Context: an optimization exercise on an open-source flow, tuned for small area. The choices shown serve that exercise and are no tape-out recipe.
At most, simulation tests tie the RTL to the original design; equivalence was not proved.
Not every run is shown, and edits may drop behaviour that the tests do not exercise.
For runs 3 to 5, only the layout was checked, not whether the RTL still works.

File: flow/run.sh
#!/bin/bash
# synth_recipe.tcl (not shown) runs the flow's synth.tcl, then flattens the netlist and writes it again
# the make line also repeats each setting of config.mk as NAME=value (left out here)
make -C /OpenROAD-flow-scripts/flow DESIGN_CONFIG=/design/flow/config.mk WORK_HOME=/design/flow/orfs CLKGATE_MAP_FILE= SYNTH_SCRIPT=/design/flow/synth_recipe.tcl finish
File: flow/config.mk
export PLATFORM = sky130hd
export DESIGN_NAME = usb_endpoint
export DESIGN_NICKNAME = usb_endpoint
export VERILOG_FILES = /design/flow/design.v
export SDC_FILE = /design/flow/constraint.sdc
export NUM_CORES = 4
export LEC_CHECK = 0
export CAP_MARGIN = 20
export CORE_MARGIN = 2
export CORE_UTILIZATION = 45
export SLEW_MARGIN = 20
File: flow/constraint.sdc
create_clock -name core_clock -period 10.0 [get_ports {clk}]
set_input_delay 2.0000 -clock core_clock [delete_from_list [all_inputs] [get_ports {clk}]]
set_output_delay 2.0000 -clock core_clock [all_outputs]
set_load 0.01 [all_outputs]
File: flow/design.v
`timescale 1ns/10ps
module fifo_data_buffer
(
    input logic clear, flush, 
    input logic clk, n_rst, 
    input logic store_tx_data, store_rx_packet_data, 
    input logic get_rx_data, get_tx_packet_data,
    input logic [7:0] tx_data, rx_packet_data,
    output logic [7:0] rx_data, tx_packet_data,
    output logic [6:0] buffer_occupancy
);
    logic s_reset;
    logic [7:0] wdata;
    logic [6:0] wpointer, n_wp;
    logic w_en;
    logic [7:0] rdata;
    logic [6:0] rpointer, n_rp;
    logic r_en;
    logic [63:0] [7:0] registers;
    logic [6:0] next_buffer_occupancy;
    always_ff @( posedge clk, negedge n_rst ) begin : BUFFER_OCCUPANCY
        if (n_rst == 1'b0) begin
            buffer_occupancy <= '0;
        end
        else if (s_reset) begin
            buffer_occupancy <= '0;
        end
        else begin
            buffer_occupancy <= next_buffer_occupancy;
        end
    end
    always_comb begin
        if (w_en && !r_en) begin
            next_buffer_occupancy = buffer_occupancy+1;
        end
        else if (r_en && !w_en) begin
            next_buffer_occupancy = buffer_occupancy-1;
        end
        else begin
            next_buffer_occupancy = buffer_occupancy;
        end
    end
    always_ff @( posedge clk, negedge n_rst ) begin : REGISTERS
        if (n_rst == 1'b0) begin
            rpointer <= '0;
            wpointer <= '0;
            registers <= '0;
        end
        else if (s_reset == 1'b1) begin
            rpointer <= '0;
            wpointer <= '0;
            registers <= '0;
        end
        else if (w_en == 1'b1) begin
            for (int i = 0; i < 64; i++) if (wpointer[5:0] == i) registers[i] <= wdata;
            rpointer <= n_rp;
            wpointer <= n_wp;
        end
        else begin
            rpointer <= n_rp;
            wpointer <= n_wp;
        end
    end
    always_comb begin
        rdata = '0;
        if (r_en == 1'b1) begin
            rdata = registers[rpointer[5:0]];
        end
    end
    always_comb begin : FLUSH_CONTROLLER
        s_reset = 1'b0;
        if (clear == 1'b1) begin
            s_reset = 1'b1;
        end
        else if (flush == 1'b1) begin
            s_reset = 1'b1;
        end
    end
    always_comb begin : NEXT_READ_POINTER
        n_rp = rpointer;
        if (r_en) begin
            n_rp = rpointer + 1;
        end
    end
    always_comb begin : READ_INPUT_HANDLER
        rx_data = '0;
        tx_packet_data = '0;
        r_en = 0;
        if (get_tx_packet_data == 1'b1) begin
            tx_packet_data = rdata;
            r_en = 1;
        end
        else if (get_rx_data == 1'b1) begin
            rx_data = rdata;
            r_en = 1;
        end
    end
    always_comb begin : NEXT_WPOINTER
        n_wp = wpointer;
        if (w_en) begin
            n_wp = wpointer + 1;
        end
    end
    always_comb begin : WRITE_INPUT_HANDLER
        if (store_tx_data == 1'b1) begin
            wdata = tx_data;
            w_en = 1;
        end
        else if (store_rx_packet_data) begin
            wdata = rx_packet_data;
            w_en = 1;
        end
        else begin
            wdata = '0;
            w_en = 0;
        end
    end
endmodule
module ahb_slave
(
    input logic clk,n_rst,
    input logic hsel,hwrite,
    input logic [1:0] htrans,hsize,
    input logic [3:0] haddr,
    input logic [31:0] hwdata,
    input logic [7:0]rx_data,
    input logic rx_data_ready,
    input logic rx_transfer_active,rx_error,
    input logic tx_transfer_active,tx_error,
    input logic [3:0] rx_packet,
    input logic [6:0] buffer_occupancy,
    output logic [7:0] tx_data,
    output logic store_tx_data,get_rx_data,
    output logic hready,hresp,
    output logic [3:0] tx_packet,
    output logic clear,
    output logic [31:0] hrdata,
    output logic d_mode
);
    localparam DATA = 0;
    localparam STATUS = 4;
    localparam ERROR = 6;
    localparam B_OCCUPY = 8;
    localparam FLUSH = 10;
    logic [3:0] [7:0] mem,nxt_mem;
    localparam TRANS_IDLE = 2'b00;
    localparam TRANS_NON = 2'b10;
    localparam OUT = 4'b0001;
    localparam IN = 4'b1001;
    localparam DATA0 = 4'b0011;
    localparam DATA1 = 4'b1011;
    localparam ACK = 4'b0010;
    localparam NAK = 4'b1010;
    localparam STALL = 4'b1110;
    logic [3:0] read_select;
    logic [3:0] write_select;
    logic [3:0] haddr_f;
    logic hwrite_f;
    logic [1:0] hsize_f,htrans_f;
    logic [31:0] nxt_hrdata;
    logic hazard;
    logic [3:0] x,tx_pac,nxt_tx_pac;
    logic flush_ctrl,nxt_flush_ctrl;
    logic tx_transfer_active_falling_edge;
    always_ff @(posedge clk,negedge n_rst) begin : FLOP_AHB_SIGNALS
        if (!n_rst)
        begin
            hsize_f <= '0;
            hwrite_f <= '0;
            haddr_f <= '0;
            htrans_f <= '0;
        end
        else
        begin
            hsize_f <= hsize;
            hwrite_f <= hwrite;
            haddr_f <= haddr;
            htrans_f <= htrans;
        end
    end
    assign hazard = ((!hwrite && hwrite_f) && (haddr_f == haddr)) ? 1'b1 : 1'b0;
    always_ff @(posedge clk,negedge n_rst) begin : REG_WRITE_SEL
        if (!n_rst)
            write_select <= '0;
        else
            write_select <= read_select;
    end
    always_comb begin : ADD_MAP
        read_select = write_select;
        if (hsel)
        begin
            if ((hwrite == 1) && (haddr<9) && (haddr>3) || (hsize == 3) || (haddr>13) || (haddr==9) || (haddr==10) || (haddr==11)) begin 
            end
            else  
            begin
                case (hsize)
                    2'b00: read_select = haddr;
                    2'b01: read_select = haddr >> 1 << 1;  
                    2'b10: read_select = haddr >> 2 << 2;  
                endcase
            end
        end
    end
    always_ff @(posedge clk,negedge n_rst) begin : REG_HRDATA
        if (!n_rst)
            hrdata <= '0;
        else
            hrdata <= nxt_hrdata;
    end
    logic [31:0] nxt_stat,stat,nxt_er,er;
    logic [6:0] bo;
    always_ff @(posedge clk,negedge n_rst) begin : STATS_FLOP
        if (!n_rst)
        begin
            stat <= '0;
            er <= '0;
            bo <= '0;
            mem <= '0;
        end
        else
        begin
            stat <= nxt_stat;
            er <= nxt_er;
            bo <= buffer_occupancy;
            mem <= nxt_mem;
        end
    end
    always_comb begin : STATUS_LOGIC
        nxt_stat = stat;
        if (rx_data_ready == 1'b1)
            nxt_stat[0] = 1'b1;
        else
            nxt_stat[0] = 1'b0;
        if (rx_packet == 4'b1001)
            nxt_stat[1] = 1'b1;
        else
            nxt_stat[1] = 1'b0;
        if (rx_packet == 4'b0001)
            nxt_stat[2] = 1'b1;
        else
            nxt_stat[2] = 1'b0;
        if (rx_packet == 4'b0010)
            nxt_stat[3] = 1'b1;
        else
            nxt_stat[3] = 1'b0;
        if (rx_packet == 4'b1010)
            nxt_stat[4] = 1'b1;
        else
            nxt_stat[4] = 1'b0;
        if (rx_transfer_active == 1'b1)
            nxt_stat[8] = 1'b1;
        else
            nxt_stat[8] = 1'b0;
        if (tx_transfer_active == 1'b1)
            nxt_stat[9] = 1'b1;
        else
            nxt_stat[9] = 1'b0;
    end
    always_comb begin : EEROR_LOGIC
        nxt_er = er;
        if (rx_error == 1'b1)
            nxt_er[0] = 1'b1;
        else
            nxt_er[0] = 1'b0;
        if (tx_error == 1'b1)
            nxt_er[8] = 1'b1;
        else
            nxt_er[8] = 1'b0;
    end
    logic [2:0] nxt_read_rx,read_rx;
    logic clear_rx;
    always_comb begin : AHB_MUX
        if (clear_rx == 1'b1)
            nxt_read_rx = '0;
        else
        begin
            nxt_read_rx = read_rx;
        end
        if ((hsel == 1) && (hwrite == 0) && (htrans == TRANS_NON))
        begin
                case (hsize)
                    2'b00:
                    begin
                        case (haddr)
                            4'd0:
                            begin
                                nxt_read_rx = 3'd1;
                            end
                            4'd1:
                            begin
                                nxt_read_rx = 3'd1;
                            end
                            4'd2:
                            begin
                                nxt_read_rx = 3'd1;
                            end
                            4'd3:
                            begin
                                nxt_read_rx = 3'd1;
                            end
                        endcase
                    end
                    2'b01:
                    begin
                        case (haddr)
                            4'd0:
                            begin
                                nxt_read_rx = 3'd2;
                            end
                            4'd1:
                            begin
                                nxt_read_rx = 3'd2;
                            end
                            4'd2:
                            begin
                                nxt_read_rx = 3'd2;
                            end
                            4'd3:
                            begin
                                nxt_read_rx = 3'd2;
                            end
                        endcase
                    end
                    2'b10:
                    begin
                        case (haddr)
                            4'd0:
                            begin
                                nxt_read_rx = 3'd4;
                            end
                            4'd1:
                            begin
                                nxt_read_rx = 3'd4;
                            end
                            4'd2:
                            begin
                                nxt_read_rx = 3'd4;
                            end
                            4'd3:
                            begin
                                nxt_read_rx = 3'd4;
                            end
                        endcase
                    end
                endcase
        end
    end
    logic [2:0] nxt_write_tx,write_tx;
    logic clear_tx;
    typedef enum bit [2:0] {IDLE,ACTIVE,RD1,RD2,RD3,RD4} stateType;
    typedef enum bit [2:0] {IDLEW,ACTIVED,W1,W2,W3,W4} statedataType;
    stateType read_state,nxt_read_state;
    statedataType write_data_state,nxt_write_data_state;
    always_ff @(posedge clk,negedge n_rst) begin : REG_READ_STATE
        if (!n_rst)
        begin
            read_state <= IDLE;
            write_data_state <= IDLEW;
            read_rx <= '0;
        end
        else
        begin
            read_state <= nxt_read_state;
            write_data_state <= nxt_write_data_state;
            read_rx <= nxt_read_rx;
        end
    end
    always_comb begin : NXT_READ_STATE
        nxt_read_state = read_state;
        clear_rx = 1'b0;
        case (read_state)
            IDLE:
            begin
                if (read_rx != 0)
                    nxt_read_state = RD1;
                else
                    nxt_read_state = IDLE;
            end
            RD1:
            begin
                if (read_rx == 3'd1)
                begin
                    nxt_read_state = IDLE;
                    clear_rx = 1'b1;
                end
                else
                    nxt_read_state = RD2;
            end
            RD2:
            begin
                if (read_rx == 3'd2)
                begin
                    nxt_read_state = IDLE;
                    clear_rx = 1'b1;
                end
                else
                    nxt_read_state = RD3;
            end
            RD3:
            begin
                if (read_rx == 3'd0)
                    nxt_read_state = IDLE;
                else
                    nxt_read_state = RD4;
            end
            RD4:
            begin
                nxt_read_state = IDLE;
                clear_rx = 1'b1;
            end
        endcase
    end
    always_comb begin : NXT_WRITE_DATA
        nxt_write_data_state = write_data_state;
        clear_tx = 1'b0;
        case (write_data_state)
            IDLEW: 
            begin
                if (write_tx != 3'd0)
                    nxt_write_data_state = ACTIVED;
                else
                    nxt_write_data_state = IDLEW;
            end
            ACTIVED:
            begin
                nxt_write_data_state = W1;
            end
            W1:
            begin
                if (write_tx == 3'd1)
                begin
                    nxt_write_data_state = IDLEW;
                    clear_tx = 1'b1;
                end
                else
                    nxt_write_data_state = W2;
            end
            W2:
            begin
                if (write_tx == 3'd2)
                begin
                    nxt_write_data_state = IDLEW;
                    clear_tx = 1'b1;
                end
                else
                    nxt_write_data_state = W3;
            end
            W3:
            begin
                if (write_tx == 3'd0)
                    nxt_write_data_state = IDLEW;
                else
                begin
                    nxt_write_data_state = W4;
                end
            end
            W4:
            begin
                nxt_write_data_state = IDLEW;
                clear_tx = 1'b1;
            end
        endcase
    end
    always_ff @(posedge clk,negedge n_rst) begin : REG_TX_FLUSH
        if (!n_rst)
        begin
            tx_pac <= '0;
            flush_ctrl <= '0;
            write_tx <= '0;
        end
        else
        begin
            tx_pac <= nxt_tx_pac;
            flush_ctrl <= nxt_flush_ctrl;
            write_tx <= nxt_write_tx;
        end
    end
    always_comb begin : WRITE_TO_DATA_B
        hready = 1'b1;
        get_rx_data = 1'b0;
        store_tx_data = 1'b0;
        tx_data = '0;
        nxt_tx_pac = tx_pac;
        nxt_flush_ctrl = flush_ctrl;
        nxt_mem = mem;
        nxt_hrdata = hrdata;
        hresp = '0;
        if (hsel)
        begin
            if ((hwrite == 1) && (haddr<9) && (haddr>3) || (hsize == 3) || (haddr>13) || (haddr==9) || (haddr==10) || (haddr==11))  
            begin
                hresp = 1'b1;
                hready = 1'b0;
            end
        end
        if (hsel) begin
            if ((hwrite_f == 1) && (haddr_f<9) && (haddr_f>3) || (hsize_f == 3) || (haddr_f>13) || (haddr_f==9) || (haddr_f==10) || (haddr_f==11))
            begin
                hresp = 1'b1;
                hready = 1'b1;
            end
        end
        if ((hsel == 1) && (hwrite == 0) && (htrans == TRANS_NON))
        begin
            if (hazard == 1)
            begin
                nxt_hrdata = hwdata;
            end
            else
            begin
                case (hsize)
                    2'b00:
                    begin
                        case (haddr)
                            4'd4: nxt_hrdata = {24'd0,stat[7:0]};
                            4'd5: nxt_hrdata = {16'd0,stat[15:8],8'd0};
                            4'd6: nxt_hrdata = {24'd0,er[7:0]};
                            4'd7: nxt_hrdata = {16'd0,er[15:8],8'd0};
                            4'd8: nxt_hrdata = {25'd0,bo};
                            4'd12: nxt_hrdata = {28'd0,tx_pac};
                            4'd13: nxt_hrdata = {31'd0,flush_ctrl};
                        endcase
                    end
                    2'b01:
                    begin
                        case (haddr)
                            4'd4: nxt_hrdata = stat;
                            4'd5: nxt_hrdata = stat;
                            4'd6: nxt_hrdata = er;
                            4'd7: nxt_hrdata = er;
                        endcase
                    end
                endcase
            end
        end
        case (read_state)
            IDLE:
            begin
                if (nxt_read_state == RD1)
                    hready = 1'b0;
            end
            RD1:
            begin
                get_rx_data = 1'b1;
                nxt_hrdata[7:0] = rx_data;
                hready = 1'b0;
            end
            RD2:
            begin
                get_rx_data = 1'b1;
                nxt_hrdata[15:8] = rx_data;
                hready = 1'b0;
            end
            RD3:
            begin
                get_rx_data = 1'b1;
                nxt_hrdata[23:16] = rx_data;
                hready = 1'b0;
            end
            RD4:
            begin
                get_rx_data = 1'b1;
                nxt_hrdata[31:24] = rx_data;
                hready = 1'b0;
            end
        endcase
        case (write_data_state)
            IDLEW:
            begin
                if (nxt_write_data_state == ACTIVED)
                    hready = 1'b0;
            end
            ACTIVED:
            begin
                if (nxt_write_data_state == W1)
                    hready = 1'b0;
            end
            W1:
            begin
                store_tx_data = 1'b1;
                for (int k = 0; k < 4; k++) if (write_select + 0 == k) tx_data = mem[k];
                hready = 1'b0;
            end
            W2:
            begin
                store_tx_data = 1'b1;
                for (int k = 0; k < 4; k++) if (write_select + 1 == k) tx_data = mem[k];
                hready = 1'b0;
            end
            W3:
            begin
                store_tx_data = 1'b1;
                for (int k = 0; k < 4; k++) if (write_select + 2 == k) tx_data = mem[k];
                hready = 1'b0;
            end
            W4:
            begin
                store_tx_data = 1'b1;
                for (int k = 0; k < 4; k++) if (write_select + 3 == k) tx_data = mem[k];
                hready = 1'b0;
            end
        endcase
        if (clear_tx == 1'b1)
            nxt_write_tx = '0;
        else
        begin
            nxt_write_tx = write_tx;
        end
        if ((hsel == 1) && (hwrite_f == 1) && (htrans_f == TRANS_NON))
        begin  
            case (hsize_f)
                2'd0:
                begin  
                    case (haddr_f)
                        4'd0 :
                        begin
                            for (int k = 0; k < 4; k++) begin if (write_select + 0 == k) nxt_mem[k] = hwdata[7:0]; end
                        end
                        4'd1 :
                        begin
                            for (int k = 0; k < 4; k++) begin if (write_select + 0 == k) nxt_mem[k] = hwdata[15:8]; end
                        end
                        4'd2 :
                        begin
                            for (int k = 0; k < 4; k++) begin if (write_select + 0 == k) nxt_mem[k] = hwdata[23:16]; end
                        end
                        4'd3 :
                        begin
                            for (int k = 0; k < 4; k++) begin if (write_select + 0 == k) nxt_mem[k] = hwdata[31:24]; end
                        end
                        4'd12: nxt_tx_pac = x;
                        4'd13: nxt_flush_ctrl = hwdata[0];
                    endcase
                end 
                2'd1:
                begin  
                    case (haddr_f)
                        4'd0,4'd1 :
                        begin
                            for (int k = 0; k < 4; k++) begin if (write_select + 0 == k) nxt_mem[k] = hwdata[7:0]; if (write_select + 1 == k) nxt_mem[k] = hwdata[15:8]; end
                        end
                        4'd2,4'd3 :
                        begin
                            for (int k = 0; k < 4; k++) begin if (write_select + 0 == k) nxt_mem[k] = hwdata[23:16]; if (write_select + 1 == k) nxt_mem[k] = hwdata[31:24]; end
                        end
                    endcase
                end
                2'd2:
                begin  
                    case (haddr_f)
                        4'd0,4'd1,4'd2,4'd3:
                        begin
                            for (int k = 0; k < 4; k++) begin if (write_select + 0 == k) nxt_mem[k] = hwdata[7:0]; if (write_select + 1 == k) nxt_mem[k] = hwdata[15:8]; if (write_select + 2 == k) nxt_mem[k] = hwdata[23:16]; if (write_select + 3 == k) nxt_mem[k] = hwdata[31:24]; end
                        end
                    endcase
                end
            endcase
        end
        if ((hsel == 1) && (hwrite == 1) && (htrans == TRANS_NON))
        begin  
            case (hsize)
                2'd0:
                begin  
                    case (haddr)
                        4'd0 :
                        begin
                            nxt_write_tx = 3'd1;
                        end
                        4'd1 :
                        begin
                            nxt_write_tx = 3'd1;
                        end
                        4'd2 :
                        begin
                            nxt_write_tx = 3'd1;
                        end
                        4'd3 :
                        begin
                            nxt_write_tx = 3'd1;
                        end
                    endcase
                end 
                2'd1:
                begin  
                    case (haddr)
                        4'd0,4'd1 :
                        begin
                            nxt_write_tx = 3'd2;
                        end
                        4'd2,4'd3 :
                        begin
                            nxt_write_tx = 3'd2;
                        end
                    endcase
                end
                2'd2:
                begin  
                    case (haddr)
                        4'd0,4'd1,4'd2,4'd3:
                        begin
                            nxt_write_tx = 3'd4;
                        end
                    endcase
                end
            endcase
        end
        if (buffer_occupancy == 0)
            nxt_flush_ctrl = '0;
        if (tx_transfer_active_falling_edge == 1)
            nxt_tx_pac = '0;
    end
    falling_edge_detect falling_edge_detect_tx_transfer_active (
        .clk(clk),
        .n_rst(n_rst),
        .dplus_sync(tx_transfer_active),
        .d_edge(tx_transfer_active_falling_edge)
    );
    always_comb begin : TX_CONTROL_OUT
        x = '0;
        case (hwdata)
            32'd1 : x = DATA0;
            32'd2 : x = ACK;
            32'd3 : x = NAK;
            32'd4 : x = STALL;
        endcase
    end
    assign clear = flush_ctrl;
    assign tx_packet = tx_pac;
    always_comb begin : D_MODE
        d_mode = '0;
        if (rx_transfer_active == 1'b0)
            d_mode = 1'b1;
    end
endmodule
module falling_edge_detect (
    input wire clk, n_rst, dplus_sync,
    output wire d_edge
);
logic dplus_prev;
always_ff @( posedge clk, negedge n_rst ) begin : FF
    if(!n_rst) dplus_prev <= 1'b1;
    else dplus_prev <= dplus_sync;
end
assign d_edge = ~dplus_sync & dplus_prev;
endmodule
module rising_edge_detector (
    input wire clk, n_rst, dplus_sync,
    output wire d_edge
);
logic dplus_prev;
always_ff @( posedge clk, negedge n_rst ) begin : FF
    if(!n_rst) dplus_prev <= 1'b1;
    else dplus_prev <= dplus_sync;
end
assign d_edge = dplus_sync & ~dplus_prev;
endmodule
module flex_counter_tx 
#(
    parameter NUM_CNT_BITS = 4
)
(
    input logic clk, n_rst, clear, count_enable,
    input logic [(NUM_CNT_BITS-1):0] rollover_val,
    output logic [(NUM_CNT_BITS-1):0] count_out,
    output logic rollover_flag
);
    logic next_flag;
    logic [(NUM_CNT_BITS-1):0] next_count;
    always_ff @(posedge clk, negedge n_rst) begin : FF_FLEX_COUNTER
        if (n_rst == 1'b0) begin
            count_out <= 'b0;
            rollover_flag <= 1'b0;
        end
        else begin
            if (clear == 1'b1) begin
                count_out <= 'b0;
                rollover_flag <= 1'b0;
            end
            else if (count_enable == 1'b1) begin
                count_out <= next_count;
                rollover_flag <= next_flag;
            end
        end
    end
    always_comb begin
        next_flag = 1'b0;
        if (count_out == rollover_val) begin
            next_count = (NUM_CNT_BITS)'(1'b1);
        end
        else if (count_out == rollover_val - 1) begin
            next_count = count_out + 1;
            next_flag = 1'b1;
        end
        else begin
            next_count = count_out + 1;
        end
    end
endmodule
module flex_pts_sr_tx
#(
    parameter NUM_BITS = 4,
    parameter SHIFT_MSB = 1
)
(
    input logic clk, n_rst, shift_enable, load_enable,
    input logic [NUM_BITS-1:0] parallel_in,
    output logic serial_out
);
    logic [NUM_BITS-1:0] state, next_state;
    assign serial_out = SHIFT_MSB ? state[NUM_BITS-1] : state[0];
    always_ff @ (posedge clk, negedge n_rst) begin
        if (n_rst == 1'b0) begin
            state <= '1;
        end
        else
            state <= next_state;
    end
    always_comb begin
        next_state = state;
        if (load_enable) begin
            next_state = parallel_in;
        end
        else if (shift_enable) begin
            if (SHIFT_MSB) begin
                next_state = {state[NUM_BITS-2:0], 1'b1};
            end
            else begin
                next_state = {1'b1, state[NUM_BITS-1:1]};
            end
        end
    end
endmodule
module tx_control_fsm
(
    input logic clk, n_rst,
    input logic next_byte, eop_done,
    input logic [3:0] tx_packet,
    input logic [6:0] buffer_occupancy,
    output logic send_eop, manual_load, initiate,
    output logic [1:0] packet_select,
    output logic tx_transfer_active, tx_error, get_tx_packet_data, enable_timer, clear_timer
);
    localparam IDLE_P = 4'b0000 ;
    localparam DATA0_P = 4'b0011 ;
    localparam DATA1_P = 4'b1011;
    localparam ACK_P = 4'b0010;
    localparam NAK_P = 4'b1010;
    typedef enum logic [3:0] { 
        IDLE,
        BUFF_CHECK,
        ERROR,
        ERROR_WAIT,
        SYNC_L,
        INITIATE,
        INITIATE_WAIT,
        PID_L,
        DATA_L,
        DATA_W,
        EOP,
        CLEAR,
        WAIT
    } stateType;
    stateType state, next_state;
    always_ff @( posedge clk, negedge n_rst ) begin : STATE
        if (n_rst == 1'b0) begin
            state <= IDLE;
        end
        else begin
            state <= next_state;
        end
    end
    always_comb begin : NEXT_STATE
        next_state = state;
        case (state)
            IDLE: begin
                case (tx_packet)
                    DATA0_P, DATA1_P: begin
                        next_state = BUFF_CHECK;
                    end
                    ACK_P, NAK_P: begin
                        next_state = SYNC_L;
                    end
                endcase
            end
            ERROR_WAIT: begin
                case (tx_packet)
                    DATA0_P, DATA1_P: begin
                        next_state = BUFF_CHECK;
                    end
                    ACK_P, NAK_P: begin
                        next_state = SYNC_L;
                    end
                endcase
            end
            ERROR: begin
                if (tx_packet == 0) begin
                    next_state = ERROR_WAIT;
                end
            end
            BUFF_CHECK: begin
                if (buffer_occupancy == 0) begin
                    next_state = ERROR;
                end
                else begin
                    next_state = SYNC_L;
                end
            end
            SYNC_L: begin
                next_state = INITIATE;
            end
            INITIATE: begin
                next_state = INITIATE_WAIT;
            end
            INITIATE_WAIT: begin
                if (next_byte == 1'b1) begin
                    next_state = PID_L;
                end
            end
            PID_L: begin
                if (next_byte == 1'b1) begin
                    case (tx_packet)
                        DATA0_P, DATA1_P: begin
                            next_state = DATA_L;
                        end
                        ACK_P, NAK_P: begin
                            next_state = EOP;
                        end
                    endcase
                end
            end
            DATA_L: begin
                next_state = DATA_W;
            end
            DATA_W: begin
                if (next_byte == 1'b1) begin
                    if (buffer_occupancy == 0) begin
                        next_state = EOP;
                    end
                    else begin
                        next_state = DATA_L;
                    end
                end
            end
            EOP: begin
                if (eop_done == 1'b1) begin
                    next_state = CLEAR;
                end
            end
            CLEAR: begin
                next_state = WAIT;
            end
            WAIT: begin
                if (tx_packet == 0) begin
                    next_state = IDLE;
                end
            end
        endcase
    end
    always_comb begin : OUTPUT_LOGIC
        send_eop = 0;
        manual_load = 0;
        initiate = 0;
        packet_select = '0;
        tx_transfer_active = 0;
        tx_error = 0;
        get_tx_packet_data = 0;
        enable_timer = 0;
        clear_timer = 0;
        case (state) 
            CLEAR: begin
                clear_timer = 1;
            end
            ERROR: begin
                tx_error = 1;
            end
            ERROR_WAIT: begin
                tx_error = 1;
            end
            BUFF_CHECK: begin
                tx_transfer_active = 1;
            end
            SYNC_L: begin
                tx_transfer_active = 1;
                manual_load = 1;
            end
            INITIATE: begin
                tx_transfer_active = 1;
                enable_timer = 1;
                initiate = 1;
            end
            INITIATE_WAIT: begin
                tx_transfer_active = 1;
                enable_timer = 1;
            end
            EOP: begin
                send_eop = 1;
                enable_timer = 1;
                tx_transfer_active = 1;
            end
            PID_L: begin
                packet_select = 2'd1;
                enable_timer = 1;
                tx_transfer_active = 1;
            end
            DATA_L: begin
                get_tx_packet_data = 1;
                packet_select = 2'd2;
                enable_timer = 1;
                tx_transfer_active = 1;
            end
            DATA_W: begin
                packet_select = 2'd2;
                enable_timer = 1;
                tx_transfer_active = 1;
            end
        endcase
    end
endmodule
module tx_encoder
(
    input logic clk, n_rst,
    input logic serial_out, new_bit, initiate, send_eop,
    output logic Dplus_out, Dminus_out, eop_done
);
    logic next_dp, next_dm;
    typedef enum logic [2:0] { NORMAL, P_EOP=4, EOP2, EOP3, IDLE} stateType;
    stateType state, next_state;
    always_ff @( posedge clk, negedge n_rst ) begin : REG
        if (n_rst == 1'b0) begin
            Dplus_out <= 1'b1;  
            Dminus_out <= 1'b0;
            state <= NORMAL;
        end
        else begin
            Dplus_out <= next_dp;
            Dminus_out <= next_dm;
            state <= next_state;
        end
    end
    always_comb begin : NEXT_STATE
        next_state = state;
        case (state)
            NORMAL: begin
                if (send_eop == 1'b1) begin
                    next_state = P_EOP;
                end
            end 
            P_EOP: begin
                if (new_bit == 1'b1) begin
                    next_state = EOP2;
                end
            end
            EOP2: begin
                if (new_bit == 1'b1) begin
                    next_state = EOP3;
                end
            end
            EOP3: begin
                if (new_bit == 1'b1) begin
                    next_state = IDLE;
                end
            end
            IDLE: begin
                if (new_bit == 1'b1) begin
                    next_state = NORMAL;
                end
            end
        endcase
    end
    always_comb begin : NEXT_DP_LOGIC
        next_dp = Dplus_out;
        next_dm = Dminus_out;
        eop_done = 0;
        case (state) 
            IDLE: begin
                next_dp = 1;
                next_dm = 0;
                if (new_bit == 1'b1) begin
                    eop_done = 1;
                end
            end
            NORMAL: begin
                if (new_bit == 1'b1 || initiate == 1'b1) begin
                    if (serial_out == 1'b0) begin
                        next_dp = ~Dplus_out;
                        next_dm = ~Dminus_out;
                    end
                end
            end
            P_EOP: begin
                if (new_bit == 1'b1) begin
                    next_dp = 0;
                    next_dm = 0;
                end
            end
            EOP2: begin
                next_dp = 0;
                next_dm = 0;
            end
            EOP3: begin
                if (new_bit == 1'b1) begin
                    next_dp = 1;
                    next_dm = 0;
                end
                else begin
                    next_dp = 0;
                    next_dm = 0;
                end
            end
        endcase
    end
endmodule
module tx_mux
(
    input logic [7:0] sync_byte, pid_byte, tx_packet_data,
    input logic [1:0] packet_select,
    output logic [7:0] parallel_in
);
    always_comb begin
        case (packet_select)
            2'd0: begin
                parallel_in = sync_byte;
            end 
            2'd1: begin
                parallel_in = pid_byte;
            end
            2'd2: begin
                parallel_in = tx_packet_data;
            end
            default: begin
                parallel_in = sync_byte;
            end
        endcase
    end
endmodule
module tx_pid_byte
(
    input logic [3:0] tx_packet,
    output logic [7:0] pid_byte
);
    localparam IDLE = 4'b0000 ;
    localparam DATA0 = 4'b0011 ;
    localparam DATA1 = 4'b1011;
    localparam ACK = 4'b0010;
    localparam NAK = 4'b1010;
    always_comb begin 
        pid_byte = {~tx_packet, tx_packet};
    end
endmodule
module tx_shift_register
(
    input logic clk, n_rst,
    input logic [7:0] parallel_in,
    input logic load_enable, shift_enable, manual_load,
    output logic serial_out
);
    logic load;
    assign load = manual_load | load_enable;
    flex_pts_sr_tx #(.NUM_BITS(8), .SHIFT_MSB(0)) pts_shift_reg 
    (
        .clk(clk),
        .n_rst(n_rst),
        .shift_enable(shift_enable),
        .load_enable(load),
        .parallel_in(parallel_in),
        .serial_out(serial_out)
    );
endmodule
module tx_sync_byte
(
    output logic [7:0] sync_byte
);
    assign sync_byte = 8'b10000000;
endmodule
module tx_timer
(
    input logic clk, n_rst,
    input logic clear_timer, enable_timer,
    output logic next_byte, shift_enable, new_bit, load_enable
);
    logic [3:0] bit_cycle_count;
    assign shift_enable = bit_cycle_count == 4'd7 ? 1'b1 : 1'b0;
    flex_counter_tx bit_period_tracker
    (
        .clk(clk),
        .n_rst(n_rst),
        .clear(clear_timer),
        .count_enable(enable_timer),
        .rollover_val(4'd8),
        .count_out(bit_cycle_count),
        .rollover_flag(new_bit)
    );
    logic [6:0] byte_count_out;
    assign load_enable = byte_count_out == 7'd63 ? 1'b1 : 1'b0;
    assign next_byte = byte_count_out == 7'd62 ? 1'b1 : 1'b0;
    flex_counter_tx #(.NUM_CNT_BITS(3'd7)) byte_complete_tracker
    (
        .clk(clk),
        .n_rst(n_rst),
        .clear(clear_timer),
        .count_enable(enable_timer),
        .rollover_val(7'd64),
        .count_out(byte_count_out)
    );
endmodule
module usb_tx
(
    input logic clk, n_rst,
    input logic [3:0] tx_packet,
    input logic [6:0] buffer_occupancy,
    input logic [7:0] tx_packet_data,
    output logic tx_transfer_active, tx_error, get_tx_packet_data, Dplus_out, Dminus_out
);
    logic next_byte; 
    logic eop_done;
    logic send_eop;
    logic manual_load;
    logic initiate;
    logic [1:0] packet_select;
    logic enable_timer;
    logic clear_timer;
    tx_control_fsm TX_CONTROL_FSM
    (
        .clk(clk),
        .n_rst(n_rst),
        .next_byte(next_byte),
        .eop_done(eop_done),
        .tx_packet(tx_packet),
        .buffer_occupancy(buffer_occupancy),
        .send_eop(send_eop),
        .manual_load(manual_load),
        .initiate(initiate),
        .packet_select(packet_select),
        .tx_transfer_active(tx_transfer_active),
        .tx_error(tx_error),
        .get_tx_packet_data(get_tx_packet_data),
        .enable_timer(enable_timer),
        .clear_timer(clear_timer)
    );
    logic shift_enable;
    logic new_bit;
    logic load_enable;
    tx_timer TX_TIMER
    (
        .clk(clk),
        .n_rst(n_rst),
        .clear_timer(clear_timer),
        .enable_timer(enable_timer),
        .next_byte(next_byte),
        .shift_enable(shift_enable),
        .new_bit(new_bit),
        .load_enable(load_enable)
    );
    logic serial_out;
    tx_encoder TX_ENCODER
    (
        .clk(clk),
        .n_rst(n_rst),
        .serial_out(serial_out),
        .new_bit(new_bit),
        .initiate(initiate),
        .send_eop(send_eop),
        .Dplus_out(Dplus_out),
        .Dminus_out(Dminus_out),
        .eop_done(eop_done)
    );
    logic [7:0] parallel_in;
    tx_shift_register TX_SHIFT_REGISTER
    (
        .clk(clk),
        .n_rst(n_rst),
        .parallel_in(parallel_in),
        .load_enable(load_enable),
        .shift_enable(shift_enable),
        .manual_load(manual_load),
        .serial_out(serial_out)
    );
    logic [7:0] pid_byte;
    tx_pid_byte TX_PID_BYTE
    (
        .tx_packet(tx_packet),
        .pid_byte(pid_byte)
    );
    logic [7:0] sync_byte;
    tx_sync_byte TX_SYNC_BYTE
    (
        .sync_byte(sync_byte)
    );
    tx_mux TX_MUX
    (
        .sync_byte(sync_byte),
        .pid_byte(pid_byte),
        .tx_packet_data(tx_packet_data),
        .packet_select(packet_select),
        .parallel_in(parallel_in)
    );
endmodule
module rx_decoder(
    input wire shift_en, clk, n_rst, dplus_sync, rcving,
    output logic d_orig
);
logic d_in1, d_in2, next_in1, next_in2;  
always_ff @( posedge clk, negedge n_rst ) begin : FF
    if(!n_rst) begin
        d_in1 <= 1;
        d_in2 <= 0;
    end
    else if(rcving) begin
       d_in1 <= next_in1;
       d_in2 <= next_in2;
    end
end
always_comb begin : Next_Serial_Logic
    next_in1 = d_in1;
    next_in2 = d_in2;
    if (shift_en) begin
        next_in1 = dplus_sync;
        next_in2 = d_in1;
    end
end
assign d_orig = ~(next_in1 ^ next_in2);
endmodule
module rx_edge_detector (
    input wire clk, n_rst, dplus_sync,
    output wire d_edge
);
logic dplus_prev;
always_ff @( posedge clk, negedge n_rst ) begin : FF
    if(!n_rst) dplus_prev <= 1'b1;
    else dplus_prev <= dplus_sync;
end
assign d_edge = dplus_sync == ~dplus_prev;
endmodule
module rx_eop_detector(
    input wire clk, n_rst, dplus_sync, dminus_sync, receiving,
    output wire eop
);
assign eop = (receiving && (dplus_sync == dminus_sync)) ? 1'b1 : 1'b0;
endmodule
module rx_flex_counter #(
    parameter NUM_CNT_BITS = 4
)
(
    input wire clk,
    input wire n_rst,
    input wire clear,
    input wire count_enable,
    input reg[NUM_CNT_BITS-1:0] rollover_val,
    output reg [NUM_CNT_BITS-1:0] count_out,
    output reg rollover_flag
);
reg [NUM_CNT_BITS-1:0] next_count;
reg next_rollover_flag;
always_ff @(posedge clk, negedge n_rst) 
begin
    if(n_rst == 1'b0) begin
        rollover_flag <= 1'b0;
        count_out <= '0;
    end 
    else begin
        rollover_flag <= next_rollover_flag;
        count_out <= next_count;
    end
end
always_comb begin
    next_count = count_out;
    next_rollover_flag = rollover_flag;
    if(clear == 1'b1) begin
        next_count = '0;
        next_rollover_flag = 1'b0;
    end 
    else begin
        if(count_enable == 1'b1) begin
            if(count_out == (rollover_val-1)) begin
                next_count = next_count + 1;
                next_rollover_flag = 1'b1;
            end
            else if(rollover_flag == 1'b1) begin
                next_count = {{{NUM_CNT_BITS-1}{1'b0}}, 1'b1};
                next_rollover_flag = 1'b0;
            end
            else 
                next_count = next_count + 1;
        end
    end
end
endmodule
module rx_flex_stp_sr #(
    parameter NUM_BITS = 8,
    parameter SHIFT_MSB = 0
)
(
  input wire clk,
  input wire n_rst,
  input wire serial_in,
  input wire shift_enable,
  output reg [NUM_BITS-1:0] parallel_out 
);
reg[NUM_BITS-1:0] next_data;
always_ff @(posedge clk, negedge n_rst) begin : FF
    if(n_rst == 1'b0) begin
        parallel_out <= '1;
    end
    else
        parallel_out <= next_data;
end
always_comb begin : Next_State
    next_data = parallel_out;
    if(shift_enable) begin
        if(!SHIFT_MSB)  
            next_data = {serial_in, parallel_out[NUM_BITS-1:1]};
        else
            next_data = {parallel_out[NUM_BITS-2:0], serial_in};
    end
end
endmodule
module rx_rcu(
    input wire clk, n_rst, eop, byte_received, d_edge, max_bytes_received,
    input wire [7:0] rcv_data,
    input wire [6:0] buffer_occupancy,
    input wire [3:0] count_bytes,
    output logic flush, store_rx_packet_data, rx_data_ready, rx_transfer_active, rx_error,
    output logic [7:0] rx_packet_data,
    output logic [3:0] rx_packet,
    output logic clear_byte_received
);
typedef enum logic [4:0] {DATA_SEND_NO_STORE, WAIT, IDLE, READ_SYNC, CHECK_SYNC, READ_PID, SEND_PID, ACK_NACK, FLUSH, TOKEN_D1, SEND_TOKEN1, TOKEN_D2, SEND_TOKEN2, NO_DATA, DATA_RECV, DATA_SEND, EOP_STATE, ERROR} state_type;
logic err_flag, next_err_flag;
state_type state, next_state;
localparam check_sync = 8'b10000000;
localparam IN = 4'b1001;
localparam OUT = 4'b0001;
localparam DATA0 = 4'b0011;
localparam DATA1 = 4'b1011;
localparam ACK = 4'b0010;
localparam NACK = 4'b1010;
always_ff @( posedge clk, negedge n_rst ) begin : FF2
    if(!n_rst) err_flag <= 1'b0;
    else err_flag <= next_err_flag;
end
always_ff @( posedge clk, negedge n_rst ) begin : FF
    if(!n_rst) 
         state <= IDLE;
    else
        state <= next_state;
end
always_comb begin : NEXT_STATE_LOGIC
    next_state = state;
    next_err_flag = err_flag;
    clear_byte_received = 1'b0;
    case (state)
        IDLE : begin
            if(d_edge) next_state = READ_SYNC;
            else next_state = IDLE;
        end 
        READ_SYNC : begin
            if(eop) next_state = ERROR;
            else if(byte_received) next_state = CHECK_SYNC;
            else next_state = READ_SYNC;
        end 
        CHECK_SYNC : begin
            if(eop) next_state = ERROR;
            else if(rcv_data == check_sync) begin 
                next_state = READ_PID;
                clear_byte_received = 1'b1;
            end
            else next_state = ERROR;
        end 
        READ_PID : begin
            if(eop) next_state = ERROR;
            else if(byte_received) next_state = SEND_PID;
            else next_state = READ_PID;
        end 
        SEND_PID : begin
            if(eop) next_state = ERROR;
            else begin 
                clear_byte_received = 1'b1;
                case (rcv_data[3:0])
                    ACK, NACK : next_state = ACK_NACK;  
                    IN, OUT : next_state = TOKEN_D1;
                    DATA0, DATA1 : next_state = FLUSH;  
                    default: next_state = ERROR;
                endcase
            end
        end 
        ACK_NACK : begin
            if(eop) next_state = EOP_STATE;
            else next_state = ERROR;
        end
        NO_DATA : begin
           if(eop) next_state = EOP_STATE;
           else next_state = ERROR; 
        end 
        TOKEN_D1 : begin
            if(eop) next_state = ERROR;
            if(byte_received) next_state = SEND_TOKEN1;
            else next_state = TOKEN_D1;
        end 
        SEND_TOKEN1 : begin
            if(eop) next_state = ERROR;
            clear_byte_received = 1'b1;
            next_state = TOKEN_D2;
        end 
        TOKEN_D2 : begin
            if(eop) next_state = ERROR;
            if(byte_received) next_state = SEND_TOKEN2;
            else next_state = TOKEN_D2;
        end 
        SEND_TOKEN2 : begin
            if(eop) next_state = EOP_STATE;
            else next_state = WAIT;
            clear_byte_received = 1'b1;
        end 
        FLUSH : begin
            if(eop) next_state = ERROR;
            else next_state = DATA_RECV;
        end 
        DATA_RECV : begin
            if(eop || max_bytes_received) next_state = ERROR;
            else if(byte_received) next_state = DATA_SEND;
            else next_state = DATA_RECV;
        end 
        DATA_SEND : begin
            if(eop) next_state = EOP_STATE;
            else if(~max_bytes_received && d_edge) begin
                next_state = DATA_RECV;
                clear_byte_received = 1'b1;
            end
            else begin 
                next_state = DATA_SEND_NO_STORE;
                clear_byte_received = 1'b1;
            end
        end 
        WAIT : begin
            if(eop) next_state = EOP_STATE;
            else next_state = WAIT;
        end
        DATA_SEND_NO_STORE: begin
            if(eop && count_bytes != 4'd8) next_state = ERROR;
            else if(eop) next_state = EOP_STATE;
            else if(max_bytes_received && d_edge) next_state = ERROR;
            else if(max_bytes_received && byte_received) next_state = ERROR;
            else if(~max_bytes_received && byte_received) begin
                next_state = DATA_SEND;
                clear_byte_received = 1'b1;
            end
            else next_state = DATA_SEND_NO_STORE;
        end
        EOP_STATE : begin
            if(d_edge) next_state = IDLE;
            else next_state = EOP_STATE;
        end 
        ERROR : begin
            if(eop) next_state = EOP_STATE;
            else next_state = ERROR;
        end 
        default: next_state = IDLE;
    endcase
    if(next_state == ERROR) next_err_flag = 1'b1;
    else if(next_state == READ_SYNC) next_err_flag = 1'b0;
end
always_comb begin : state_logic
        rx_transfer_active = 1'b0;
        rx_error = err_flag;
        flush = 1'b0;
        rx_data_ready = 1'b0;
        store_rx_packet_data = 1'b0;
        rx_transfer_active = 1'b0;
        rx_packet = '0;
        rx_packet_data = '0;
        case (state)
            IDLE : begin
                rx_transfer_active = 1'b0;
                flush = 1'b0;
                rx_data_ready = 1'b0;
                store_rx_packet_data = 1'b0;
            end 
            READ_SYNC : begin
                rx_transfer_active = 1'b1;
                flush = 1'b0;
                rx_data_ready = 1'b0;
                store_rx_packet_data = 1'b0;
            end 
            CHECK_SYNC : begin
                rx_transfer_active = 1'b1;
                rx_error = 1'b0;
                flush = 1'b0;
                rx_data_ready = 1'b0;
                store_rx_packet_data = 1'b0;
            end 
            READ_PID : begin
                rx_transfer_active = 1'b1;
                rx_error = 1'b0;
                flush = 1'b0;
                rx_data_ready = 1'b0;
                store_rx_packet_data = 1'b0;
            end 
            SEND_PID : begin
                rx_transfer_active = 1'b1;
                rx_error = 1'b0;
                flush = 1'b0;
                rx_data_ready = 1'b0;
                store_rx_packet_data = 1'b0;
                rx_packet = rcv_data[3:0];
            end 
            ACK_NACK : begin
                rx_transfer_active = 1'b1;
                rx_error = 1'b0;
                flush = 1'b0;
                rx_data_ready = 1'b0;
                store_rx_packet_data = 1'b0;
                rx_packet = rcv_data[3:0];
            end
            NO_DATA : begin
                rx_transfer_active = 1'b1;
                rx_error = 1'b0;
                flush = 1'b0;
                rx_data_ready = 1'b0;
                store_rx_packet_data = 1'b0;
            end 
            TOKEN_D1 : begin
                rx_transfer_active = 1'b1;
                rx_error = 1'b0;
                flush = 1'b0;
                rx_data_ready = 1'b0;
                store_rx_packet_data = 1'b0;
            end 
            SEND_TOKEN1 : begin
                rx_transfer_active = 1'b1;
                rx_error = 1'b0;
                flush = 1'b0;
                rx_data_ready = 1'b0;
                store_rx_packet_data = 1'b1;
                rx_packet_data = rcv_data;
            end 
            TOKEN_D2 : begin
                rx_transfer_active = 1'b1;
                rx_error = 1'b0;
                flush = 1'b0;
                rx_data_ready = 1'b0;
                store_rx_packet_data = 1'b0;
            end 
            SEND_TOKEN2 : begin
                rx_transfer_active = 1'b1;
                rx_error = 1'b0;
                flush = 1'b0;
                rx_data_ready = 1'b1;
                store_rx_packet_data = 1'b1;
                rx_packet_data = rcv_data;
            end 
            FLUSH : begin
                rx_transfer_active = 1'b1;
                rx_error = 1'b0;
                flush = 1'b1;
                rx_data_ready = 1'b0;
                store_rx_packet_data = 1'b0;
            end 
            DATA_RECV : begin
                rx_transfer_active = 1'b1;
                rx_error = 1'b0;
                flush = 1'b0;
                rx_data_ready = 1'b0;
                store_rx_packet_data = 1'b0;
            end 
            DATA_SEND : begin
                rx_transfer_active = 1'b1;
                rx_error = 1'b0;
                flush = 1'b0;
                rx_data_ready = 1'b1;
                store_rx_packet_data = 1'b1;
                rx_packet_data = rcv_data;
            end 
            DATA_SEND_NO_STORE: begin
                rx_transfer_active = 1'b1;
                rx_error = 1'b0;
                flush = 1'b0;
                rx_data_ready = 1'b0;
                store_rx_packet_data = 1'b0;
                rx_packet_data = rcv_data;
            end
            EOP_STATE : begin
                rx_transfer_active = 1'b0;
                flush = 1'b0;
                rx_data_ready = 1'b0;
                store_rx_packet_data = 1'b0;
            end 
            WAIT : begin
                rx_transfer_active = 1'b1;
                flush = 1'b0;
                rx_data_ready = 1'b0;
                store_rx_packet_data = 1'b0;
            end 
            ERROR : begin
                rx_transfer_active = 1'b1;
                rx_error = 1'b1;
                flush = 1'b0;
                rx_data_ready = 1'b0;
                store_rx_packet_data = 1'b0;
            end 
    endcase
end
endmodule
module rx_sync_high ( 
    input wire clk,
    input wire n_rst,
    input wire async_in,
    output logic sync_out
);
logic temp;
always_ff @(posedge clk, negedge n_rst)
begin
    if(n_rst == 1'b0) begin
        sync_out <= 1'b1;
        temp <= 1'b1;
    end
    else begin
        temp <= async_in;
        sync_out <= temp;
    end
end
endmodule
module rx_sync_low ( 
    input wire clk,
    input wire n_rst,
    input wire async_in,
    output logic sync_out
);
logic temp;
always_ff @(posedge clk, negedge n_rst)
begin
    if(n_rst == 1'b0) begin
        sync_out <= 1'b0;
        temp <= 1'b0;
    end
    else begin
        temp <= async_in;
        sync_out <= temp;
    end
end
endmodule
module rx_timer(
    input wire clk, n_rst, receiving,
    output logic shift_en, packet_received, max_data_received,
    output logic [3:0] count_out_bit
);
    logic rollover_flag;
    localparam num_bits = 4;
    logic [num_bits-1:0] count_out_10bit;
    rx_flex_counter #(num_bits) ten_bit_count(
                    .clk(clk), 
                    .n_rst(n_rst), 
                    .clear(!receiving), 
                    .count_enable(receiving), 
                    .rollover_val(4'd8), 
                    .count_out(count_out_10bit)
    );
    assign shift_en = count_out_10bit == 4'd3 ? 1'b1 : 1'b0;
    logic [num_bits-1:0] count_out_8bit;
    rx_flex_counter #(num_bits) nine_bit_count(
                    .clk(clk), 
                    .n_rst(n_rst), 
                    .clear(!receiving), 
                    .count_enable(shift_en), 
                    .rollover_val(4'd8), 
                    .count_out(count_out_8bit), 
                    .rollover_flag(rollover_flag)
    );
    rising_edge_detector rise (.clk(clk), .n_rst(n_rst), .dplus_sync(rollover_flag), .d_edge(packet_received) );
    assign count_out_bit = count_out_8bit;
    logic [6:0] count_out_64bytes;
    rx_flex_counter #(7) six_four_byte_count(
                    .clk(clk), 
                    .n_rst(n_rst), 
                    .clear(!receiving), 
                    .count_enable(packet_received), 
                    .rollover_val(7'd66), 
                    .count_out(count_out_64bytes), 
                    .rollover_flag(max_data_received)
    );
endmodule
module usb_rx
(
    input wire clk, n_rst, dplus_in, dminus_in,
    input logic [6:0] buffer_occupancy,
    output logic rx_transfer_active, rx_error, flush, store_rx_packet_data, rx_data_ready,
    output logic [3:0] rx_packet,
    output logic [7:0] rx_packet_data
);
logic dplus_sync, dminus_sync, d_edge, d_orig, eop, shift_en, buff_en, byte_received;
logic [3:0] bit_cnt, count_bytes;
logic [7:0] temp_hold, rcv_fifo;
logic [15:0] buffer;
logic max_data_bytes_received;
logic clear_byte_received;
rx_sync_high sync_h(.clk(clk), .n_rst(n_rst), .async_in(dplus_in), .sync_out(dplus_sync));
rx_sync_low sync_l(.clk(clk), .n_rst(n_rst), .async_in(dminus_in), .sync_out(dminus_sync));
rx_edge_detector EDG (.clk(clk), .n_rst(n_rst), .dplus_sync(dplus_sync), .d_edge(d_edge));
rx_decoder dec(.clk(clk), .n_rst(n_rst), .rcving(rx_transfer_active), .dplus_sync(dplus_sync), .shift_en(shift_en), .d_orig(d_orig));
rx_timer tim(.clk(clk), .n_rst(n_rst), .receiving(rx_transfer_active), .packet_received(byte_received), .shift_en(shift_en), .max_data_received(max_data_bytes_received), .count_out_bit(count_bytes));
rx_flex_stp_sr #(8, 0) shift_register (.clk(clk), .n_rst(n_rst), .serial_in(d_orig), .shift_enable(shift_en), .parallel_out(temp_hold));
always_ff @( posedge clk, negedge n_rst ) begin : blockName
    if(!n_rst) rcv_fifo <= '1;
    else if(byte_received) rcv_fifo <= temp_hold;
end
rx_eop_detector eop_detec (.clk(clk), .n_rst(n_rst), .dplus_sync(dplus_sync), .dminus_sync(dminus_sync), .receiving(rx_transfer_active), .eop(eop));
rx_rcu state(.clk(clk), .n_rst(n_rst), .eop(eop), .byte_received(byte_received), .d_edge(d_edge), .rcv_data(rcv_fifo), .flush(flush), .rx_error(rx_error), .max_bytes_received(max_data_bytes_received),
                    .store_rx_packet_data(store_rx_packet_data), .rx_packet_data(rx_packet_data), 
                    .rx_data_ready(rx_data_ready), .rx_packet(rx_packet), .rx_transfer_active(rx_transfer_active), .buffer_occupancy(buffer_occupancy), .clear_byte_received(clear_byte_received),
                    .count_bytes(count_bytes));
endmodule
module usb_endpoint
(
    input logic clk,
    input logic n_rst,
    input logic hsel,
    input logic [3:0] haddr,
    input logic [1:0] htrans,
    input logic [1:0] hsize,
    input logic hwrite,
    input logic [31:0] hwdata,
    input logic dplus_in,
    input logic dminus_in,
    output logic [31:0] hrdata,
    output logic hresp,
    output logic hready,
    output logic d_mode,
    output logic dplus_out,
    output logic dminus_out
);
    logic [3:0] rx_packet;
    logic rx_data_ready,rx_transfer_active,tx_transfer_active,rx_error,flush;
    logic [6:0] buffer_occupancy;
    logic [7:0] rx_data;
    logic get_rx_data,store_tx_data;
    logic [7:0] tx_data;
    logic clear;
    logic [7:0] tx_packet_data;
    logic [3:0] tx_packet;
    logic tx_error;
    logic get_tx_packet_data;
    logic store_rx_packet_data;
    logic [7:0] rx_packet_data;
    ahb_slave
    SLAVE(
        .clk(clk),
        .n_rst(n_rst),
        .hsel(hsel),
        .hwrite(hwrite),
        .htrans(htrans),
        .hsize(hsize),
        .haddr(haddr),
        .hwdata(hwdata),
        .rx_data(rx_data),
        .rx_data_ready(rx_data_ready),
        .rx_transfer_active(rx_transfer_active),
        .rx_error(rx_error),
        .tx_transfer_active(tx_transfer_active),
        .tx_error(tx_error),
        .rx_packet(rx_packet),
        .buffer_occupancy(buffer_occupancy),
        .tx_data(tx_data),
        .store_tx_data(store_tx_data),
        .get_rx_data(get_rx_data),
        .hready(hready),
        .hresp(hresp),
        .tx_packet(tx_packet),
        .clear(clear),
        .hrdata(hrdata),
        .d_mode(d_mode)
    );
    fifo_data_buffer
    FIFO_BUFFER(
        .clear(clear),
        .flush(flush), 
        .clk(clk),
        .n_rst(n_rst), 
        .store_tx_data(store_tx_data),
        .store_rx_packet_data(store_rx_packet_data), 
        .get_rx_data(get_rx_data),
        .get_tx_packet_data(get_tx_packet_data),
        .tx_data(tx_data),
        .rx_packet_data(rx_packet_data),
        .rx_data(rx_data),
        .tx_packet_data(tx_packet_data),
        .buffer_occupancy(buffer_occupancy)
    );
    usb_tx
    TX_USB(
        .clk(clk),
        .n_rst(n_rst),
        .tx_packet(tx_packet),
        .buffer_occupancy(buffer_occupancy),
        .tx_packet_data(tx_packet_data),
        .tx_transfer_active(tx_transfer_active),
        .tx_error(tx_error),
        .get_tx_packet_data(get_tx_packet_data),
        .Dplus_out(dplus_out),
        .Dminus_out(dminus_out)
    );
    usb_rx
    RX_USB(
        .clk(clk),
        .n_rst(n_rst),
        .dplus_in(dplus_in),
        .dminus_in(dminus_in),
        .buffer_occupancy(buffer_occupancy),
        .rx_transfer_active(rx_transfer_active),
        .rx_error(rx_error),
        .flush(flush),
        .store_rx_packet_data(store_rx_packet_data),
        .rx_data_ready(rx_data_ready),
        .rx_packet(rx_packet),
        .rx_packet_data(rx_packet_data)
    );
endmodule
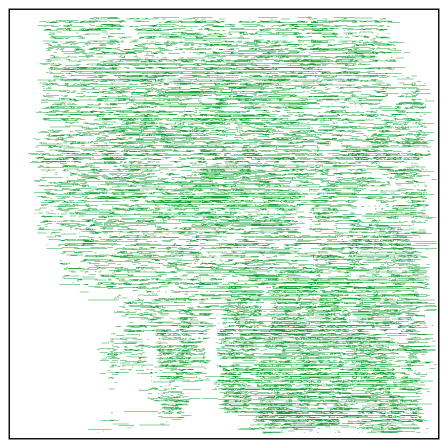
Figure 1: run 1, the metal 1 layer.
The layer carries 55.6 mm of wire. 3992 nets have wire on it. The longest straight run is 103 um. The wires run mostly horizontal.
GR Util met1: 0.405
final wirelength: 124 mm
vias: 33045

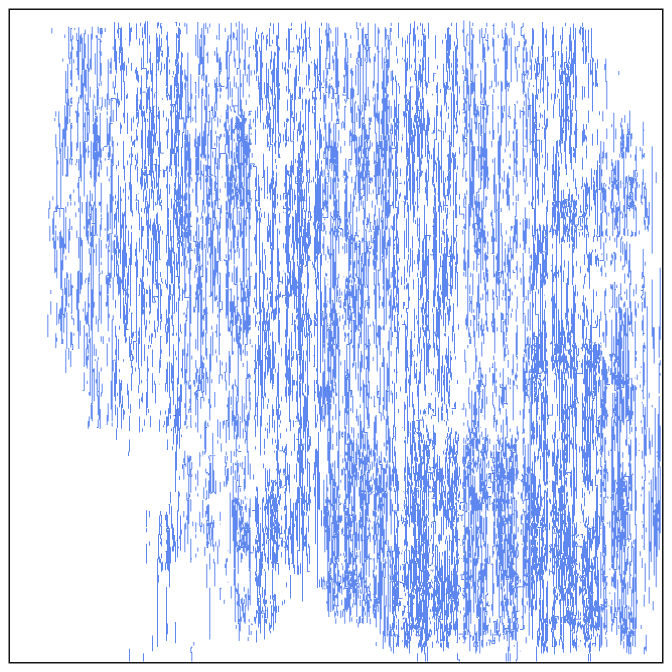
Figure 2: run 1, met2 routing.
The layer carries 55.2 mm of wire. The layer holds 44% of the routed length. The wires run mostly vertical. 3242 nets have wire on it. The longest straight run is 92.5 um.
met2 usage: 0.423

==> flow_summary.json, run 1 <==
{
  "synth_common_cells": "nand2_1 (748), dfrtp_1 (686), o21ai_0 (629)",
  "start_util": 0.455,
  "die_w_um": 298,
  "ant_nets": 0,
  "dieArea_sq_mm": 0.0887,
  "fin_nets": 4219,
  "yosys.area.top_type": "dfrtp_1",
  "wire_per_inst_um": 23.2,
  "required_ps": 8000,
  "hold_viol": 0,
  "grt_pass1_wl_mm": 194,
  "crit_path_start_kind": "input port",
  "seqCellArea_sq_mm": 0.0180,
  "path_buf_inv": 3,
  "drc": 0,
  "synth.area.top_cells": "dfrtp_1 (44%), o21ai_0 (8.1%), nand2_1 (7.2%)",
  "firstDrtPassIters": 12,
  "grt.overflow.total": 0,
  "top_layer": "met4",
  "post-route-util": 0.510,
  "gp_congestion": 0.904,
  "timing.final.crit_share": 0.642,
  "synthSimpleGateAreaFrac": 0.152,
  "buf_share": 0.0360,
  "slew_viol_final": 0,
  "grt_max_degree": 168,
  "crit_path_max_fanout": 18,
  "path_depth": 7,
  "synth.cell_area_sq_mm": 0.0388,
  "nNonClkBuffers": 174,
  "pin_count": 83,
  "synth_warnings": 20,
  "inverters": 49,
  "synth_top_area_frac": 0.442,
  "cts_hold_buf": 0,
  "core.rowCount": 107,
  "wl_met1_mm": 55.6,
  "die_h_um": 298,
  "whs_ps": 356,
  "tns_ps": 0,
  "io_buffer_count": 82,
  "fin_worst_skew_ps": 39.8,
  "final_cells": 5355,
  "clk_share": 0.0705,
  "crit_chain": "clkdlybuf4s50_1 > nor2_1 > a221oi_1 > nor2_1 > inv_1 > a311oi_1 > clkdlybuf4s50_1",
  "layout_common_cells": "nand2_1 (748), dfrtp_1 (683), o21ai_0 (627)",
  "nClkBuffers": 122,
  "clkTransAtPathRegs_ps": 50,
  "multi_input_area_share": 0.442,
  "post_cts_resized": 0,
  "cp.arrival_ps": 4420,
  "htree_levels": 3,
  "dr_wl_met2_mm": 55.2,
  "placed_area_sq_mm": 0.0403,
  "crit_slowest_cell": "clkdlybuf4s50_1",
  "seq-cell-share": 0.414,
  "comb.multi_input.count": 3114,
  "synth.mux.area_fraction": 0.0955,
  "final_common_cell": "nand2_1",
  "syn_nets": 4345,
  "grt-busiest-layer": "met2",
  "synth-xor-area-share": 0.00767,
  "core_sq_mm": 0.0853,
  "drive_above_1_share": 0.109,
  "tapCellCount": 1144,
  "cap_violations": 0,
  "ys.flop_type": "dfrtp_1",
  "drt_iter0_markers": 3330,
  "cts_setup_buffers": 0,
  "post-place-ws_ps": 3580,
  "yosysMostFrequentCell": "nand2_1",
  "rr_worst_depth": 14,
  "rsz0062_at_grt": "false",
  "cts_sinks": 718,
  "worst_skew_pair.late_latency_ps": 650,
  "status": "timing/DRC/antenna clean",
  "seq_cells": 718,
  "crit_type": "input port to output port",
  "synthAdderAreaFrac": 0.0108,
  "min-delay-start": "RX_USB.sync_h.temp$_DFF_PN1_",
  "clock_path_buffers": 3,
  "largest_reg_flops": 512,
  "holdPathStages": 0,
  "fmaxAchievable_mhz": 156,
  "top_register": "FIFO_BUFFER.registers",
  "fill_cells": 7916,
  "critPathCaptureType": "output port",
  "synth-edff-count": 0,
  "layout_setup_ws_ps": 3580,
  "cts_buffers": 84,
  "dp_cells": 5198,
  "synth_top_family_by_area": "compound AO/OA/AOI/OAI gates",
  "synthCells": 4267,
  "ys_seq_elements": 718,
  "startpoint": "haddr[2]",
  "synth_compound_area_frac": 0.224,
  "routed_via_density": 6.17,
  "ys_types": 90,
  "synth_area_per_cell_sq_um": 9.10,
  "critical_path.endpoint": "hready",
  "hold_class": "flop to flop",
  "r2r_start": "RX_USB.state.state[0]$_DFF_PN0_",
  "ctsRootBufferMaster": "clkbuf_16",
  "reg2reg_to": "FIFO_BUFFER.buffer_occupancy[6]$_DFFE_PN0P_",
  "min_to": "RX_USB.sync_h.sync_out$_DFF_PN1_",
  "slowest_delay_ps": 800,
  "multi_input_area_sq_mm": 0.0193,
  "tightest_slew_ps": 1110,
  "final_area_sq_mm": 0.0435,
  "setup_viol": 0,
  "reg_top3": "FIFO_BUFFER.registers: 512 flops, SLAVE.hrdata: 32 flops, SLAVE.mem: 32 flops",
  "syn_to_final_growth_pct": 12.1,
  "cts_tree": "built",
  "cp_top_family": "buffers and inverters",
  "largest_cell_class": "multi-input combinational cells",
  "r2r_slack_ps": 5360,
  "grt_pass1_vias": 31467,
  "antenna_cells": 0,
  "grt_usage": 0.278,
  "antenna_found_initial": 0,
  "async_flop_share": 1.00,
  "seq_area_frac_synth": 0.464,
  "dr_wl_met3_mm": 10.6,
  "fin_crit_ps": 6420,
  "relSlewSlack": 0.255,
  "hpwlAfterDp_mm": 80.4
}
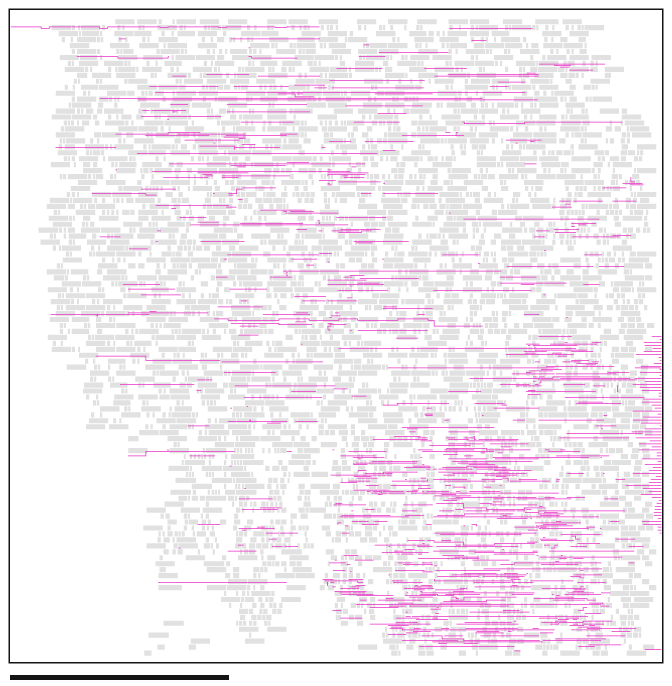
Figure 3: run 1, M3 wires.
Bar = 100 um.
The layer carries 10600 um of wire. The layer holds 8.6% of the routed length.
GR Layer Usage met3: 0.0518

Figure 4. Full-chip view from the flow's report step (run 1).
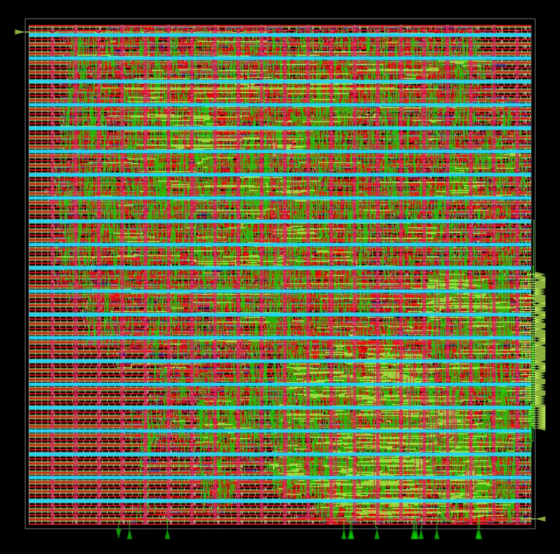

--- run 2 (changed files replaced; the others as in run 1) ---
==> flow/design.v <==
module fifo_data_buffer
(
    input logic clear, flush,
    input logic clk, n_rst,
    input logic store_tx_data, store_rx_packet_data,
    input logic get_rx_data, get_tx_packet_data,
    input logic [7:0] tx_data, rx_packet_data,
    output logic [7:0] rx_data, tx_packet_data,
    output logic [6:0] buffer_occupancy
);
    logic s_reset, w_en, r_en;
    logic [7:0] wdata, rdata;
    logic [5:0] wpointer, rpointer;
    logic wrapped;            
    logic [7:0] mem [0:63];
    assign s_reset = clear | flush;
    assign w_en = store_tx_data | store_rx_packet_data;
    assign wdata = store_tx_data ? tx_data : rx_packet_data;
    assign r_en = get_tx_packet_data | get_rx_data;
    always_ff @(posedge clk, negedge n_rst) begin
        if (!n_rst) begin
            buffer_occupancy <= '0;
            rpointer <= '0;
            wpointer <= '0;
            wrapped <= 1'b0;
        end
        else if (s_reset) begin
            buffer_occupancy <= '0;
            rpointer <= '0;
            wpointer <= '0;
            wrapped <= 1'b0;
        end
        else begin
            if (w_en && !r_en) buffer_occupancy <= buffer_occupancy + 7'd1;
            else if (r_en && !w_en) buffer_occupancy <= buffer_occupancy - 7'd1;
            if (r_en) rpointer <= rpointer + 6'd1;
            if (w_en) begin
                wpointer <= wpointer + 6'd1;
                if (wpointer == 6'd63) wrapped <= 1'b1;
            end
        end
    end
    always_ff @(posedge clk) begin
        if (w_en) mem[wpointer] <= wdata;
    end
    assign rdata = (wrapped || rpointer < wpointer) ? mem[rpointer] : 8'd0;
    assign tx_packet_data = get_tx_packet_data ? rdata : 8'd0;
    assign rx_data = (get_rx_data && !get_tx_packet_data) ? rdata : 8'd0;
endmodule
module ahb_slave
(
    input logic clk,n_rst,
    input logic hsel,hwrite,
    input logic [1:0] htrans,hsize,
    input logic [3:0] haddr,
    input logic [31:0] hwdata,
    input logic [7:0]rx_data,
    input logic rx_data_ready,
    input logic rx_transfer_active,rx_error,
    input logic tx_transfer_active,tx_error,
    input logic [3:0] rx_packet,
    input logic [6:0] buffer_occupancy,
    output logic [7:0] tx_data,
    output logic store_tx_data,get_rx_data,
    output logic hready,hresp,
    output logic [3:0] tx_packet,
    output logic clear,
    output logic [31:0] hrdata,
    output logic d_mode
);
    logic nonseq, err_raw, fifo_addr, rd_cmd;
    assign nonseq = (htrans == 2'b10);
    assign err_raw = (hsize == 2'd3) || (hwrite && haddr >= 4'd4 && haddr <= 4'd8) ||
                     (haddr >= 4'd9 && haddr <= 4'd11) || (haddr >= 4'd14);
    assign fifo_addr = (haddr < 4'd4) && (hsize != 2'd3);
    assign rd_cmd = hsel && !hwrite && nonseq;
    logic [3:0] haddr_f;
    logic hwrite_f, err_f, wr_fifo_f, wr12_f, wr13_f;
    logic [1:0] align_f;
    always_ff @(posedge clk, negedge n_rst) begin
        if (!n_rst) begin
            haddr_f <= '0;
            hwrite_f <= 1'b0;
            err_f <= 1'b0;
            wr_fifo_f <= 1'b0;
            wr12_f <= 1'b0;
            wr13_f <= 1'b0;
            align_f <= '0;
        end
        else begin
            haddr_f <= haddr;
            hwrite_f <= hwrite;
            err_f <= err_raw;
            wr_fifo_f <= hwrite && nonseq && fifo_addr;
            wr12_f <= hwrite && nonseq && hsize == 2'd0 && haddr == 4'd12;
            wr13_f <= hwrite && nonseq && hsize == 2'd0 && haddr == 4'd13;
            align_f <= (hsize == 2'd0) ? haddr[1:0] : (hsize == 2'd1) ? {haddr[1], 1'b0} : 2'b00;
        end
    end
    logic [2:0] pos;
    logic [1:0] nm1;
    logic mode_wr;
    logic busy, byte_ph, last;
    assign busy = !(pos[2] && !pos[1]);
    assign byte_ph = !pos[2];
    assign last = (pos[1:0] == nm1);
    always_ff @(posedge clk, negedge n_rst) begin
        if (!n_rst) begin
            pos <= 3'd4;
            nm1 <= '0;
            mode_wr <= 1'b0;
        end
        else if (!busy) begin
            if (hsel && nonseq && fifo_addr) begin
                pos <= hwrite ? 3'd6 : 3'd7;
                mode_wr <= hwrite;
                nm1 <= (hsize == 2'd0) ? 2'd0 : (hsize == 2'd1) ? 2'd1 : 2'd3;
            end
        end
        else if (byte_ph && last) pos <= 3'd4;
        else pos <= pos + 3'd1;
    end
    assign get_rx_data = byte_ph && !mode_wr;
    assign store_tx_data = byte_ph && mode_wr;
    logic [31:0] wdata_q;
    logic [1:0] wsel_q;
    logic wr_data_ph;
    assign wr_data_ph = hsel && wr_fifo_f;
    always_ff @(posedge clk) begin
        if (wr_data_ph) begin
            wdata_q <= hwdata;
            wsel_q <= align_f;
        end
    end
    logic [1:0] tx_idx;
    assign tx_idx = wsel_q + pos[1:0];
    assign tx_data = store_tx_data ? wdata_q[8*tx_idx +: 8] : 8'd0;
    logic [6:0] stat;   
    logic [1:0] er;
    logic [6:0] bo;
    always_ff @(posedge clk, negedge n_rst) begin
        if (!n_rst) begin
            stat <= '0;
            er <= '0;
            bo <= '0;
        end
        else begin
            stat <= {tx_transfer_active, rx_transfer_active,
                     rx_packet == 4'b1010, rx_packet == 4'b0010,
                     rx_packet == 4'b0001, rx_packet == 4'b1001, rx_data_ready};
            er <= {tx_error, rx_error};
            bo <= buffer_occupancy;
        end
    end
    logic [3:0] tx_pac;
    logic flush_ctrl, tta_prev;
    logic [3:0] x;
    always_comb begin
        x = '0;
        case (hwdata)
            32'd1 : x = 4'b0011;
            32'd2 : x = 4'b0010;
            32'd3 : x = 4'b1010;
            32'd4 : x = 4'b1110;
            default: x = '0;
        endcase
    end
    always_ff @(posedge clk, negedge n_rst) begin
        if (!n_rst) begin
            tx_pac <= '0;
            flush_ctrl <= 1'b0;
            tta_prev <= 1'b1;
        end
        else begin
            tta_prev <= tx_transfer_active;
            if (!tx_transfer_active && tta_prev) tx_pac <= '0;
            else if (hsel && wr12_f) tx_pac <= x;
            if (buffer_occupancy == 7'd0) flush_ctrl <= 1'b0;
            else if (hsel && wr13_f) flush_ctrl <= hwdata[0];
        end
    end
    logic hazard;
    assign hazard = hwrite_f && (haddr_f == haddr);
    logic [31:0] nxt_hrdata;
    always_comb begin
        nxt_hrdata = hrdata;
        if (rd_cmd) begin
            if (hazard) nxt_hrdata = hwdata;
            else begin
                case (hsize)
                    2'b00:
                        case (haddr)
                            4'd4: nxt_hrdata = {27'd0, stat[4:0]};
                            4'd5: nxt_hrdata = {22'd0, stat[6:5], 8'd0};
                            4'd6: nxt_hrdata = {31'd0, er[0]};
                            4'd7: nxt_hrdata = {23'd0, er[1], 8'd0};
                            4'd8: nxt_hrdata = {25'd0, bo};
                            4'd12: nxt_hrdata = {28'd0, tx_pac};
                            4'd13: nxt_hrdata = {31'd0, flush_ctrl};
                            default: ;
                        endcase
                    2'b01:
                        case (haddr)
                            4'd4, 4'd5: nxt_hrdata = {22'd0, stat[6:5], 3'd0, stat[4:0]};
                            4'd6, 4'd7: nxt_hrdata = {23'd0, er[1], 7'd0, er[0]};
                            default: ;
                        endcase
                    default: ;
                endcase
            end
        end
        if (get_rx_data) nxt_hrdata[8*pos[1:0] +: 8] = rx_data;
    end
    always_ff @(posedge clk, negedge n_rst) begin
        if (!n_rst) hrdata <= '0;
        else hrdata <= nxt_hrdata;
    end
    assign hresp = hsel && (err_raw || err_f);
    assign hready = !busy && !(hsel && err_raw && !err_f);
    assign clear = flush_ctrl;
    assign tx_packet = tx_pac;
    assign d_mode = !rx_transfer_active;
endmodule
module falling_edge_detect (
    input wire clk, n_rst, dplus_sync,
    output wire d_edge
);
logic dplus_prev;
always_ff @( posedge clk, negedge n_rst ) begin : FF
    if(!n_rst) dplus_prev <= 1'b1;
    else dplus_prev <= dplus_sync;
end
assign d_edge = ~dplus_sync & dplus_prev;
endmodule
module rising_edge_detector (
    input wire clk, n_rst, dplus_sync,
    output wire d_edge
);
logic dplus_prev;
always_ff @( posedge clk, negedge n_rst ) begin : FF
    if(!n_rst) dplus_prev <= 1'b1;
    else dplus_prev <= dplus_sync;
end
assign d_edge = dplus_sync & ~dplus_prev;
endmodule
module flex_counter_tx 
#(
    parameter NUM_CNT_BITS = 4
)
(
    input logic clk, n_rst, clear, count_enable,
    input logic [(NUM_CNT_BITS-1):0] rollover_val,
    output logic [(NUM_CNT_BITS-1):0] count_out,
    output logic rollover_flag
);
    logic next_flag;
    logic [(NUM_CNT_BITS-1):0] next_count;
    always_ff @(posedge clk, negedge n_rst) begin : FF_FLEX_COUNTER
        if (n_rst == 1'b0) begin
            count_out <= 'b0;
            rollover_flag <= 1'b0;
        end
        else begin
            if (clear == 1'b1) begin
                count_out <= 'b0;
                rollover_flag <= 1'b0;
            end
            else if (count_enable == 1'b1) begin
                count_out <= next_count;
                rollover_flag <= next_flag;
            end
        end
    end
    always_comb begin
        next_flag = 1'b0;
        if (count_out == rollover_val) begin
            next_count = (NUM_CNT_BITS)'(1'b1);
        end
        else if (count_out == rollover_val - 1) begin
            next_count = count_out + 1;
            next_flag = 1'b1;
        end
        else begin
            next_count = count_out + 1;
        end
    end
endmodule
module flex_pts_sr_tx
#(
    parameter NUM_BITS = 4,
    parameter SHIFT_MSB = 1
)
(
    input logic clk, n_rst, shift_enable, load_enable,
    input logic [NUM_BITS-1:0] parallel_in,
    output logic serial_out
);
    logic [NUM_BITS-1:0] state, next_state;
    assign serial_out = SHIFT_MSB ? state[NUM_BITS-1] : state[0];
    always_ff @ (posedge clk, negedge n_rst) begin
        if (n_rst == 1'b0) begin
            state <= '1;
        end
        else
            state <= next_state;
    end
    always_comb begin
        next_state = state;
        if (load_enable) begin
            next_state = parallel_in;
        end
        else if (shift_enable) begin
            if (SHIFT_MSB) begin
                next_state = {state[NUM_BITS-2:0], 1'b1};
            end
            else begin
                next_state = {1'b1, state[NUM_BITS-1:1]};
            end
        end
    end
endmodule
module tx_control_fsm
(
    input logic clk, n_rst,
    input logic next_byte, eop_done,
    input logic [3:0] tx_packet,
    input logic [6:0] buffer_occupancy,
    output logic send_eop, manual_load, initiate,
    output logic [1:0] packet_select,
    output logic tx_transfer_active, tx_error, get_tx_packet_data, enable_timer, clear_timer
);
    localparam IDLE_P = 4'b0000 ;
    localparam DATA0_P = 4'b0011 ;
    localparam DATA1_P = 4'b1011;
    localparam ACK_P = 4'b0010;
    localparam NAK_P = 4'b1010;
    typedef enum logic [3:0] { 
        IDLE,
        BUFF_CHECK,
        ERROR,
        ERROR_WAIT,
        SYNC_L,
        INITIATE,
        INITIATE_WAIT,
        PID_L,
        DATA_L,
        DATA_W,
        EOP,
        CLEAR,
        WAIT
    } stateType;
    stateType state, next_state;
    always_ff @( posedge clk, negedge n_rst ) begin : STATE
        if (n_rst == 1'b0) begin
            state <= IDLE;
        end
        else begin
            state <= next_state;
        end
    end
    always_comb begin : NEXT_STATE
        next_state = state;
        case (state)
            IDLE: begin
                case (tx_packet)
                    DATA0_P, DATA1_P: begin
                        next_state = BUFF_CHECK;
                    end
                    ACK_P, NAK_P: begin
                        next_state = SYNC_L;
                    end
                endcase
            end
            ERROR_WAIT: begin
                case (tx_packet)
                    DATA0_P, DATA1_P: begin
                        next_state = BUFF_CHECK;
                    end
                    ACK_P, NAK_P: begin
                        next_state = SYNC_L;
                    end
                endcase
            end
            ERROR: begin
                if (tx_packet == 0) begin
                    next_state = ERROR_WAIT;
                end
            end
            BUFF_CHECK: begin
                if (buffer_occupancy == 0) begin
                    next_state = ERROR;
                end
                else begin
                    next_state = SYNC_L;
                end
            end
            SYNC_L: begin
                next_state = INITIATE;
            end
            INITIATE: begin
                next_state = INITIATE_WAIT;
            end
            INITIATE_WAIT: begin
                if (next_byte == 1'b1) begin
                    next_state = PID_L;
                end
            end
            PID_L: begin
                if (next_byte == 1'b1) begin
                    case (tx_packet)
                        DATA0_P, DATA1_P: begin
                            next_state = DATA_L;
                        end
                        ACK_P, NAK_P: begin
                            next_state = EOP;
                        end
                    endcase
                end
            end
            DATA_L: begin
                next_state = DATA_W;
            end
            DATA_W: begin
                if (next_byte == 1'b1) begin
                    if (buffer_occupancy == 0) begin
                        next_state = EOP;
                    end
                    else begin
                        next_state = DATA_L;
                    end
                end
            end
            EOP: begin
                if (eop_done == 1'b1) begin
                    next_state = CLEAR;
                end
            end
            CLEAR: begin
                next_state = WAIT;
            end
            WAIT: begin
                if (tx_packet == 0) begin
                    next_state = IDLE;
                end
            end
        endcase
    end
    always_comb begin : OUTPUT_LOGIC
        send_eop = 0;
        manual_load = 0;
        initiate = 0;
        packet_select = '0;
        tx_transfer_active = 0;
        tx_error = 0;
        get_tx_packet_data = 0;
        enable_timer = 0;
        clear_timer = 0;
        case (state) 
            CLEAR: begin
                clear_timer = 1;
            end
            ERROR: begin
                tx_error = 1;
            end
            ERROR_WAIT: begin
                tx_error = 1;
            end
            BUFF_CHECK: begin
                tx_transfer_active = 1;
            end
            SYNC_L: begin
                tx_transfer_active = 1;
                manual_load = 1;
            end
            INITIATE: begin
                tx_transfer_active = 1;
                enable_timer = 1;
                initiate = 1;
            end
            INITIATE_WAIT: begin
                tx_transfer_active = 1;
                enable_timer = 1;
            end
            EOP: begin
                send_eop = 1;
                enable_timer = 1;
                tx_transfer_active = 1;
            end
            PID_L: begin
                packet_select = 2'd1;
                enable_timer = 1;
                tx_transfer_active = 1;
            end
            DATA_L: begin
                get_tx_packet_data = 1;
                packet_select = 2'd2;
                enable_timer = 1;
                tx_transfer_active = 1;
            end
            DATA_W: begin
                packet_select = 2'd2;
                enable_timer = 1;
                tx_transfer_active = 1;
            end
        endcase
    end
endmodule
module tx_encoder
(
    input logic clk, n_rst,
    input logic serial_out, new_bit, initiate, send_eop,
    output logic Dplus_out, Dminus_out, eop_done
);
    logic next_dp, next_dm;
    typedef enum logic [2:0] { NORMAL, P_EOP=4, EOP2, EOP3, IDLE} stateType;
    stateType state, next_state;
    always_ff @( posedge clk, negedge n_rst ) begin : REG
        if (n_rst == 1'b0) begin
            Dplus_out <= 1'b1;  
            Dminus_out <= 1'b0;
            state <= NORMAL;
        end
        else begin
            Dplus_out <= next_dp;
            Dminus_out <= next_dm;
            state <= next_state;
        end
    end
    always_comb begin : NEXT_STATE
        next_state = state;
        case (state)
            NORMAL: begin
                if (send_eop == 1'b1) begin
                    next_state = P_EOP;
                end
            end 
            P_EOP: begin
                if (new_bit == 1'b1) begin
                    next_state = EOP2;
                end
            end
            EOP2: begin
                if (new_bit == 1'b1) begin
                    next_state = EOP3;
                end
            end
            EOP3: begin
                if (new_bit == 1'b1) begin
                    next_state = IDLE;
                end
            end
            IDLE: begin
                if (new_bit == 1'b1) begin
                    next_state = NORMAL;
                end
            end
        endcase
    end
    always_comb begin : NEXT_DP_LOGIC
        next_dp = Dplus_out;
        next_dm = Dminus_out;
        eop_done = 0;
        case (state) 
            IDLE: begin
                next_dp = 1;
                next_dm = 0;
                if (new_bit == 1'b1) begin
                    eop_done = 1;
                end
            end
            NORMAL: begin
                if (new_bit == 1'b1 || initiate == 1'b1) begin
                    if (serial_out == 1'b0) begin
                        next_dp = ~Dplus_out;
                        next_dm = ~Dminus_out;
                    end
                end
            end
            P_EOP: begin
                if (new_bit == 1'b1) begin
                    next_dp = 0;
                    next_dm = 0;
                end
            end
            EOP2: begin
                next_dp = 0;
                next_dm = 0;
            end
            EOP3: begin
                if (new_bit == 1'b1) begin
                    next_dp = 1;
                    next_dm = 0;
                end
                else begin
                    next_dp = 0;
                    next_dm = 0;
                end
            end
        endcase
    end
endmodule
module tx_mux
(
    input logic [7:0] sync_byte, pid_byte, tx_packet_data,
    input logic [1:0] packet_select,
    output logic [7:0] parallel_in
);
    always_comb begin
        case (packet_select)
            2'd0: begin
                parallel_in = sync_byte;
            end 
            2'd1: begin
                parallel_in = pid_byte;
            end
            2'd2: begin
                parallel_in = tx_packet_data;
            end
            default: begin
                parallel_in = sync_byte;
            end
        endcase
    end
endmodule
module tx_pid_byte
(
    input logic [3:0] tx_packet,
    output logic [7:0] pid_byte
);
    localparam IDLE = 4'b0000 ;
    localparam DATA0 = 4'b0011 ;
    localparam DATA1 = 4'b1011;
    localparam ACK = 4'b0010;
    localparam NAK = 4'b1010;
    always_comb begin 
        pid_byte = {~tx_packet, tx_packet};
    end
endmodule
module tx_shift_register
(
    input logic clk, n_rst,
    input logic [7:0] parallel_in,
    input logic load_enable, shift_enable, manual_load,
    output logic serial_out
);
    logic load;
    assign load = manual_load | load_enable;
    flex_pts_sr_tx #(.NUM_BITS(8), .SHIFT_MSB(0)) pts_shift_reg 
    (
        .clk(clk),
        .n_rst(n_rst),
        .shift_enable(shift_enable),
        .load_enable(load),
        .parallel_in(parallel_in),
        .serial_out(serial_out)
    );
endmodule
module tx_sync_byte
(
    output logic [7:0] sync_byte
);
    assign sync_byte = 8'b10000000;
endmodule
module tx_timer
(
    input logic clk, n_rst,
    input logic clear_timer, enable_timer,
    output logic next_byte, shift_enable, new_bit, load_enable
);
    logic [3:0] bit_cycle_count;
    assign shift_enable = bit_cycle_count == 4'd7 ? 1'b1 : 1'b0;
    flex_counter_tx bit_period_tracker
    (
        .clk(clk),
        .n_rst(n_rst),
        .clear(clear_timer),
        .count_enable(enable_timer),
        .rollover_val(4'd8),
        .count_out(bit_cycle_count),
        .rollover_flag(new_bit)
    );
    logic [6:0] byte_count_out;
    assign load_enable = byte_count_out == 7'd63 ? 1'b1 : 1'b0;
    assign next_byte = byte_count_out == 7'd62 ? 1'b1 : 1'b0;
    flex_counter_tx #(.NUM_CNT_BITS(3'd7)) byte_complete_tracker
    (
        .clk(clk),
        .n_rst(n_rst),
        .clear(clear_timer),
        .count_enable(enable_timer),
        .rollover_val(7'd64),
        .count_out(byte_count_out)
    );
endmodule
module usb_tx
(
    input logic clk, n_rst,
    input logic [3:0] tx_packet,
    input logic [6:0] buffer_occupancy,
    input logic [7:0] tx_packet_data,
    output logic tx_transfer_active, tx_error, get_tx_packet_data, Dplus_out, Dminus_out
);
    logic next_byte; 
    logic eop_done;
    logic send_eop;
    logic manual_load;
    logic initiate;
    logic [1:0] packet_select;
    logic enable_timer;
    logic clear_timer;
    tx_control_fsm TX_CONTROL_FSM
    (
        .clk(clk),
        .n_rst(n_rst),
        .next_byte(next_byte),
        .eop_done(eop_done),
        .tx_packet(tx_packet),
        .buffer_occupancy(buffer_occupancy),
        .send_eop(send_eop),
        .manual_load(manual_load),
        .initiate(initiate),
        .packet_select(packet_select),
        .tx_transfer_active(tx_transfer_active),
        .tx_error(tx_error),
        .get_tx_packet_data(get_tx_packet_data),
        .enable_timer(enable_timer),
        .clear_timer(clear_timer)
    );
    logic shift_enable;
    logic new_bit;
    logic load_enable;
    tx_timer TX_TIMER
    (
        .clk(clk),
        .n_rst(n_rst),
        .clear_timer(clear_timer),
        .enable_timer(enable_timer),
        .next_byte(next_byte),
        .shift_enable(shift_enable),
        .new_bit(new_bit),
        .load_enable(load_enable)
    );
    logic serial_out;
    tx_encoder TX_ENCODER
    (
        .clk(clk),
        .n_rst(n_rst),
        .serial_out(serial_out),
        .new_bit(new_bit),
        .initiate(initiate),
        .send_eop(send_eop),
        .Dplus_out(Dplus_out),
        .Dminus_out(Dminus_out),
        .eop_done(eop_done)
    );
    logic [7:0] parallel_in;
    tx_shift_register TX_SHIFT_REGISTER
    (
        .clk(clk),
        .n_rst(n_rst),
        .parallel_in(parallel_in),
        .load_enable(load_enable),
        .shift_enable(shift_enable),
        .manual_load(manual_load),
        .serial_out(serial_out)
    );
    logic [7:0] pid_byte;
    tx_pid_byte TX_PID_BYTE
    (
        .tx_packet(tx_packet),
        .pid_byte(pid_byte)
    );
    logic [7:0] sync_byte;
    tx_sync_byte TX_SYNC_BYTE
    (
        .sync_byte(sync_byte)
    );
    tx_mux TX_MUX
    (
        .sync_byte(sync_byte),
        .pid_byte(pid_byte),
        .tx_packet_data(tx_packet_data),
        .packet_select(packet_select),
        .parallel_in(parallel_in)
    );
endmodule
module rx_decoder(
    input wire shift_en, clk, n_rst, dplus_sync, rcving,
    output logic d_orig
);
logic d_in1, d_in2, next_in1, next_in2;  
always_ff @( posedge clk, negedge n_rst ) begin : FF
    if(!n_rst) begin
        d_in1 <= 1;
        d_in2 <= 0;
    end
    else if(rcving) begin
       d_in1 <= next_in1;
       d_in2 <= next_in2;
    end
end
always_comb begin : Next_Serial_Logic
    next_in1 = d_in1;
    next_in2 = d_in2;
    if (shift_en) begin
        next_in1 = dplus_sync;
        next_in2 = d_in1;
    end
end
assign d_orig = ~(next_in1 ^ next_in2);
endmodule
module rx_edge_detector (
    input wire clk, n_rst, dplus_sync,
    output wire d_edge
);
logic dplus_prev;
always_ff @( posedge clk, negedge n_rst ) begin : FF
    if(!n_rst) dplus_prev <= 1'b1;
    else dplus_prev <= dplus_sync;
end
assign d_edge = dplus_sync == ~dplus_prev;
endmodule
module rx_eop_detector(
    input wire clk, n_rst, dplus_sync, dminus_sync, receiving,
    output wire eop
);
assign eop = (receiving && (dplus_sync == dminus_sync)) ? 1'b1 : 1'b0;
endmodule
module rx_flex_counter #(
    parameter NUM_CNT_BITS = 4
)
(
    input wire clk,
    input wire n_rst,
    input wire clear,
    input wire count_enable,
    input reg[NUM_CNT_BITS-1:0] rollover_val,
    output reg [NUM_CNT_BITS-1:0] count_out,
    output reg rollover_flag
);
reg [NUM_CNT_BITS-1:0] next_count;
reg next_rollover_flag;
always_ff @(posedge clk, negedge n_rst) 
begin
    if(n_rst == 1'b0) begin
        rollover_flag <= 1'b0;
        count_out <= '0;
    end 
    else begin
        rollover_flag <= next_rollover_flag;
        count_out <= next_count;
    end
end
always_comb begin
    next_count = count_out;
    next_rollover_flag = rollover_flag;
    if(clear == 1'b1) begin
        next_count = '0;
        next_rollover_flag = 1'b0;
    end 
    else begin
        if(count_enable == 1'b1) begin
            if(count_out == (rollover_val-1)) begin
                next_count = next_count + 1;
                next_rollover_flag = 1'b1;
            end
            else if(rollover_flag == 1'b1) begin
                next_count = {{{NUM_CNT_BITS-1}{1'b0}}, 1'b1};
                next_rollover_flag = 1'b0;
            end
            else 
                next_count = next_count + 1;
        end
    end
end
endmodule
module rx_flex_stp_sr #(
    parameter NUM_BITS = 8,
    parameter SHIFT_MSB = 0
)
(
  input wire clk,
  input wire n_rst,
  input wire serial_in,
  input wire shift_enable,
  output reg [NUM_BITS-1:0] parallel_out 
);
reg[NUM_BITS-1:0] next_data;
always_ff @(posedge clk, negedge n_rst) begin : FF
    if(n_rst == 1'b0) begin
        parallel_out <= '1;
    end
    else
        parallel_out <= next_data;
end
always_comb begin : Next_State
    next_data = parallel_out;
    if(shift_enable) begin
        if(!SHIFT_MSB)  
            next_data = {serial_in, parallel_out[NUM_BITS-1:1]};
        else
            next_data = {parallel_out[NUM_BITS-2:0], serial_in};
    end
end
endmodule
module rx_rcu(
    input wire clk, n_rst, eop, byte_received, d_edge, max_bytes_received,
    input wire [7:0] rcv_data,
    input wire [6:0] buffer_occupancy,
    input wire [3:0] count_bytes,
    output logic flush, store_rx_packet_data, rx_data_ready, rx_transfer_active, rx_error,
    output logic [7:0] rx_packet_data,
    output logic [3:0] rx_packet,
    output logic clear_byte_received
);
typedef enum logic [4:0] {DATA_SEND_NO_STORE, WAIT, IDLE, READ_SYNC, CHECK_SYNC, READ_PID, SEND_PID, ACK_NACK, FLUSH, TOKEN_D1, SEND_TOKEN1, TOKEN_D2, SEND_TOKEN2, NO_DATA, DATA_RECV, DATA_SEND, EOP_STATE, ERROR} state_type;
logic err_flag, next_err_flag;
state_type state, next_state;
localparam check_sync = 8'b10000000;
localparam IN = 4'b1001;
localparam OUT = 4'b0001;
localparam DATA0 = 4'b0011;
localparam DATA1 = 4'b1011;
localparam ACK = 4'b0010;
localparam NACK = 4'b1010;
always_ff @( posedge clk, negedge n_rst ) begin : FF2
    if(!n_rst) err_flag <= 1'b0;
    else err_flag <= next_err_flag;
end
always_ff @( posedge clk, negedge n_rst ) begin : FF
    if(!n_rst) 
         state <= IDLE;
    else
        state <= next_state;
end
always_comb begin : NEXT_STATE_LOGIC
    next_state = state;
    next_err_flag = err_flag;
    clear_byte_received = 1'b0;
    case (state)
        IDLE : begin
            if(d_edge) next_state = READ_SYNC;
            else next_state = IDLE;
        end 
        READ_SYNC : begin
            if(eop) next_state = ERROR;
            else if(byte_received) next_state = CHECK_SYNC;
            else next_state = READ_SYNC;
        end 
        CHECK_SYNC : begin
            if(eop) next_state = ERROR;
            else if(rcv_data == check_sync) begin 
                next_state = READ_PID;
                clear_byte_received = 1'b1;
            end
            else next_state = ERROR;
        end 
        READ_PID : begin
            if(eop) next_state = ERROR;
            else if(byte_received) next_state = SEND_PID;
            else next_state = READ_PID;
        end 
        SEND_PID : begin
            if(eop) next_state = ERROR;
            else begin 
                clear_byte_received = 1'b1;
                case (rcv_data[3:0])
                    ACK, NACK : next_state = ACK_NACK;  
                    IN, OUT : next_state = TOKEN_D1;
                    DATA0, DATA1 : next_state = FLUSH;  
                    default: next_state = ERROR;
                endcase
            end
        end 
        ACK_NACK : begin
            if(eop) next_state = EOP_STATE;
            else next_state = ERROR;
        end
        NO_DATA : begin
           if(eop) next_state = EOP_STATE;
           else next_state = ERROR; 
        end 
        TOKEN_D1 : begin
            if(eop) next_state = ERROR;
            if(byte_received) next_state = SEND_TOKEN1;
            else next_state = TOKEN_D1;
        end 
        SEND_TOKEN1 : begin
            if(eop) next_state = ERROR;
            clear_byte_received = 1'b1;
            next_state = TOKEN_D2;
        end 
        TOKEN_D2 : begin
            if(eop) next_state = ERROR;
            if(byte_received) next_state = SEND_TOKEN2;
            else next_state = TOKEN_D2;
        end 
        SEND_TOKEN2 : begin
            if(eop) next_state = EOP_STATE;
            else next_state = WAIT;
            clear_byte_received = 1'b1;
        end 
        FLUSH : begin
            if(eop) next_state = ERROR;
            else next_state = DATA_RECV;
        end 
        DATA_RECV : begin
            if(eop || max_bytes_received) next_state = ERROR;
            else if(byte_received) next_state = DATA_SEND;
            else next_state = DATA_RECV;
        end 
        DATA_SEND : begin
            if(eop) next_state = EOP_STATE;
            else if(~max_bytes_received && d_edge) begin
                next_state = DATA_RECV;
                clear_byte_received = 1'b1;
            end
            else begin 
                next_state = DATA_SEND_NO_STORE;
                clear_byte_received = 1'b1;
            end
        end 
        WAIT : begin
            if(eop) next_state = EOP_STATE;
            else next_state = WAIT;
        end
        DATA_SEND_NO_STORE: begin
            if(eop && count_bytes != 4'd8) next_state = ERROR;
            else if(eop) next_state = EOP_STATE;
            else if(max_bytes_received && d_edge) next_state = ERROR;
            else if(max_bytes_received && byte_received) next_state = ERROR;
            else if(~max_bytes_received && byte_received) begin
                next_state = DATA_SEND;
                clear_byte_received = 1'b1;
            end
            else next_state = DATA_SEND_NO_STORE;
        end
        EOP_STATE : begin
            if(d_edge) next_state = IDLE;
            else next_state = EOP_STATE;
        end 
        ERROR : begin
            if(eop) next_state = EOP_STATE;
            else next_state = ERROR;
        end 
        default: next_state = IDLE;
    endcase
    if(next_state == ERROR) next_err_flag = 1'b1;
    else if(next_state == READ_SYNC) next_err_flag = 1'b0;
end
always_comb begin : state_logic
        rx_transfer_active = 1'b0;
        rx_error = err_flag;
        flush = 1'b0;
        rx_data_ready = 1'b0;
        store_rx_packet_data = 1'b0;
        rx_transfer_active = 1'b0;
        rx_packet = '0;
        rx_packet_data = '0;
        case (state)
            IDLE : begin
                rx_transfer_active = 1'b0;
                flush = 1'b0;
                rx_data_ready = 1'b0;
                store_rx_packet_data = 1'b0;
            end 
            READ_SYNC : begin
                rx_transfer_active = 1'b1;
                flush = 1'b0;
                rx_data_ready = 1'b0;
                store_rx_packet_data = 1'b0;
            end 
            CHECK_SYNC : begin
                rx_transfer_active = 1'b1;
                rx_error = 1'b0;
                flush = 1'b0;
                rx_data_ready = 1'b0;
                store_rx_packet_data = 1'b0;
            end 
            READ_PID : begin
                rx_transfer_active = 1'b1;
                rx_error = 1'b0;
                flush = 1'b0;
                rx_data_ready = 1'b0;
                store_rx_packet_data = 1'b0;
            end 
            SEND_PID : begin
                rx_transfer_active = 1'b1;
                rx_error = 1'b0;
                flush = 1'b0;
                rx_data_ready = 1'b0;
                store_rx_packet_data = 1'b0;
                rx_packet = rcv_data[3:0];
            end 
            ACK_NACK : begin
                rx_transfer_active = 1'b1;
                rx_error = 1'b0;
                flush = 1'b0;
                rx_data_ready = 1'b0;
                store_rx_packet_data = 1'b0;
                rx_packet = rcv_data[3:0];
            end
            NO_DATA : begin
                rx_transfer_active = 1'b1;
                rx_error = 1'b0;
                flush = 1'b0;
                rx_data_ready = 1'b0;
                store_rx_packet_data = 1'b0;
            end 
            TOKEN_D1 : begin
                rx_transfer_active = 1'b1;
                rx_error = 1'b0;
                flush = 1'b0;
                rx_data_ready = 1'b0;
                store_rx_packet_data = 1'b0;
            end 
            SEND_TOKEN1 : begin
                rx_transfer_active = 1'b1;
                rx_error = 1'b0;
                flush = 1'b0;
                rx_data_ready = 1'b0;
                store_rx_packet_data = 1'b1;
                rx_packet_data = rcv_data;
            end 
            TOKEN_D2 : begin
                rx_transfer_active = 1'b1;
                rx_error = 1'b0;
                flush = 1'b0;
                rx_data_ready = 1'b0;
                store_rx_packet_data = 1'b0;
            end 
            SEND_TOKEN2 : begin
                rx_transfer_active = 1'b1;
                rx_error = 1'b0;
                flush = 1'b0;
                rx_data_ready = 1'b1;
                store_rx_packet_data = 1'b1;
                rx_packet_data = rcv_data;
            end 
            FLUSH : begin
                rx_transfer_active = 1'b1;
                rx_error = 1'b0;
                flush = 1'b1;
                rx_data_ready = 1'b0;
                store_rx_packet_data = 1'b0;
            end 
            DATA_RECV : begin
                rx_transfer_active = 1'b1;
                rx_error = 1'b0;
                flush = 1'b0;
                rx_data_ready = 1'b0;
                store_rx_packet_data = 1'b0;
            end 
            DATA_SEND : begin
                rx_transfer_active = 1'b1;
                rx_error = 1'b0;
                flush = 1'b0;
                rx_data_ready = 1'b1;
                store_rx_packet_data = 1'b1;
                rx_packet_data = rcv_data;
            end 
            DATA_SEND_NO_STORE: begin
                rx_transfer_active = 1'b1;
                rx_error = 1'b0;
                flush = 1'b0;
                rx_data_ready = 1'b0;
                store_rx_packet_data = 1'b0;
                rx_packet_data = rcv_data;
            end
            EOP_STATE : begin
                rx_transfer_active = 1'b0;
                flush = 1'b0;
                rx_data_ready = 1'b0;
                store_rx_packet_data = 1'b0;
            end 
            WAIT : begin
                rx_transfer_active = 1'b1;
                flush = 1'b0;
                rx_data_ready = 1'b0;
                store_rx_packet_data = 1'b0;
            end 
            ERROR : begin
                rx_transfer_active = 1'b1;
                rx_error = 1'b1;
                flush = 1'b0;
                rx_data_ready = 1'b0;
                store_rx_packet_data = 1'b0;
            end 
    endcase
end
endmodule
module rx_sync_high ( 
    input wire clk,
    input wire n_rst,
    input wire async_in,
    output logic sync_out
);
logic temp;
always_ff @(posedge clk, negedge n_rst)
begin
    if(n_rst == 1'b0) begin
        sync_out <= 1'b1;
        temp <= 1'b1;
    end
    else begin
        temp <= async_in;
        sync_out <= temp;
    end
end
endmodule
module rx_sync_low ( 
    input wire clk,
    input wire n_rst,
    input wire async_in,
    output logic sync_out
);
logic temp;
always_ff @(posedge clk, negedge n_rst)
begin
    if(n_rst == 1'b0) begin
        sync_out <= 1'b0;
        temp <= 1'b0;
    end
    else begin
        temp <= async_in;
        sync_out <= temp;
    end
end
endmodule
module rx_timer(
    input wire clk, n_rst, receiving,
    output logic shift_en, packet_received, max_data_received,
    output logic [3:0] count_out_bit
);
    logic rollover_flag;
    localparam num_bits = 4;
    logic [num_bits-1:0] count_out_10bit;
    rx_flex_counter #(num_bits) ten_bit_count(
                    .clk(clk), 
                    .n_rst(n_rst), 
                    .clear(!receiving), 
                    .count_enable(receiving), 
                    .rollover_val(4'd8), 
                    .count_out(count_out_10bit)
    );
    assign shift_en = count_out_10bit == 4'd3 ? 1'b1 : 1'b0;
    logic [num_bits-1:0] count_out_8bit;
    rx_flex_counter #(num_bits) nine_bit_count(
                    .clk(clk), 
                    .n_rst(n_rst), 
                    .clear(!receiving), 
                    .count_enable(shift_en), 
                    .rollover_val(4'd8), 
                    .count_out(count_out_8bit), 
                    .rollover_flag(rollover_flag)
    );
    rising_edge_detector rise (.clk(clk), .n_rst(n_rst), .dplus_sync(rollover_flag), .d_edge(packet_received) );
    assign count_out_bit = count_out_8bit;
    logic [6:0] count_out_64bytes;
    rx_flex_counter #(7) six_four_byte_count(
                    .clk(clk), 
                    .n_rst(n_rst), 
                    .clear(!receiving), 
                    .count_enable(packet_received), 
                    .rollover_val(7'd66), 
                    .count_out(count_out_64bytes), 
                    .rollover_flag(max_data_received)
    );
endmodule
module usb_rx
(
    input wire clk, n_rst, dplus_in, dminus_in,
    input logic [6:0] buffer_occupancy,
    output logic rx_transfer_active, rx_error, flush, store_rx_packet_data, rx_data_ready,
    output logic [3:0] rx_packet,
    output logic [7:0] rx_packet_data
);
logic dplus_sync, dminus_sync, d_edge, d_orig, eop, shift_en, buff_en, byte_received;
logic [3:0] bit_cnt, count_bytes;
logic [7:0] temp_hold, rcv_fifo;
logic [15:0] buffer;
logic max_data_bytes_received;
logic clear_byte_received;
rx_sync_high sync_h(.clk(clk), .n_rst(n_rst), .async_in(dplus_in), .sync_out(dplus_sync));
rx_sync_low sync_l(.clk(clk), .n_rst(n_rst), .async_in(dminus_in), .sync_out(dminus_sync));
rx_edge_detector EDG (.clk(clk), .n_rst(n_rst), .dplus_sync(dplus_sync), .d_edge(d_edge));
rx_decoder dec(.clk(clk), .n_rst(n_rst), .rcving(rx_transfer_active), .dplus_sync(dplus_sync), .shift_en(shift_en), .d_orig(d_orig));
rx_timer tim(.clk(clk), .n_rst(n_rst), .receiving(rx_transfer_active), .packet_received(byte_received), .shift_en(shift_en), .max_data_received(max_data_bytes_received), .count_out_bit(count_bytes));
rx_flex_stp_sr #(8, 0) shift_register (.clk(clk), .n_rst(n_rst), .serial_in(d_orig), .shift_enable(shift_en), .parallel_out(temp_hold));
always_ff @( posedge clk, negedge n_rst ) begin : blockName
    if(!n_rst) rcv_fifo <= '1;
    else if(byte_received) rcv_fifo <= temp_hold;
end
rx_eop_detector eop_detec (.clk(clk), .n_rst(n_rst), .dplus_sync(dplus_sync), .dminus_sync(dminus_sync), .receiving(rx_transfer_active), .eop(eop));
rx_rcu state(.clk(clk), .n_rst(n_rst), .eop(eop), .byte_received(byte_received), .d_edge(d_edge), .rcv_data(rcv_fifo), .flush(flush), .rx_error(rx_error), .max_bytes_received(max_data_bytes_received),
                    .store_rx_packet_data(store_rx_packet_data), .rx_packet_data(rx_packet_data), 
                    .rx_data_ready(rx_data_ready), .rx_packet(rx_packet), .rx_transfer_active(rx_transfer_active), .buffer_occupancy(buffer_occupancy), .clear_byte_received(clear_byte_received),
                    .count_bytes(count_bytes));
endmodule
module usb_endpoint
(
    input logic clk,
    input logic n_rst,
    input logic hsel,
    input logic [3:0] haddr,
    input logic [1:0] htrans,
    input logic [1:0] hsize,
    input logic hwrite,
    input logic [31:0] hwdata,
    input logic dplus_in,
    input logic dminus_in,
    output logic [31:0] hrdata,
    output logic hresp,
    output logic hready,
    output logic d_mode,
    output logic dplus_out,
    output logic dminus_out
);
    logic [3:0] rx_packet;
    logic rx_data_ready,rx_transfer_active,tx_transfer_active,rx_error,flush;
    logic [6:0] buffer_occupancy;
    logic [7:0] rx_data;
    logic get_rx_data,store_tx_data;
    logic [7:0] tx_data;
    logic clear;
    logic [7:0] tx_packet_data;
    logic [3:0] tx_packet;
    logic tx_error;
    logic get_tx_packet_data;
    logic store_rx_packet_data;
    logic [7:0] rx_packet_data;
    ahb_slave
    SLAVE(
        .clk(clk),
        .n_rst(n_rst),
        .hsel(hsel),
        .hwrite(hwrite),
        .htrans(htrans),
        .hsize(hsize),
        .haddr(haddr),
        .hwdata(hwdata),
        .rx_data(rx_data),
        .rx_data_ready(rx_data_ready),
        .rx_transfer_active(rx_transfer_active),
        .rx_error(rx_error),
        .tx_transfer_active(tx_transfer_active),
        .tx_error(tx_error),
        .rx_packet(rx_packet),
        .buffer_occupancy(buffer_occupancy),
        .tx_data(tx_data),
        .store_tx_data(store_tx_data),
        .get_rx_data(get_rx_data),
        .hready(hready),
        .hresp(hresp),
        .tx_packet(tx_packet),
        .clear(clear),
        .hrdata(hrdata),
        .d_mode(d_mode)
    );
    fifo_data_buffer
    FIFO_BUFFER(
        .clear(clear),
        .flush(flush), 
        .clk(clk),
        .n_rst(n_rst), 
        .store_tx_data(store_tx_data),
        .store_rx_packet_data(store_rx_packet_data), 
        .get_rx_data(get_rx_data),
        .get_tx_packet_data(get_tx_packet_data),
        .tx_data(tx_data),
        .rx_packet_data(rx_packet_data),
        .rx_data(rx_data),
        .tx_packet_data(tx_packet_data),
        .buffer_occupancy(buffer_occupancy)
    );
    usb_tx
    TX_USB(
        .clk(clk),
        .n_rst(n_rst),
        .tx_packet(tx_packet),
        .buffer_occupancy(buffer_occupancy),
        .tx_packet_data(tx_packet_data),
        .tx_transfer_active(tx_transfer_active),
        .tx_error(tx_error),
        .get_tx_packet_data(get_tx_packet_data),
        .Dplus_out(dplus_out),
        .Dminus_out(dminus_out)
    );
    usb_rx
    RX_USB(
        .clk(clk),
        .n_rst(n_rst),
        .dplus_in(dplus_in),
        .dminus_in(dminus_in),
        .buffer_occupancy(buffer_occupancy),
        .rx_transfer_active(rx_transfer_active),
        .rx_error(rx_error),
        .flush(flush),
        .store_rx_packet_data(store_rx_packet_data),
        .rx_data_ready(rx_data_ready),
        .rx_packet(rx_packet),
        .rx_packet_data(rx_packet_data)
    );
endmodule
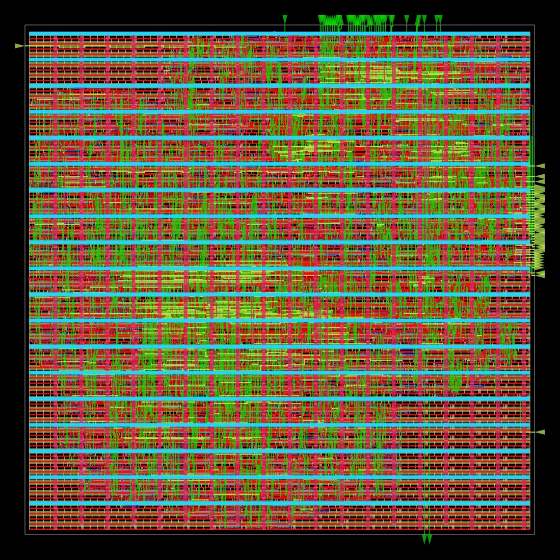
Figure 5: run 2, full-chip view from the flow's report step.
Std-Cell Rows: 95
die area: 0.0705 sq mm

==> run 2 against run 1 <==
Global-route usage down 4.9 points. Sequential cell count down 5. Register-to-register slack about the same. Count of clock-buffer cells in the layout down 21. Cell count down 41%. Utilization up 0.74 points. Worst hold slack better by 2.2 ps. Critical path type unchanged. Critical endpoint is now hresp. Highest routed layer unchanged.
==> flow_summary.json, run 2 <==
{
  "relSlewSlack": 0.170,
  "grt-busiest-layer": "met2",
  "crit_slowest_cell": "clkdlybuf4s50_1",
  "multi_input_area_sq_mm": 0.00944,
  "tns_ps": 0,
  "crit_chain": "clkdlybuf4s50_1 > nor2b_1 > a21o_1 > o21ai_0 > o21a_1 > clkdlybuf4s50_1",
  "dp_cells": 3004,
  "setup_viol": 0,
  "hold_viol": 0,
  "whs_ps": 358,
  "critPathCaptureType": "output port",
  "fin_crit_ps": 6360,
  "synthAdderAreaFrac": 0.0120,
  "final_area_sq_mm": 0.0349,
  "worst_skew_pair.late_latency_ps": 630,
  "die_h_um": 266,
  "synth.mux.area_fraction": 0.107,
  "ys_types": 77,
  "reg2reg_to": "SLAVE.hrdata[18]$_DFF_PN0_",
  "synth.area.top_cells": "edfxtp_1 (53%), dfrtp_1 (11%), mux4_2 (5.9%)",
  "dr_wl_met2_mm": 38.4,
  "crit_path_max_fanout": 19,
  "wl_met1_mm": 34.1,
  "crit_type": "input port to output port",
  "ys.flop_type": "edfxtp_1",
  "fin_nets": 2285,
  "antenna_found_initial": 0,
  "synth_top_area_frac": 0.533,
  "fin_worst_skew_ps": 40.4,
  "min_to": "RX_USB.sync_h.sync_out$_DFF_PN1_",
  "synth-xor-area-share": 0.00825,
  "gr-usage-met2": 0.366,
  "drt_iter0_markers": 2140,
  "largest_reg_flops": 512,
  "synthSimpleGateAreaFrac": 0.0810,
  "dr_wl_met3_mm": 5.68,
  "nNonClkBuffers": 115,
  "fmaxAchievable_mhz": 157,
  "cts_sinks": 713,
  "cp.arrival_ps": 4360,
  "syn_to_final_growth_pct": 13.4,
  "grt.overflow.total": 0,
  "drc": 0,
  "grt_usage": 0.229,
  "antenna_cells": 0,
  "die_w_um": 266,
  "clkTransAtPathRegs_ps": 60,
  "synth_top_family_by_area": "multiplexers",
  "pin_count": 83,
  "required_ps": 8000,
  "synth_common_cells": "edfxtp_1 (546), nor2_1 (181), nand2_1 (146)",
  "r2r_slack_ps": 5350,
  "multi_input_area_share": 0.271,
  "buf_share": 0.0307,
  "seqCellArea_sq_mm": 0.0206,
  "cts_tree": "built",
  "startpoint": "haddr[3]",
  "post-place-ws_ps": 3700,
  "yosys.area.top_type": "edfxtp_1",
  "grt_pass1_vias": 18776,
  "seq_cells": 713,
  "async_flop_share": 0.234,
  "critical_path.endpoint": "hresp",
  "largest_cell_class": "flip-flops and latches",
  "crit_path_start_kind": "input port",
  "path_depth": 6,
  "nClkBuffers": 101,
  "comb.multi_input.count": 1262,
  "cp_top_family": "buffers and inverters",
  "timing.final.crit_share": 0.636,
  "ctsRootBufferMaster": "clkbuf_16",
  "top_layer": "met4",
  "tapCellCount": 873,
  "synth.cell_area_sq_mm": 0.0308,
  "grt_util_met1": 0.322,
  "tightest_slew_ps": 1240,
  "core_sq_mm": 0.0674,
  "routed_via_density": 6.04,
  "clock_path_buffers": 3,
  "htree_levels": 3,
  "firstDrtPassIters": 5,
  "synthCells": 2137,
  "post-route-util": 0.518,
  "synth_area_per_cell_sq_um": 14.4,
  "gp_congestion": 0.916,
  "synth_warnings": 19,
  "final_cells": 3145,
  "seq_area_frac_synth": 0.670,
  "yosysMostFrequentCell": "edfxtp_1",
  "top_register": "FIFO_BUFFER.mem",
  "cts_setup_buffers": 0,
  "hpwlAfterDp_mm": 51.5,
  "cts_buffers": 77,
  "final_common_cell": "edfxtp_1",
  "rsz0062_at_grt": "false",
  "seq-cell-share": 0.591,
  "wire_per_inst_um": 25.5,
  "layout_common_cells": "edfxtp_1 (546), nor2_1 (180), nand2_1 (146)",
  "io_buffer_count": 82,
  "slew_viol_final": 0,
  "post_cts_resized": 0,
  "start_util": 0.457,
  "rr_worst_depth": 9,
  "ant_nets": 0,
  "r2r_start": "FIFO_BUFFER.rpointer[0]$_DFFE_PN0P_",
  "layout_setup_ws_ps": 3640,
  "fill_cells": 5538,
  "cap_violations": 0,
  "synth_compound_area_frac": 0.0978,
  "slowest_delay_ps": 780,
  "holdPathStages": 0,
  "min-delay-start": "RX_USB.sync_h.temp$_DFF_PN1_",
  "ys_seq_elements": 713,
  "placed_area_sq_mm": 0.0324,
  "hold_class": "flop to flop",
  "drive_above_1_share": 0.130,
  "grt_max_degree": 75,
  "cts_hold_buf": 0,
  "status": "timing/DRC/antenna clean"
}
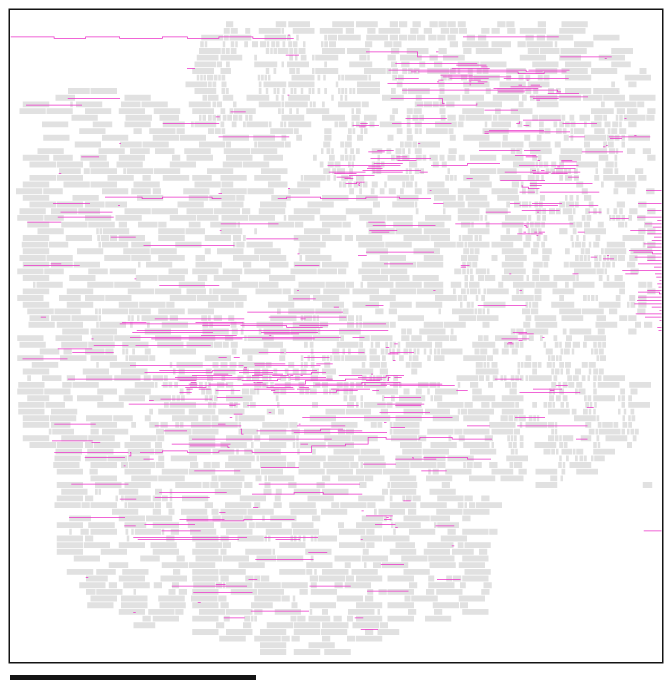
Figure 6: run 2, M3 wires.
Bar = 100 um.
The longest straight run is 108 um. The wires run mostly horizontal. The layer carries 5680 um of wire. The layer holds 7.1% of the routed length.
final wirelength: 80.3 mm
GR Layer Usage met3: 0.0451
vias: 18985

Figure 7. Met4 routing (run 2).
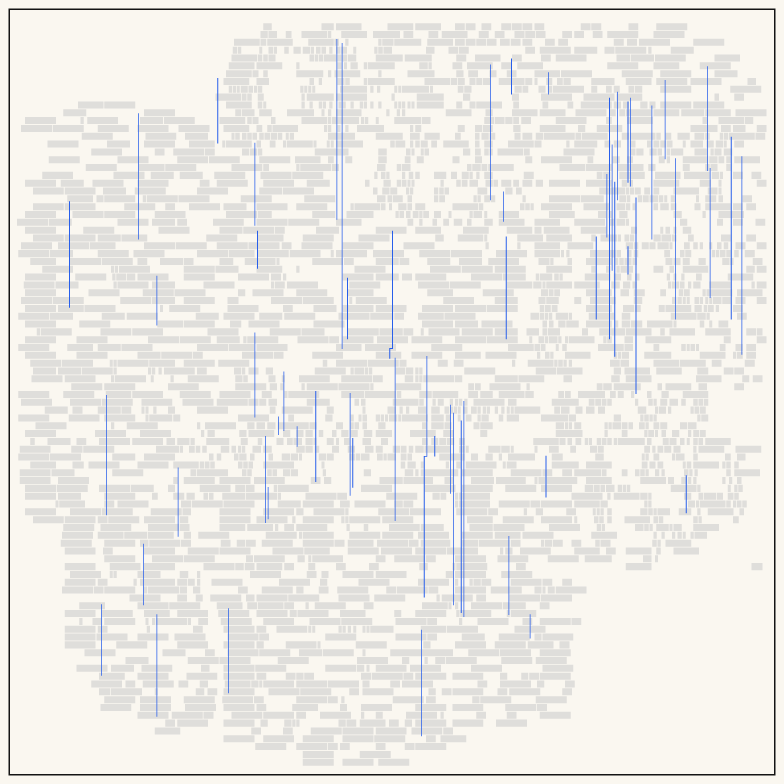

==> run 3: a larger rewrite; changed files in full <==
==> flow/design.v <==
module fifo_data_buffer
(
    input logic clear, flush,
    input logic clk, n_rst,
    input logic store_tx_data, store_rx_packet_data,
    input logic get_rx_data, get_tx_packet_data,
    input logic [7:0] tx_data, rcv_data,
    output logic [7:0] rx_data, tx_packet_data,
    output logic [6:0] buffer_occupancy
);
    logic s_reset, w_en, r_en;
    logic [7:0] wdata, rdata;
    logic [5:0] wpointer, rpointer;
    logic wrapped;            
    logic [7:0] mem [0:63];
    assign s_reset = clear | flush;
    assign w_en = store_tx_data | store_rx_packet_data;
    assign wdata = store_tx_data ? tx_data : rcv_data;
    assign r_en = get_tx_packet_data | get_rx_data;
    always_ff @(posedge clk, negedge n_rst) begin
        if (!n_rst) begin
            buffer_occupancy <= '0;
            rpointer <= '0;
            wpointer <= '0;
            wrapped <= 1'b0;
        end
        else if (s_reset) begin
            buffer_occupancy <= '0;
            rpointer <= '0;
            wpointer <= '0;
            wrapped <= 1'b0;
        end
        else begin
            if (w_en && !r_en) buffer_occupancy <= buffer_occupancy + 7'd1;
            else if (r_en && !w_en) buffer_occupancy <= buffer_occupancy - 7'd1;
            if (r_en) rpointer <= rpointer + 6'd1;
            if (w_en) begin
                wpointer <= wpointer + 6'd1;
                if (wpointer == 6'd63) wrapped <= 1'b1;
            end
        end
    end
    always_ff @(posedge clk) begin
        if (w_en) mem[wpointer] <= wdata;
    end
    assign rdata = (wrapped || rpointer < wpointer) ? mem[rpointer] : 8'd0;
    assign tx_packet_data = get_tx_packet_data ? rdata : 8'd0;
    assign rx_data = (get_rx_data && !get_tx_packet_data) ? rdata : 8'd0;
endmodule
module ahb_slave
(
    input logic clk,n_rst,
    input logic hsel,hwrite,
    input logic [1:0] htrans,hsize,
    input logic [3:0] haddr,
    input logic [31:0] hwdata,
    input logic [7:0]rx_data,
    input logic rx_data_ready,
    input logic rx_transfer_active,rx_error,
    input logic tx_transfer_active,tx_error,
    input logic pid_in, pid_out, pid_ack, pid_nak,
    input logic [6:0] buffer_occupancy,
    output logic [7:0] tx_data,
    output logic store_tx_data,get_rx_data,
    output logic hready,hresp,
    output logic [3:0] tx_packet,
    output logic clear,
    output logic [31:0] hrdata,
    output logic d_mode
);
    logic nonseq, err_raw, fifo_addr, rd_cmd;
    assign nonseq = (htrans == 2'b10);
    assign err_raw = (hsize == 2'd3) || (hwrite && haddr >= 4'd4 && haddr <= 4'd8) ||
                     (haddr >= 4'd9 && haddr <= 4'd11) || (haddr >= 4'd14);
    assign fifo_addr = (haddr < 4'd4) && (hsize != 2'd3);
    assign rd_cmd = hsel && !hwrite && nonseq;
    logic [3:0] haddr_f;
    logic hwrite_f, err_f, wr_fifo_f, wr12_f, wr13_f;
    logic [1:0] align_f;
    always_ff @(posedge clk, negedge n_rst) begin
        if (!n_rst) begin
            haddr_f <= '0;
            hwrite_f <= 1'b0;
            err_f <= 1'b0;
            wr_fifo_f <= 1'b0;
            wr12_f <= 1'b0;
            wr13_f <= 1'b0;
            align_f <= '0;
        end
        else begin
            haddr_f <= haddr;
            hwrite_f <= hwrite;
            err_f <= err_raw;
            wr_fifo_f <= hwrite && nonseq && fifo_addr;
            wr12_f <= hwrite && nonseq && hsize == 2'd0 && haddr == 4'd12;
            wr13_f <= hwrite && nonseq && hsize == 2'd0 && haddr == 4'd13;
            align_f <= (hsize == 2'd0) ? haddr[1:0] : (hsize == 2'd1) ? {haddr[1], 1'b0} : 2'b00;
        end
    end
    logic [2:0] pos;
    logic [1:0] nm1;
    logic mode_wr;
    logic busy, byte_ph, last;
    assign busy = !(pos[2] && !pos[1]);
    assign byte_ph = !pos[2];
    assign last = (pos[1:0] == nm1);
    always_ff @(posedge clk, negedge n_rst) begin
        if (!n_rst) begin
            pos <= 3'd4;
            nm1 <= '0;
            mode_wr <= 1'b0;
        end
        else if (!busy) begin
            if (hsel && nonseq && fifo_addr) begin
                pos <= hwrite ? 3'd6 : 3'd7;
                mode_wr <= hwrite;
                nm1 <= (hsize == 2'd0) ? 2'd0 : (hsize == 2'd1) ? 2'd1 : 2'd3;
            end
        end
        else if (byte_ph && last) pos <= 3'd4;
        else pos <= pos + 3'd1;
    end
    assign get_rx_data = byte_ph && !mode_wr;
    assign store_tx_data = byte_ph && mode_wr;
    logic [31:0] wdata_q;
    logic [1:0] wsel_q;
    logic wr_data_ph;
    assign wr_data_ph = hsel && wr_fifo_f;
    always_ff @(posedge clk) begin
        if (wr_data_ph) begin
            wdata_q <= hwdata;
            wsel_q <= align_f;
        end
    end
    logic [1:0] tx_idx;
    assign tx_idx = wsel_q + pos[1:0];
    assign tx_data = store_tx_data ? wdata_q[8*tx_idx +: 8] : 8'd0;
    logic [6:0] stat;   
    logic [1:0] er;
    logic [6:0] bo;
    always_ff @(posedge clk, negedge n_rst) begin
        if (!n_rst) begin
            stat <= '0;
            er <= '0;
            bo <= '0;
        end
        else begin
            stat <= {tx_transfer_active, rx_transfer_active,
                     pid_nak, pid_ack, pid_out, pid_in, rx_data_ready};
            er <= {tx_error, rx_error};
            bo <= buffer_occupancy;
        end
    end
    logic [3:0] tx_pac;
    logic flush_ctrl, tta_prev;
    logic [3:0] x;
    always_comb begin
        x = '0;
        case (hwdata)
            32'd1 : x = 4'b0011;
            32'd2 : x = 4'b0010;
            32'd3 : x = 4'b1010;
            32'd4 : x = 4'b1110;
            default: x = '0;
        endcase
    end
    always_ff @(posedge clk, negedge n_rst) begin
        if (!n_rst) begin
            tx_pac <= '0;
            flush_ctrl <= 1'b0;
            tta_prev <= 1'b1;
        end
        else begin
            tta_prev <= tx_transfer_active;
            if (!tx_transfer_active && tta_prev) tx_pac <= '0;
            else if (hsel && wr12_f) tx_pac <= x;
            if (buffer_occupancy == 7'd0) flush_ctrl <= 1'b0;
            else if (hsel && wr13_f) flush_ctrl <= hwdata[0];
        end
    end
    logic hazard;
    assign hazard = hwrite_f && (haddr_f == haddr);
    logic [31:0] nxt_hrdata;
    always_comb begin
        nxt_hrdata = hrdata;
        if (rd_cmd) begin
            if (hazard) nxt_hrdata = hwdata;
            else begin
                case (hsize)
                    2'b00:
                        case (haddr)
                            4'd4: nxt_hrdata = {27'd0, stat[4:0]};
                            4'd5: nxt_hrdata = {22'd0, stat[6:5], 8'd0};
                            4'd6: nxt_hrdata = {31'd0, er[0]};
                            4'd7: nxt_hrdata = {23'd0, er[1], 8'd0};
                            4'd8: nxt_hrdata = {25'd0, bo};
                            4'd12: nxt_hrdata = {28'd0, tx_pac};
                            4'd13: nxt_hrdata = {31'd0, flush_ctrl};
                            default: ;
                        endcase
                    2'b01:
                        case (haddr)
                            4'd4, 4'd5: nxt_hrdata = {22'd0, stat[6:5], 3'd0, stat[4:0]};
                            4'd6, 4'd7: nxt_hrdata = {23'd0, er[1], 7'd0, er[0]};
                            default: ;
                        endcase
                    default: ;
                endcase
            end
        end
        if (get_rx_data) nxt_hrdata[8*pos[1:0] +: 8] = rx_data;
    end
    always_ff @(posedge clk, negedge n_rst) begin
        if (!n_rst) hrdata <= '0;
        else hrdata <= nxt_hrdata;
    end
    assign hresp = hsel && (err_raw || err_f);
    assign hready = !busy && !(hsel && err_raw && !err_f);
    assign clear = flush_ctrl;
    assign tx_packet = tx_pac;
    assign d_mode = !rx_transfer_active;
endmodule
module falling_edge_detect (
    input wire clk, n_rst, dplus_sync,
    output wire d_edge
);
logic dplus_prev;
always_ff @( posedge clk, negedge n_rst ) begin : FF
    if(!n_rst) dplus_prev <= 1'b1;
    else dplus_prev <= dplus_sync;
end
assign d_edge = ~dplus_sync & dplus_prev;
endmodule
module rising_edge_detector (
    input wire clk, n_rst, dplus_sync,
    output wire d_edge
);
logic dplus_prev;
always_ff @( posedge clk, negedge n_rst ) begin : FF
    if(!n_rst) dplus_prev <= 1'b1;
    else dplus_prev <= dplus_sync;
end
assign d_edge = dplus_sync & ~dplus_prev;
endmodule
module usb_tx
(
    input logic clk, n_rst,
    input logic [3:0] tx_packet,
    input logic [6:0] buffer_occupancy,
    input logic [7:0] tx_packet_data,
    output logic tx_transfer_active, tx_error, get_tx_packet_data, Dplus_out, Dminus_out
);
    localparam [3:0] IDLE = 4'd0, ERROR_WAIT = 4'd1, ERROR = 4'd2, WAIT = 4'd3,
                     CLEAR = 4'd4, BUFF_CHECK = 4'd8, SYNC_L = 4'd9,
                     PH_SYNC = 4'd12, PH_PID = 4'd13, PH_DATA = 4'd14, PH_EOP = 4'd15;
    logic [3:0] state, next_state;
    logic [5:0] k;
    logic en, is_data, is_hs;
    assign en = state[3] && state[2];
    assign is_data = (tx_packet == 4'b0011) || (tx_packet == 4'b1011);
    assign is_hs = (tx_packet == 4'b0010) || (tx_packet == 4'b1010);
    always_comb begin
        next_state = state;
        case (state)
            IDLE, ERROR_WAIT: begin
                if (is_data) next_state = BUFF_CHECK;
                else if (is_hs) next_state = SYNC_L;
            end
            ERROR: if (tx_packet == 4'd0) next_state = ERROR_WAIT;
            BUFF_CHECK: next_state = (buffer_occupancy == 7'd0) ? ERROR : SYNC_L;
            SYNC_L: next_state = PH_SYNC;
            PH_SYNC: if (k == 6'd62) next_state = PH_PID;
            PH_PID: begin
                if (k == 6'd62) begin
                    if (is_data) next_state = PH_DATA;
                    else if (is_hs) next_state = PH_EOP;
                end
            end
            PH_DATA: if (k == 6'd62 && buffer_occupancy == 7'd0) next_state = PH_EOP;
            PH_EOP: if (k == 6'd24) next_state = CLEAR;
            CLEAR: next_state = WAIT;
            WAIT: if (tx_packet == 4'd0) next_state = IDLE;
            default: next_state = IDLE;
        endcase
    end
    always_ff @(posedge clk, negedge n_rst) begin
        if (!n_rst) begin
            state <= IDLE;
            k <= '0;
        end
        else begin
            state <= next_state;
            if (state == CLEAR) k <= '0;
            else if (en) k <= k + 6'd1;
        end
    end
    assign tx_transfer_active = state[3];
    assign tx_error = (state == ERROR) || (state == ERROR_WAIT);
    assign get_tx_packet_data = (state == PH_DATA) && (k == 6'd63);
    logic [7:0] sr, pin;
    always_comb begin
        case (state)
            PH_PID: pin = {~tx_packet, tx_packet};
            PH_DATA: pin = tx_packet_data;
            default: pin = 8'b10000000;
        endcase
    end
    always_ff @(posedge clk) begin
        if (state == SYNC_L || k == 6'd63) sr <= pin;
        else if (k[2:0] == 3'd7) sr <= {1'b1, sr[7:1]};
    end
    always_ff @(posedge clk, negedge n_rst) begin
        if (!n_rst) begin
            Dplus_out <= 1'b1;
            Dminus_out <= 1'b0;
        end
        else if (state == PH_EOP) begin
            if (k != 6'd63) begin
                Dplus_out <= (k >= 6'd16);
                Dminus_out <= 1'b0;
            end
        end
        else if (en && k[2:0] == 3'd0 && !sr[0]) begin
            Dplus_out <= ~Dplus_out;
            Dminus_out <= ~Dminus_out;
        end
    end
endmodule
module usb_rx
(
    input wire clk, n_rst, dplus_in, dminus_in,
    output logic rx_transfer_active, rx_error, flush, store_rx_packet_data, rx_data_ready,
    output logic pid_in, pid_out, pid_ack, pid_nak,
    output logic [7:0] rcv_data
);
    localparam [4:0] IDLE = 5'd0, IDLE_E = 5'd1, EOP_S = 5'd2, EOP_E = 5'd3,
                     READ_SYNC = 5'd4, CHECK_SYNC = 5'd5, READ_PID = 5'd6, SEND_PID = 5'd7,
                     ACK_NACK = 5'd8, TOKEN_D1 = 5'd9, SEND_TOKEN1 = 5'd10, TOKEN_D2 = 5'd11,
                     SEND_TOKEN2 = 5'd12, WAIT = 5'd13, FLUSH = 5'd14, DATA_RECV = 5'd15,
                     DATA_SEND = 5'd16, DATA_NS = 5'd17, ERROR = 5'd18;
    logic [4:0] state, next_state;
    logic dp_t, dp_s, dp_p, dm_t, dm_s;
    always_ff @(posedge clk, negedge n_rst) begin
        if (!n_rst) begin
            dp_t <= 1'b1;
            dp_s <= 1'b1;
            dp_p <= 1'b1;
            dm_t <= 1'b0;
            dm_s <= 1'b0;
        end
        else begin
            dp_t <= dplus_in;
            dp_s <= dp_t;
            dp_p <= dp_s;
            dm_t <= dminus_in;
            dm_s <= dm_t;
        end
    end
    logic d_edge, eop, rcving;
    assign rcving = (state[4:2] != 3'd0);
    assign d_edge = dp_s ^ dp_p;
    assign eop = rcving && (dp_s == dm_s);
    logic [2:0] cyc, bits;
    logic full;                  
    logic [6:0] nbytes;
    logic shift_en, byte_received, max_bytes;
    assign shift_en = (cyc == 3'd3);
    assign byte_received = full && (cyc == 3'd4);
    assign max_bytes = (nbytes == 7'd66);
    always_ff @(posedge clk, negedge n_rst) begin
        if (!n_rst) begin
            cyc <= '0;
            bits <= '0;
            full <= 1'b0;
            nbytes <= '0;
        end
        else if (!rcving) begin
            cyc <= '0;
            bits <= '0;
            full <= 1'b0;
            nbytes <= '0;
        end
        else begin
            cyc <= cyc + 3'd1;
            if (shift_en) begin
                bits <= bits + 3'd1;
                full <= (bits == 3'd7);
            end
            if (byte_received) nbytes <= max_bytes ? 7'd1 : nbytes + 7'd1;
        end
    end
    logic d_last;
    always_ff @(posedge clk, negedge n_rst) begin
        if (!n_rst) d_last <= 1'b1;
        else if (rcving && shift_en) d_last <= dp_s;
    end
    always_ff @(posedge clk) begin
        if (shift_en) rcv_data <= {~(dp_s ^ d_last), rcv_data[7:1]};
    end
    logic err_now;
    assign err_now = (state == IDLE_E) || (state == EOP_E);
    always_comb begin
        next_state = state;
        case (state)
            IDLE, IDLE_E: if (d_edge) next_state = READ_SYNC;
            READ_SYNC: begin
                if (eop) next_state = ERROR;
                else if (byte_received) next_state = CHECK_SYNC;
            end
            CHECK_SYNC: begin
                if (eop) next_state = ERROR;
                else if (rcv_data == 8'b10000000) next_state = READ_PID;
                else next_state = ERROR;
            end
            READ_PID: begin
                if (eop) next_state = ERROR;
                else if (byte_received) next_state = SEND_PID;
            end
            SEND_PID: begin
                if (eop) next_state = ERROR;
                else case (rcv_data[3:0])
                    4'b0010, 4'b1010: next_state = ACK_NACK;
                    4'b1001, 4'b0001: next_state = TOKEN_D1;
                    4'b0011, 4'b1011: next_state = FLUSH;
                    default: next_state = ERROR;
                endcase
            end
            ACK_NACK: next_state = eop ? EOP_S : ERROR;
            TOKEN_D1: if (byte_received) next_state = SEND_TOKEN1;
            SEND_TOKEN1: next_state = TOKEN_D2;
            TOKEN_D2: if (byte_received) next_state = SEND_TOKEN2;
            SEND_TOKEN2: next_state = eop ? EOP_S : WAIT;
            FLUSH: next_state = eop ? ERROR : DATA_RECV;
            DATA_RECV: begin
                if (eop || max_bytes) next_state = ERROR;
                else if (byte_received) next_state = DATA_SEND;
            end
            DATA_SEND: begin
                if (eop) next_state = EOP_S;
                else if (!max_bytes && d_edge) next_state = DATA_RECV;
                else next_state = DATA_NS;
            end
            WAIT: if (eop) next_state = EOP_S;
            DATA_NS: begin
                if (eop && !full) next_state = ERROR;
                else if (eop) next_state = EOP_S;
                else if (max_bytes && (d_edge || byte_received)) next_state = ERROR;
                else if (byte_received) next_state = DATA_SEND;
            end
            EOP_S: if (d_edge) next_state = IDLE;
            EOP_E: if (d_edge) next_state = IDLE_E;
            ERROR: if (eop) next_state = EOP_E;
            default: next_state = IDLE;
        endcase
    end
    always_ff @(posedge clk, negedge n_rst) begin
        if (!n_rst) state <= IDLE;
        else state <= next_state;
    end
    assign rx_transfer_active = rcving;
    assign rx_error = err_now || (state == ERROR);
    assign flush = (state == FLUSH);
    assign store_rx_packet_data = (state == SEND_TOKEN1) || (state == SEND_TOKEN2) || (state == DATA_SEND);
    assign rx_data_ready = (state == SEND_TOKEN2) || (state == DATA_SEND);
    logic pid_st;
    assign pid_st = (state == SEND_PID) || (state == ACK_NACK);
    assign pid_in = pid_st && rcv_data[3:0] == 4'b1001;
    assign pid_out = pid_st && rcv_data[3:0] == 4'b0001;
    assign pid_ack = pid_st && rcv_data[3:0] == 4'b0010;
    assign pid_nak = pid_st && rcv_data[3:0] == 4'b1010;
endmodule
module usb_endpoint
(
    input logic clk,
    input logic n_rst,
    input logic hsel,
    input logic [3:0] haddr,
    input logic [1:0] htrans,
    input logic [1:0] hsize,
    input logic hwrite,
    input logic [31:0] hwdata,
    input logic dplus_in,
    input logic dminus_in,
    output logic [31:0] hrdata,
    output logic hresp,
    output logic hready,
    output logic d_mode,
    output logic dplus_out,
    output logic dminus_out
);
    logic rx_data_ready, rx_transfer_active, tx_transfer_active, rx_error, flush;
    logic pid_in, pid_out, pid_ack, pid_nak;
    logic [6:0] buffer_occupancy;
    logic [7:0] rx_data, tx_data, tx_packet_data, rcv_data;
    logic get_rx_data, store_tx_data, clear, tx_error, get_tx_packet_data, store_rx_packet_data;
    logic [3:0] tx_packet;
    ahb_slave SLAVE (
        .clk(clk), .n_rst(n_rst), .hsel(hsel), .hwrite(hwrite), .htrans(htrans),
        .hsize(hsize), .haddr(haddr), .hwdata(hwdata), .rx_data(rx_data),
        .rx_data_ready(rx_data_ready), .rx_transfer_active(rx_transfer_active),
        .rx_error(rx_error), .tx_transfer_active(tx_transfer_active), .tx_error(tx_error),
        .pid_in(pid_in), .pid_out(pid_out), .pid_ack(pid_ack), .pid_nak(pid_nak),
        .buffer_occupancy(buffer_occupancy), .tx_data(tx_data),
        .store_tx_data(store_tx_data), .get_rx_data(get_rx_data), .hready(hready),
        .hresp(hresp), .tx_packet(tx_packet), .clear(clear), .hrdata(hrdata),
        .d_mode(d_mode)
    );
    fifo_data_buffer FIFO_BUFFER (
        .clear(clear), .flush(flush), .clk(clk), .n_rst(n_rst),
        .store_tx_data(store_tx_data), .store_rx_packet_data(store_rx_packet_data),
        .get_rx_data(get_rx_data), .get_tx_packet_data(get_tx_packet_data),
        .tx_data(tx_data), .rcv_data(rcv_data), .rx_data(rx_data),
        .tx_packet_data(tx_packet_data), .buffer_occupancy(buffer_occupancy)
    );
    usb_tx TX_USB (
        .clk(clk), .n_rst(n_rst), .tx_packet(tx_packet),
        .buffer_occupancy(buffer_occupancy), .tx_packet_data(tx_packet_data),
        .tx_transfer_active(tx_transfer_active), .tx_error(tx_error),
        .get_tx_packet_data(get_tx_packet_data), .Dplus_out(dplus_out),
        .Dminus_out(dminus_out)
    );
    usb_rx RX_USB (
        .clk(clk), .n_rst(n_rst), .dplus_in(dplus_in), .dminus_in(dminus_in),
        .rx_transfer_active(rx_transfer_active), .rx_error(rx_error), .flush(flush),
        .store_rx_packet_data(store_rx_packet_data), .rx_data_ready(rx_data_ready),
        .pid_in(pid_in), .pid_out(pid_out), .pid_ack(pid_ack), .pid_nak(pid_nak),
        .rcv_data(rcv_data)
    );
endmodule
==> flow/config.mk <==
export PLATFORM = sky130hd
export DESIGN_NAME = usb_endpoint
export DESIGN_NICKNAME = usb_endpoint
export VERILOG_FILES = /design/flow/design.v
export SDC_FILE = /design/flow/constraint.sdc
export NUM_CORES = 4
export LEC_CHECK = 0
export CAP_MARGIN = 20
export CORE_MARGIN = 2
export CORE_UTILIZATION = 70
export CTS_BUF_LIST = sky130_fd_sc_hd__clkbuf_4
export CTS_CLUSTER_SIZE = 20
export SLEW_MARGIN = 20
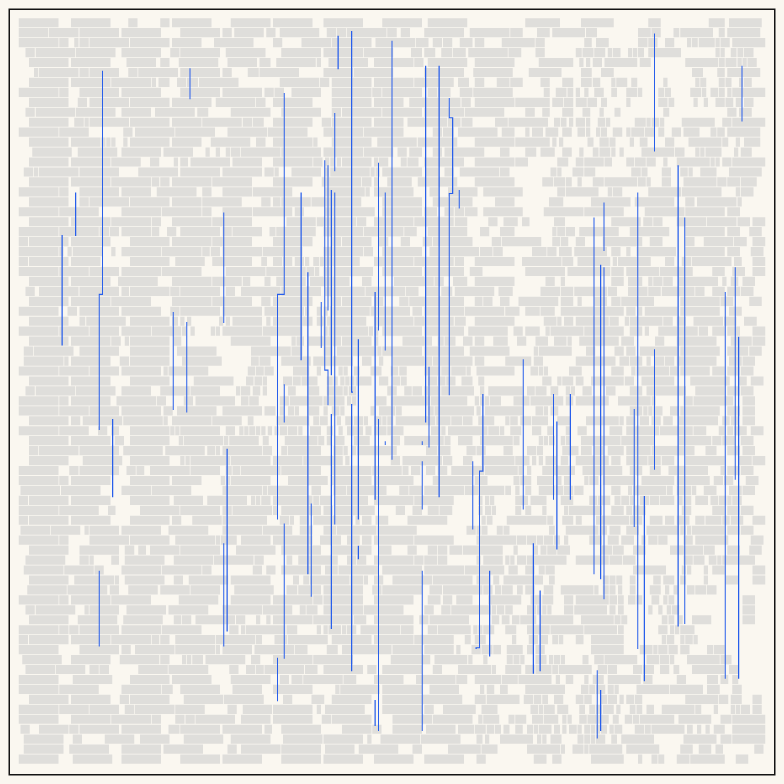
Figure 8: run 3, met4 routing.
The wires run mostly vertical. The longest straight run is 126 um. The layer holds 4.7% of the routed length. The layer carries 3370 um of wire.
final wirelength: 71.6 mm
vias: 18118

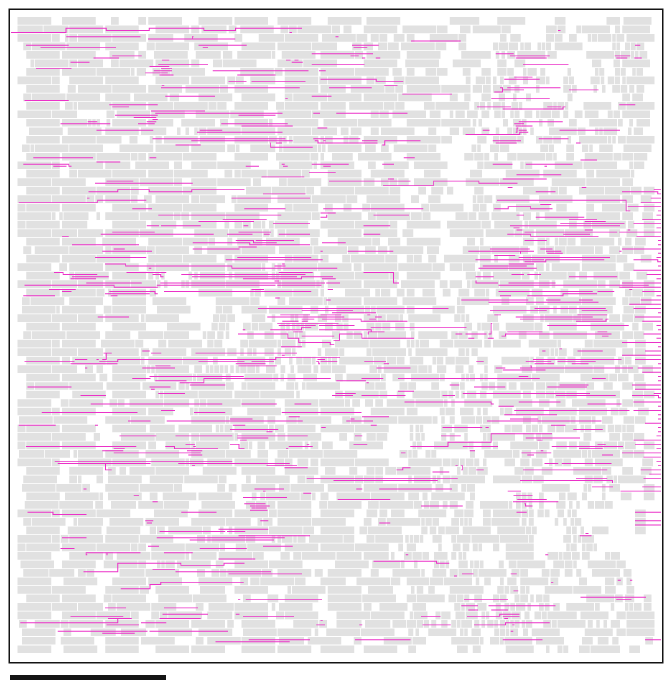
Figure 9: run 3, M3 wires.
Bar = 50 um.
365 nets have wire on it. The longest straight run is 60.7 um.
GR Layer Usage met3: 0.0890

==> run 3 against run 2 <==
Sequential cell count decreased by 23. Utilization rose by 26 points. Clock skew up 36 ps. Routed wire length shrank 11%. First-iteration DRC count shrank 3.1%. Via count decreased by 4.6%. Die area down 38%. Sequential share of layout area is 2.5 points higher. Critical endpoint is now hready.
==> flow_summary.json, run 3 <==
{
  "status": "timing/DRC/antenna clean",
  "ys.flop_type": "edfxtp_1",
  "synth.mux.area_fraction": 0.112,
  "synthCells": 1860,
  "grt_usage": 0.339,
  "timing.final.crit_share": 0.636,
  "relSlewSlack": 0.173,
  "whs_ps": 351,
  "syn_to_final_growth_pct": 11.0,
  "synthAdderAreaFrac": 0.0135,
  "gp_congestion": 0.910,
  "seq_cells": 690,
  "htree_levels": 4,
  "rr_worst_depth": 5,
  "multi_input_area_sq_mm": 0.00865,
  "routed_via_density": 6.71,
  "grt_pass1_wl_mm": 107,
  "layout_setup_ws_ps": 3640,
  "ys_seq_elements": 690,
  "clock_path_buffers": 3,
  "min_to": "RX_USB.dm_s$_DFF_PN0_",
  "die_h_um": 209,
  "largest_reg_flops": 512,
  "crit_chain": "clkdlybuf4s50_1 > nor2b_1 > nand2_1 > o221ai_1 > nand2_1 > a31oi_1 > clkdlybuf4s50_1",
  "grt_pass1_vias": 17975,
  "required_ps": 8000,
  "drt_iter0_markers": 2074,
  "clkTransAtPathRegs_ps": 60,
  "layout_common_cells": "edfxtp_1 (562), clkbuf_4 (246), nor2_1 (166)",
  "synth_common_cells": "edfxtp_1 (562), nor2_1 (166), dfrtp_1 (121)",
  "start_util": 0.705,
  "grt.overflow.total": 0,
  "cp.arrival_ps": 4360,
  "synth-xor-area-share": 0.00865,
  "tightest_slew_ps": 1240,
  "fmaxAchievable_mhz": 157,
  "top_register": "FIFO_BUFFER.mem",
  "min-delay-start": "RX_USB.dm_t$_DFF_PN0_",
  "dieArea_sq_mm": 0.0436,
  "dr_wl_met2_mm": 33.5,
  "hold_viol": 0,
  "synth_warnings": 4,
  "yosysMostFrequentCell": "edfxtp_1",
  "pin_count": 83,
  "grt_max_degree": 161,
  "cts_buffers": 166,
  "crit_type": "input port to output port",
  "post-place-ws_ps": 3690,
  "crit_slowest_cell": "clkdlybuf4s50_1",
  "gr-usage-met2": 0.513,
  "grt_util_met1": 0.463,
  "path_depth": 7,
  "post-route-util": 0.783,
  "seq_area_frac_synth": 0.684,
  "drive_above_1_share": 0.210,
  "startpoint": "haddr[2]",
  "ctsRootBufferMaster": "clkbuf_4",
  "r2r_slack_ps": 5940,
  "tns_ps": 0,
  "final_cells": 2699,
  "post_cts_resized": 0,
  "core.rowCount": 75,
  "seqCellArea_sq_mm": 0.0201,
  "cap_violations": 0,
  "top_layer": "met5",
  "wire_per_inst_um": 26.5,
  "cts_hold_buf": 0,
  "synth_top_area_frac": 0.575,
  "tapCellCount": 539,
  "core_sq_mm": 0.0417,
  "largest_cell_class": "flip-flops and latches",
  "setup_viol": 0,
  "hold_class": "flop to flop",
  "rsz0062_at_grt": "false",
  "synthSimpleGateAreaFrac": 0.0780,
  "dr_wl_met3_mm": 7.05,
  "synth_compound_area_frac": 0.0820,
  "async_flop_share": 0.186,
  "cp_top_family": "buffers and inverters",
  "ys_types": 88,
  "slowest_delay_ps": 810,
  "crit_path_start_kind": "input port",
  "fin_worst_skew_ps": 76.0,
  "cts_sinks": 690,
  "fin_nets": 2114,
  "synth_top_family_by_area": "multiplexers",
  "comb.multi_input.count": 1042,
  "antenna_found_initial": 5,
  "fin_crit_ps": 6360,
  "slew_viol_final": 0,
  "final_area_sq_mm": 0.0326,
  "critical_path.endpoint": "hready",
  "final_common_cell": "edfxtp_1",
  "nNonClkBuffers": 104,
  "cts_setup_buffers": 0,
  "placed_area_sq_mm": 0.0305,
  "r2r_start": "RX_USB.state[2]$_DFFE_PN0P_",
  "synth.cell_area_sq_mm": 0.0294,
  "worst_skew_pair.late_latency_ps": 1050,
  "firstDrtPassIters": 6,
  "multi_input_area_share": 0.265,
  "hpwlAfterDp_mm": 44.7,
  "ant_nets": 0,
  "drc": 0,
  "reg2reg_to": "FIFO_BUFFER.mem[55][4]$_DFFE_PP_",
  "buf_share": 0.0312,
  "antenna_cells": 5,
  "seq-cell-share": 0.616,
  "critPathCaptureType": "output port",
  "holdPathStages": 0,
  "grt-busiest-layer": "met2",
  "cts_tree": "built",
  "nClkBuffers": 246,
  "crit_path_max_fanout": 14,
  "die_w_um": 209,
  "dp_cells": 2407,
  "wl_met1_mm": 27.7
}
Figure 10. Full-chip view from the flow's report step (run 3).
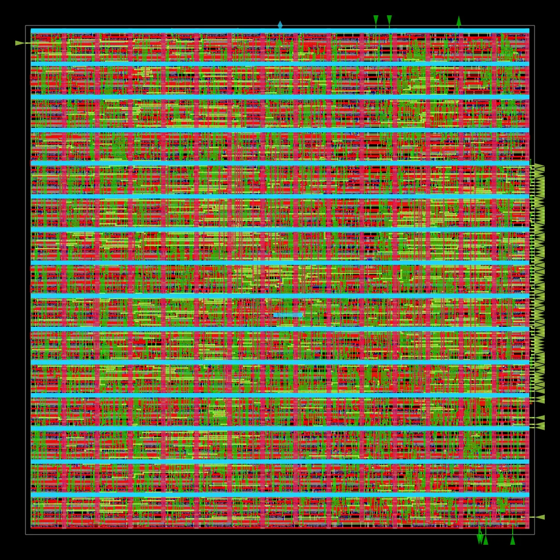

==> inputs of run 4 (changes only) <==
--- a/flow/design.v
+++ b/flow/design.v
@@ -44,5 +44,20 @@
         if (w_en) mem[wpointer] <= wdata;
     end
-    assign rdata = (wrapped || rpointer < wpointer) ? mem[rpointer] : 8'd0;
+    logic [7:0] sa, sb;
+    logic [7:0] rmux;
+    logic [7:0][7:0] grp;
+    always_comb begin
+        for (int i = 0; i < 8; i++) begin
+            sa[i] = (rpointer[2:0] == i);
+            sb[i] = (rpointer[5:3] == i);
+        end
+        rmux = '0;
+        for (int k = 0; k < 8; k++) begin
+            grp[k] = '0;
+            for (int j = 0; j < 8; j++) grp[k] = grp[k] | ({8{sa[j]}} & mem[8*k+j]);
+            rmux = rmux | ({8{sb[k]}} & grp[k]);
+        end
+    end
+    assign rdata = (wrapped || rpointer < wpointer) ? rmux : 8'd0;
     assign tx_packet_data = get_tx_packet_data ? rdata : 8'd0;
     assign rx_data = (get_rx_data && !get_tx_packet_data) ? rdata : 8'd0;
--- a/flow/config.mk
+++ b/flow/config.mk
@@ -8,6 +8,7 @@
 export CAP_MARGIN = 20
 export CORE_MARGIN = 2
-export CORE_UTILIZATION = 70
-export CTS_BUF_LIST = sky130_fd_sc_hd__clkbuf_4
-export CTS_CLUSTER_SIZE = 20
+export CORE_UTILIZATION = 65
+export CTS_BUF_LIST = sky130_fd_sc_hd__clkbuf_8
+export CTS_CLUSTER_DIAMETER = 60
+export CTS_CLUSTER_SIZE = 15
 export SLEW_MARGIN = 20
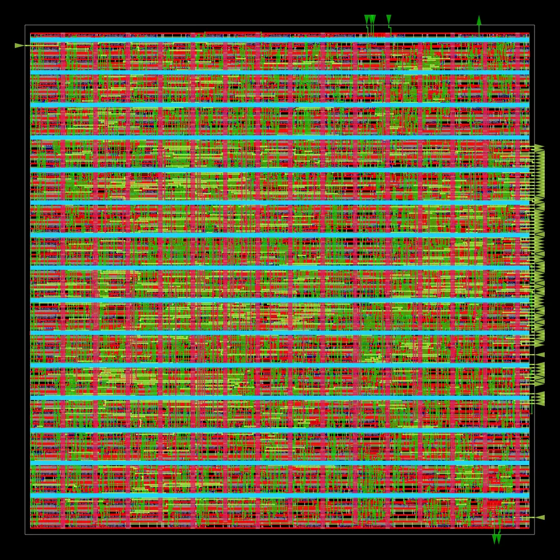
Figure 11: run 4, full-chip view from the flow's report step.
Finished Cell Area: 0.0306 sq mm
Std-Cell Rows: 76
Non-Filler Instances: 2590

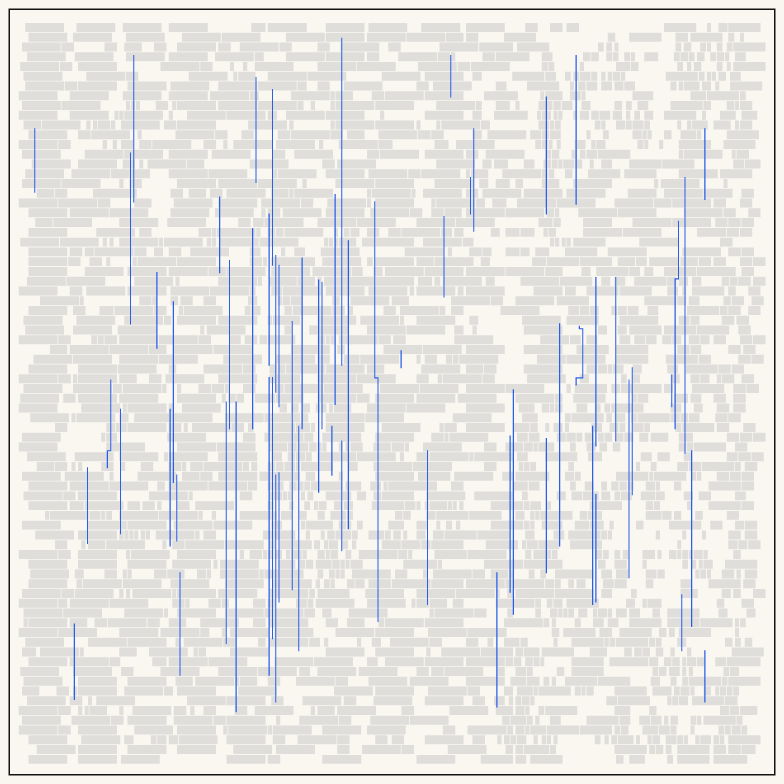
Figure 12: run 4, met4 routing.
final wirelength: 71.1 mm
vias: 18177

==> run 4 against run 3 <==
Cell area shrank 6.0%. Count of clock-buffer cells in the layout is 189 lower. Setup slack worse by 8.3 ps. Critical path depth unchanged. Critical path type unchanged. Critical endpoint is now hresp.
==> flow_summary.json, run 4 <==
{
  "async_flop_share": 0.186,
  "grt_pass1_wl_mm": 107,
  "clkTransAtPathRegs_ps": 90,
  "seq-cell-share": 0.656,
  "relSlewSlack": 0.226,
  "drive_above_1_share": 0.0868,
  "timing.final.crit_share": 0.637,
  "multi_input_area_share": 0.250,
  "min-delay-start": "RX_USB.dp_t$_DFF_PN1_",
  "synth-edff-count": 562,
  "ctsRootBufferMaster": "clkbuf_8",
  "wl_met1_mm": 27.9,
  "rsz0062_at_grt": "false",
  "start_util": 0.659,
  "clock_path_buffers": 3,
  "seqCellArea_sq_mm": 0.0201,
  "required_ps": 8000,
  "layout_common_cells": "edfxtp_1 (562), a222oi_1 (152), nor2_1 (140)",
  "synth-xor-area-share": 0.00772,
  "hpwlAfterDp_mm": 44.8,
  "synth_warnings": 4,
  "synthAdderAreaFrac": 0.0157,
  "firstDrtPassIters": 11,
  "ys.flop_type": "edfxtp_1",
  "yosys.area.top_type": "edfxtp_1",
  "synth_common_cells": "edfxtp_1 (562), a222oi_1 (152), nor2_1 (140)",
  "top_register": "FIFO_BUFFER.mem",
  "reg2reg_to": "TX_USB.sr[3]$_DFFE_PP_",
  "multi_input_area_sq_mm": 0.00766,
  "fin_crit_ps": 6370,
  "tightest_slew_ps": 1150,
  "synthSimpleGateAreaFrac": 0.0827,
  "cts_sinks": 690,
  "largest_reg_flops": 512,
  "path_depth": 7,
  "nClkBuffers": 57,
  "post_cts_resized": 0,
  "cp_top_family": "buffers and inverters",
  "htree_levels": 2,
  "comb.multi_input.count": 1082,
  "synth.mux.area_fraction": 0.0208,
  "synthCells": 1929,
  "synth_top_area_frac": 0.595,
  "grt_max_degree": 70,
  "crit_chain": "clkdlybuf4s50_1 > nor2_1 > nor2b_1 > nor2_1 > o31ai_1 > o21a_1 > clkdlybuf4s50_1",
  "antenna_found_initial": 0,
  "synth_top_family_by_area": "compound AO/OA/AOI/OAI gates",
  "worst_skew_pair.late_latency_ps": 720,
  "critPathCaptureType": "output port",
  "grt_pass1_vias": 17264,
  "synth.cell_area_sq_mm": 0.0284,
  "fmaxAchievable_mhz": 157,
  "slowest_delay_ps": 850,
  "hold_class": "flop to flop",
  "min_to": "RX_USB.dp_s$_DFF_PN1_",
  "drt_iter0_markers": 2915,
  "synth_compound_area_frac": 0.141,
  "nNonClkBuffers": 108,
  "grt_usage": 0.318,
  "crit_path_max_fanout": 15,
  "cts_setup_buffers": 0,
  "crit_type": "input port to output port",
  "cts_hold_buf": 0,
  "cp.arrival_ps": 4370,
  "gp_congestion": 0.923,
  "grt_util_met1": 0.452,
  "largest_cell_class": "flip-flops and latches",
  "post-place-ws_ps": 3650,
  "tns_ps": 0,
  "top_layer": "met4",
  "layout_setup_ws_ps": 3630,
  "dr_wl_met2_mm": 33.4,
  "crit_path_start_kind": "input port",
  "die_w_um": 213,
  "inverters": 35,
  "buf_share": 0.0331,
  "startpoint": "haddr[1]",
  "rr_worst_depth": 9,
  "dp_cells": 2499,
  "dr_wl_met3_mm": 7.09,
  "die_h_um": 213,
  "ys_seq_elements": 690,
  "routed_via_density": 7.02,
  "path_buf_inv": 2,
  "grt.overflow.total": 0,
  "drc": 0,
  "grtUsageMet3": 0.0568,
  "fill_cells": 2872,
  "cts_buffers": 55,
  "grt-busiest-layer": "met2",
  "fin_nets": 2053,
  "seq_area_frac_synth": 0.708,
  "slew_viol_final": 0,
  "whs_ps": 361,
  "critical_path.endpoint": "hresp",
  "r2r_slack_ps": 5830,
  "seq_cells": 690,
  "cap_violations": 0,
  "core_sq_mm": 0.0431,
  "yosysMostFrequentCell": "edfxtp_1",
  "holdPathStages": 0,
  "ys_types": 83,
  "final_common_cell": "edfxtp_1",
  "status": "timing/DRC/antenna clean",
  "r2r_start": "FIFO_BUFFER.rpointer[0]$_DFFE_PN0P_",
  "setup_viol": 0,
  "antenna_cells": 0,
  "syn_to_final_growth_pct": 7.98,
  "post-route-util": 0.711,
  "ant_nets": 0,
  "crit_slowest_cell": "clkdlybuf4s50_1",
  "wire_per_inst_um": 27.5,
  "pin_count": 83,
  "dieArea_sq_mm": 0.0453,
  "fin_worst_skew_ps": 36.5,
  "reg_top3": "FIFO_BUFFER.mem: 512 flops, SLAVE.hrdata: 32 flops, SLAVE.wdata_q: 32 flops",
  "placed_area_sq_mm": 0.0296,
  "cts_tree": "built",
  "hold_viol": 0,
  "tapCellCount": 585,
  "gr-usage-met2": 0.501
}
Figure 13. The metal 1 layer (run 4).
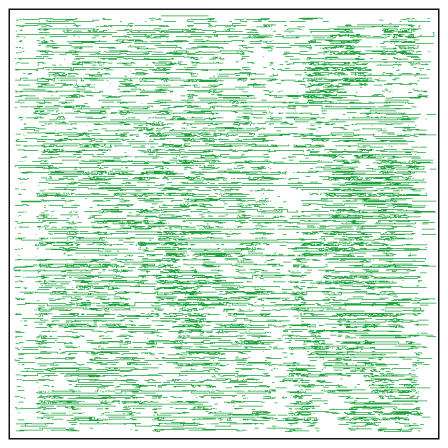

==> inputs of run 5 (changes only) <==
--- a/flow/config.mk
+++ b/flow/config.mk
@@ -9,6 +9,6 @@
 export CORE_MARGIN = 2
 export CORE_UTILIZATION = 65
-export CTS_BUF_LIST = sky130_fd_sc_hd__clkbuf_8
+export CTS_BUF_LIST = sky130_fd_sc_hd__clkbuf_16
 export CTS_CLUSTER_DIAMETER = 60
-export CTS_CLUSTER_SIZE = 15
+export CTS_CLUSTER_SIZE = 40
 export SLEW_MARGIN = 20
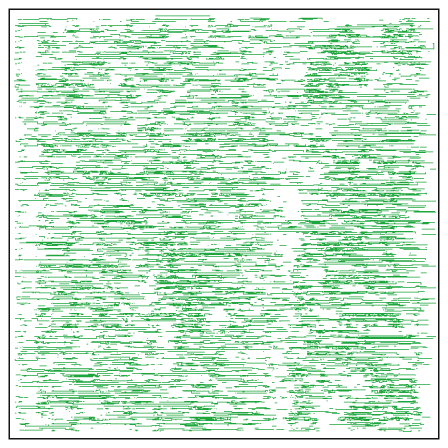
Figure 14: run 5, the metal 1 layer.
vias: 18093
GR Util met1: 0.452
final wirelength: 71.2 mm

==> run 5 against run 4 <==
Critical endpoint unchanged. Cell count shrank 0.54%. Still clean. Count of clock-buffer cells in the layout down 14. Via count decreased by 0.46%. Utilization is 1.2 points higher. Die area stayed put. Critical path depth unchanged. Global-route usage barely moved.
==> flow_summary.json, run 5 <==
{
  "ctsRootBufferMaster": "clkbuf_16",
  "core_sq_mm": 0.0431,
  "reg_top3": "FIFO_BUFFER.mem: 512 flops, SLAVE.hrdata: 32 flops, SLAVE.wdata_q: 32 flops",
  "post_cts_resized": 0,
  "grt-busiest-layer": "met2",
  "nClkBuffers": 43,
  "seq_area_frac_synth": 0.708,
  "hpwlAfterDp_mm": 44.8,
  "rsz0062_at_grt": "false",
  "cap_violations": 0,
  "seq_cells": 690,
  "cts_hold_buf": 0,
  "htree_levels": 2,
  "comb.multi_input.count": 1082,
  "grt.overflow.total": 0,
  "path_depth": 7,
  "whs_ps": 360,
  "antenna_cells": 0,
  "relSlewSlack": 0.227,
  "synth_top_family_by_area": "compound AO/OA/AOI/OAI gates",
  "tapCellCount": 585,
  "reg2reg_to": "TX_USB.sr[0]$_DFFE_PP_",
  "grt_pass1_wl_mm": 107,
  "crit_path_max_fanout": 15,
  "hold_class": "flop to flop",
  "clk_share": 0.0488,
  "seq-cell-share": 0.645,
  "fmaxAchievable_mhz": 157,
  "synth_top_area_frac": 0.595,
  "async_flop_share": 0.186,
  "cts_tree": "built",
  "holdPathStages": 0,
  "required_ps": 8000,
  "core.rowCount": 76,
  "synthAdderAreaFrac": 0.0157,
  "multi_input_area_share": 0.246,
  "startpoint": "haddr[1]",
  "r2r_start": "FIFO_BUFFER.rpointer[0]$_DFFE_PN0P_",
  "tightest_slew_ps": 1150,
  "post-place-ws_ps": 3650,
  "ant_nets": 0,
  "min_to": "RX_USB.dm_s$_DFF_PN0_",
  "die_w_um": 213,
  "tns_ps": 0,
  "syn_to_final_growth_pct": 9.77,
  "clkTransAtPathRegs_ps": 90,
  "timing.final.crit_share": 0.637,
  "buf_share": 0.0326,
  "fin_crit_ps": 6370,
  "crit_chain": "clkdlybuf4s50_1 > nor2_1 > nor2b_1 > nor2_1 > o31ai_1 > o21a_1 > clkdlybuf4s50_1",
  "fin_worst_skew_ps": 34.2,
  "synth.cell_area_sq_mm": 0.0284,
  "yosysMostFrequentCell": "edfxtp_1",
  "ys_types": 83,
  "grt_max_degree": 70,
  "placed_area_sq_mm": 0.0296,
  "routed_via_density": 7.02,
  "wl_met1_mm": 27.8,
  "drive_above_1_share": 0.0909,
  "ys.flop_type": "edfxtp_1",
  "status": "timing/DRC/antenna clean",
  "slowest_delay_ps": 840,
  "final_common_cell": "edfxtp_1",
  "dr_wl_met3_mm": 7.02,
  "top_register": "FIFO_BUFFER.mem",
  "dr_wl_met2_mm": 33.6,
  "setup_viol": 0,
  "top_layer": "met4",
  "r2r_slack_ps": 5830,
  "cts_sinks": 690,
  "wire_per_inst_um": 27.6,
  "synth_common_cells": "edfxtp_1 (562), a222oi_1 (152), nor2_1 (140)",
  "antenna_found_initial": 0,
  "clock_path_buffers": 3,
  "drt_iter0_markers": 2945,
  "fill_cells": 2826,
  "worst_skew_pair.late_latency_ps": 610,
  "cts_buffers": 41,
  "cp.arrival_ps": 4370,
  "hold_viol": 0,
  "largest_cell_class": "flip-flops and latches",
  "largest_reg_flops": 512,
  "grt_pass1_vias": 17239,
  "layout_common_cells": "edfxtp_1 (562), a222oi_1 (152), nor2_1 (140)",
  "synth-xor-area-share": 0.00772,
  "cts_setup_buffers": 0,
  "min-delay-start": "RX_USB.dm_t$_DFF_PN0_",
  "yosys.area.top_type": "edfxtp_1",
  "grtUsageMet3": 0.0572,
  "synth_compound_area_frac": 0.141,
  "synthCells": 1929,
  "pin_count": 83,
  "synth.mux.area_fraction": 0.0208,
  "drc": 0,
  "ys_seq_elements": 690,
  "synth_warnings": 4,
  "grt_usage": 0.319,
  "synthSimpleGateAreaFrac": 0.0827,
  "firstDrtPassIters": 9,
  "rr_worst_depth": 9
}
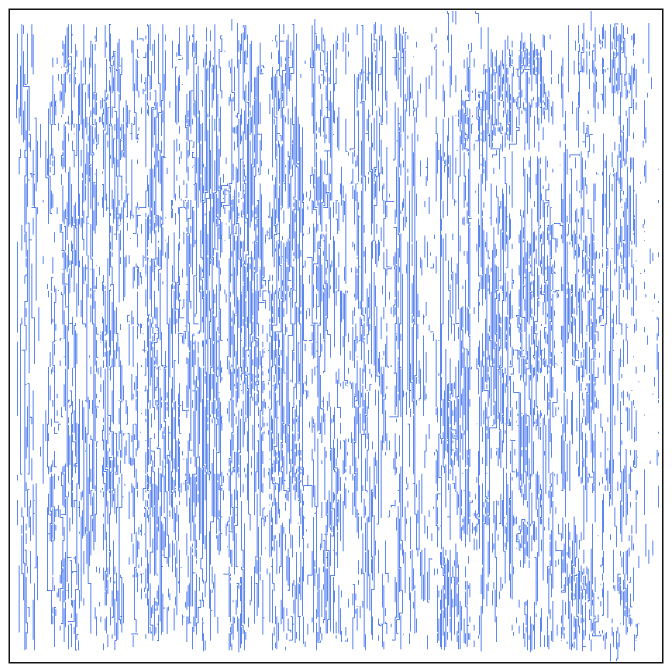
Figure 15: run 5, met2 routing.
1782 nets have wire on it. The longest straight run is 94.7 um. The layer carries 33.6 mm of wire.
met2 usage: 0.502

Figure 16. M3 wires (run 5).
Bar = 50 um.
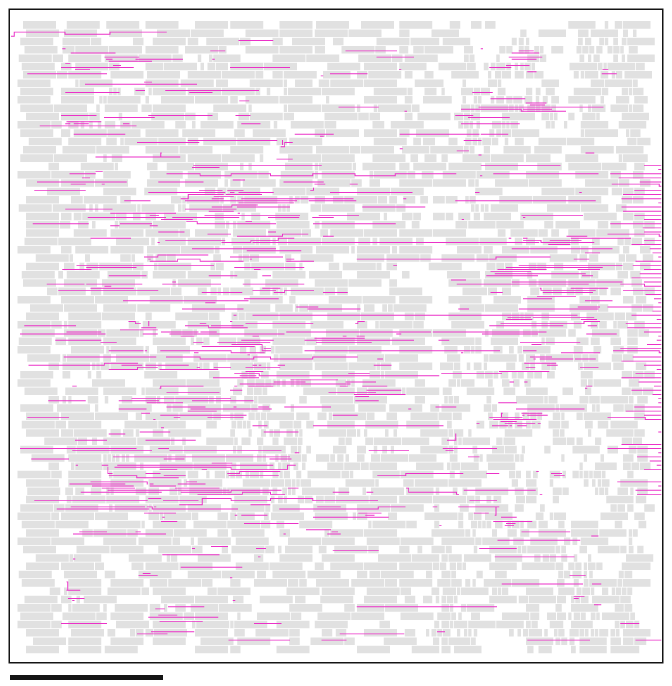

==> inputs of run 6 (changes only) <==
--- a/flow/design.v
+++ b/flow/design.v
@@ -11,6 +11,7 @@
     logic s_reset, w_en, r_en;
     logic [7:0] wdata, rdata;
+    logic [6:0] wcount, rcount;   
     logic [5:0] wpointer, rpointer;
-    logic wrapped;            
+    logic wrapped;                
     logic [7:0] mem [0:63];
     assign s_reset = clear | flush;
@@ -18,23 +19,22 @@
     assign wdata = store_tx_data ? tx_data : rcv_data;
     assign r_en = get_tx_packet_data | get_rx_data;
+    assign wpointer = wcount[5:0];
+    assign rpointer = rcount[5:0];
+    assign buffer_occupancy = wcount - rcount;
     always_ff @(posedge clk, negedge n_rst) begin
         if (!n_rst) begin
-            buffer_occupancy <= '0;
-            rpointer <= '0;
-            wpointer <= '0;
+            rcount <= '0;
+            wcount <= '0;
             wrapped <= 1'b0;
         end
         else if (s_reset) begin
-            buffer_occupancy <= '0;
-            rpointer <= '0;
-            wpointer <= '0;
+            rcount <= '0;
+            wcount <= '0;
             wrapped <= 1'b0;
         end
         else begin
-            if (w_en && !r_en) buffer_occupancy <= buffer_occupancy + 7'd1;
-            else if (r_en && !w_en) buffer_occupancy <= buffer_occupancy - 7'd1;
-            if (r_en) rpointer <= rpointer + 6'd1;
+            if (r_en) rcount <= rcount + 7'd1;
             if (w_en) begin
-                wpointer <= wpointer + 6'd1;
+                wcount <= wcount + 7'd1;
                 if (wpointer == 6'd63) wrapped <= 1'b1;
             end
@@ -377,9 +377,8 @@
     assign eop = rcving && (dp_s == dm_s);
     logic [2:0] cyc, bits;
-    logic full;                  
     logic [6:0] nbytes;
     logic shift_en, byte_received, max_bytes;
     assign shift_en = (cyc == 3'd3);
-    assign byte_received = full && (cyc == 3'd4);
+    assign byte_received = (bits == 3'd0) && (cyc == 3'd4);
     assign max_bytes = (nbytes == 7'd66);
     always_ff @(posedge clk, negedge n_rst) begin
@@ -387,5 +386,4 @@
             cyc <= '0;
             bits <= '0;
-            full <= 1'b0;
             nbytes <= '0;
         end
@@ -393,13 +391,9 @@
             cyc <= '0;
             bits <= '0;
-            full <= 1'b0;
             nbytes <= '0;
         end
         else begin
             cyc <= cyc + 3'd1;
-            if (shift_en) begin
-                bits <= bits + 3'd1;
-                full <= (bits == 3'd7);
-            end
+            if (shift_en) bits <= bits + 3'd1;
             if (byte_received) nbytes <= max_bytes ? 7'd1 : nbytes + 7'd1;
         end
@@ -458,5 +452,5 @@
             WAIT: if (eop) next_state = EOP_S;
             DATA_NS: begin
-                if (eop && !full) next_state = ERROR;
+                if (eop && bits != 3'd0) next_state = ERROR;
                 else if (eop) next_state = EOP_S;
                 else if (max_bytes && (d_edge || byte_received)) next_state = ERROR;
--- a/flow/config.mk
+++ b/flow/config.mk
@@ -8,7 +8,7 @@
 export CAP_MARGIN = 20
 export CORE_MARGIN = 2
-export CORE_UTILIZATION = 65
-export CTS_BUF_LIST = sky130_fd_sc_hd__clkbuf_16
+export CORE_UTILIZATION = 50
+export CTS_BUF_LIST = sky130_fd_sc_hd__clkbuf_8
 export CTS_CLUSTER_DIAMETER = 60
-export CTS_CLUSTER_SIZE = 40
+export CTS_CLUSTER_SIZE = 15
 export SLEW_MARGIN = 20
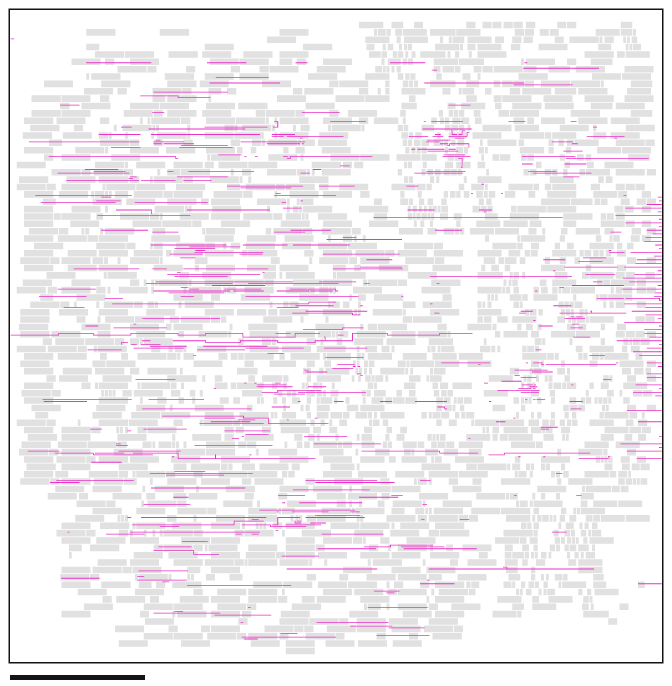
Figure 17: run 6, M3 wires.
Bar = 50 um.
The layer holds 7.5% of the routed length. The longest straight run is 72.5 um. The layer carries 5690 um of wire. 251 nets have wire on it.
final wirelength: 75.5 mm
vias: 17896
GR Layer Usage met3: 0.0343

==> run 6 against run 5 <==
Count of clock-buffer cells in the layout rose by 15. Area after synthesis fell by 1.2%. Critical endpoint unchanged. Utilization fell by 17 points. Clock skew rose by 15 ps. Via count fell by 1.1%. Still clean. Sequential share of layout area rose by 0.88 points. Cell area fell by 2.1%. Critical path type unchanged. Critical path depth fell by 2. Sequential cell count fell by 6. Cell count rose by 6.8%. Largest cell class unchanged.
==> flow_summary.json, run 6 <==
{
  "cp.arrival_ps": 4210,
  "crit_path_max_fanout": 18,
  "synthSimpleGateAreaFrac": 0.0831,
  "wl_met1_mm": 31.4,
  "fmaxAchievable_mhz": 161,
  "hold_viol": 0,
  "r2r_slack_ps": 5490,
  "status": "timing/DRC/antenna clean",
  "ys_types": 78,
  "grt_usage": 0.261,
  "grt_max_degree": 70,
  "tns_ps": 0,
  "post_cts_resized": 0,
  "min-delay-start": "RX_USB.dm_t$_DFF_PN0_",
  "die_w_um": 241,
  "tapCellCount": 748,
  "seq_cells": 684,
  "pin_count": 83,
  "cap_violations": 0,
  "timing.final.crit_share": 0.621,
  "rr_worst_depth": 9,
  "top_register": "FIFO_BUFFER.mem",
  "min_to": "RX_USB.dm_s$_DFF_PN0_",
  "core.rowCount": 86,
  "layout_common_cells": "edfxtp_1 (562), nand2_1 (173), a222oi_1 (172)",
  "fin_crit_ps": 6210,
  "comb.multi_input.count": 1083,
  "setup_viol": 0,
  "cts_setup_buffers": 0,
  "nClkBuffers": 58,
  "largest_cell_class": "flip-flops and latches",
  "synthCells": 1929,
  "r2r_start": "FIFO_BUFFER.rcount[0]$_DFFE_PN0P_",
  "ctsRootBufferMaster": "clkbuf_8",
  "rsz0062_at_grt": "false",
  "hold_class": "flop to flop",
  "drive_above_1_share": 0.0804,
  "path_depth": 5,
  "dr_wl_met3_mm": 5.69,
  "reg_top3": "FIFO_BUFFER.mem: 512 flops, SLAVE.hrdata: 32 flops, SLAVE.wdata_q: 32 flops",
  "cts_tree": "built",
  "buf_share": 0.0327,
  "synthAdderAreaFrac": 0.0163,
  "holdPathStages": 0,
  "synth_warnings": 4,
  "drt_iter0_markers": 2395,
  "synth.mux.area_fraction": 0.0176,
  "multi_input_area_share": 0.245,
  "required_ps": 8000,
  "yosysMostFrequentCell": "edfxtp_1",
  "htree_levels": 2,
  "async_flop_share": 0.178,
  "synth_top_area_frac": 0.602,
  "synth_common_cells": "edfxtp_1 (562), nand2_1 (173), a222oi_1 (172)",
  "ys.flop_type": "edfxtp_1",
  "firstDrtPassIters": 11,
  "worst_skew_pair.late_latency_ps": 720,
  "grt.overflow.total": 0,
  "core_sq_mm": 0.0553,
  "final_common_cell": "edfxtp_1",
  "startpoint": "haddr[1]",
  "synth-xor-area-share": 0.0100,
  "tightest_slew_ps": 1100,
  "cts_buffers": 57,
  "fin_worst_skew_ps": 49.1,
  "dr_wl_met2_mm": 35.6,
  "wire_per_inst_um": 27.4,
  "clk_share": 0.0325,
  "whs_ps": 353,
  "grt_util_met1": 0.369,
  "post-place-ws_ps": 3820,
  "cts_hold_buf": 0,
  "top_layer": "met4",
  "syn_to_final_growth_pct": 8.76,
  "crit_chain": "clkdlybuf4s50_1 > nor2_1 > o31ai_1 > o21a_1 > clkdlybuf4s50_1",
  "fill_cells": 4519,
  "drc": 0,
  "seq_area_frac_synth": 0.711,
  "antenna_cells": 1
}
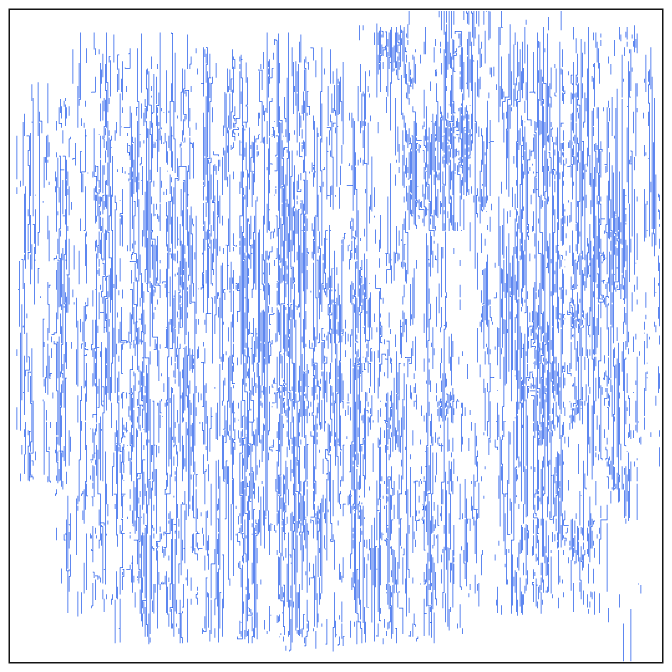
Figure 18: run 6, met2 routing.
met2 usage: 0.414

Figure 19. The metal 1 layer (run 6).
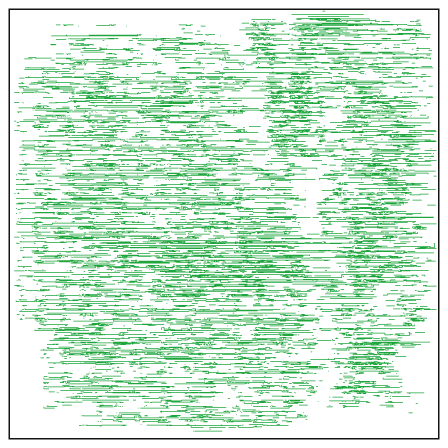

==> inputs of run 7 (changes only) <==
--- a/flow/config.mk
+++ b/flow/config.mk
@@ -8,5 +8,5 @@
 export CAP_MARGIN = 20
 export CORE_MARGIN = 2
-export CORE_UTILIZATION = 50
+export CORE_UTILIZATION = 65
 export CTS_BUF_LIST = sky130_fd_sc_hd__clkbuf_8
 export CTS_CLUSTER_DIAMETER = 60
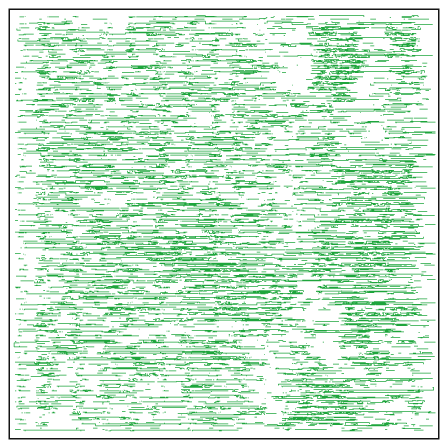
Figure 20: run 7, the metal 1 layer.
The layer carries 27.2 mm of wire. 1928 nets have wire on it.
final wirelength: 71.0 mm
vias: 18058
GR Util met1: 0.450

==> run 7 against run 6 <==
Critical path type unchanged. Routed wire length fell by 5.9%. Cell area fell by 0.83%. Utilization rose by 16 points. Area after synthesis did not move. Non-clock buffer count rose by 1. Critical path depth did not move. Worst hold slack improved by 7.4 ps. Still clean on timing, DRC and antenna.
==> flow_summary.json, run 7 <==
{
  "rr_worst_depth": 9,
  "grt_max_degree": 69,
  "synth.mux.area_fraction": 0.0176,
  "top_register": "FIFO_BUFFER.mem",
  "antenna_cells": 0,
  "synthAdderAreaFrac": 0.0163,
  "startpoint": "haddr[1]",
  "r2r_slack_ps": 5390,
  "min_to": "RX_USB.dp_s$_DFF_PN1_",
  "crit_path_max_fanout": 18,
  "dr_wl_met2_mm": 34.1,
  "timing.final.crit_share": 0.622,
  "ctsRootBufferMaster": "clkbuf_8",
  "cap_violations": 0,
  "fin_crit_ps": 6220,
  "fill_cells": 2909,
  "cts_hold_buf": 0,
  "async_flop_share": 0.178,
  "gr-usage-met2": 0.512,
  "status": "timing/DRC/antenna clean",
  "core.rowCount": 76,
  "r2r_start": "FIFO_BUFFER.rcount[2]$_DFFE_PN0P_",
  "seq_cells": 684,
  "drc": 0,
  "layout_common_cells": "edfxtp_1 (562), nand2_1 (173), a222oi_1 (172)",
  "multi_input_area_share": 0.247,
  "post-place-ws_ps": 3810,
  "nClkBuffers": 56,
  "wl_met1_mm": 27.2,
  "synthCells": 1929,
  "synth-xor-area-share": 0.0100,
  "tightest_slew_ps": 1030,
  "hold_viol": 0,
  "seq_area_frac_synth": 0.711,
  "tns_ps": 0,
  "ys_types": 78,
  "pin_count": 83,
  "cts_buffers": 55,
  "buf_share": 0.0332,
  "cts_tree": "built",
  "crit_chain": "clkdlybuf4s50_1 > nor2_1 > o31ai_1 > o21a_1 > clkdlybuf4s50_1",
  "dr_wl_met3_mm": 7.28,
  "synth_top_area_frac": 0.602,
  "cp.arrival_ps": 4220,
  "top_layer": "met4",
  "required_ps": 8000,
  "worst_skew_pair.late_latency_ps": 710,
  "post_cts_resized": 0,
  "path_depth": 5,
  "cts_setup_buffers": 0,
  "firstDrtPassIters": 13,
  "rsz0062_at_grt": "false",
  "grt.overflow.total": 0,
  "whs_ps": 360,
  "core_sq_mm": 0.0428,
  "yosysMostFrequentCell": "edfxtp_1",
  "synthSimpleGateAreaFrac": 0.0831,
  "wire_per_inst_um": 27.8,
  "drive_above_1_share": 0.0773,
  "synth_common_cells": "edfxtp_1 (562), nand2_1 (173), a222oi_1 (172)",
  "fin_worst_skew_ps": 41.4,
  "drt_iter0_markers": 2903,
  "tapCellCount": 546
}
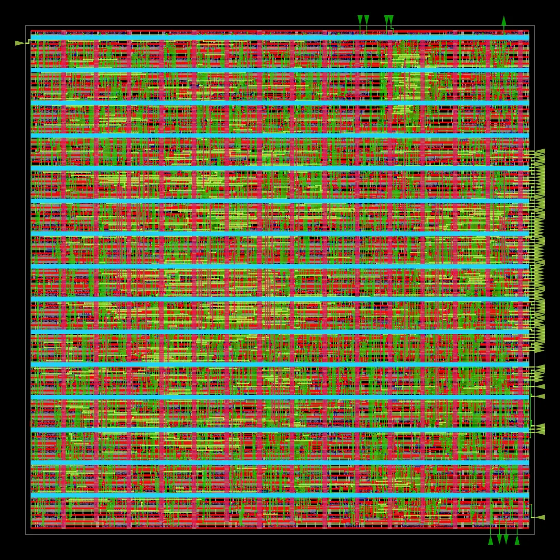
Figure 21: run 7, full-chip view from the flow's report step.
die area: 0.0448 sq mm
Die X: 212 um

Figure 22. Met2 routing (run 7).
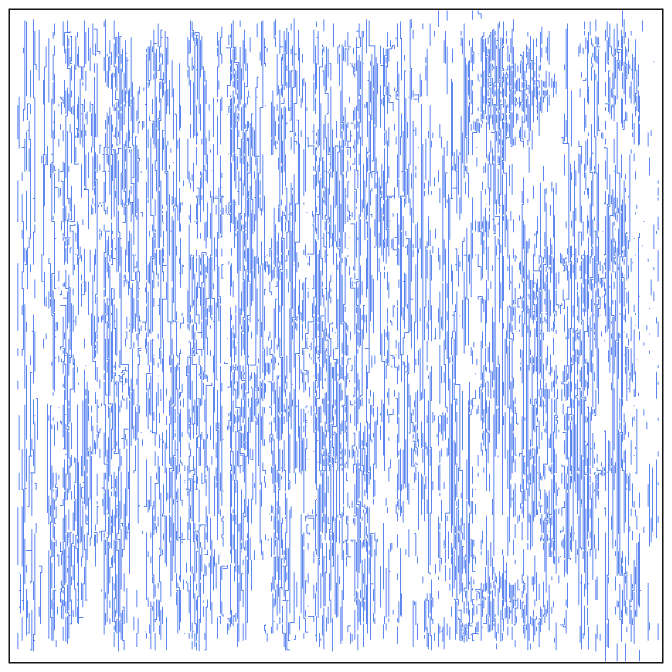

==> inputs of run 8 (changes only) <==
--- a/flow/design.v
+++ b/flow/design.v
@@ -22,5 +22,5 @@
     assign rpointer = rcount[5:0];
     assign buffer_occupancy = wcount - rcount;
-    always_ff @(posedge clk, negedge n_rst) begin
+    always_ff @(posedge clk) begin
         if (!n_rst) begin
             rcount <= '0;
@@ -44,16 +44,15 @@
         if (w_en) mem[wpointer] <= wdata;
     end
-    logic [7:0] sa, sb;
+    logic [3:0] sa;
+    logic [15:0] sb;
     logic [7:0] rmux;
-    logic [7:0][7:0] grp;
+    logic [15:0][7:0] grp;
     always_comb begin
-        for (int i = 0; i < 8; i++) begin
-            sa[i] = (rpointer[2:0] == i);
-            sb[i] = (rpointer[5:3] == i);
-        end
+        for (int i = 0; i < 4; i++) sa[i] = (rpointer[1:0] == i);
+        for (int i = 0; i < 16; i++) sb[i] = (rpointer[5:2] == i);
         rmux = '0;
-        for (int k = 0; k < 8; k++) begin
+        for (int k = 0; k < 16; k++) begin
             grp[k] = '0;
-            for (int j = 0; j < 8; j++) grp[k] = grp[k] | ({8{sa[j]}} & mem[8*k+j]);
+            for (int j = 0; j < 4; j++) grp[k] = grp[k] | ({8{sa[j]}} & mem[4*k+j]);
             rmux = rmux | ({8{sb[k]}} & grp[k]);
         end
@@ -94,21 +93,21 @@
     logic [1:0] align_f;
     always_ff @(posedge clk, negedge n_rst) begin
+        if (!n_rst) err_f <= 1'b0;
+        else err_f <= err_raw;
+    end
+    always_ff @(posedge clk) begin
+        haddr_f <= haddr;
+        align_f <= (hsize == 2'd0) ? haddr[1:0] : (hsize == 2'd1) ? {haddr[1], 1'b0} : 2'b00;
         if (!n_rst) begin
-            haddr_f <= '0;
             hwrite_f <= 1'b0;
-            err_f <= 1'b0;
             wr_fifo_f <= 1'b0;
             wr12_f <= 1'b0;
             wr13_f <= 1'b0;
-            align_f <= '0;
         end
         else begin
-            haddr_f <= haddr;
             hwrite_f <= hwrite;
-            err_f <= err_raw;
             wr_fifo_f <= hwrite && nonseq && fifo_addr;
             wr12_f <= hwrite && nonseq && hsize == 2'd0 && haddr == 4'd12;
             wr13_f <= hwrite && nonseq && hsize == 2'd0 && haddr == 4'd13;
-            align_f <= (hsize == 2'd0) ? haddr[1:0] : (hsize == 2'd1) ? {haddr[1], 1'b0} : 2'b00;
         end
     end
@@ -121,19 +120,17 @@
     assign last = (pos[1:0] == nm1);
     always_ff @(posedge clk, negedge n_rst) begin
-        if (!n_rst) begin
-            pos <= 3'd4;
-            nm1 <= '0;
-            mode_wr <= 1'b0;
-        end
+        if (!n_rst) pos <= 3'd4;
         else if (!busy) begin
-            if (hsel && nonseq && fifo_addr) begin
-                pos <= hwrite ? 3'd6 : 3'd7;
-                mode_wr <= hwrite;
-                nm1 <= (hsize == 2'd0) ? 2'd0 : (hsize == 2'd1) ? 2'd1 : 2'd3;
-            end
+            if (hsel && nonseq && fifo_addr) pos <= hwrite ? 3'd6 : 3'd7;
         end
         else if (byte_ph && last) pos <= 3'd4;
         else pos <= pos + 3'd1;
     end
+    always_ff @(posedge clk) begin
+        if (!busy) begin
+            mode_wr <= hwrite;
+            nm1 <= (hsize == 2'd0) ? 2'd0 : (hsize == 2'd1) ? 2'd1 : 2'd3;
+        end
+    end
     assign get_rx_data = byte_ph && !mode_wr;
     assign store_tx_data = byte_ph && mode_wr;
@@ -154,14 +151,15 @@
     logic [1:0] er;
     logic [6:0] bo;
-    always_ff @(posedge clk, negedge n_rst) begin
+    always_ff @(posedge clk) begin
+        stat[5:0] <= {rx_transfer_active, pid_nak, pid_ack, pid_out, pid_in, rx_data_ready};
+        er[0] <= rx_error;
         if (!n_rst) begin
-            stat <= '0;
-            er <= '0;
+            stat[6] <= 1'b0;
+            er[1] <= 1'b0;
             bo <= '0;
         end
         else begin
-            stat <= {tx_transfer_active, rx_transfer_active,
-                     pid_nak, pid_ack, pid_out, pid_in, rx_data_ready};
-            er <= {tx_error, rx_error};
+            stat[6] <= tx_transfer_active;
+            er[1] <= tx_error;
             bo <= buffer_occupancy;
         end
@@ -180,5 +178,5 @@
         endcase
     end
-    always_ff @(posedge clk, negedge n_rst) begin
+    always_ff @(posedge clk) begin
         if (!n_rst) begin
             tx_pac <= '0;
@@ -236,26 +234,4 @@
     assign d_mode = !rx_transfer_active;
 endmodule
-module falling_edge_detect (
-    input wire clk, n_rst, dplus_sync,
-    output wire d_edge
-);
-logic dplus_prev;
-always_ff @( posedge clk, negedge n_rst ) begin : FF
-    if(!n_rst) dplus_prev <= 1'b1;
-    else dplus_prev <= dplus_sync;
-end
-assign d_edge = ~dplus_sync & dplus_prev;
-endmodule
-module rising_edge_detector (
-    input wire clk, n_rst, dplus_sync,
-    output wire d_edge
-);
-logic dplus_prev;
-always_ff @( posedge clk, negedge n_rst ) begin : FF
-    if(!n_rst) dplus_prev <= 1'b1;
-    else dplus_prev <= dplus_sync;
-end
-assign d_edge = dplus_sync & ~dplus_prev;
-endmodule
 module usb_tx
 (
@@ -356,5 +332,5 @@
     logic [4:0] state, next_state;
     logic dp_t, dp_s, dp_p, dm_t, dm_s;
-    always_ff @(posedge clk, negedge n_rst) begin
+    always_ff @(posedge clk) begin
         if (!n_rst) begin
             dp_t <= 1'b1;
@@ -382,5 +358,5 @@
     assign byte_received = (bits == 3'd0) && (cyc == 3'd4);
     assign max_bytes = (nbytes == 7'd66);
-    always_ff @(posedge clk, negedge n_rst) begin
+    always_ff @(posedge clk) begin
         if (!n_rst) begin
             cyc <= '0;
@@ -400,5 +376,5 @@
     end
     logic d_last;
-    always_ff @(posedge clk, negedge n_rst) begin
+    always_ff @(posedge clk) begin
         if (!n_rst) d_last <= 1'b1;
         else if (rcving && shift_en) d_last <= dp_s;
==> flow/flow/run.sh (new file) <==
#!/bin/bash
# Standard layout with two changes: the port buffers use the smallest
# buffer cell, and clock tree synthesis balances the tree without dummy loads.
set -o pipefail
export BUFFER_PORTS_ARGS="-buffer_cell sky130_fd_sc_hd__buf_1"
export CTS_ARGS="-sink_clustering_enable -repair_clock_nets -sink_clustering_size 30 -sink_clustering_max_diameter 80 -buf_list sky130_fd_sc_hd__clkbuf_16 -dont_use_dummy_load"
bash standard.sh 2>&1 | tee standard.log
==> flow/standard.sh (new file) <==
#!/bin/bash
# synth_recipe.tcl (not shown) runs the flow's synth.tcl, then flattens the netlist and writes it again
# the make line also repeats each setting of config.mk as NAME=value (left out here)
make -C /OpenROAD-flow-scripts/flow DESIGN_CONFIG=/design/flow/config.mk WORK_HOME=/design/flow/orfs CLKGATE_MAP_FILE= SYNTH_SCRIPT=/design/flow/synth_recipe.tcl "${@:-finish}"
--- a/flow/config.mk
+++ b/flow/config.mk
@@ -8,7 +8,4 @@
 export CAP_MARGIN = 20
 export CORE_MARGIN = 2
-export CORE_UTILIZATION = 65
-export CTS_BUF_LIST = sky130_fd_sc_hd__clkbuf_8
-export CTS_CLUSTER_DIAMETER = 60
-export CTS_CLUSTER_SIZE = 15
+export CORE_UTILIZATION = 50
 export SLEW_MARGIN = 20
removed: flow/run.sh
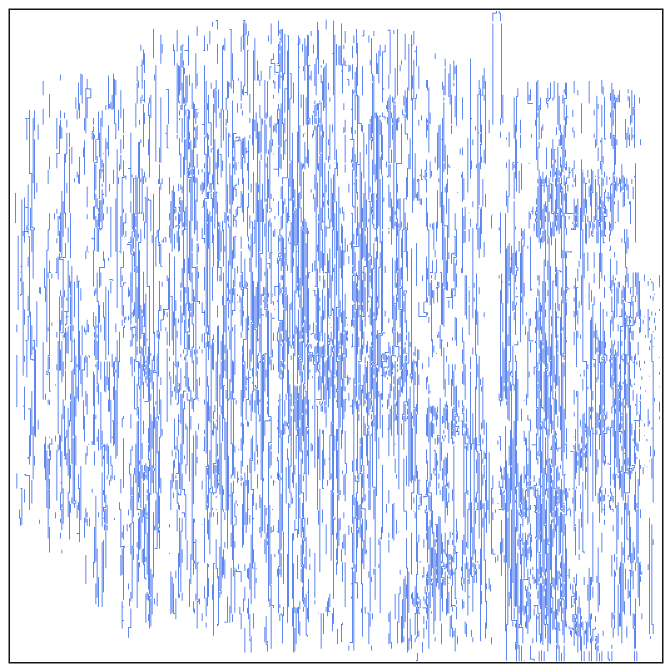
Figure 23: run 8, met2 routing.
The layer carries 35.3 mm of wire. The longest straight run is 92.1 um. 1704 nets have wire on it. The layer holds 48% of the routed length. The wires run mostly vertical.
vias: 17423
final wirelength: 74.0 mm
met2 usage: 0.419

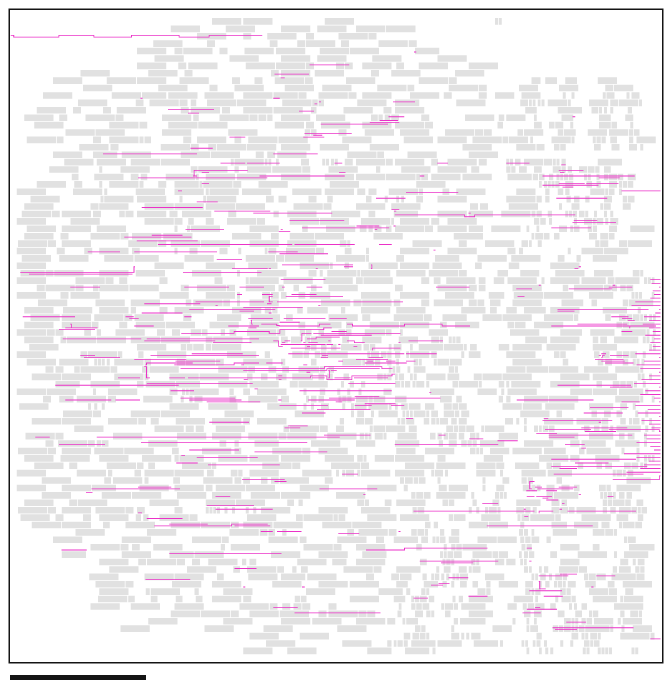
Figure 24: run 8, M3 wires.
Bar = 50 um.
GR Layer Usage met3: 0.0354

==> run 8 against run 7 <==
Via count fell by 3.5%. Still clean. Largest cell class unchanged. Clock skew rose by 22 ps. Worst hold slack improved by 45 ps. Critical path depth rose by 1. Register-to-register slack barely moved. First-iteration DRC count fell by 28%. Cell area fell by 2.1%. Global-route usage fell by 6.1 points. Area after synthesis fell by 1.1%.
==> flow_summary.json, run 8 <==
{
  "antenna_found_initial": 0,
  "clk_share": 0.0287,
  "buf_share": 0.0159,
  "cap_violations": 0,
  "dr_wl_met2_mm": 35.3,
  "synth_compound_area_frac": 0.150,
  "synth_top_area_frac": 0.612,
  "r2r_slack_ps": 5390,
  "cts_sinks": 684,
  "crit_chain": "buf_1 > or2_2 > a21oi_1 > o31ai_1 > o21a_1 > buf_1",
  "pin_count": 83,
  "clock_path_buffers": 3,
  "r2r_start": "FIFO_BUFFER.rcount[1]$_SDFFE_PP0P_",
  "final_area_sq_mm": 0.0296,
  "grt_util_met1": 0.356,
  "cts_setup_buffers": 0,
  "nClkBuffers": 34,
  "fin_worst_skew_ps": 63.3,
  "yosys.area.top_type": "edfxtp_1",
  "grt_usage": 0.258,
  "clkTransAtPathRegs_ps": 60,
  "dr_wl_met3_mm": 4.84,
  "drive_above_1_share": 0.0574,
  "cp_top_family": "compound AO/OA/AOI/OAI gates",
  "io_buffer_count": 82,
  "synth_common_cells": "edfxtp_1 (565), nor2_1 (153), a22o_1 (103)",
  "critical_path.endpoint": "hresp",
  "grt_pass1_wl_mm": 110,
  "worst_skew_pair.late_latency_ps": 590,
  "slowest_delay_ps": 470,
  "cts_hold_buf": 0,
  "drt_iter0_markers": 2091,
  "crit_slowest_cell": "buf_1",
  "syn_to_final_growth_pct": 6.79,
  "routed_via_density": 6.50,
  "required_ps": 8000,
  "drc": 0,
  "whs_ps": 405,
  "fmaxAchievable_mhz": 181,
  "cts_tree": "built",
  "top_layer": "met4",
  "synth.area.top_cells": "edfxtp_1 (61%), dfxtp_1 (4.8%), dfrtp_1 (4.6%)",
  "top_register": "FIFO_BUFFER.mem",
  "critPathCaptureType": "output port",
  "synthSimpleGateAreaFrac": 0.0801,
  "startpoint": "haddr[1]",
  "inverters": 45,
  "yosysMostFrequentCell": "edfxtp_1",
  "multi_input_area_share": 0.255,
  "crit_path_max_fanout": 14,
  "largest_cell_class": "flip-flops and latches",
  "hpwlAfterDp_mm": 46.9,
  "seqCellArea_sq_mm": 0.0196,
  "hold_class": "flop to flop",
  "relSlewSlack": 0.275,
  "synth_area_per_cell_sq_um": 14.6,
  "seq-cell-share": 0.663,
  "cp.arrival_ps": 3530,
  "firstDrtPassIters": 6,
  "antenna_cells": 0,
  "synthAdderAreaFrac": 0.0156,
  "synth_top_family_by_area": "compound AO/OA/AOI/OAI gates",
  "rsz0062_at_grt": "false",
  "seq_area_frac_synth": 0.708,
  "synth-xor-area-share": 0.0117,
  "holdPathStages": 0,
  "grt_pass1_vias": 16599,
  "ys_seq_elements": 684,
  "timing.final.crit_share": 0.553,
  "layout_common_cells": "edfxtp_1 (565), nor2_1 (153), a22o_1 (103)",
  "rr_worst_depth": 10,
  "tapCellCount": 748,
  "htree_levels": 2,
  "nNonClkBuffers": 102,
  "path_depth": 6,
  "dieArea_sq_mm": 0.0573,
  "reg2reg_to": "TX_USB.sr[3]$_DFFE_PP_",
  "synth_warnings": 4,
  "cp_common_cell": "buf_1",
  "grt_max_degree": 129,
  "core.rowCount": 86,
  "tightest_slew_ps": 1090,
  "wl_met1_mm": 30.9,
  "crit_type": "input port to output port",
  "fill_cells": 4539,
  "slew_viol_final": 0,
  "ctsRootBufferMaster": "clkbuf_16",
  "start_util": 0.504,
  "reg_top3": "FIFO_BUFFER.mem: 512 flops, SLAVE.hrdata: 32 flops, SLAVE.wdata_q: 32 flops",
  "grt-busiest-layer": "met2",
  "ys.flop_type": "edfxtp_1",
  "final_common_cell": "edfxtp_1",
  "final_cells": 2681,
  "cts_buffers": 34,
  "ant_nets": 0,
  "post-route-util": 0.538,
  "synth.cell_area_sq_mm": 0.0277,
  "grt.overflow.total": 0,
  "die_w_um": 239,
  "seq_cells": 684,
  "wire_per_inst_um": 27.6,
  "status": "timing/DRC/antenna clean",
  "dp_cells": 2647,
  "async_flop_share": 0.0775,
  "min_to": "SLAVE.wsel_q[0]$_DFFE_PP_",
  "post_cts_resized": 0,
  "fin_nets": 2015,
  "synth.mux.area_fraction": 0.0126,
  "multi_input_area_sq_mm": 0.00756,
  "largest_reg_flops": 512,
  "core_sq_mm": 0.0550,
  "fin_crit_ps": 5530,
  "synthCells": 1900,
  "tns_ps": 0,
  "gp_congestion": 0.879,
  "crit_path_start_kind": "input port",
  "layout_setup_ws_ps": 4470,
  "die_h_um": 239,
  "placed_area_sq_mm": 0.0287,
  "post-place-ws_ps": 4500,
  "path_buf_inv": 2,
  "comb.multi_input.count": 1068,
  "hold_viol": 0,
  "ys_types": 75
}
Figure 25. Full-chip view from the flow's report step (run 8).
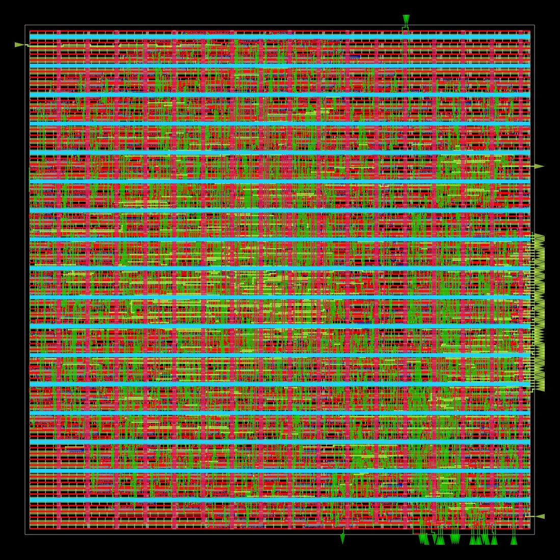

==> inputs of run 9 (changes only) <==
==> flow/flow/run.sh (replaced) <==
#!/bin/bash
# Standard layout with two changes: the port buffers use the smallest
# buffer cell, and clock tree synthesis balances the tree without dummy loads.
set -o pipefail
export BUFFER_PORTS_ARGS="-buffer_cell sky130_fd_sc_hd__buf_1"
export CTS_ARGS="-sink_clustering_enable -repair_clock_nets -sink_clustering_size 20 -sink_clustering_max_diameter 60 -buf_list sky130_fd_sc_hd__clkbuf_8 -dont_use_dummy_load"
bash standard.sh 2>&1 | tee standard.log
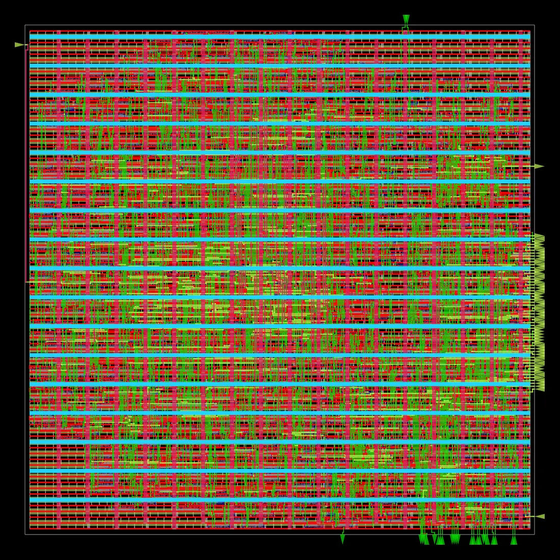
Figure 26: run 9, full-chip view from the flow's report step.
Std-Cell Rows: 86
Chip Height: 239 um
io pins: 83
final core utilization: 0.535
Finished Cell Area: 0.0294 sq mm

==> run 9 against run 8 <==
Still clean. Cell count is 0.60% higher. Area after synthesis stayed put. Via count is 0.56% higher. Synthesized cell count stayed put. Sequential share of layout area is 0.42 points higher. Setup slack better by 18 ps. First-iteration DRC count is 12% lower. Critical path type unchanged. Count of clock-buffer cells in the layout is 14 higher. Sequential cell count stayed put.
==> flow_summary.json, run 9 <==
{
  "cap_violations": 0,
  "final_common_cell": "edfxtp_1",
  "min_to": "SLAVE.wsel_q[1]$_DFFE_PP_",
  "synth_compound_area_frac": 0.150,
  "multi_input_area_sq_mm": 0.00756,
  "grt_max_degree": 129,
  "core_sq_mm": 0.0550,
  "cp_common_cell": "buf_1",
  "layout_setup_ws_ps": 4490,
  "grt_pass1_vias": 16719,
  "cts_buffers": 48,
  "required_ps": 8000,
  "ys_seq_elements": 684,
  "crit_type": "input port to output port",
  "synth.mux.area_fraction": 0.0126,
  "hold_viol": 0,
  "routed_via_density": 6.50,
  "top_register": "FIFO_BUFFER.mem",
  "path_depth": 6,
  "r2r_slack_ps": 5300,
  "crit_chain": "buf_1 > or2_2 > a21oi_1 > o31ai_1 > o21a_1 > buf_1",
  "crit_slowest_cell": "buf_1",
  "cts_tree": "built",
  "reg_top3": "FIFO_BUFFER.mem: 512 flops, SLAVE.hrdata: 32 flops, SLAVE.wdata_q: 32 flops",
  "syn_to_final_growth_pct": 6.12,
  "relSlewSlack": 0.309,
  "layout_common_cells": "edfxtp_1 (565), nor2_1 (153), a22o_1 (103)",
  "synth_common_cells": "edfxtp_1 (565), nor2_1 (153), a22o_1 (103)",
  "gr-usage-met2": 0.422,
  "clk_share": 0.0225,
  "status": "timing/DRC/antenna clean",
  "fill_cells": 4562,
  "hpwlAfterDp_mm": 46.9,
  "crit_path_max_fanout": 14,
  "critPathCaptureType": "output port",
  "seq_area_frac_synth": 0.708,
  "inverters": 45,
  "post_cts_resized": 0,
  "synthAdderAreaFrac": 0.0156,
  "yosys.area.top_type": "edfxtp_1",
  "top_layer": "met4",
  "fin_crit_ps": 5510,
  "drc": 0,
  "drive_above_1_share": 0.0642,
  "critical_path.endpoint": "hresp",
  "buf_share": 0.0160,
  "grt-busiest-layer": "met2",
  "antenna_cells": 2,
  "post-place-ws_ps": 4500,
  "synthCells": 1900,
  "nClkBuffers": 48,
  "cts_setup_buffers": 0,
  "dr_wl_met3_mm": 5.06,
  "seqCellArea_sq_mm": 0.0196,
  "whs_ps": 423,
  "rsz0062_at_grt": "false",
  "seq_cells": 684,
  "dp_cells": 2647,
  "multi_input_area_share": 0.257,
  "tapCellCount": 748,
  "ant_nets": 0,
  "comb.multi_input.count": 1068,
  "gp_congestion": 0.879
}
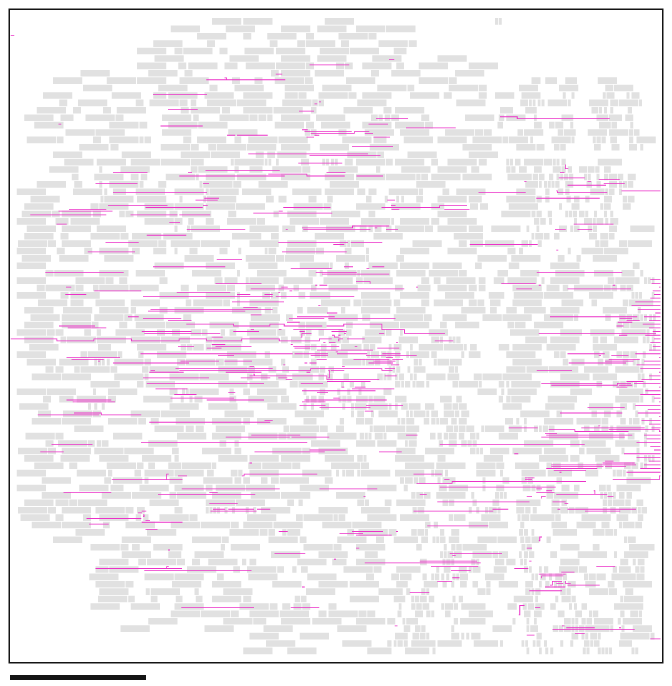
Figure 27: run 9, M3 wires.
Bar = 50 um.
The layer carries 5060 um of wire. The wires run mostly horizontal. The layer holds 6.8% of the routed length. 257 nets have wire on it.
final wirelength: 74.3 mm
vias: 17520

Figure 28. The metal 1 layer (run 9).
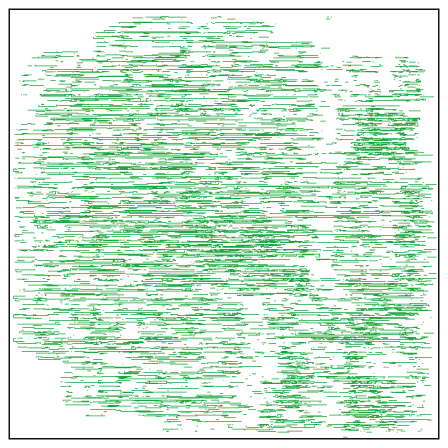

==> inputs of run 10 (changes only) <==
==> flow/flow/run.sh (replaced) <==
#!/bin/bash
# Standard layout with two changes: the port buffers use the smallest
# buffer cell, and clock tree synthesis balances the tree without dummy loads.
set -o pipefail
export BUFFER_PORTS_ARGS="-buffer_cell sky130_fd_sc_hd__buf_1"
export CTS_ARGS="-sink_clustering_enable -repair_clock_nets -sink_clustering_size 15 -sink_clustering_max_diameter 60 -buf_list sky130_fd_sc_hd__clkbuf_8 -dont_use_dummy_load"
bash standard.sh 2>&1 | tee standard.log
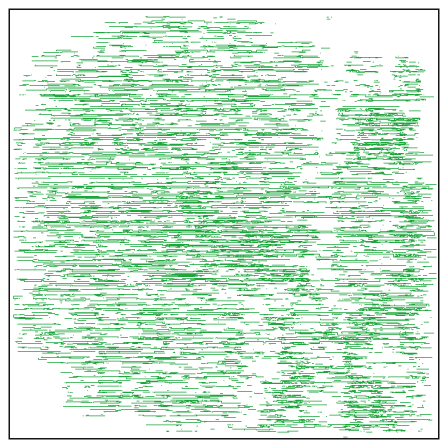
Figure 29: run 10, the metal 1 layer.
vias: 17538
GR Util met1: 0.352
final wirelength: 74.4 mm

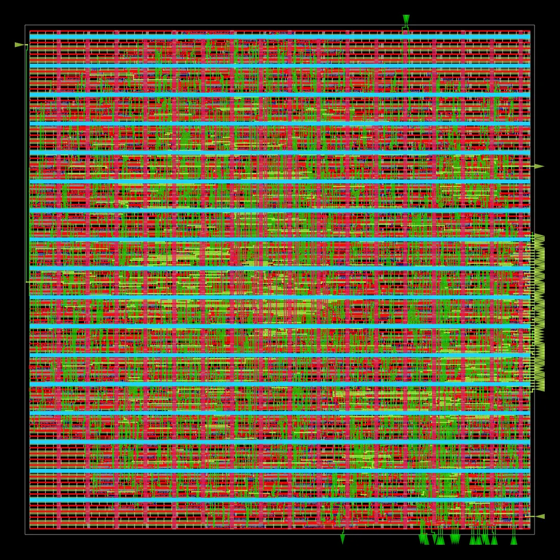
Figure 30: run 10, full-chip view from the flow's report step.
Finished Cell Area: 0.0295 sq mm
final core utilization: 0.537
Non-Filler Instances: 2705
Die X: 239 um
die area: 0.0573 sq mm

==> run 10 against run 9 <==
Highest routed layer unchanged. Largest cell class unchanged. Utilization is 0.20 points higher. Cell count is 0.30% higher. Count of clock-buffer cells in the layout is 8 higher. Worst hold slack better by 1.2 ps.
==> flow_summary.json, run 10 <==
{
  "hold_class": "flop to flop",
  "cts_buffers": 56,
  "tns_ps": 0,
  "cts_setup_buffers": 0,
  "cp.arrival_ps": 3510,
  "status": "timing/DRC/antenna clean",
  "crit_path_max_fanout": 14,
  "crit_chain": "buf_1 > or2_2 > a21oi_1 > o31ai_1 > o21a_1 > buf_1",
  "start_util": 0.504,
  "multi_input_area_sq_mm": 0.00756,
  "dp_cells": 2647,
  "top_layer": "met4",
  "synth_warnings": 4,
  "layout_setup_ws_ps": 4490,
  "drive_above_1_share": 0.0680,
  "tapCellCount": 748,
  "cts_tree": "built",
  "post_cts_resized": 0,
  "pin_count": 83,
  "top_register": "FIFO_BUFFER.mem",
  "buf_share": 0.0160,
  "path_buf_inv": 2,
  "critical_path.endpoint": "hresp",
  "grt_max_degree": 129,
  "grt_usage": 0.261,
  "fill_cells": 4569,
  "core_sq_mm": 0.0550,
  "grt-busiest-layer": "met2",
  "dr_wl_met2_mm": 35.5,
  "clk_share": 0.0261,
  "r2r_slack_ps": 5350,
  "syn_to_final_growth_pct": 6.52,
  "ant_nets": 0,
  "cp_common_cell": "buf_1",
  "whs_ps": 424,
  "rr_worst_depth": 10,
  "drt_iter0_markers": 1897,
  "synth_area_per_cell_sq_um": 14.6,
  "grt_pass1_vias": 16825,
  "synthAdderAreaFrac": 0.0156,
  "antenna_cells": 2,
  "firstDrtPassIters": 5,
  "async_flop_share": 0.0775,
  "comb.multi_input.count": 1068,
  "crit_slowest_cell": "buf_1",
  "post-place-ws_ps": 4500,
  "crit_path_start_kind": "input port",
  "synth.mux.area_fraction": 0.0126,
  "fmaxAchievable_mhz": 181,
  "min-delay-start": "SLAVE.align_f[1]$_DFF_P_",
  "syn_nets": 1980,
  "fin_nets": 2037,
  "crit_type": "input port to output port",
  "ys_seq_elements": 684,
  "path_depth": 6,
  "cts_sinks": 684,
  "core.rowCount": 86,
  "hold_viol": 0,
  "inverters": 45,
  "yosys.area.top_type": "edfxtp_1",
  "gp_congestion": 0.879,
  "synth.area.top_cells": "edfxtp_1 (61%), dfxtp_1 (4.8%), dfrtp_1 (4.6%)",
  "synth-edff-count": 565,
  "startpoint": "haddr[1]",
  "seq_cells": 684,
  "synth_top_family_by_area": "compound AO/OA/AOI/OAI gates",
  "drc": 0,
  "required_ps": 8000,
  "seqCellArea_sq_mm": 0.0196,
  "rsz0062_at_grt": "false",
  "cap_violations": 0,
  "ctsRootBufferMaster": "clkbuf_8",
  "wl_met1_mm": 30.1,
  "synth.cell_area_sq_mm": 0.0277,
  "seq_area_frac_synth": 0.708,
  "synth_top_area_frac": 0.612,
  "routed_via_density": 6.48,
  "yosysMostFrequentCell": "edfxtp_1",
  "min_to": "SLAVE.wsel_q[1]$_DFFE_PP_",
  "gr-usage-met2": 0.422,
  "grt_pass1_wl_mm": 111,
  "timing.final.crit_share": 0.551,
  "htree_levels": 2,
  "multi_input_area_share": 0.256,
  "nClkBuffers": 56,
  "worst_skew_pair.late_latency_ps": 720,
  "synthSimpleGateAreaFrac": 0.0801,
  "critPathCaptureType": "output port",
  "antenna_found_initial": 1,
  "largest_reg_flops": 512,
  "reg_top3": "FIFO_BUFFER.mem: 512 flops, SLAVE.hrdata: 32 flops, SLAVE.wdata_q: 32 flops",
  "synth_compound_area_frac": 0.150,
  "fin_crit_ps": 5510,
  "dr_wl_met3_mm": 5.63,
  "hpwlAfterDp_mm": 46.9,
  "synth_common_cells": "edfxtp_1 (565), nor2_1 (153), a22o_1 (103)",
  "layout_common_cells": "edfxtp_1 (565), nor2_1 (153), a22o_1 (103)",
  "slowest_delay_ps": 460,
  "final_common_cell": "edfxtp_1",
  "synthCells": 1900,
  "ys.flop_type": "edfxtp_1",
  "setup_viol": 0,
  "relSlewSlack": 0.301
}
Figure 31. Met4 routing (run 10).
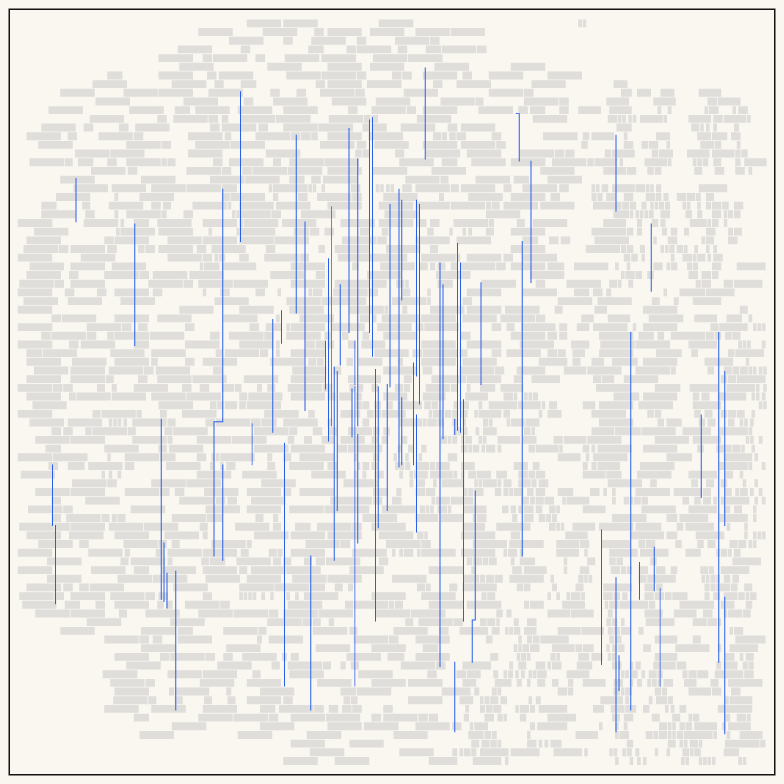

==> inputs of run 11 (changes only) <==
==> flow/flow/run.sh (replaced) <==
#!/bin/bash
# The standard layout with three changes:
#  - synthesis is the standard one, except that ABC maps the logic with
#    area recovery (flow/abc_map.script) in place of ORFS's speed script;
#    the registers are those of the standard synthesis;
#  - the port buffers use the smallest buffer cell;
#  - clock tree synthesis uses clkbuf_8 with clusters of 15 sinks and no
#    dummy loads.
# Each step's full output goes to a log file in this folder.
set -euo pipefail
here=$(pwd)
rm -rf "$here/scripts_abc"
cp -r "$FLOW_HOME/scripts" "$here/scripts_abc"
cp "$here/flow/abc_map.script" "$here/scripts_abc/abc_speed.script"
SCRIPTS_DIR="$here/scripts_abc" bash standard.sh synth > "$here/synth.log" 2>&1
export BUFFER_PORTS_ARGS="-buffer_cell sky130_fd_sc_hd__buf_1"
export CTS_ARGS="-sink_clustering_enable -repair_clock_nets -sink_clustering_size 15 -sink_clustering_max_diameter 60 -buf_list sky130_fd_sc_hd__clkbuf_8 -dont_use_dummy_load"
bash standard.sh > "$here/layout.log" 2>&1
==> flow/flow/abc_map.script (new file) <==
&get -n
&st
&dch -f
&nf -p -a -F 8 -A 4 -R 1000
&put
topo
stime -c
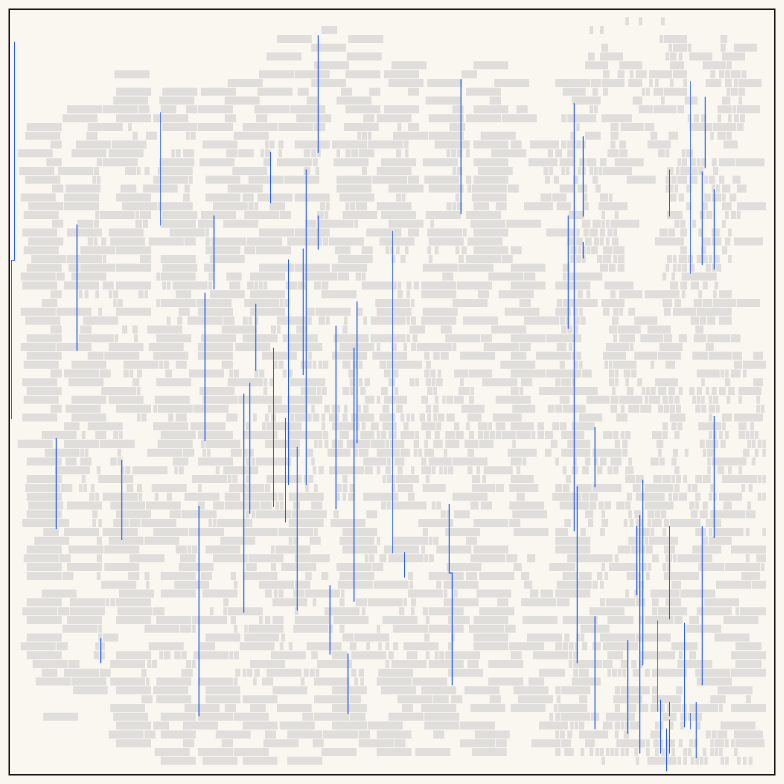
Figure 32: run 11, met4 routing.
The layer carries 2200 um of wire. 38 nets have wire on it.
vias: 17885
final wirelength: 73.4 mm

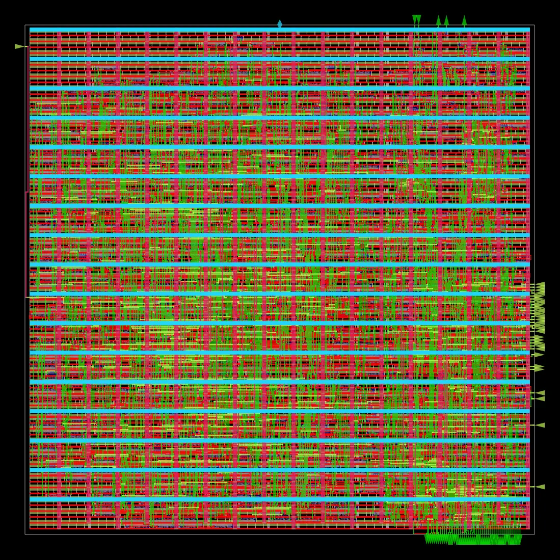
Figure 33: run 11, full-chip view from the flow's report step.
die area: 0.0557 sq mm
final core utilization: 0.544
Std-Cell Rows: 85

==> run 11 against run 10 <==
Setup slack lost 190 ps. Cell area is 1.5% lower. Critical path depth grew 1. Routed wire length down 1.3%. First-iteration DRC count is 21% higher. Utilization up 0.69 points. Clock skew fell by 7.4 ps. Register-to-register slack worse by 160 ps. Die area fell by 2.8%. Cell count rose by 2.4%. Critical path type unchanged. Largest cell class unchanged. Highest routed layer unchanged.
==> flow_summary.json, run 11 <==
{
  "status": "timing/DRC/antenna clean",
  "reg2reg_to": "SLAVE.hrdata[14]$_DFF_PN0_",
  "hpwlAfterDp_mm": 46.9,
  "slew_viol_final": 0,
  "clock_path_buffers": 3,
  "cts_sinks": 684,
  "comb.multi_input.count": 1192,
  "cp.arrival_ps": 3700,
  "synthSimpleGateAreaFrac": 0.107,
  "post-place-ws_ps": 4330,
  "async_flop_share": 0.0775,
  "holdPathStages": 1,
  "seqCellArea_sq_mm": 0.0196,
  "top_layer": "met4",
  "slowest_delay_ps": 350,
  "layout_setup_ws_ps": 4300,
  "clk_share": 0.0260,
  "cap_violations": 0,
  "seq-cell-share": 0.674,
  "final_cells": 2770,
  "yosys.area.top_type": "edfxtp_1",
  "ys_types": 62,
  "pin_count": 83,
  "gp_congestion": 0.915,
  "grt_pass1_wl_mm": 110,
  "critical_path.endpoint": "hready",
  "rsz0062_at_grt": "false",
  "ant_nets": 0,
  "final_common_cell": "edfxtp_1",
  "tns_ps": 0,
  "hold_class": "flop to flop",
  "synth_common_cells": "edfxtp_1 (565), nand2_1 (254), a21oi_1 (182)",
  "hold_viol": 0,
  "synthAdderAreaFrac": 0.0161,
  "crit_slowest_cell": "and3_1",
  "antenna_found_initial": 1,
  "fin_nets": 2155,
  "grt_max_degree": 67,
  "seq_cells": 684,
  "synth-xor-area-share": 0.00813,
  "multi_input_area_sq_mm": 0.00723,
  "ys.flop_type": "edfxtp_1",
  "buf_share": 0.0167,
  "grt.overflow.total": 0,
  "critPathCaptureType": "output port",
  "synth.area.top_cells": "edfxtp_1 (63%), dfxtp_1 (4.9%), a222oi_1 (4.8%)",
  "post_cts_resized": 0,
  "antenna_cells": 1,
  "grtUsageMet3": 0.0412,
  "crit_path_start_kind": "input port",
  "cp_top_family": "buffers and inverters",
  "nClkBuffers": 55,
  "drc": 0,
  "crit_chain": "buf_1 > clkinv_1 > and3_1 > o21ai_0 > o2111ai_1 > a31oi_1 > buf_1",
  "cts_hold_buf": 0,
  "relSlewSlack": 0.268,
  "synth-edff-count": 565,
  "cts_setup_buffers": 0,
  "routed_via_density": 6.46,
  "synth_area_per_cell_sq_um": 14.1,
  "multi_input_area_share": 0.248,
  "worst_skew_pair.late_latency_ps": 720,
  "die_h_um": 236,
  "syn_nets": 1993,
  "fmaxAchievable_mhz": 175,
  "grt-busiest-layer": "met2",
  "synth_compound_area_frac": 0.123,
  "cts_tree": "built",
  "dr_wl_met2_mm": 35.7,
  "top_register": "FIFO_BUFFER.mem",
  "synth_top_family_by_area": "compound AO/OA/AOI/OAI gates",
  "yosysMostFrequentCell": "edfxtp_1",
  "largest_cell_class": "flip-flops and latches",
  "required_ps": 8000,
  "start_util": 0.503,
  "syn_to_final_growth_pct": 8.07,
  "gr-usage-met2": 0.434,
  "wire_per_inst_um": 26.5,
  "reg_top3": "FIFO_BUFFER.mem: 512 flops, SLAVE.hrdata: 32 flops, SLAVE.wdata_q: 32 flops",
  "synth_warnings": 4,
  "layout_common_cells": "edfxtp_1 (565), nand2_1 (254), a21oi_1 (182)",
  "grt_usage": 0.261,
  "fill_cells": 4475,
  "r2r_slack_ps": 5190,
  "placed_area_sq_mm": 0.0283,
  "r2r_start": "FIFO_BUFFER.rcount[1]$_SDFFE_PP0P_",
  "dr_wl_met3_mm": 5.52,
  "tapCellCount": 696,
  "clkTransAtPathRegs_ps": 90,
  "fin_worst_skew_ps": 90.7,
  "timing.final.crit_share": 0.570,
  "final_area_sq_mm": 0.0291,
  "synth.mux.area_fraction": 0.0119,
  "cp_common_cell": "buf_1",
  "min-delay-start": "RX_USB.dp_t$_SDFF_PN1_",
  "fin_crit_ps": 5700,
  "dp_cells": 2714,
  "ys_seq_elements": 684,
  "tightest_slew_ps": 1100,
  "firstDrtPassIters": 12,
  "startpoint": "haddr[1]",
  "inverters": 36,
  "grt_pass1_vias": 17131,
  "io_buffer_count": 82,
  "path_depth": 7,
  "crit_type": "input port to output port",
  "setup_viol": 0,
  "synth.cell_area_sq_mm": 0.0269,
  "path_buf_inv": 3,
  "largest_reg_flops": 512,
  "synthCells": 1913,
  "drt_iter0_markers": 2295,
  "nNonClkBuffers": 106,
  "grt_util_met1": 0.360,
  "min_to": "RX_USB.dp_s$_SDFF_PN1_",
  "whs_ps": 417,
  "htree_levels": 2,
  "drive_above_1_share": 0.0502,
  "die_w_um": 236,
  "cts_buffers": 55,
  "core_sq_mm": 0.0535,
  "seq_area_frac_synth": 0.729,
  "crit_path_max_fanout": 10,
  "rr_worst_depth": 12,
  "ctsRootBufferMaster": "clkbuf_8",
  "wl_met1_mm": 30.0,
  "synth_top_area_frac": 0.630
}
Figure 34. Met2 routing (run 11).
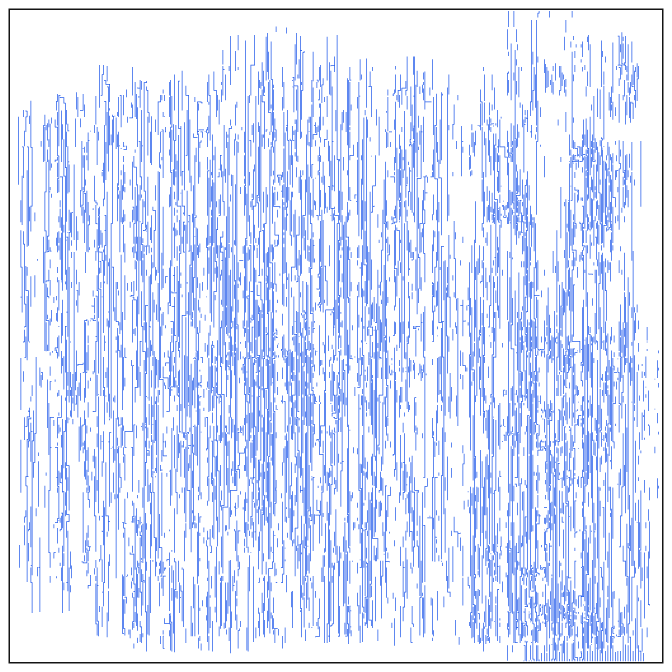

==> run 12: a larger rewrite; changed files in full <==
==> flow/design.v <==
module usb_endpoint
(
    input logic clk,
    input logic n_rst,
    input logic hsel,
    input logic [3:0] haddr,
    input logic [1:0] htrans,
    input logic [1:0] hsize,
    input logic hwrite,
    input logic [31:0] hwdata,
    input logic dplus_in,
    input logic dminus_in,
    output logic [31:0] hrdata,
    output logic hresp,
    output logic hready,
    output logic d_mode,
    output logic dplus_out,
    output logic dminus_out
);
    logic rx_data_ready, rx_transfer_active, tx_transfer_active, rx_error, flush;
    logic pid_in, pid_out, pid_ack, pid_nak;
    logic [6:0] buffer_occupancy;
    logic [7:0] rx_data, tx_data, tx_packet_data, rcv_data;
    logic get_rx_data, store_tx_data, clear, tx_error, get_tx_packet_data, store_rx_packet_data;
    logic [3:0] tx_packet;
    logic [63:0][7:0] mem, mem_d;
    fifo_storage STORAGE (.clk(clk), .d(mem_d), .q(mem));
    logic nonseq, err_raw, fifo_addr, rd_cmd;
    assign nonseq = (htrans == 2'b10);
    assign err_raw = (hsize == 2'd3) || (hwrite && haddr >= 4'd4 && haddr <= 4'd8) ||
                     (haddr >= 4'd9 && haddr <= 4'd11) || (haddr >= 4'd14);
    assign fifo_addr = (haddr < 4'd4) && (hsize != 2'd3);
    assign rd_cmd = hsel && !hwrite && nonseq;
    logic [3:0] haddr_f;
    logic hwrite_f, err_f, wr_fifo_f, wr12_f, wr13_f;
    logic [1:0] align_f;
    always_ff @(posedge clk, negedge n_rst) begin
        if (!n_rst) err_f <= 1'b0;
        else err_f <= err_raw;
    end
    always_ff @(posedge clk) begin
        haddr_f <= haddr;
        align_f <= (hsize == 2'd0) ? haddr[1:0] : (hsize == 2'd1) ? {haddr[1], 1'b0} : 2'b00;
        if (!n_rst) begin
            hwrite_f <= 1'b0;
            wr_fifo_f <= 1'b0;
            wr12_f <= 1'b0;
            wr13_f <= 1'b0;
        end
        else begin
            hwrite_f <= hwrite;
            wr_fifo_f <= hwrite && nonseq && fifo_addr;
            wr12_f <= hwrite && nonseq && hsize == 2'd0 && haddr == 4'd12;
            wr13_f <= hwrite && nonseq && hsize == 2'd0 && haddr == 4'd13;
        end
    end
    logic [2:0] pos;
    logic [1:0] nm1;
    logic mode_wr;
    logic busy, byte_ph, last;
    assign busy = !(pos[2] && !pos[1]);
    assign byte_ph = !pos[2];
    assign last = (pos[1:0] == nm1);
    always_ff @(posedge clk, negedge n_rst) begin
        if (!n_rst) pos <= 3'd4;
        else if (!busy) begin
            if (hsel && nonseq && fifo_addr) pos <= hwrite ? 3'd6 : 3'd7;
        end
        else if (byte_ph && last) pos <= 3'd4;
        else pos <= pos + 3'd1;
    end
    always_ff @(posedge clk) begin
        if (!busy) begin
            mode_wr <= hwrite;
            nm1 <= (hsize == 2'd0) ? 2'd0 : (hsize == 2'd1) ? 2'd1 : 2'd3;
        end
    end
    assign get_rx_data = byte_ph && !mode_wr;
    assign store_tx_data = byte_ph && mode_wr;
    logic [31:0] wdata_q;
    logic [1:0] wsel_q;
    logic wr_data_ph;
    assign wr_data_ph = hsel && wr_fifo_f;
    always_ff @(posedge clk) begin
        if (wr_data_ph) begin
            wdata_q <= hwdata;
            wsel_q <= align_f;
        end
    end
    logic [1:0] tx_idx;
    assign tx_idx = wsel_q + pos[1:0];
    assign tx_data = store_tx_data ? wdata_q[8*tx_idx +: 8] : 8'd0;
    logic [6:0] stat;   
    logic [1:0] er;
    logic [6:0] bo;
    always_ff @(posedge clk) begin
        stat[5:0] <= {rx_transfer_active, pid_nak, pid_ack, pid_out, pid_in, rx_data_ready};
        er[0] <= rx_error;
        if (!n_rst) begin
            stat[6] <= 1'b0;
            er[1] <= 1'b0;
            bo <= '0;
        end
        else begin
            stat[6] <= tx_transfer_active;
            er[1] <= tx_error;
            bo <= buffer_occupancy;
        end
    end
    logic [3:0] tx_pac;
    logic flush_ctrl, tta_prev;
    logic [3:0] x;
    always_comb begin
        x = '0;
        case (hwdata)
            32'd1 : x = 4'b0011;
            32'd2 : x = 4'b0010;
            32'd3 : x = 4'b1010;
            32'd4 : x = 4'b1110;
            default: x = '0;
        endcase
    end
    always_ff @(posedge clk) begin
        if (!n_rst) begin
            tx_pac <= '0;
            flush_ctrl <= 1'b0;
            tta_prev <= 1'b1;
        end
        else begin
            tta_prev <= tx_transfer_active;
            if (!tx_transfer_active && tta_prev) tx_pac <= '0;
            else if (hsel && wr12_f) tx_pac <= x;
            if (buffer_occupancy == 7'd0) flush_ctrl <= 1'b0;
            else if (hsel && wr13_f) flush_ctrl <= hwdata[0];
        end
    end
    logic hazard;
    assign hazard = hwrite_f && (haddr_f == haddr);
    logic [31:0] nxt_hrdata;
    always_comb begin
        nxt_hrdata = hrdata;
        if (rd_cmd) begin
            if (hazard) nxt_hrdata = hwdata;
            else begin
                case (hsize)
                    2'b00:
                        case (haddr)
                            4'd4: nxt_hrdata = {27'd0, stat[4:0]};
                            4'd5: nxt_hrdata = {22'd0, stat[6:5], 8'd0};
                            4'd6: nxt_hrdata = {31'd0, er[0]};
                            4'd7: nxt_hrdata = {23'd0, er[1], 8'd0};
                            4'd8: nxt_hrdata = {25'd0, bo};
                            4'd12: nxt_hrdata = {28'd0, tx_pac};
                            4'd13: nxt_hrdata = {31'd0, flush_ctrl};
                            default: ;
                        endcase
                    2'b01:
                        case (haddr)
                            4'd4, 4'd5: nxt_hrdata = {22'd0, stat[6:5], 3'd0, stat[4:0]};
                            4'd6, 4'd7: nxt_hrdata = {23'd0, er[1], 7'd0, er[0]};
                            default: ;
                        endcase
                    default: ;
                endcase
            end
        end
        if (get_rx_data) nxt_hrdata[8*pos[1:0] +: 8] = rx_data;
    end
    always_ff @(posedge clk, negedge n_rst) begin
        if (!n_rst) hrdata <= '0;
        else hrdata <= nxt_hrdata;
    end
    assign hresp = hsel && (err_raw || err_f);
    assign hready = !busy && !(hsel && err_raw && !err_f);
    assign clear = flush_ctrl;
    assign tx_packet = tx_pac;
    assign d_mode = !rx_transfer_active;
    logic s_reset, w_en, r_en;
    logic [7:0] wdata, rdata;
    logic [6:0] wcount, rcount;   
    logic [5:0] wpointer, rpointer;
    logic wrapped;                
    assign s_reset = clear | flush;
    assign w_en = store_tx_data | store_rx_packet_data;
    assign wdata = store_tx_data ? tx_data : rcv_data;
    assign r_en = get_tx_packet_data | get_rx_data;
    assign wpointer = wcount[5:0];
    assign rpointer = rcount[5:0];
    assign buffer_occupancy = wcount - rcount;
    always_ff @(posedge clk) begin
        if (!n_rst) begin
            rcount <= '0;
            wcount <= '0;
            wrapped <= 1'b0;
        end
        else if (s_reset) begin
            rcount <= '0;
            wcount <= '0;
            wrapped <= 1'b0;
        end
        else begin
            if (r_en) rcount <= rcount + 7'd1;
            if (w_en) begin
                wcount <= wcount + 7'd1;
                if (wpointer == 6'd63) wrapped <= 1'b1;
            end
        end
    end
    always_comb for (int i = 0; i < 64; i++)
        mem_d[i] = (w_en && wpointer == i) ? wdata : mem[i];
    logic [3:0] sa;
    logic [15:0] sb;
    logic [7:0] rmux;
    logic [15:0][7:0] grp;
    always_comb begin
        for (int i = 0; i < 4; i++) sa[i] = (rpointer[1:0] == i);
        for (int i = 0; i < 16; i++) sb[i] = (rpointer[5:2] == i);
        rmux = '0;
        for (int k = 0; k < 16; k++) begin
            grp[k] = '0;
            for (int j = 0; j < 4; j++) grp[k] = grp[k] | ({8{sa[j]}} & mem[4*k+j]);
            rmux = rmux | ({8{sb[k]}} & grp[k]);
        end
    end
    assign rdata = (wrapped || rpointer < wpointer) ? rmux : 8'd0;
    assign tx_packet_data = get_tx_packet_data ? rdata : 8'd0;
    assign rx_data = (get_rx_data && !get_tx_packet_data) ? rdata : 8'd0;
    localparam [4:0] RX_IDLE = 5'd0, RX_IDLE_E = 5'd1, RX_EOP_S = 5'd2, RX_EOP_E = 5'd3,
                     RX_READ_SYNC = 5'd4, RX_CHECK_SYNC = 5'd5, RX_READ_PID = 5'd6, RX_SEND_PID = 5'd7,
                     RX_ACK_NACK = 5'd8, RX_TOKEN_D1 = 5'd9, RX_SEND_TOKEN1 = 5'd10, RX_TOKEN_D2 = 5'd11,
                     RX_SEND_TOKEN2 = 5'd12, RX_WAIT = 5'd13, RX_FLUSH = 5'd14, RX_DATA_RECV = 5'd15,
                     RX_DATA_SEND = 5'd16, RX_DATA_NS = 5'd17, RX_ERROR = 5'd18;
    logic [4:0] rx_state, rx_next;
    logic dp_t, dp_s, dp_p, dm_t, dm_s;
    always_ff @(posedge clk) begin
        if (!n_rst) begin
            dp_t <= 1'b1;
            dp_s <= 1'b1;
            dp_p <= 1'b1;
            dm_t <= 1'b0;
            dm_s <= 1'b0;
        end
        else begin
            dp_t <= dplus_in;
            dp_s <= dp_t;
            dp_p <= dp_s;
            dm_t <= dminus_in;
            dm_s <= dm_t;
        end
    end
    logic d_edge, eop, rcving;
    assign rcving = (rx_state[4:2] != 3'd0);
    assign d_edge = dp_s ^ dp_p;
    assign eop = rcving && (dp_s == dm_s);
    logic [2:0] cyc, bits;
    logic [6:0] nbytes;
    logic shift_en, byte_received, max_bytes;
    assign shift_en = (cyc == 3'd3);
    assign byte_received = (bits == 3'd0) && (cyc == 3'd4);
    assign max_bytes = (nbytes == 7'd66);
    always_ff @(posedge clk) begin
        if (!n_rst) begin
            cyc <= '0;
            bits <= '0;
            nbytes <= '0;
        end
        else if (!rcving) begin
            cyc <= '0;
            bits <= '0;
            nbytes <= '0;
        end
        else begin
            cyc <= cyc + 3'd1;
            if (shift_en) bits <= bits + 3'd1;
            if (byte_received) nbytes <= max_bytes ? 7'd1 : nbytes + 7'd1;
        end
    end
    logic d_last;
    always_ff @(posedge clk) begin
        if (!n_rst) d_last <= 1'b1;
        else if (rcving && shift_en) d_last <= dp_s;
    end
    always_ff @(posedge clk) begin
        if (shift_en) rcv_data <= {~(dp_s ^ d_last), rcv_data[7:1]};
    end
    logic err_now;
    assign err_now = (rx_state == RX_IDLE_E) || (rx_state == RX_EOP_E);
    always_comb begin
        rx_next = rx_state;
        case (rx_state)
            RX_IDLE, RX_IDLE_E: if (d_edge) rx_next = RX_READ_SYNC;
            RX_READ_SYNC: begin
                if (eop) rx_next = RX_ERROR;
                else if (byte_received) rx_next = RX_CHECK_SYNC;
            end
            RX_CHECK_SYNC: begin
                if (eop) rx_next = RX_ERROR;
                else if (rcv_data == 8'b10000000) rx_next = RX_READ_PID;
                else rx_next = RX_ERROR;
            end
            RX_READ_PID: begin
                if (eop) rx_next = RX_ERROR;
                else if (byte_received) rx_next = RX_SEND_PID;
            end
            RX_SEND_PID: begin
                if (eop) rx_next = RX_ERROR;
                else case (rcv_data[3:0])
                    4'b0010, 4'b1010: rx_next = RX_ACK_NACK;
                    4'b1001, 4'b0001: rx_next = RX_TOKEN_D1;
                    4'b0011, 4'b1011: rx_next = RX_FLUSH;
                    default: rx_next = RX_ERROR;
                endcase
            end
            RX_ACK_NACK: rx_next = eop ? RX_EOP_S : RX_ERROR;
            RX_TOKEN_D1: if (byte_received) rx_next = RX_SEND_TOKEN1;
            RX_SEND_TOKEN1: rx_next = RX_TOKEN_D2;
            RX_TOKEN_D2: if (byte_received) rx_next = RX_SEND_TOKEN2;
            RX_SEND_TOKEN2: rx_next = eop ? RX_EOP_S : RX_WAIT;
            RX_FLUSH: rx_next = eop ? RX_ERROR : RX_DATA_RECV;
            RX_DATA_RECV: begin
                if (eop || max_bytes) rx_next = RX_ERROR;
                else if (byte_received) rx_next = RX_DATA_SEND;
            end
            RX_DATA_SEND: begin
                if (eop) rx_next = RX_EOP_S;
                else if (!max_bytes && d_edge) rx_next = RX_DATA_RECV;
                else rx_next = RX_DATA_NS;
            end
            RX_WAIT: if (eop) rx_next = RX_EOP_S;
            RX_DATA_NS: begin
                if (eop && bits != 3'd0) rx_next = RX_ERROR;
                else if (eop) rx_next = RX_EOP_S;
                else if (max_bytes && (d_edge || byte_received)) rx_next = RX_ERROR;
                else if (byte_received) rx_next = RX_DATA_SEND;
            end
            RX_EOP_S: if (d_edge) rx_next = RX_IDLE;
            RX_EOP_E: if (d_edge) rx_next = RX_IDLE_E;
            RX_ERROR: if (eop) rx_next = RX_EOP_E;
            default: rx_next = RX_IDLE;
        endcase
    end
    always_ff @(posedge clk, negedge n_rst) begin
        if (!n_rst) rx_state <= RX_IDLE;
        else rx_state <= rx_next;
    end
    assign rx_transfer_active = rcving;
    assign rx_error = err_now || (rx_state == RX_ERROR);
    assign flush = (rx_state == RX_FLUSH);
    assign store_rx_packet_data = (rx_state == RX_SEND_TOKEN1) || (rx_state == RX_SEND_TOKEN2) || (rx_state == RX_DATA_SEND);
    assign rx_data_ready = (rx_state == RX_SEND_TOKEN2) || (rx_state == RX_DATA_SEND);
    logic pid_st;
    assign pid_st = (rx_state == RX_SEND_PID) || (rx_state == RX_ACK_NACK);
    assign pid_in = pid_st && rcv_data[3:0] == 4'b1001;
    assign pid_out = pid_st && rcv_data[3:0] == 4'b0001;
    assign pid_ack = pid_st && rcv_data[3:0] == 4'b0010;
    assign pid_nak = pid_st && rcv_data[3:0] == 4'b1010;
    localparam [3:0] TX_IDLE = 4'd0, TX_ERROR_WAIT = 4'd1, TX_ERROR = 4'd2, TX_WAIT = 4'd3,
                     TX_CLEAR = 4'd4, TX_BUFF_CHECK = 4'd8, TX_SYNC_L = 4'd9,
                     TX_PH_SYNC = 4'd12, TX_PH_PID = 4'd13, TX_PH_DATA = 4'd14, TX_PH_EOP = 4'd15;
    logic [3:0] tx_state, tx_next;
    logic [5:0] k;
    logic en, is_data, is_hs;
    assign en = tx_state[3] && tx_state[2];
    assign is_data = (tx_packet == 4'b0011) || (tx_packet == 4'b1011);
    assign is_hs = (tx_packet == 4'b0010) || (tx_packet == 4'b1010);
    always_comb begin
        tx_next = tx_state;
        case (tx_state)
            TX_IDLE, TX_ERROR_WAIT: begin
                if (is_data) tx_next = TX_BUFF_CHECK;
                else if (is_hs) tx_next = TX_SYNC_L;
            end
            TX_ERROR: if (tx_packet == 4'd0) tx_next = TX_ERROR_WAIT;
            TX_BUFF_CHECK: tx_next = (buffer_occupancy == 7'd0) ? TX_ERROR : TX_SYNC_L;
            TX_SYNC_L: tx_next = TX_PH_SYNC;
            TX_PH_SYNC: if (k == 6'd62) tx_next = TX_PH_PID;
            TX_PH_PID: begin
                if (k == 6'd62) begin
                    if (is_data) tx_next = TX_PH_DATA;
                    else if (is_hs) tx_next = TX_PH_EOP;
                end
            end
            TX_PH_DATA: if (k == 6'd62 && buffer_occupancy == 7'd0) tx_next = TX_PH_EOP;
            TX_PH_EOP: if (k == 6'd24) tx_next = TX_CLEAR;
            TX_CLEAR: tx_next = TX_WAIT;
            TX_WAIT: if (tx_packet == 4'd0) tx_next = TX_IDLE;
            default: tx_next = TX_IDLE;
        endcase
    end
    always_ff @(posedge clk, negedge n_rst) begin
        if (!n_rst) begin
            tx_state <= TX_IDLE;
            k <= '0;
        end
        else begin
            tx_state <= tx_next;
            if (tx_state == TX_CLEAR) k <= '0;
            else if (en) k <= k + 6'd1;
        end
    end
    assign tx_transfer_active = tx_state[3];
    assign tx_error = (tx_state == TX_ERROR) || (tx_state == TX_ERROR_WAIT);
    assign get_tx_packet_data = (tx_state == TX_PH_DATA) && (k == 6'd63);
    logic [7:0] sr, pin;
    always_comb begin
        case (tx_state)
            TX_PH_PID: pin = {~tx_packet, tx_packet};
            TX_PH_DATA: pin = tx_packet_data;
            default: pin = 8'b10000000;
        endcase
    end
    always_ff @(posedge clk) begin
        if (tx_state == TX_SYNC_L || k == 6'd63) sr <= pin;
        else if (k[2:0] == 3'd7) sr <= {1'b1, sr[7:1]};
    end
    always_ff @(posedge clk, negedge n_rst) begin
        if (!n_rst) begin
            dplus_out <= 1'b1;
            dminus_out <= 1'b0;
        end
        else if (tx_state == TX_PH_EOP) begin
            if (k != 6'd63) begin
                dplus_out <= (k >= 6'd16);
                dminus_out <= 1'b0;
            end
        end
        else if (en && k[2:0] == 3'd0 && !sr[0]) begin
            dplus_out <= ~dplus_out;
            dminus_out <= ~dminus_out;
        end
    end
endmodule
module fifo_storage (input logic clk, input logic [63:0][7:0] d, output logic [63:0][7:0] q);
    always_ff @(posedge clk) q <= d;
endmodule
==> flow/flow/run.sh <==
#!/bin/bash
set -euo pipefail
here=$(pwd)
rm -rf "$here/scripts_abc"
cp -r "$FLOW_HOME/scripts" "$here/scripts_abc"
cp "$here/flow/abc_map.script" "$here/scripts_abc/abc_speed.script"
SCRIPTS_DIR="$here/scripts_abc" bash standard.sh synth > "$here/synth.log" 2>&1
export BUFFER_PORTS_ARGS="-buffer_cell sky130_fd_sc_hd__buf_1"
export CTS_ARGS="-sink_clustering_enable -repair_clock_nets -sink_clustering_size 15 -sink_clustering_max_diameter 60 -buf_list sky130_fd_sc_hd__clkbuf_8 -dont_use_dummy_load"
bash standard.sh > "$here/layout.log" 2>&1
==> flow/config.mk <==
export PLATFORM = sky130hd
export DESIGN_NAME = usb_endpoint
export DESIGN_NICKNAME = usb_endpoint
export VERILOG_FILES = /design/flow/design.v
export SDC_FILE = /design/flow/constraint.sdc
export NUM_CORES = 4
export LEC_CHECK = 0
export CAP_MARGIN = 0
export CORE_MARGIN = 2
export CORE_UTILIZATION = 50
export SLEW_MARGIN = 0
export SYNTH_HIERARCHICAL = 1
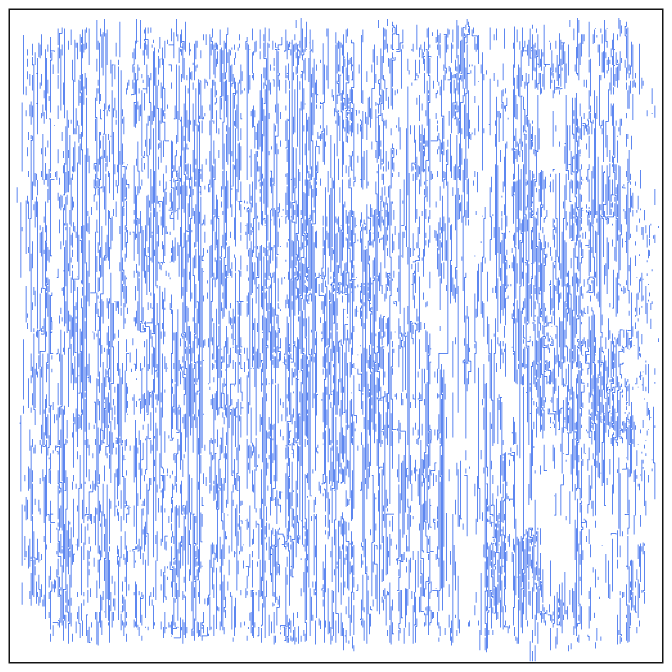
Figure 35: run 12, met2 routing.
The layer holds 46% of the routed length. The longest straight run is 126 um. 2557 nets have wire on it. The wires run mostly vertical. The layer carries 38.4 mm of wire.
met2 usage: 0.490
vias: 23162
final wirelength: 84.2 mm

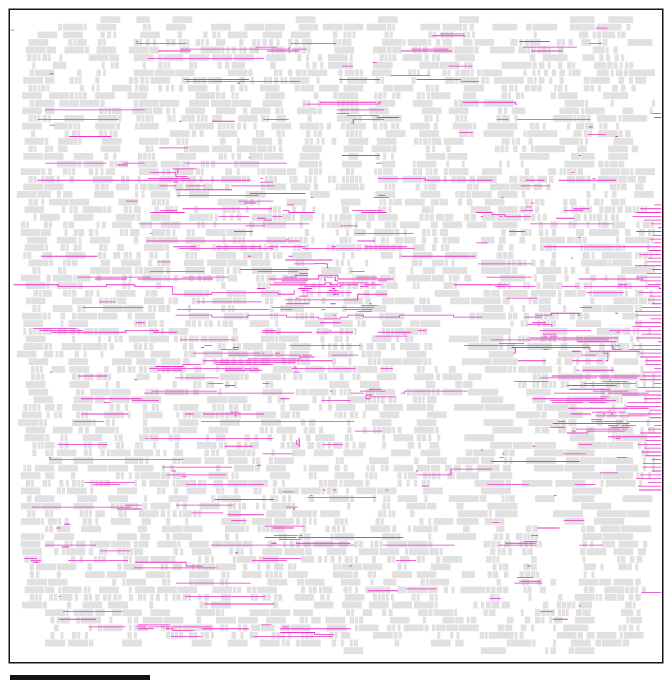
Figure 36: run 12, M3 wires.
Bar = 50 um.
GR Layer Usage met3: 0.0415

==> run 12 against run 11 <==
Die area decreased by 2.3%. Worst hold slack got worse by 8.1 ps. Cell area decreased by 1.0%. Sequential share of layout area decreased by 17 points. Still clean. Count of clock-buffer cells in the layout unchanged. Critical path depth unchanged. Via count increased by 30%.
==> flow_summary.json, run 12 <==
{
  "cts_hold_buf": 0,
  "grt_pass1_vias": 21358,
  "ys_types": 62,
  "top_layer": "met4",
  "tapCellCount": 688,
  "wl_met1_mm": 36.1,
  "firstDrtPassIters": 10,
  "startpoint": "haddr[3]",
  "crit_slowest_cell": "nor3b_1",
  "path_depth": 7,
  "nClkBuffers": 55,
  "grt-busiest-layer": "met2",
  "inverters": 38,
  "antenna_found_initial": 0,
  "synthAdderAreaFrac": 0.0179,
  "fin_crit_ps": 5950,
  "path_buf_inv": 2,
  "min-delay-start": "align_f[1]$_DFF_P_",
  "syn_to_final_growth_pct": 9.55,
  "cts_sinks": 684,
  "clock_path_buffers": 3,
  "buf_share": 0.0240,
  "slew_viol_final": 0,
  "synthSimpleGateAreaFrac": 0.182,
  "setup_viol": 0,
  "io_buffer_count": 82,
  "hpwlAfterDp_mm": 54.8,
  "layout_setup_ws_ps": 4050,
  "r2r_slack_ps": 5330,
  "htree_levels": 2,
  "grt_usage": 0.304,
  "final_cells": 3803,
  "largest_reg_flops": 512,
  "ctsRootBufferMaster": "clkbuf_8",
  "hold_viol": 0,
  "synth-edff-count": 53,
  "worst_skew_pair.late_latency_ps": 720,
  "final_area_sq_mm": 0.0288,
  "final_common_cell": "a21oi_1",
  "r2r_start": "rcount[1]$_SDFFE_PP0P_",
  "ys_seq_elements": 684,
  "syn_nets": 3010,
  "grt_max_degree": 68,
  "gp_congestion": 0.944,
  "min_to": "wsel_q[1]$_DFFE_PP_",
  "yosysMostFrequentCell": "a21oi_1",
  "rr_worst_depth": 12,
  "cap_violations": 0,
  "cp_top_family": "simple AND/OR/NAND/NOR gates",
  "wire_per_inst_um": 22.1,
  "status": "timing/DRC/antenna clean",
  "comb.multi_input.count": 2204,
  "largest_cell_class": "flip-flops and latches",
  "seq_area_frac_synth": 0.551,
  "ant_nets": 0,
  "synth_area_per_cell_sq_um": 8.98,
  "synth_common_cells": "a21oi_1 (696), nor2_1 (635), dfxtp_1 (578)",
  "crit_chain": "buf_1 > nor2b_1 > nor3b_1 > o21ai_0 > o2111ai_1 > o21a_1 > buf_1",
  "pin_count": 83,
  "layout_common_cells": "a21oi_1 (696), nor2_1 (635), dfxtp_1 (578)",
  "crit_path_max_fanout": 9,
  "rsz0062_at_grt": "false",
  "synth_top_family_by_area": "compound AO/OA/AOI/OAI gates",
  "post-route-util": 0.551,
  "clk_share": 0.0263,
  "ys.flop_type": "dfxtp_1",
  "cp.arrival_ps": 3950,
  "post_cts_resized": 0,
  "holdPathStages": 0,
  "synth_top_area_frac": 0.440,
  "seq_cells": 684,
  "crit_path_start_kind": "input port",
  "hold_class": "flop to flop",
  "synth_warnings": 8,
  "reg_top3": "STORAGE.q: 512 flops, hrdata: 32 flops, wdata_q: 32 flops",
  "seqCellArea_sq_mm": 0.0145,
  "synthCells": 2927,
  "synth.mux.area_fraction": 0.0115,
  "drt_iter0_markers": 2630,
  "critPathCaptureType": "output port",
  "fill_cells": 4874,
  "die_w_um": 233,
  "dr_wl_met3_mm": 5.88,
  "top_register": "STORAGE.q",
  "cts_buffers": 55,
  "post-place-ws_ps": 4070,
  "synth.area.top_cells": "dfxtp_1 (44%), a21oi_1 (13%), nor2_1 (9.1%)",
  "grt_pass1_wl_mm": 127,
  "grt_util_met1": 0.410,
  "multi_input_area_share": 0.412,
  "drc": 0,
  "async_flop_share": 0.0775,
  "nNonClkBuffers": 133,
  "core_sq_mm": 0.0522,
  "tns_ps": 0,
  "fmaxAchievable_mhz": 168,
  "fin_worst_skew_ps": 70.7,
  "slowest_delay_ps": 840,
  "synth_compound_area_frac": 0.224,
  "die_h_um": 233,
  "dr_wl_met2_mm": 38.4,
  "clkTransAtPathRegs_ps": 70,
  "critical_path.endpoint": "hresp",
  "cts_tree": "built",
  "dp_cells": 3747,
  "grt.overflow.total": 0,
  "relSlewSlack": 0.222,
  "drive_above_1_share": 0.0450,
  "cts_setup_buffers": 0,
  "synth-xor-area-share": 0.00800,
  "fin_nets": 3199,
  "cp_common_cell": "buf_1",
  "routed_via_density": 6.09,
  "placed_area_sq_mm": 0.0280,
  "multi_input_area_sq_mm": 0.0119,
  "synth.cell_area_sq_mm": 0.0263,
  "whs_ps": 409,
  "dieArea_sq_mm": 0.0544,
  "reg2reg_to": "hrdata[14]$_DFF_PN0_",
  "required_ps": 8000,
  "yosys.area.top_type": "dfxtp_1",
  "seq-cell-share": 0.503,
  "timing.final.crit_share": 0.595,
  "crit_type": "input port to output port",
  "core.rowCount": 84,
  "tightest_slew_ps": 1160,
  "start_util": 0.503,
  "antenna_cells": 1
}
Figure 37. Met4 routing (run 12).
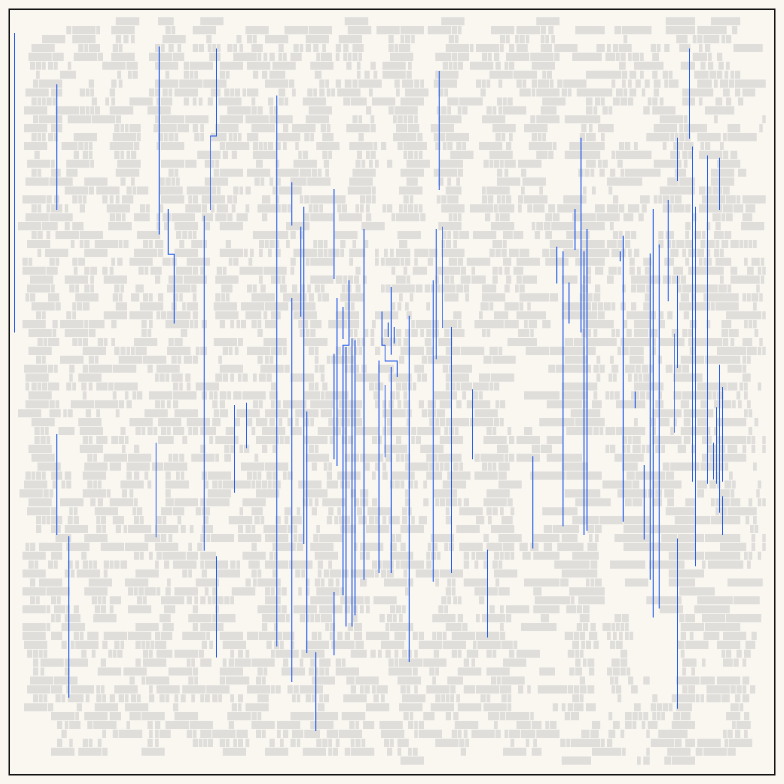

==> inputs of run 13 (changes only) <==
--- a/flow/config.mk
+++ b/flow/config.mk
@@ -6,7 +6,7 @@
 export NUM_CORES = 4
 export LEC_CHECK = 0
-export CAP_MARGIN = 0
+export CAP_MARGIN = 20
 export CORE_MARGIN = 2
 export CORE_UTILIZATION = 50
-export SLEW_MARGIN = 0
+export SLEW_MARGIN = 20
 export SYNTH_HIERARCHICAL = 1
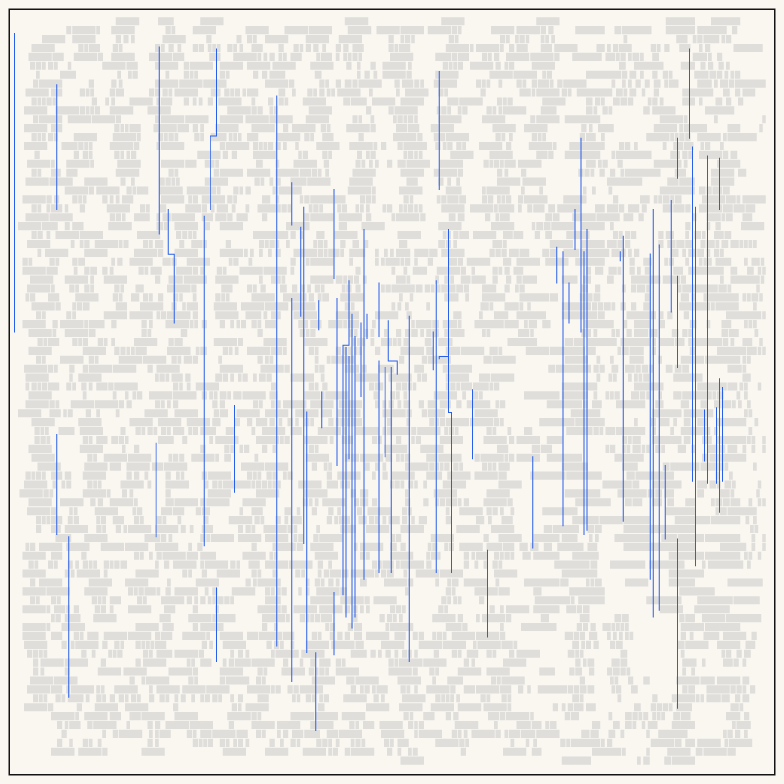
Figure 38: run 13, met4 routing.
The wires run mostly vertical. 48 nets have wire on it.
final wirelength: 84.1 mm
vias: 23127

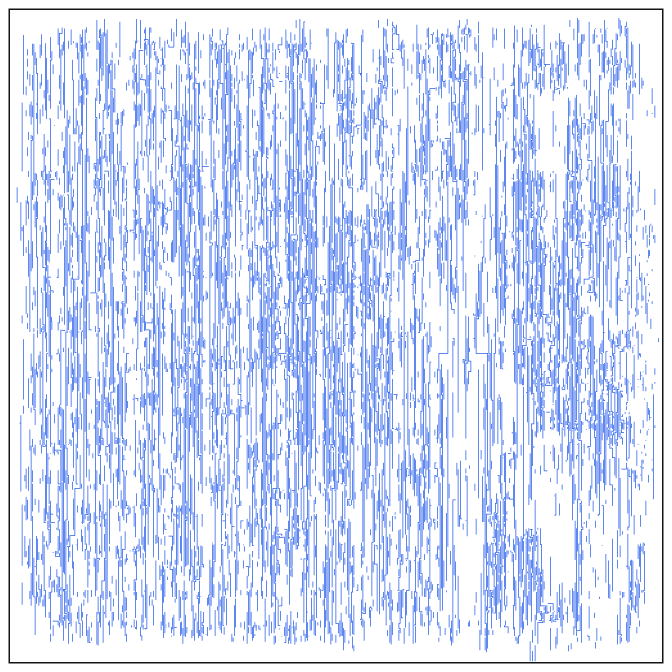
Figure 39: run 13, met2 routing.
The layer holds 46% of the routed length. 2560 nets have wire on it.

==> run 13 against run 12 <==
Critical path depth stayed put. Sequential cell count stayed put. Non-clock buffer count is 4 higher.
==> flow_summary.json, run 13 <==
{
  "fill_cells": 4866,
  "cp.arrival_ps": 3590,
  "top_layer": "met4",
  "cts_tree": "built",
  "r2r_start": "rcount[1]$_SDFFE_PP0P_",
  "drive_above_1_share": 0.0497,
  "cp_common_cell": "buf_1",
  "grt_util_met1": 0.410,
  "die_w_um": 233,
  "syn_nets": 3010,
  "whs_ps": 409,
  "grt_pass1_vias": 21358,
  "crit_chain": "buf_1 > nor2b_1 > nor3b_2 > o21ai_0 > o2111ai_1 > o21a_1 > buf_1",
  "clkTransAtPathRegs_ps": 70,
  "startpoint": "haddr[3]",
  "hpwlAfterDp_mm": 54.8,
  "synthAdderAreaFrac": 0.0179,
  "ys.flop_type": "dfxtp_1",
  "path_buf_inv": 2,
  "slowest_delay_ps": 510,
  "critPathCaptureType": "output port",
  "grt_pass1_wl_mm": 127,
  "min-delay-start": "align_f[1]$_DFF_P_",
  "pin_count": 83,
  "synth.cell_area_sq_mm": 0.0263,
  "synth.area.top_cells": "dfxtp_1 (44%), a21oi_1 (13%), nor2_1 (9.1%)",
  "dr_wl_met3_mm": 5.96,
  "placed_area_sq_mm": 0.0280,
  "largest_cell_class": "flip-flops and latches",
  "seq-cell-share": 0.502,
  "final_cells": 3807,
  "multi_input_area_sq_mm": 0.0119,
  "grt_max_degree": 68,
  "nClkBuffers": 55,
  "ys_types": 62,
  "ant_nets": 0,
  "inverters": 38,
  "ys_seq_elements": 684,
  "post-route-util": 0.552,
  "synth_compound_area_frac": 0.224,
  "synth_top_family_by_area": "compound AO/OA/AOI/OAI gates",
  "holdPathStages": 0,
  "setup_viol": 0,
  "seq_area_frac_synth": 0.551,
  "gp_congestion": 0.944,
  "final_area_sq_mm": 0.0289,
  "antenna_cells": 1,
  "synth.mux.area_fraction": 0.0115,
  "seqCellArea_sq_mm": 0.0145,
  "layout_common_cells": "a21oi_1 (696), nor2_1 (626), dfxtp_1 (578)",
  "synthSimpleGateAreaFrac": 0.182,
  "post_cts_resized": 0,
  "wl_met1_mm": 35.9,
  "layout_setup_ws_ps": 4410,
  "crit_path_start_kind": "input port",
  "fin_nets": 3203,
  "antenna_found_initial": 0,
  "syn_to_final_growth_pct": 9.78,
  "fin_crit_ps": 5590,
  "status": "timing/DRC/antenna clean",
  "cts_setup_buffers": 0,
  "timing.final.crit_share": 0.559,
  "nNonClkBuffers": 137,
  "core.rowCount": 84,
  "cts_sinks": 684,
  "async_flop_share": 0.0775,
  "start_util": 0.503,
  "final_common_cell": "a21oi_1",
  "seq_cells": 684,
  "required_ps": 8000,
  "path_depth": 7
}
Figure 40. M3 wires (run 13).
Bar = 50 um.
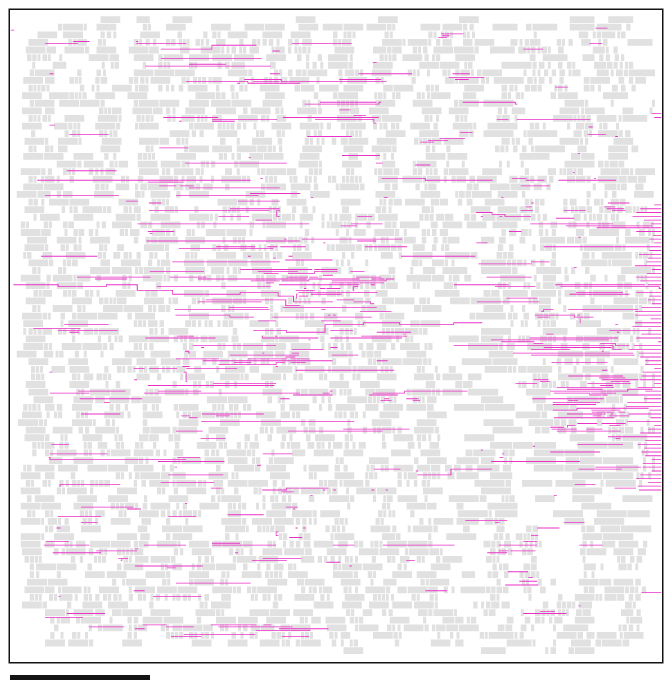

==> inputs of run 14 (changes only) <==
--- a/flow/design.v
+++ b/flow/design.v
@@ -209,15 +209,15 @@
     always_comb for (int i = 0; i < 64; i++)
         mem_d[i] = (w_en && wpointer == i) ? wdata : mem[i];
-    logic [3:0] sa;
-    logic [15:0] sb;
+    logic [7:0] sa;
+    logic [7:0] sb;
     logic [7:0] rmux;
-    logic [15:0][7:0] grp;
+    logic [7:0][7:0] grp;
     always_comb begin
-        for (int i = 0; i < 4; i++) sa[i] = (rpointer[1:0] == i);
-        for (int i = 0; i < 16; i++) sb[i] = (rpointer[5:2] == i);
+        for (int i = 0; i < 8; i++) sa[i] = (rpointer[2:0] == i);
+        for (int i = 0; i < 8; i++) sb[i] = (rpointer[5:3] == i);
         rmux = '0;
-        for (int k = 0; k < 16; k++) begin
+        for (int k = 0; k < 8; k++) begin
             grp[k] = '0;
-            for (int j = 0; j < 4; j++) grp[k] = grp[k] | ({8{sa[j]}} & mem[4*k+j]);
+            for (int j = 0; j < 8; j++) grp[k] = grp[k] | ({8{sa[j]}} & mem[8*k+j]);
             rmux = rmux | ({8{sb[k]}} & grp[k]);
         end
--- a/flow/config.mk
+++ b/flow/config.mk
@@ -8,5 +8,5 @@
 export CAP_MARGIN = 20
 export CORE_MARGIN = 2
-export CORE_UTILIZATION = 50
+export CORE_UTILIZATION = 35
 export SLEW_MARGIN = 20
 export SYNTH_HIERARCHICAL = 1
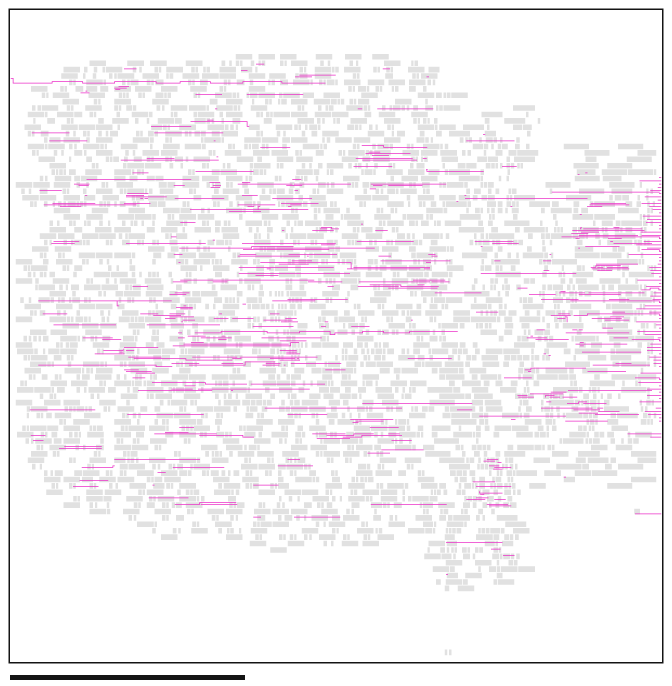
Figure 41: run 14, M3 wires.
Bar = 100 um.
GR Layer Usage met3: 0.0256
vias: 22243
final wirelength: 79.8 mm

==> run 14 against run 13 <==
Still clean. Count of clock-buffer cells in the layout decreased by 1. Cell count grew 3.6%. First-iteration DRC count decreased by 2.9%. Worst hold slack got worse by 0.76 ps. Cell area rose by 0.75%. Die area increased by 41%. Routed wire length shrank 5.1%. Register-to-register slack worse by 70 ps. Critical endpoint is now hready.
==> flow_summary.json, run 14 <==
{
  "status": "timing/DRC/antenna clean",
  "wire_per_inst_um": 20.2,
  "top_layer": "met4",
  "ys_seq_elements": 684,
  "crit_path_max_fanout": 12,
  "top_register": "STORAGE.q",
  "yosys.area.top_type": "dfxtp_1",
  "post-route-util": 0.392,
  "ys.flop_type": "dfxtp_1",
  "crit_type": "input port to output port",
  "final_common_cell": "nor2_1",
  "layout_common_cells": "nor2_1 (613), dfxtp_1 (578), a21oi_1 (563)",
  "post-place-ws_ps": 4170,
  "pin_count": 83,
  "fin_worst_skew_ps": 74.6,
  "tightest_slew_ps": 1090,
  "hold_viol": 0,
  "min_to": "wsel_q[0]$_DFFE_PP_",
  "multi_input_area_sq_mm": 0.0118,
  "async_flop_share": 0.0775,
  "synthAdderAreaFrac": 0.0190,
  "gr-usage-met2": 0.329,
  "synth_warnings": 8,
  "r2r_slack_ps": 5260,
  "seq_cells": 684,
  "synth_common_cells": "nor2_1 (629), dfxtp_1 (578), a21oi_1 (563)",
  "gp_congestion": 0.907,
  "start_util": 0.352,
  "yosysMostFrequentCell": "nor2_1",
  "fmaxAchievable_mhz": 169,
  "hpwlAfterDp_mm": 50.7,
  "synth_compound_area_frac": 0.236,
  "final_cells": 3943,
  "crit_path_start_kind": "input port",
  "cp.arrival_ps": 3910,
  "path_depth": 7,
  "dr_wl_met3_mm": 5.41,
  "dr_wl_met2_mm": 36.5,
  "routed_via_density": 5.64,
  "seq_area_frac_synth": 0.556,
  "die_w_um": 277,
  "die_h_um": 277,
  "buf_share": 0.0221,
  "drt_iter0_markers": 2489,
  "nNonClkBuffers": 126,
  "tapCellCount": 969,
  "io_buffer_count": 82,
  "drc": 0,
  "comb.multi_input.count": 2049,
  "cp_common_cell": "buf_1",
  "synth_area_per_cell_sq_um": 9.33,
  "synth-xor-area-share": 0.00672,
  "rr_worst_depth": 14,
  "slowest_delay_ps": 420,
  "firstDrtPassIters": 7,
  "htree_levels": 2,
  "min-delay-start": "align_f[0]$_SDFF_PN0_",
  "r2r_start": "rcount[2]$_SDFFE_PP0P_",
  "reg2reg_to": "hrdata[12]$_DFF_PN0_",
  "cts_sinks": 684,
  "relSlewSlack": 0.270,
  "seqCellArea_sq_mm": 0.0145,
  "cts_tree": "built",
  "clk_share": 0.0256,
  "antenna_cells": 0,
  "wl_met1_mm": 36.1,
  "synth_top_area_frac": 0.444,
  "grt_max_degree": 65,
  "ant_nets": 0,
  "tns_ps": 0,
  "largest_cell_class": "flip-flops and latches",
  "cts_buffers": 54,
  "timing.final.crit_share": 0.591,
  "layout_setup_ws_ps": 4090,
  "synth.mux.area_fraction": 0.0116,
  "final_area_sq_mm": 0.0291,
  "ctsRootBufferMaster": "clkbuf_8",
  "dieArea_sq_mm": 0.0767,
  "synth_top_family_by_area": "compound AO/OA/AOI/OAI gates",
  "fin_crit_ps": 5910,
  "synth.cell_area_sq_mm": 0.0261,
  "setup_viol": 0,
  "synthSimpleGateAreaFrac": 0.162,
  "required_ps": 8000,
  "dp_cells": 3886,
  "antenna_found_initial": 0,
  "nClkBuffers": 54,
  "post_cts_resized": 0,
  "grt.overflow.total": 0,
  "grt_pass1_wl_mm": 123,
  "syn_to_final_growth_pct": 11.5,
  "holdPathStages": 0,
  "cap_violations": 0,
  "synthCells": 2795,
  "fin_nets": 3061,
  "fill_cells": 7553,
  "slew_viol_final": 0,
  "grt-busiest-layer": "met2",
  "whs_ps": 408,
  "placed_area_sq_mm": 0.0282,
  "core.rowCount": 100,
  "syn_nets": 2880,
  "critPathCaptureType": "output port",
  "rsz0062_at_grt": "false",
  "startpoint": "haddr[1]",
  "ys_types": 62,
  "clock_path_buffers": 3,
  "synth-edff-count": 53,
  "drive_above_1_share": 0.0582,
  "cts_setup_buffers": 0,
  "crit_chain": "buf_1 > clkinv_1 > and3_1 > o21ai_0 > o2111ai_1 > a31oi_1 > buf_1",
  "cts_hold_buf": 0,
  "seq-cell-share": 0.498,
  "clkTransAtPathRegs_ps": 80,
  "synth.area.top_cells": "dfxtp_1 (44%), a21oi_1 (11%), nor2_1 (9.1%)",
  "multi_input_area_share": 0.404,
  "grt_pass1_vias": 20589,
  "worst_skew_pair.late_latency_ps": 700,
  "inverters": 61,
  "path_buf_inv": 3
}
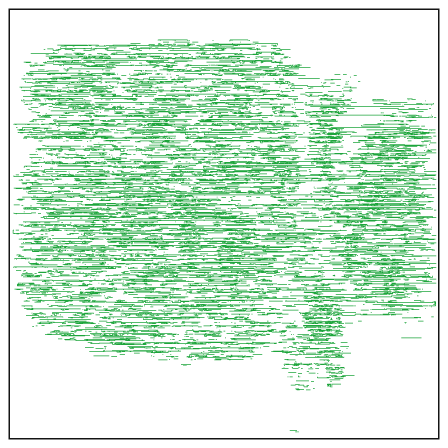
Figure 42: run 14, the metal 1 layer.
The longest straight run is 92.5 um. The layer holds 45% of the routed length. The wires run mostly horizontal. The layer carries 36.1 mm of wire.
GR Util met1: 0.284


## Gallery

Met2 routing.
panel A
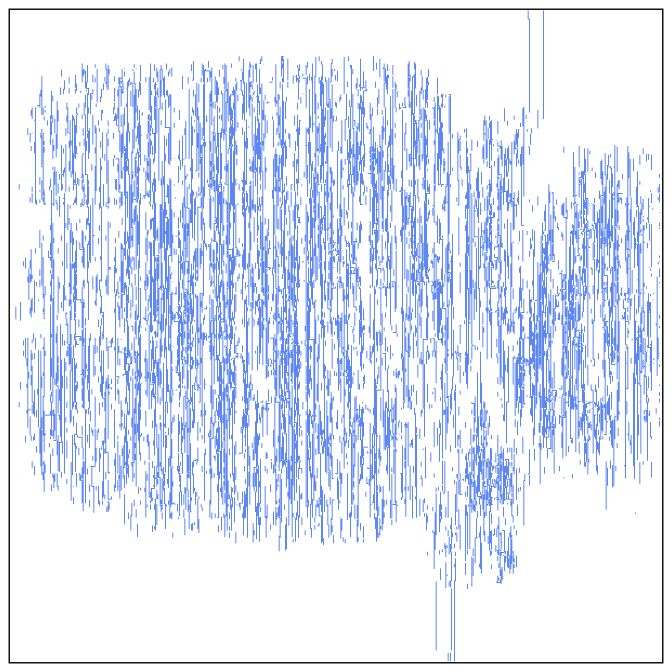
panel B
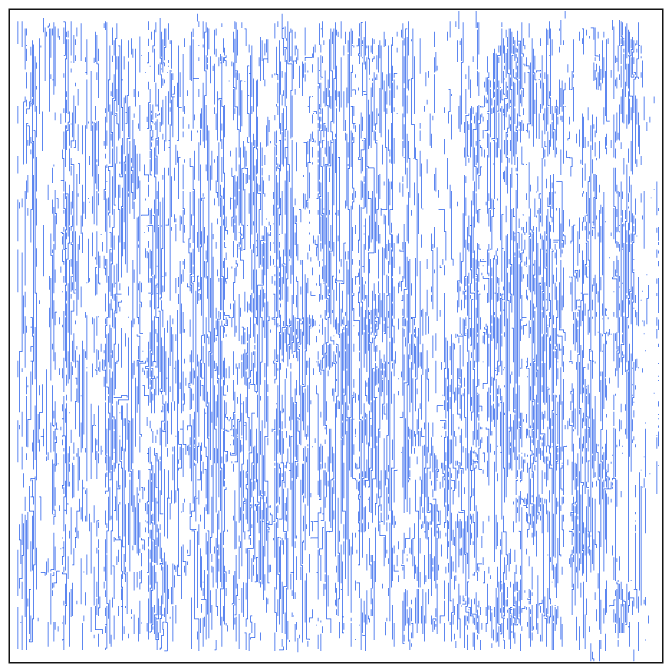
panel C
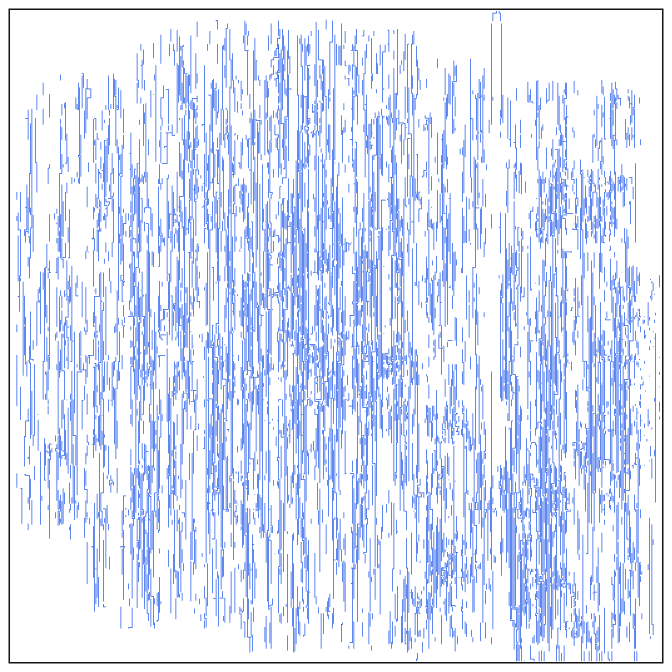
panel D
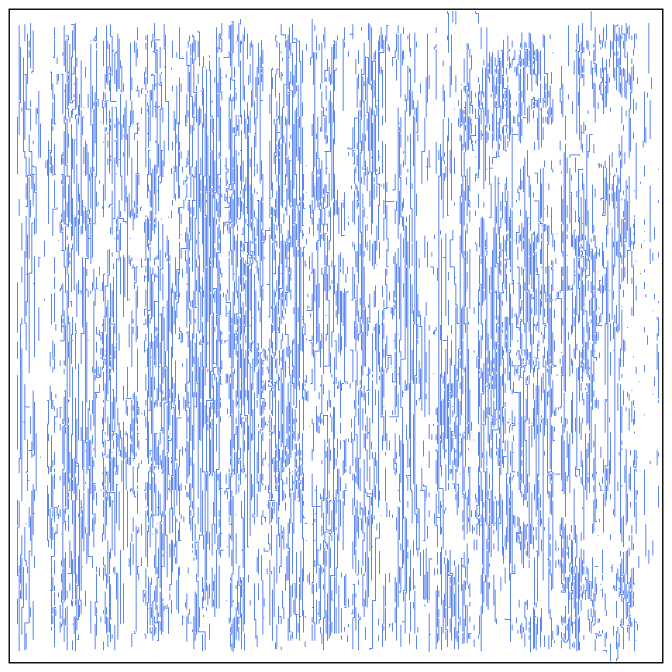
panel E
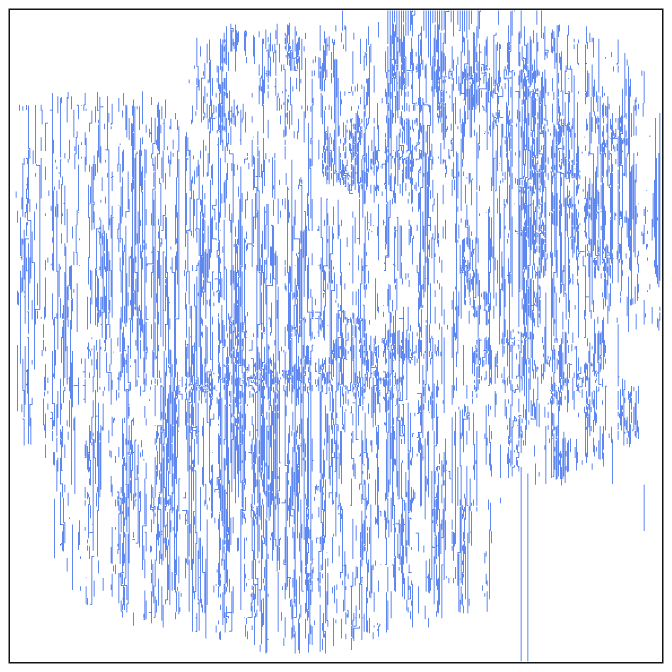
Panel A comes from run 14.
Panel B comes from run 3.
Panel E comes from run 2.
Panel D comes from run 4.
Panel C comes from run 9.


==> gallery <==
M3 wires.
Bar = 50 um.
shot_01.png
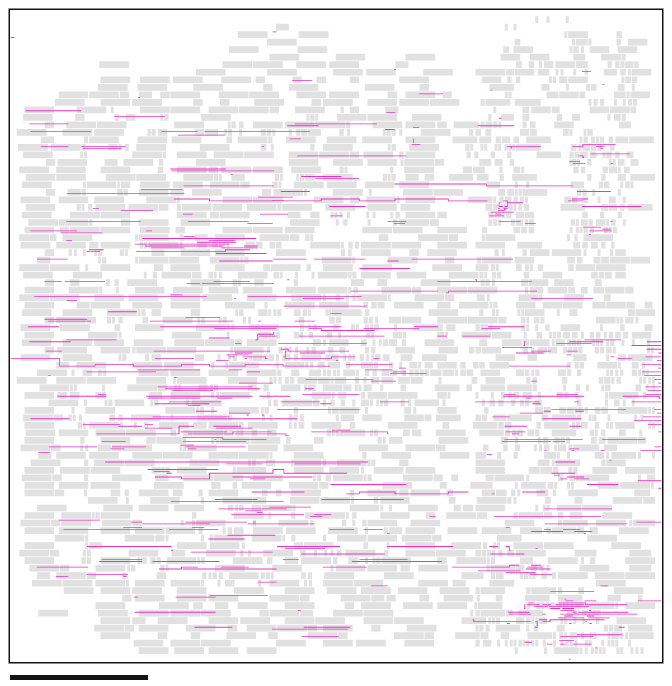
shot_02.png
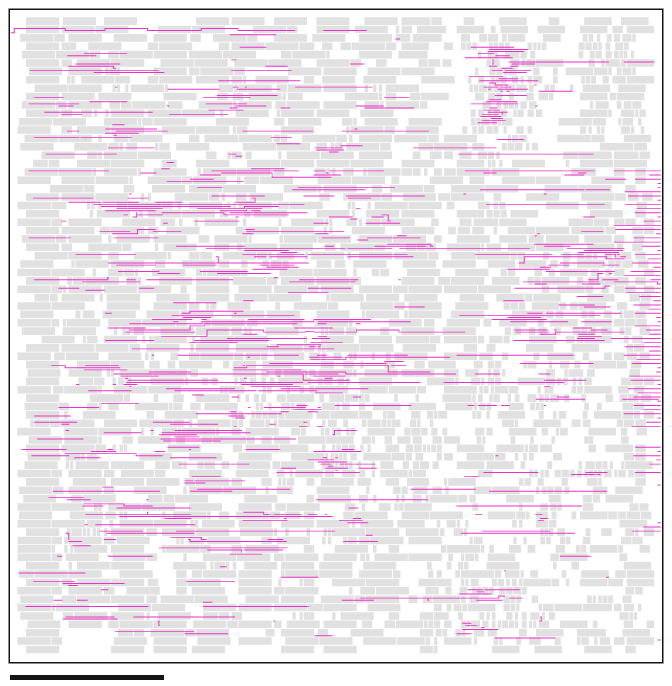
Run 7 is shot_02.png.
Run 11 is shot_01.png.

Key to shot_01.png:
255 nets have wire on it. The layer holds 7.5% of the routed length.

==> afterwards: timing with drivers on the ports <==
The flow's constraints put no driver on any port. The routed layouts listed below were extracted and timed again, unchanged, in two steps.
Step 1: set_driving_cell puts a clkbuf_16 on clk and a buf_2 on each other input, an assumption about the parent block.
Step 2 adds t to the input delays and takes it off the output delays; t is the mean of the earliest and latest rising clock arrival at the registers after step 1. Input paths then give back, and output paths get back, about the clock's delay inside the block.
Three values: ideal ports, drivers, drivers and shift; two values: the first two.
| run | t (ns) | slack for setup (ns) | cell pins on the clock port's net |
|---|---|---|---|
| run 1 | 0.702 | 3.578 / 3.547 / 3.547 | 1 |
| run 2 | 0.671 | 3.642 / 3.617 / 3.617 | 1 |
| run 3 | 1.064 | 3.641 / 3.617 / 3.617 | 1 |
| run 4 | 0.755 | 3.633 / 3.599 / 3.599 | 1 |
| run 5 | 0.657 | 3.633 / 3.600 / 3.600 | 1 |
| run 6 | 0.748 | 3.795 / 3.765 / 3.765 | 1 |
| run 7 | 0.744 | 3.783 / 3.758 / 3.758 | 1 |
| run 8 | 0.619 | 4.471 / 4.447 / 4.447 | 1 |
| run 9 | 0.722 | 4.489 / 4.465 / 4.465 | 1 |
| run 10 | 0.725 | 4.489 / 4.465 / 4.465 | 1 |
| run 11 | 0.731 | 4.300 / 4.276 / 4.276 | 1 |
| run 12 | 0.742 | 4.052 / 4.026 / 4.026 | 1 |
| run 13 | 0.744 | 4.412 / 4.387 / 4.387 | 1 |
| run 14 | 0.728 | 4.088 / 4.038 / 4.038 | 1 |
After both steps setup and hold are still met in every run listed. For run 14, which loses most, drivers alone change the setup slack by -0.050 ns; drivers and shift together by -0.050 ns.
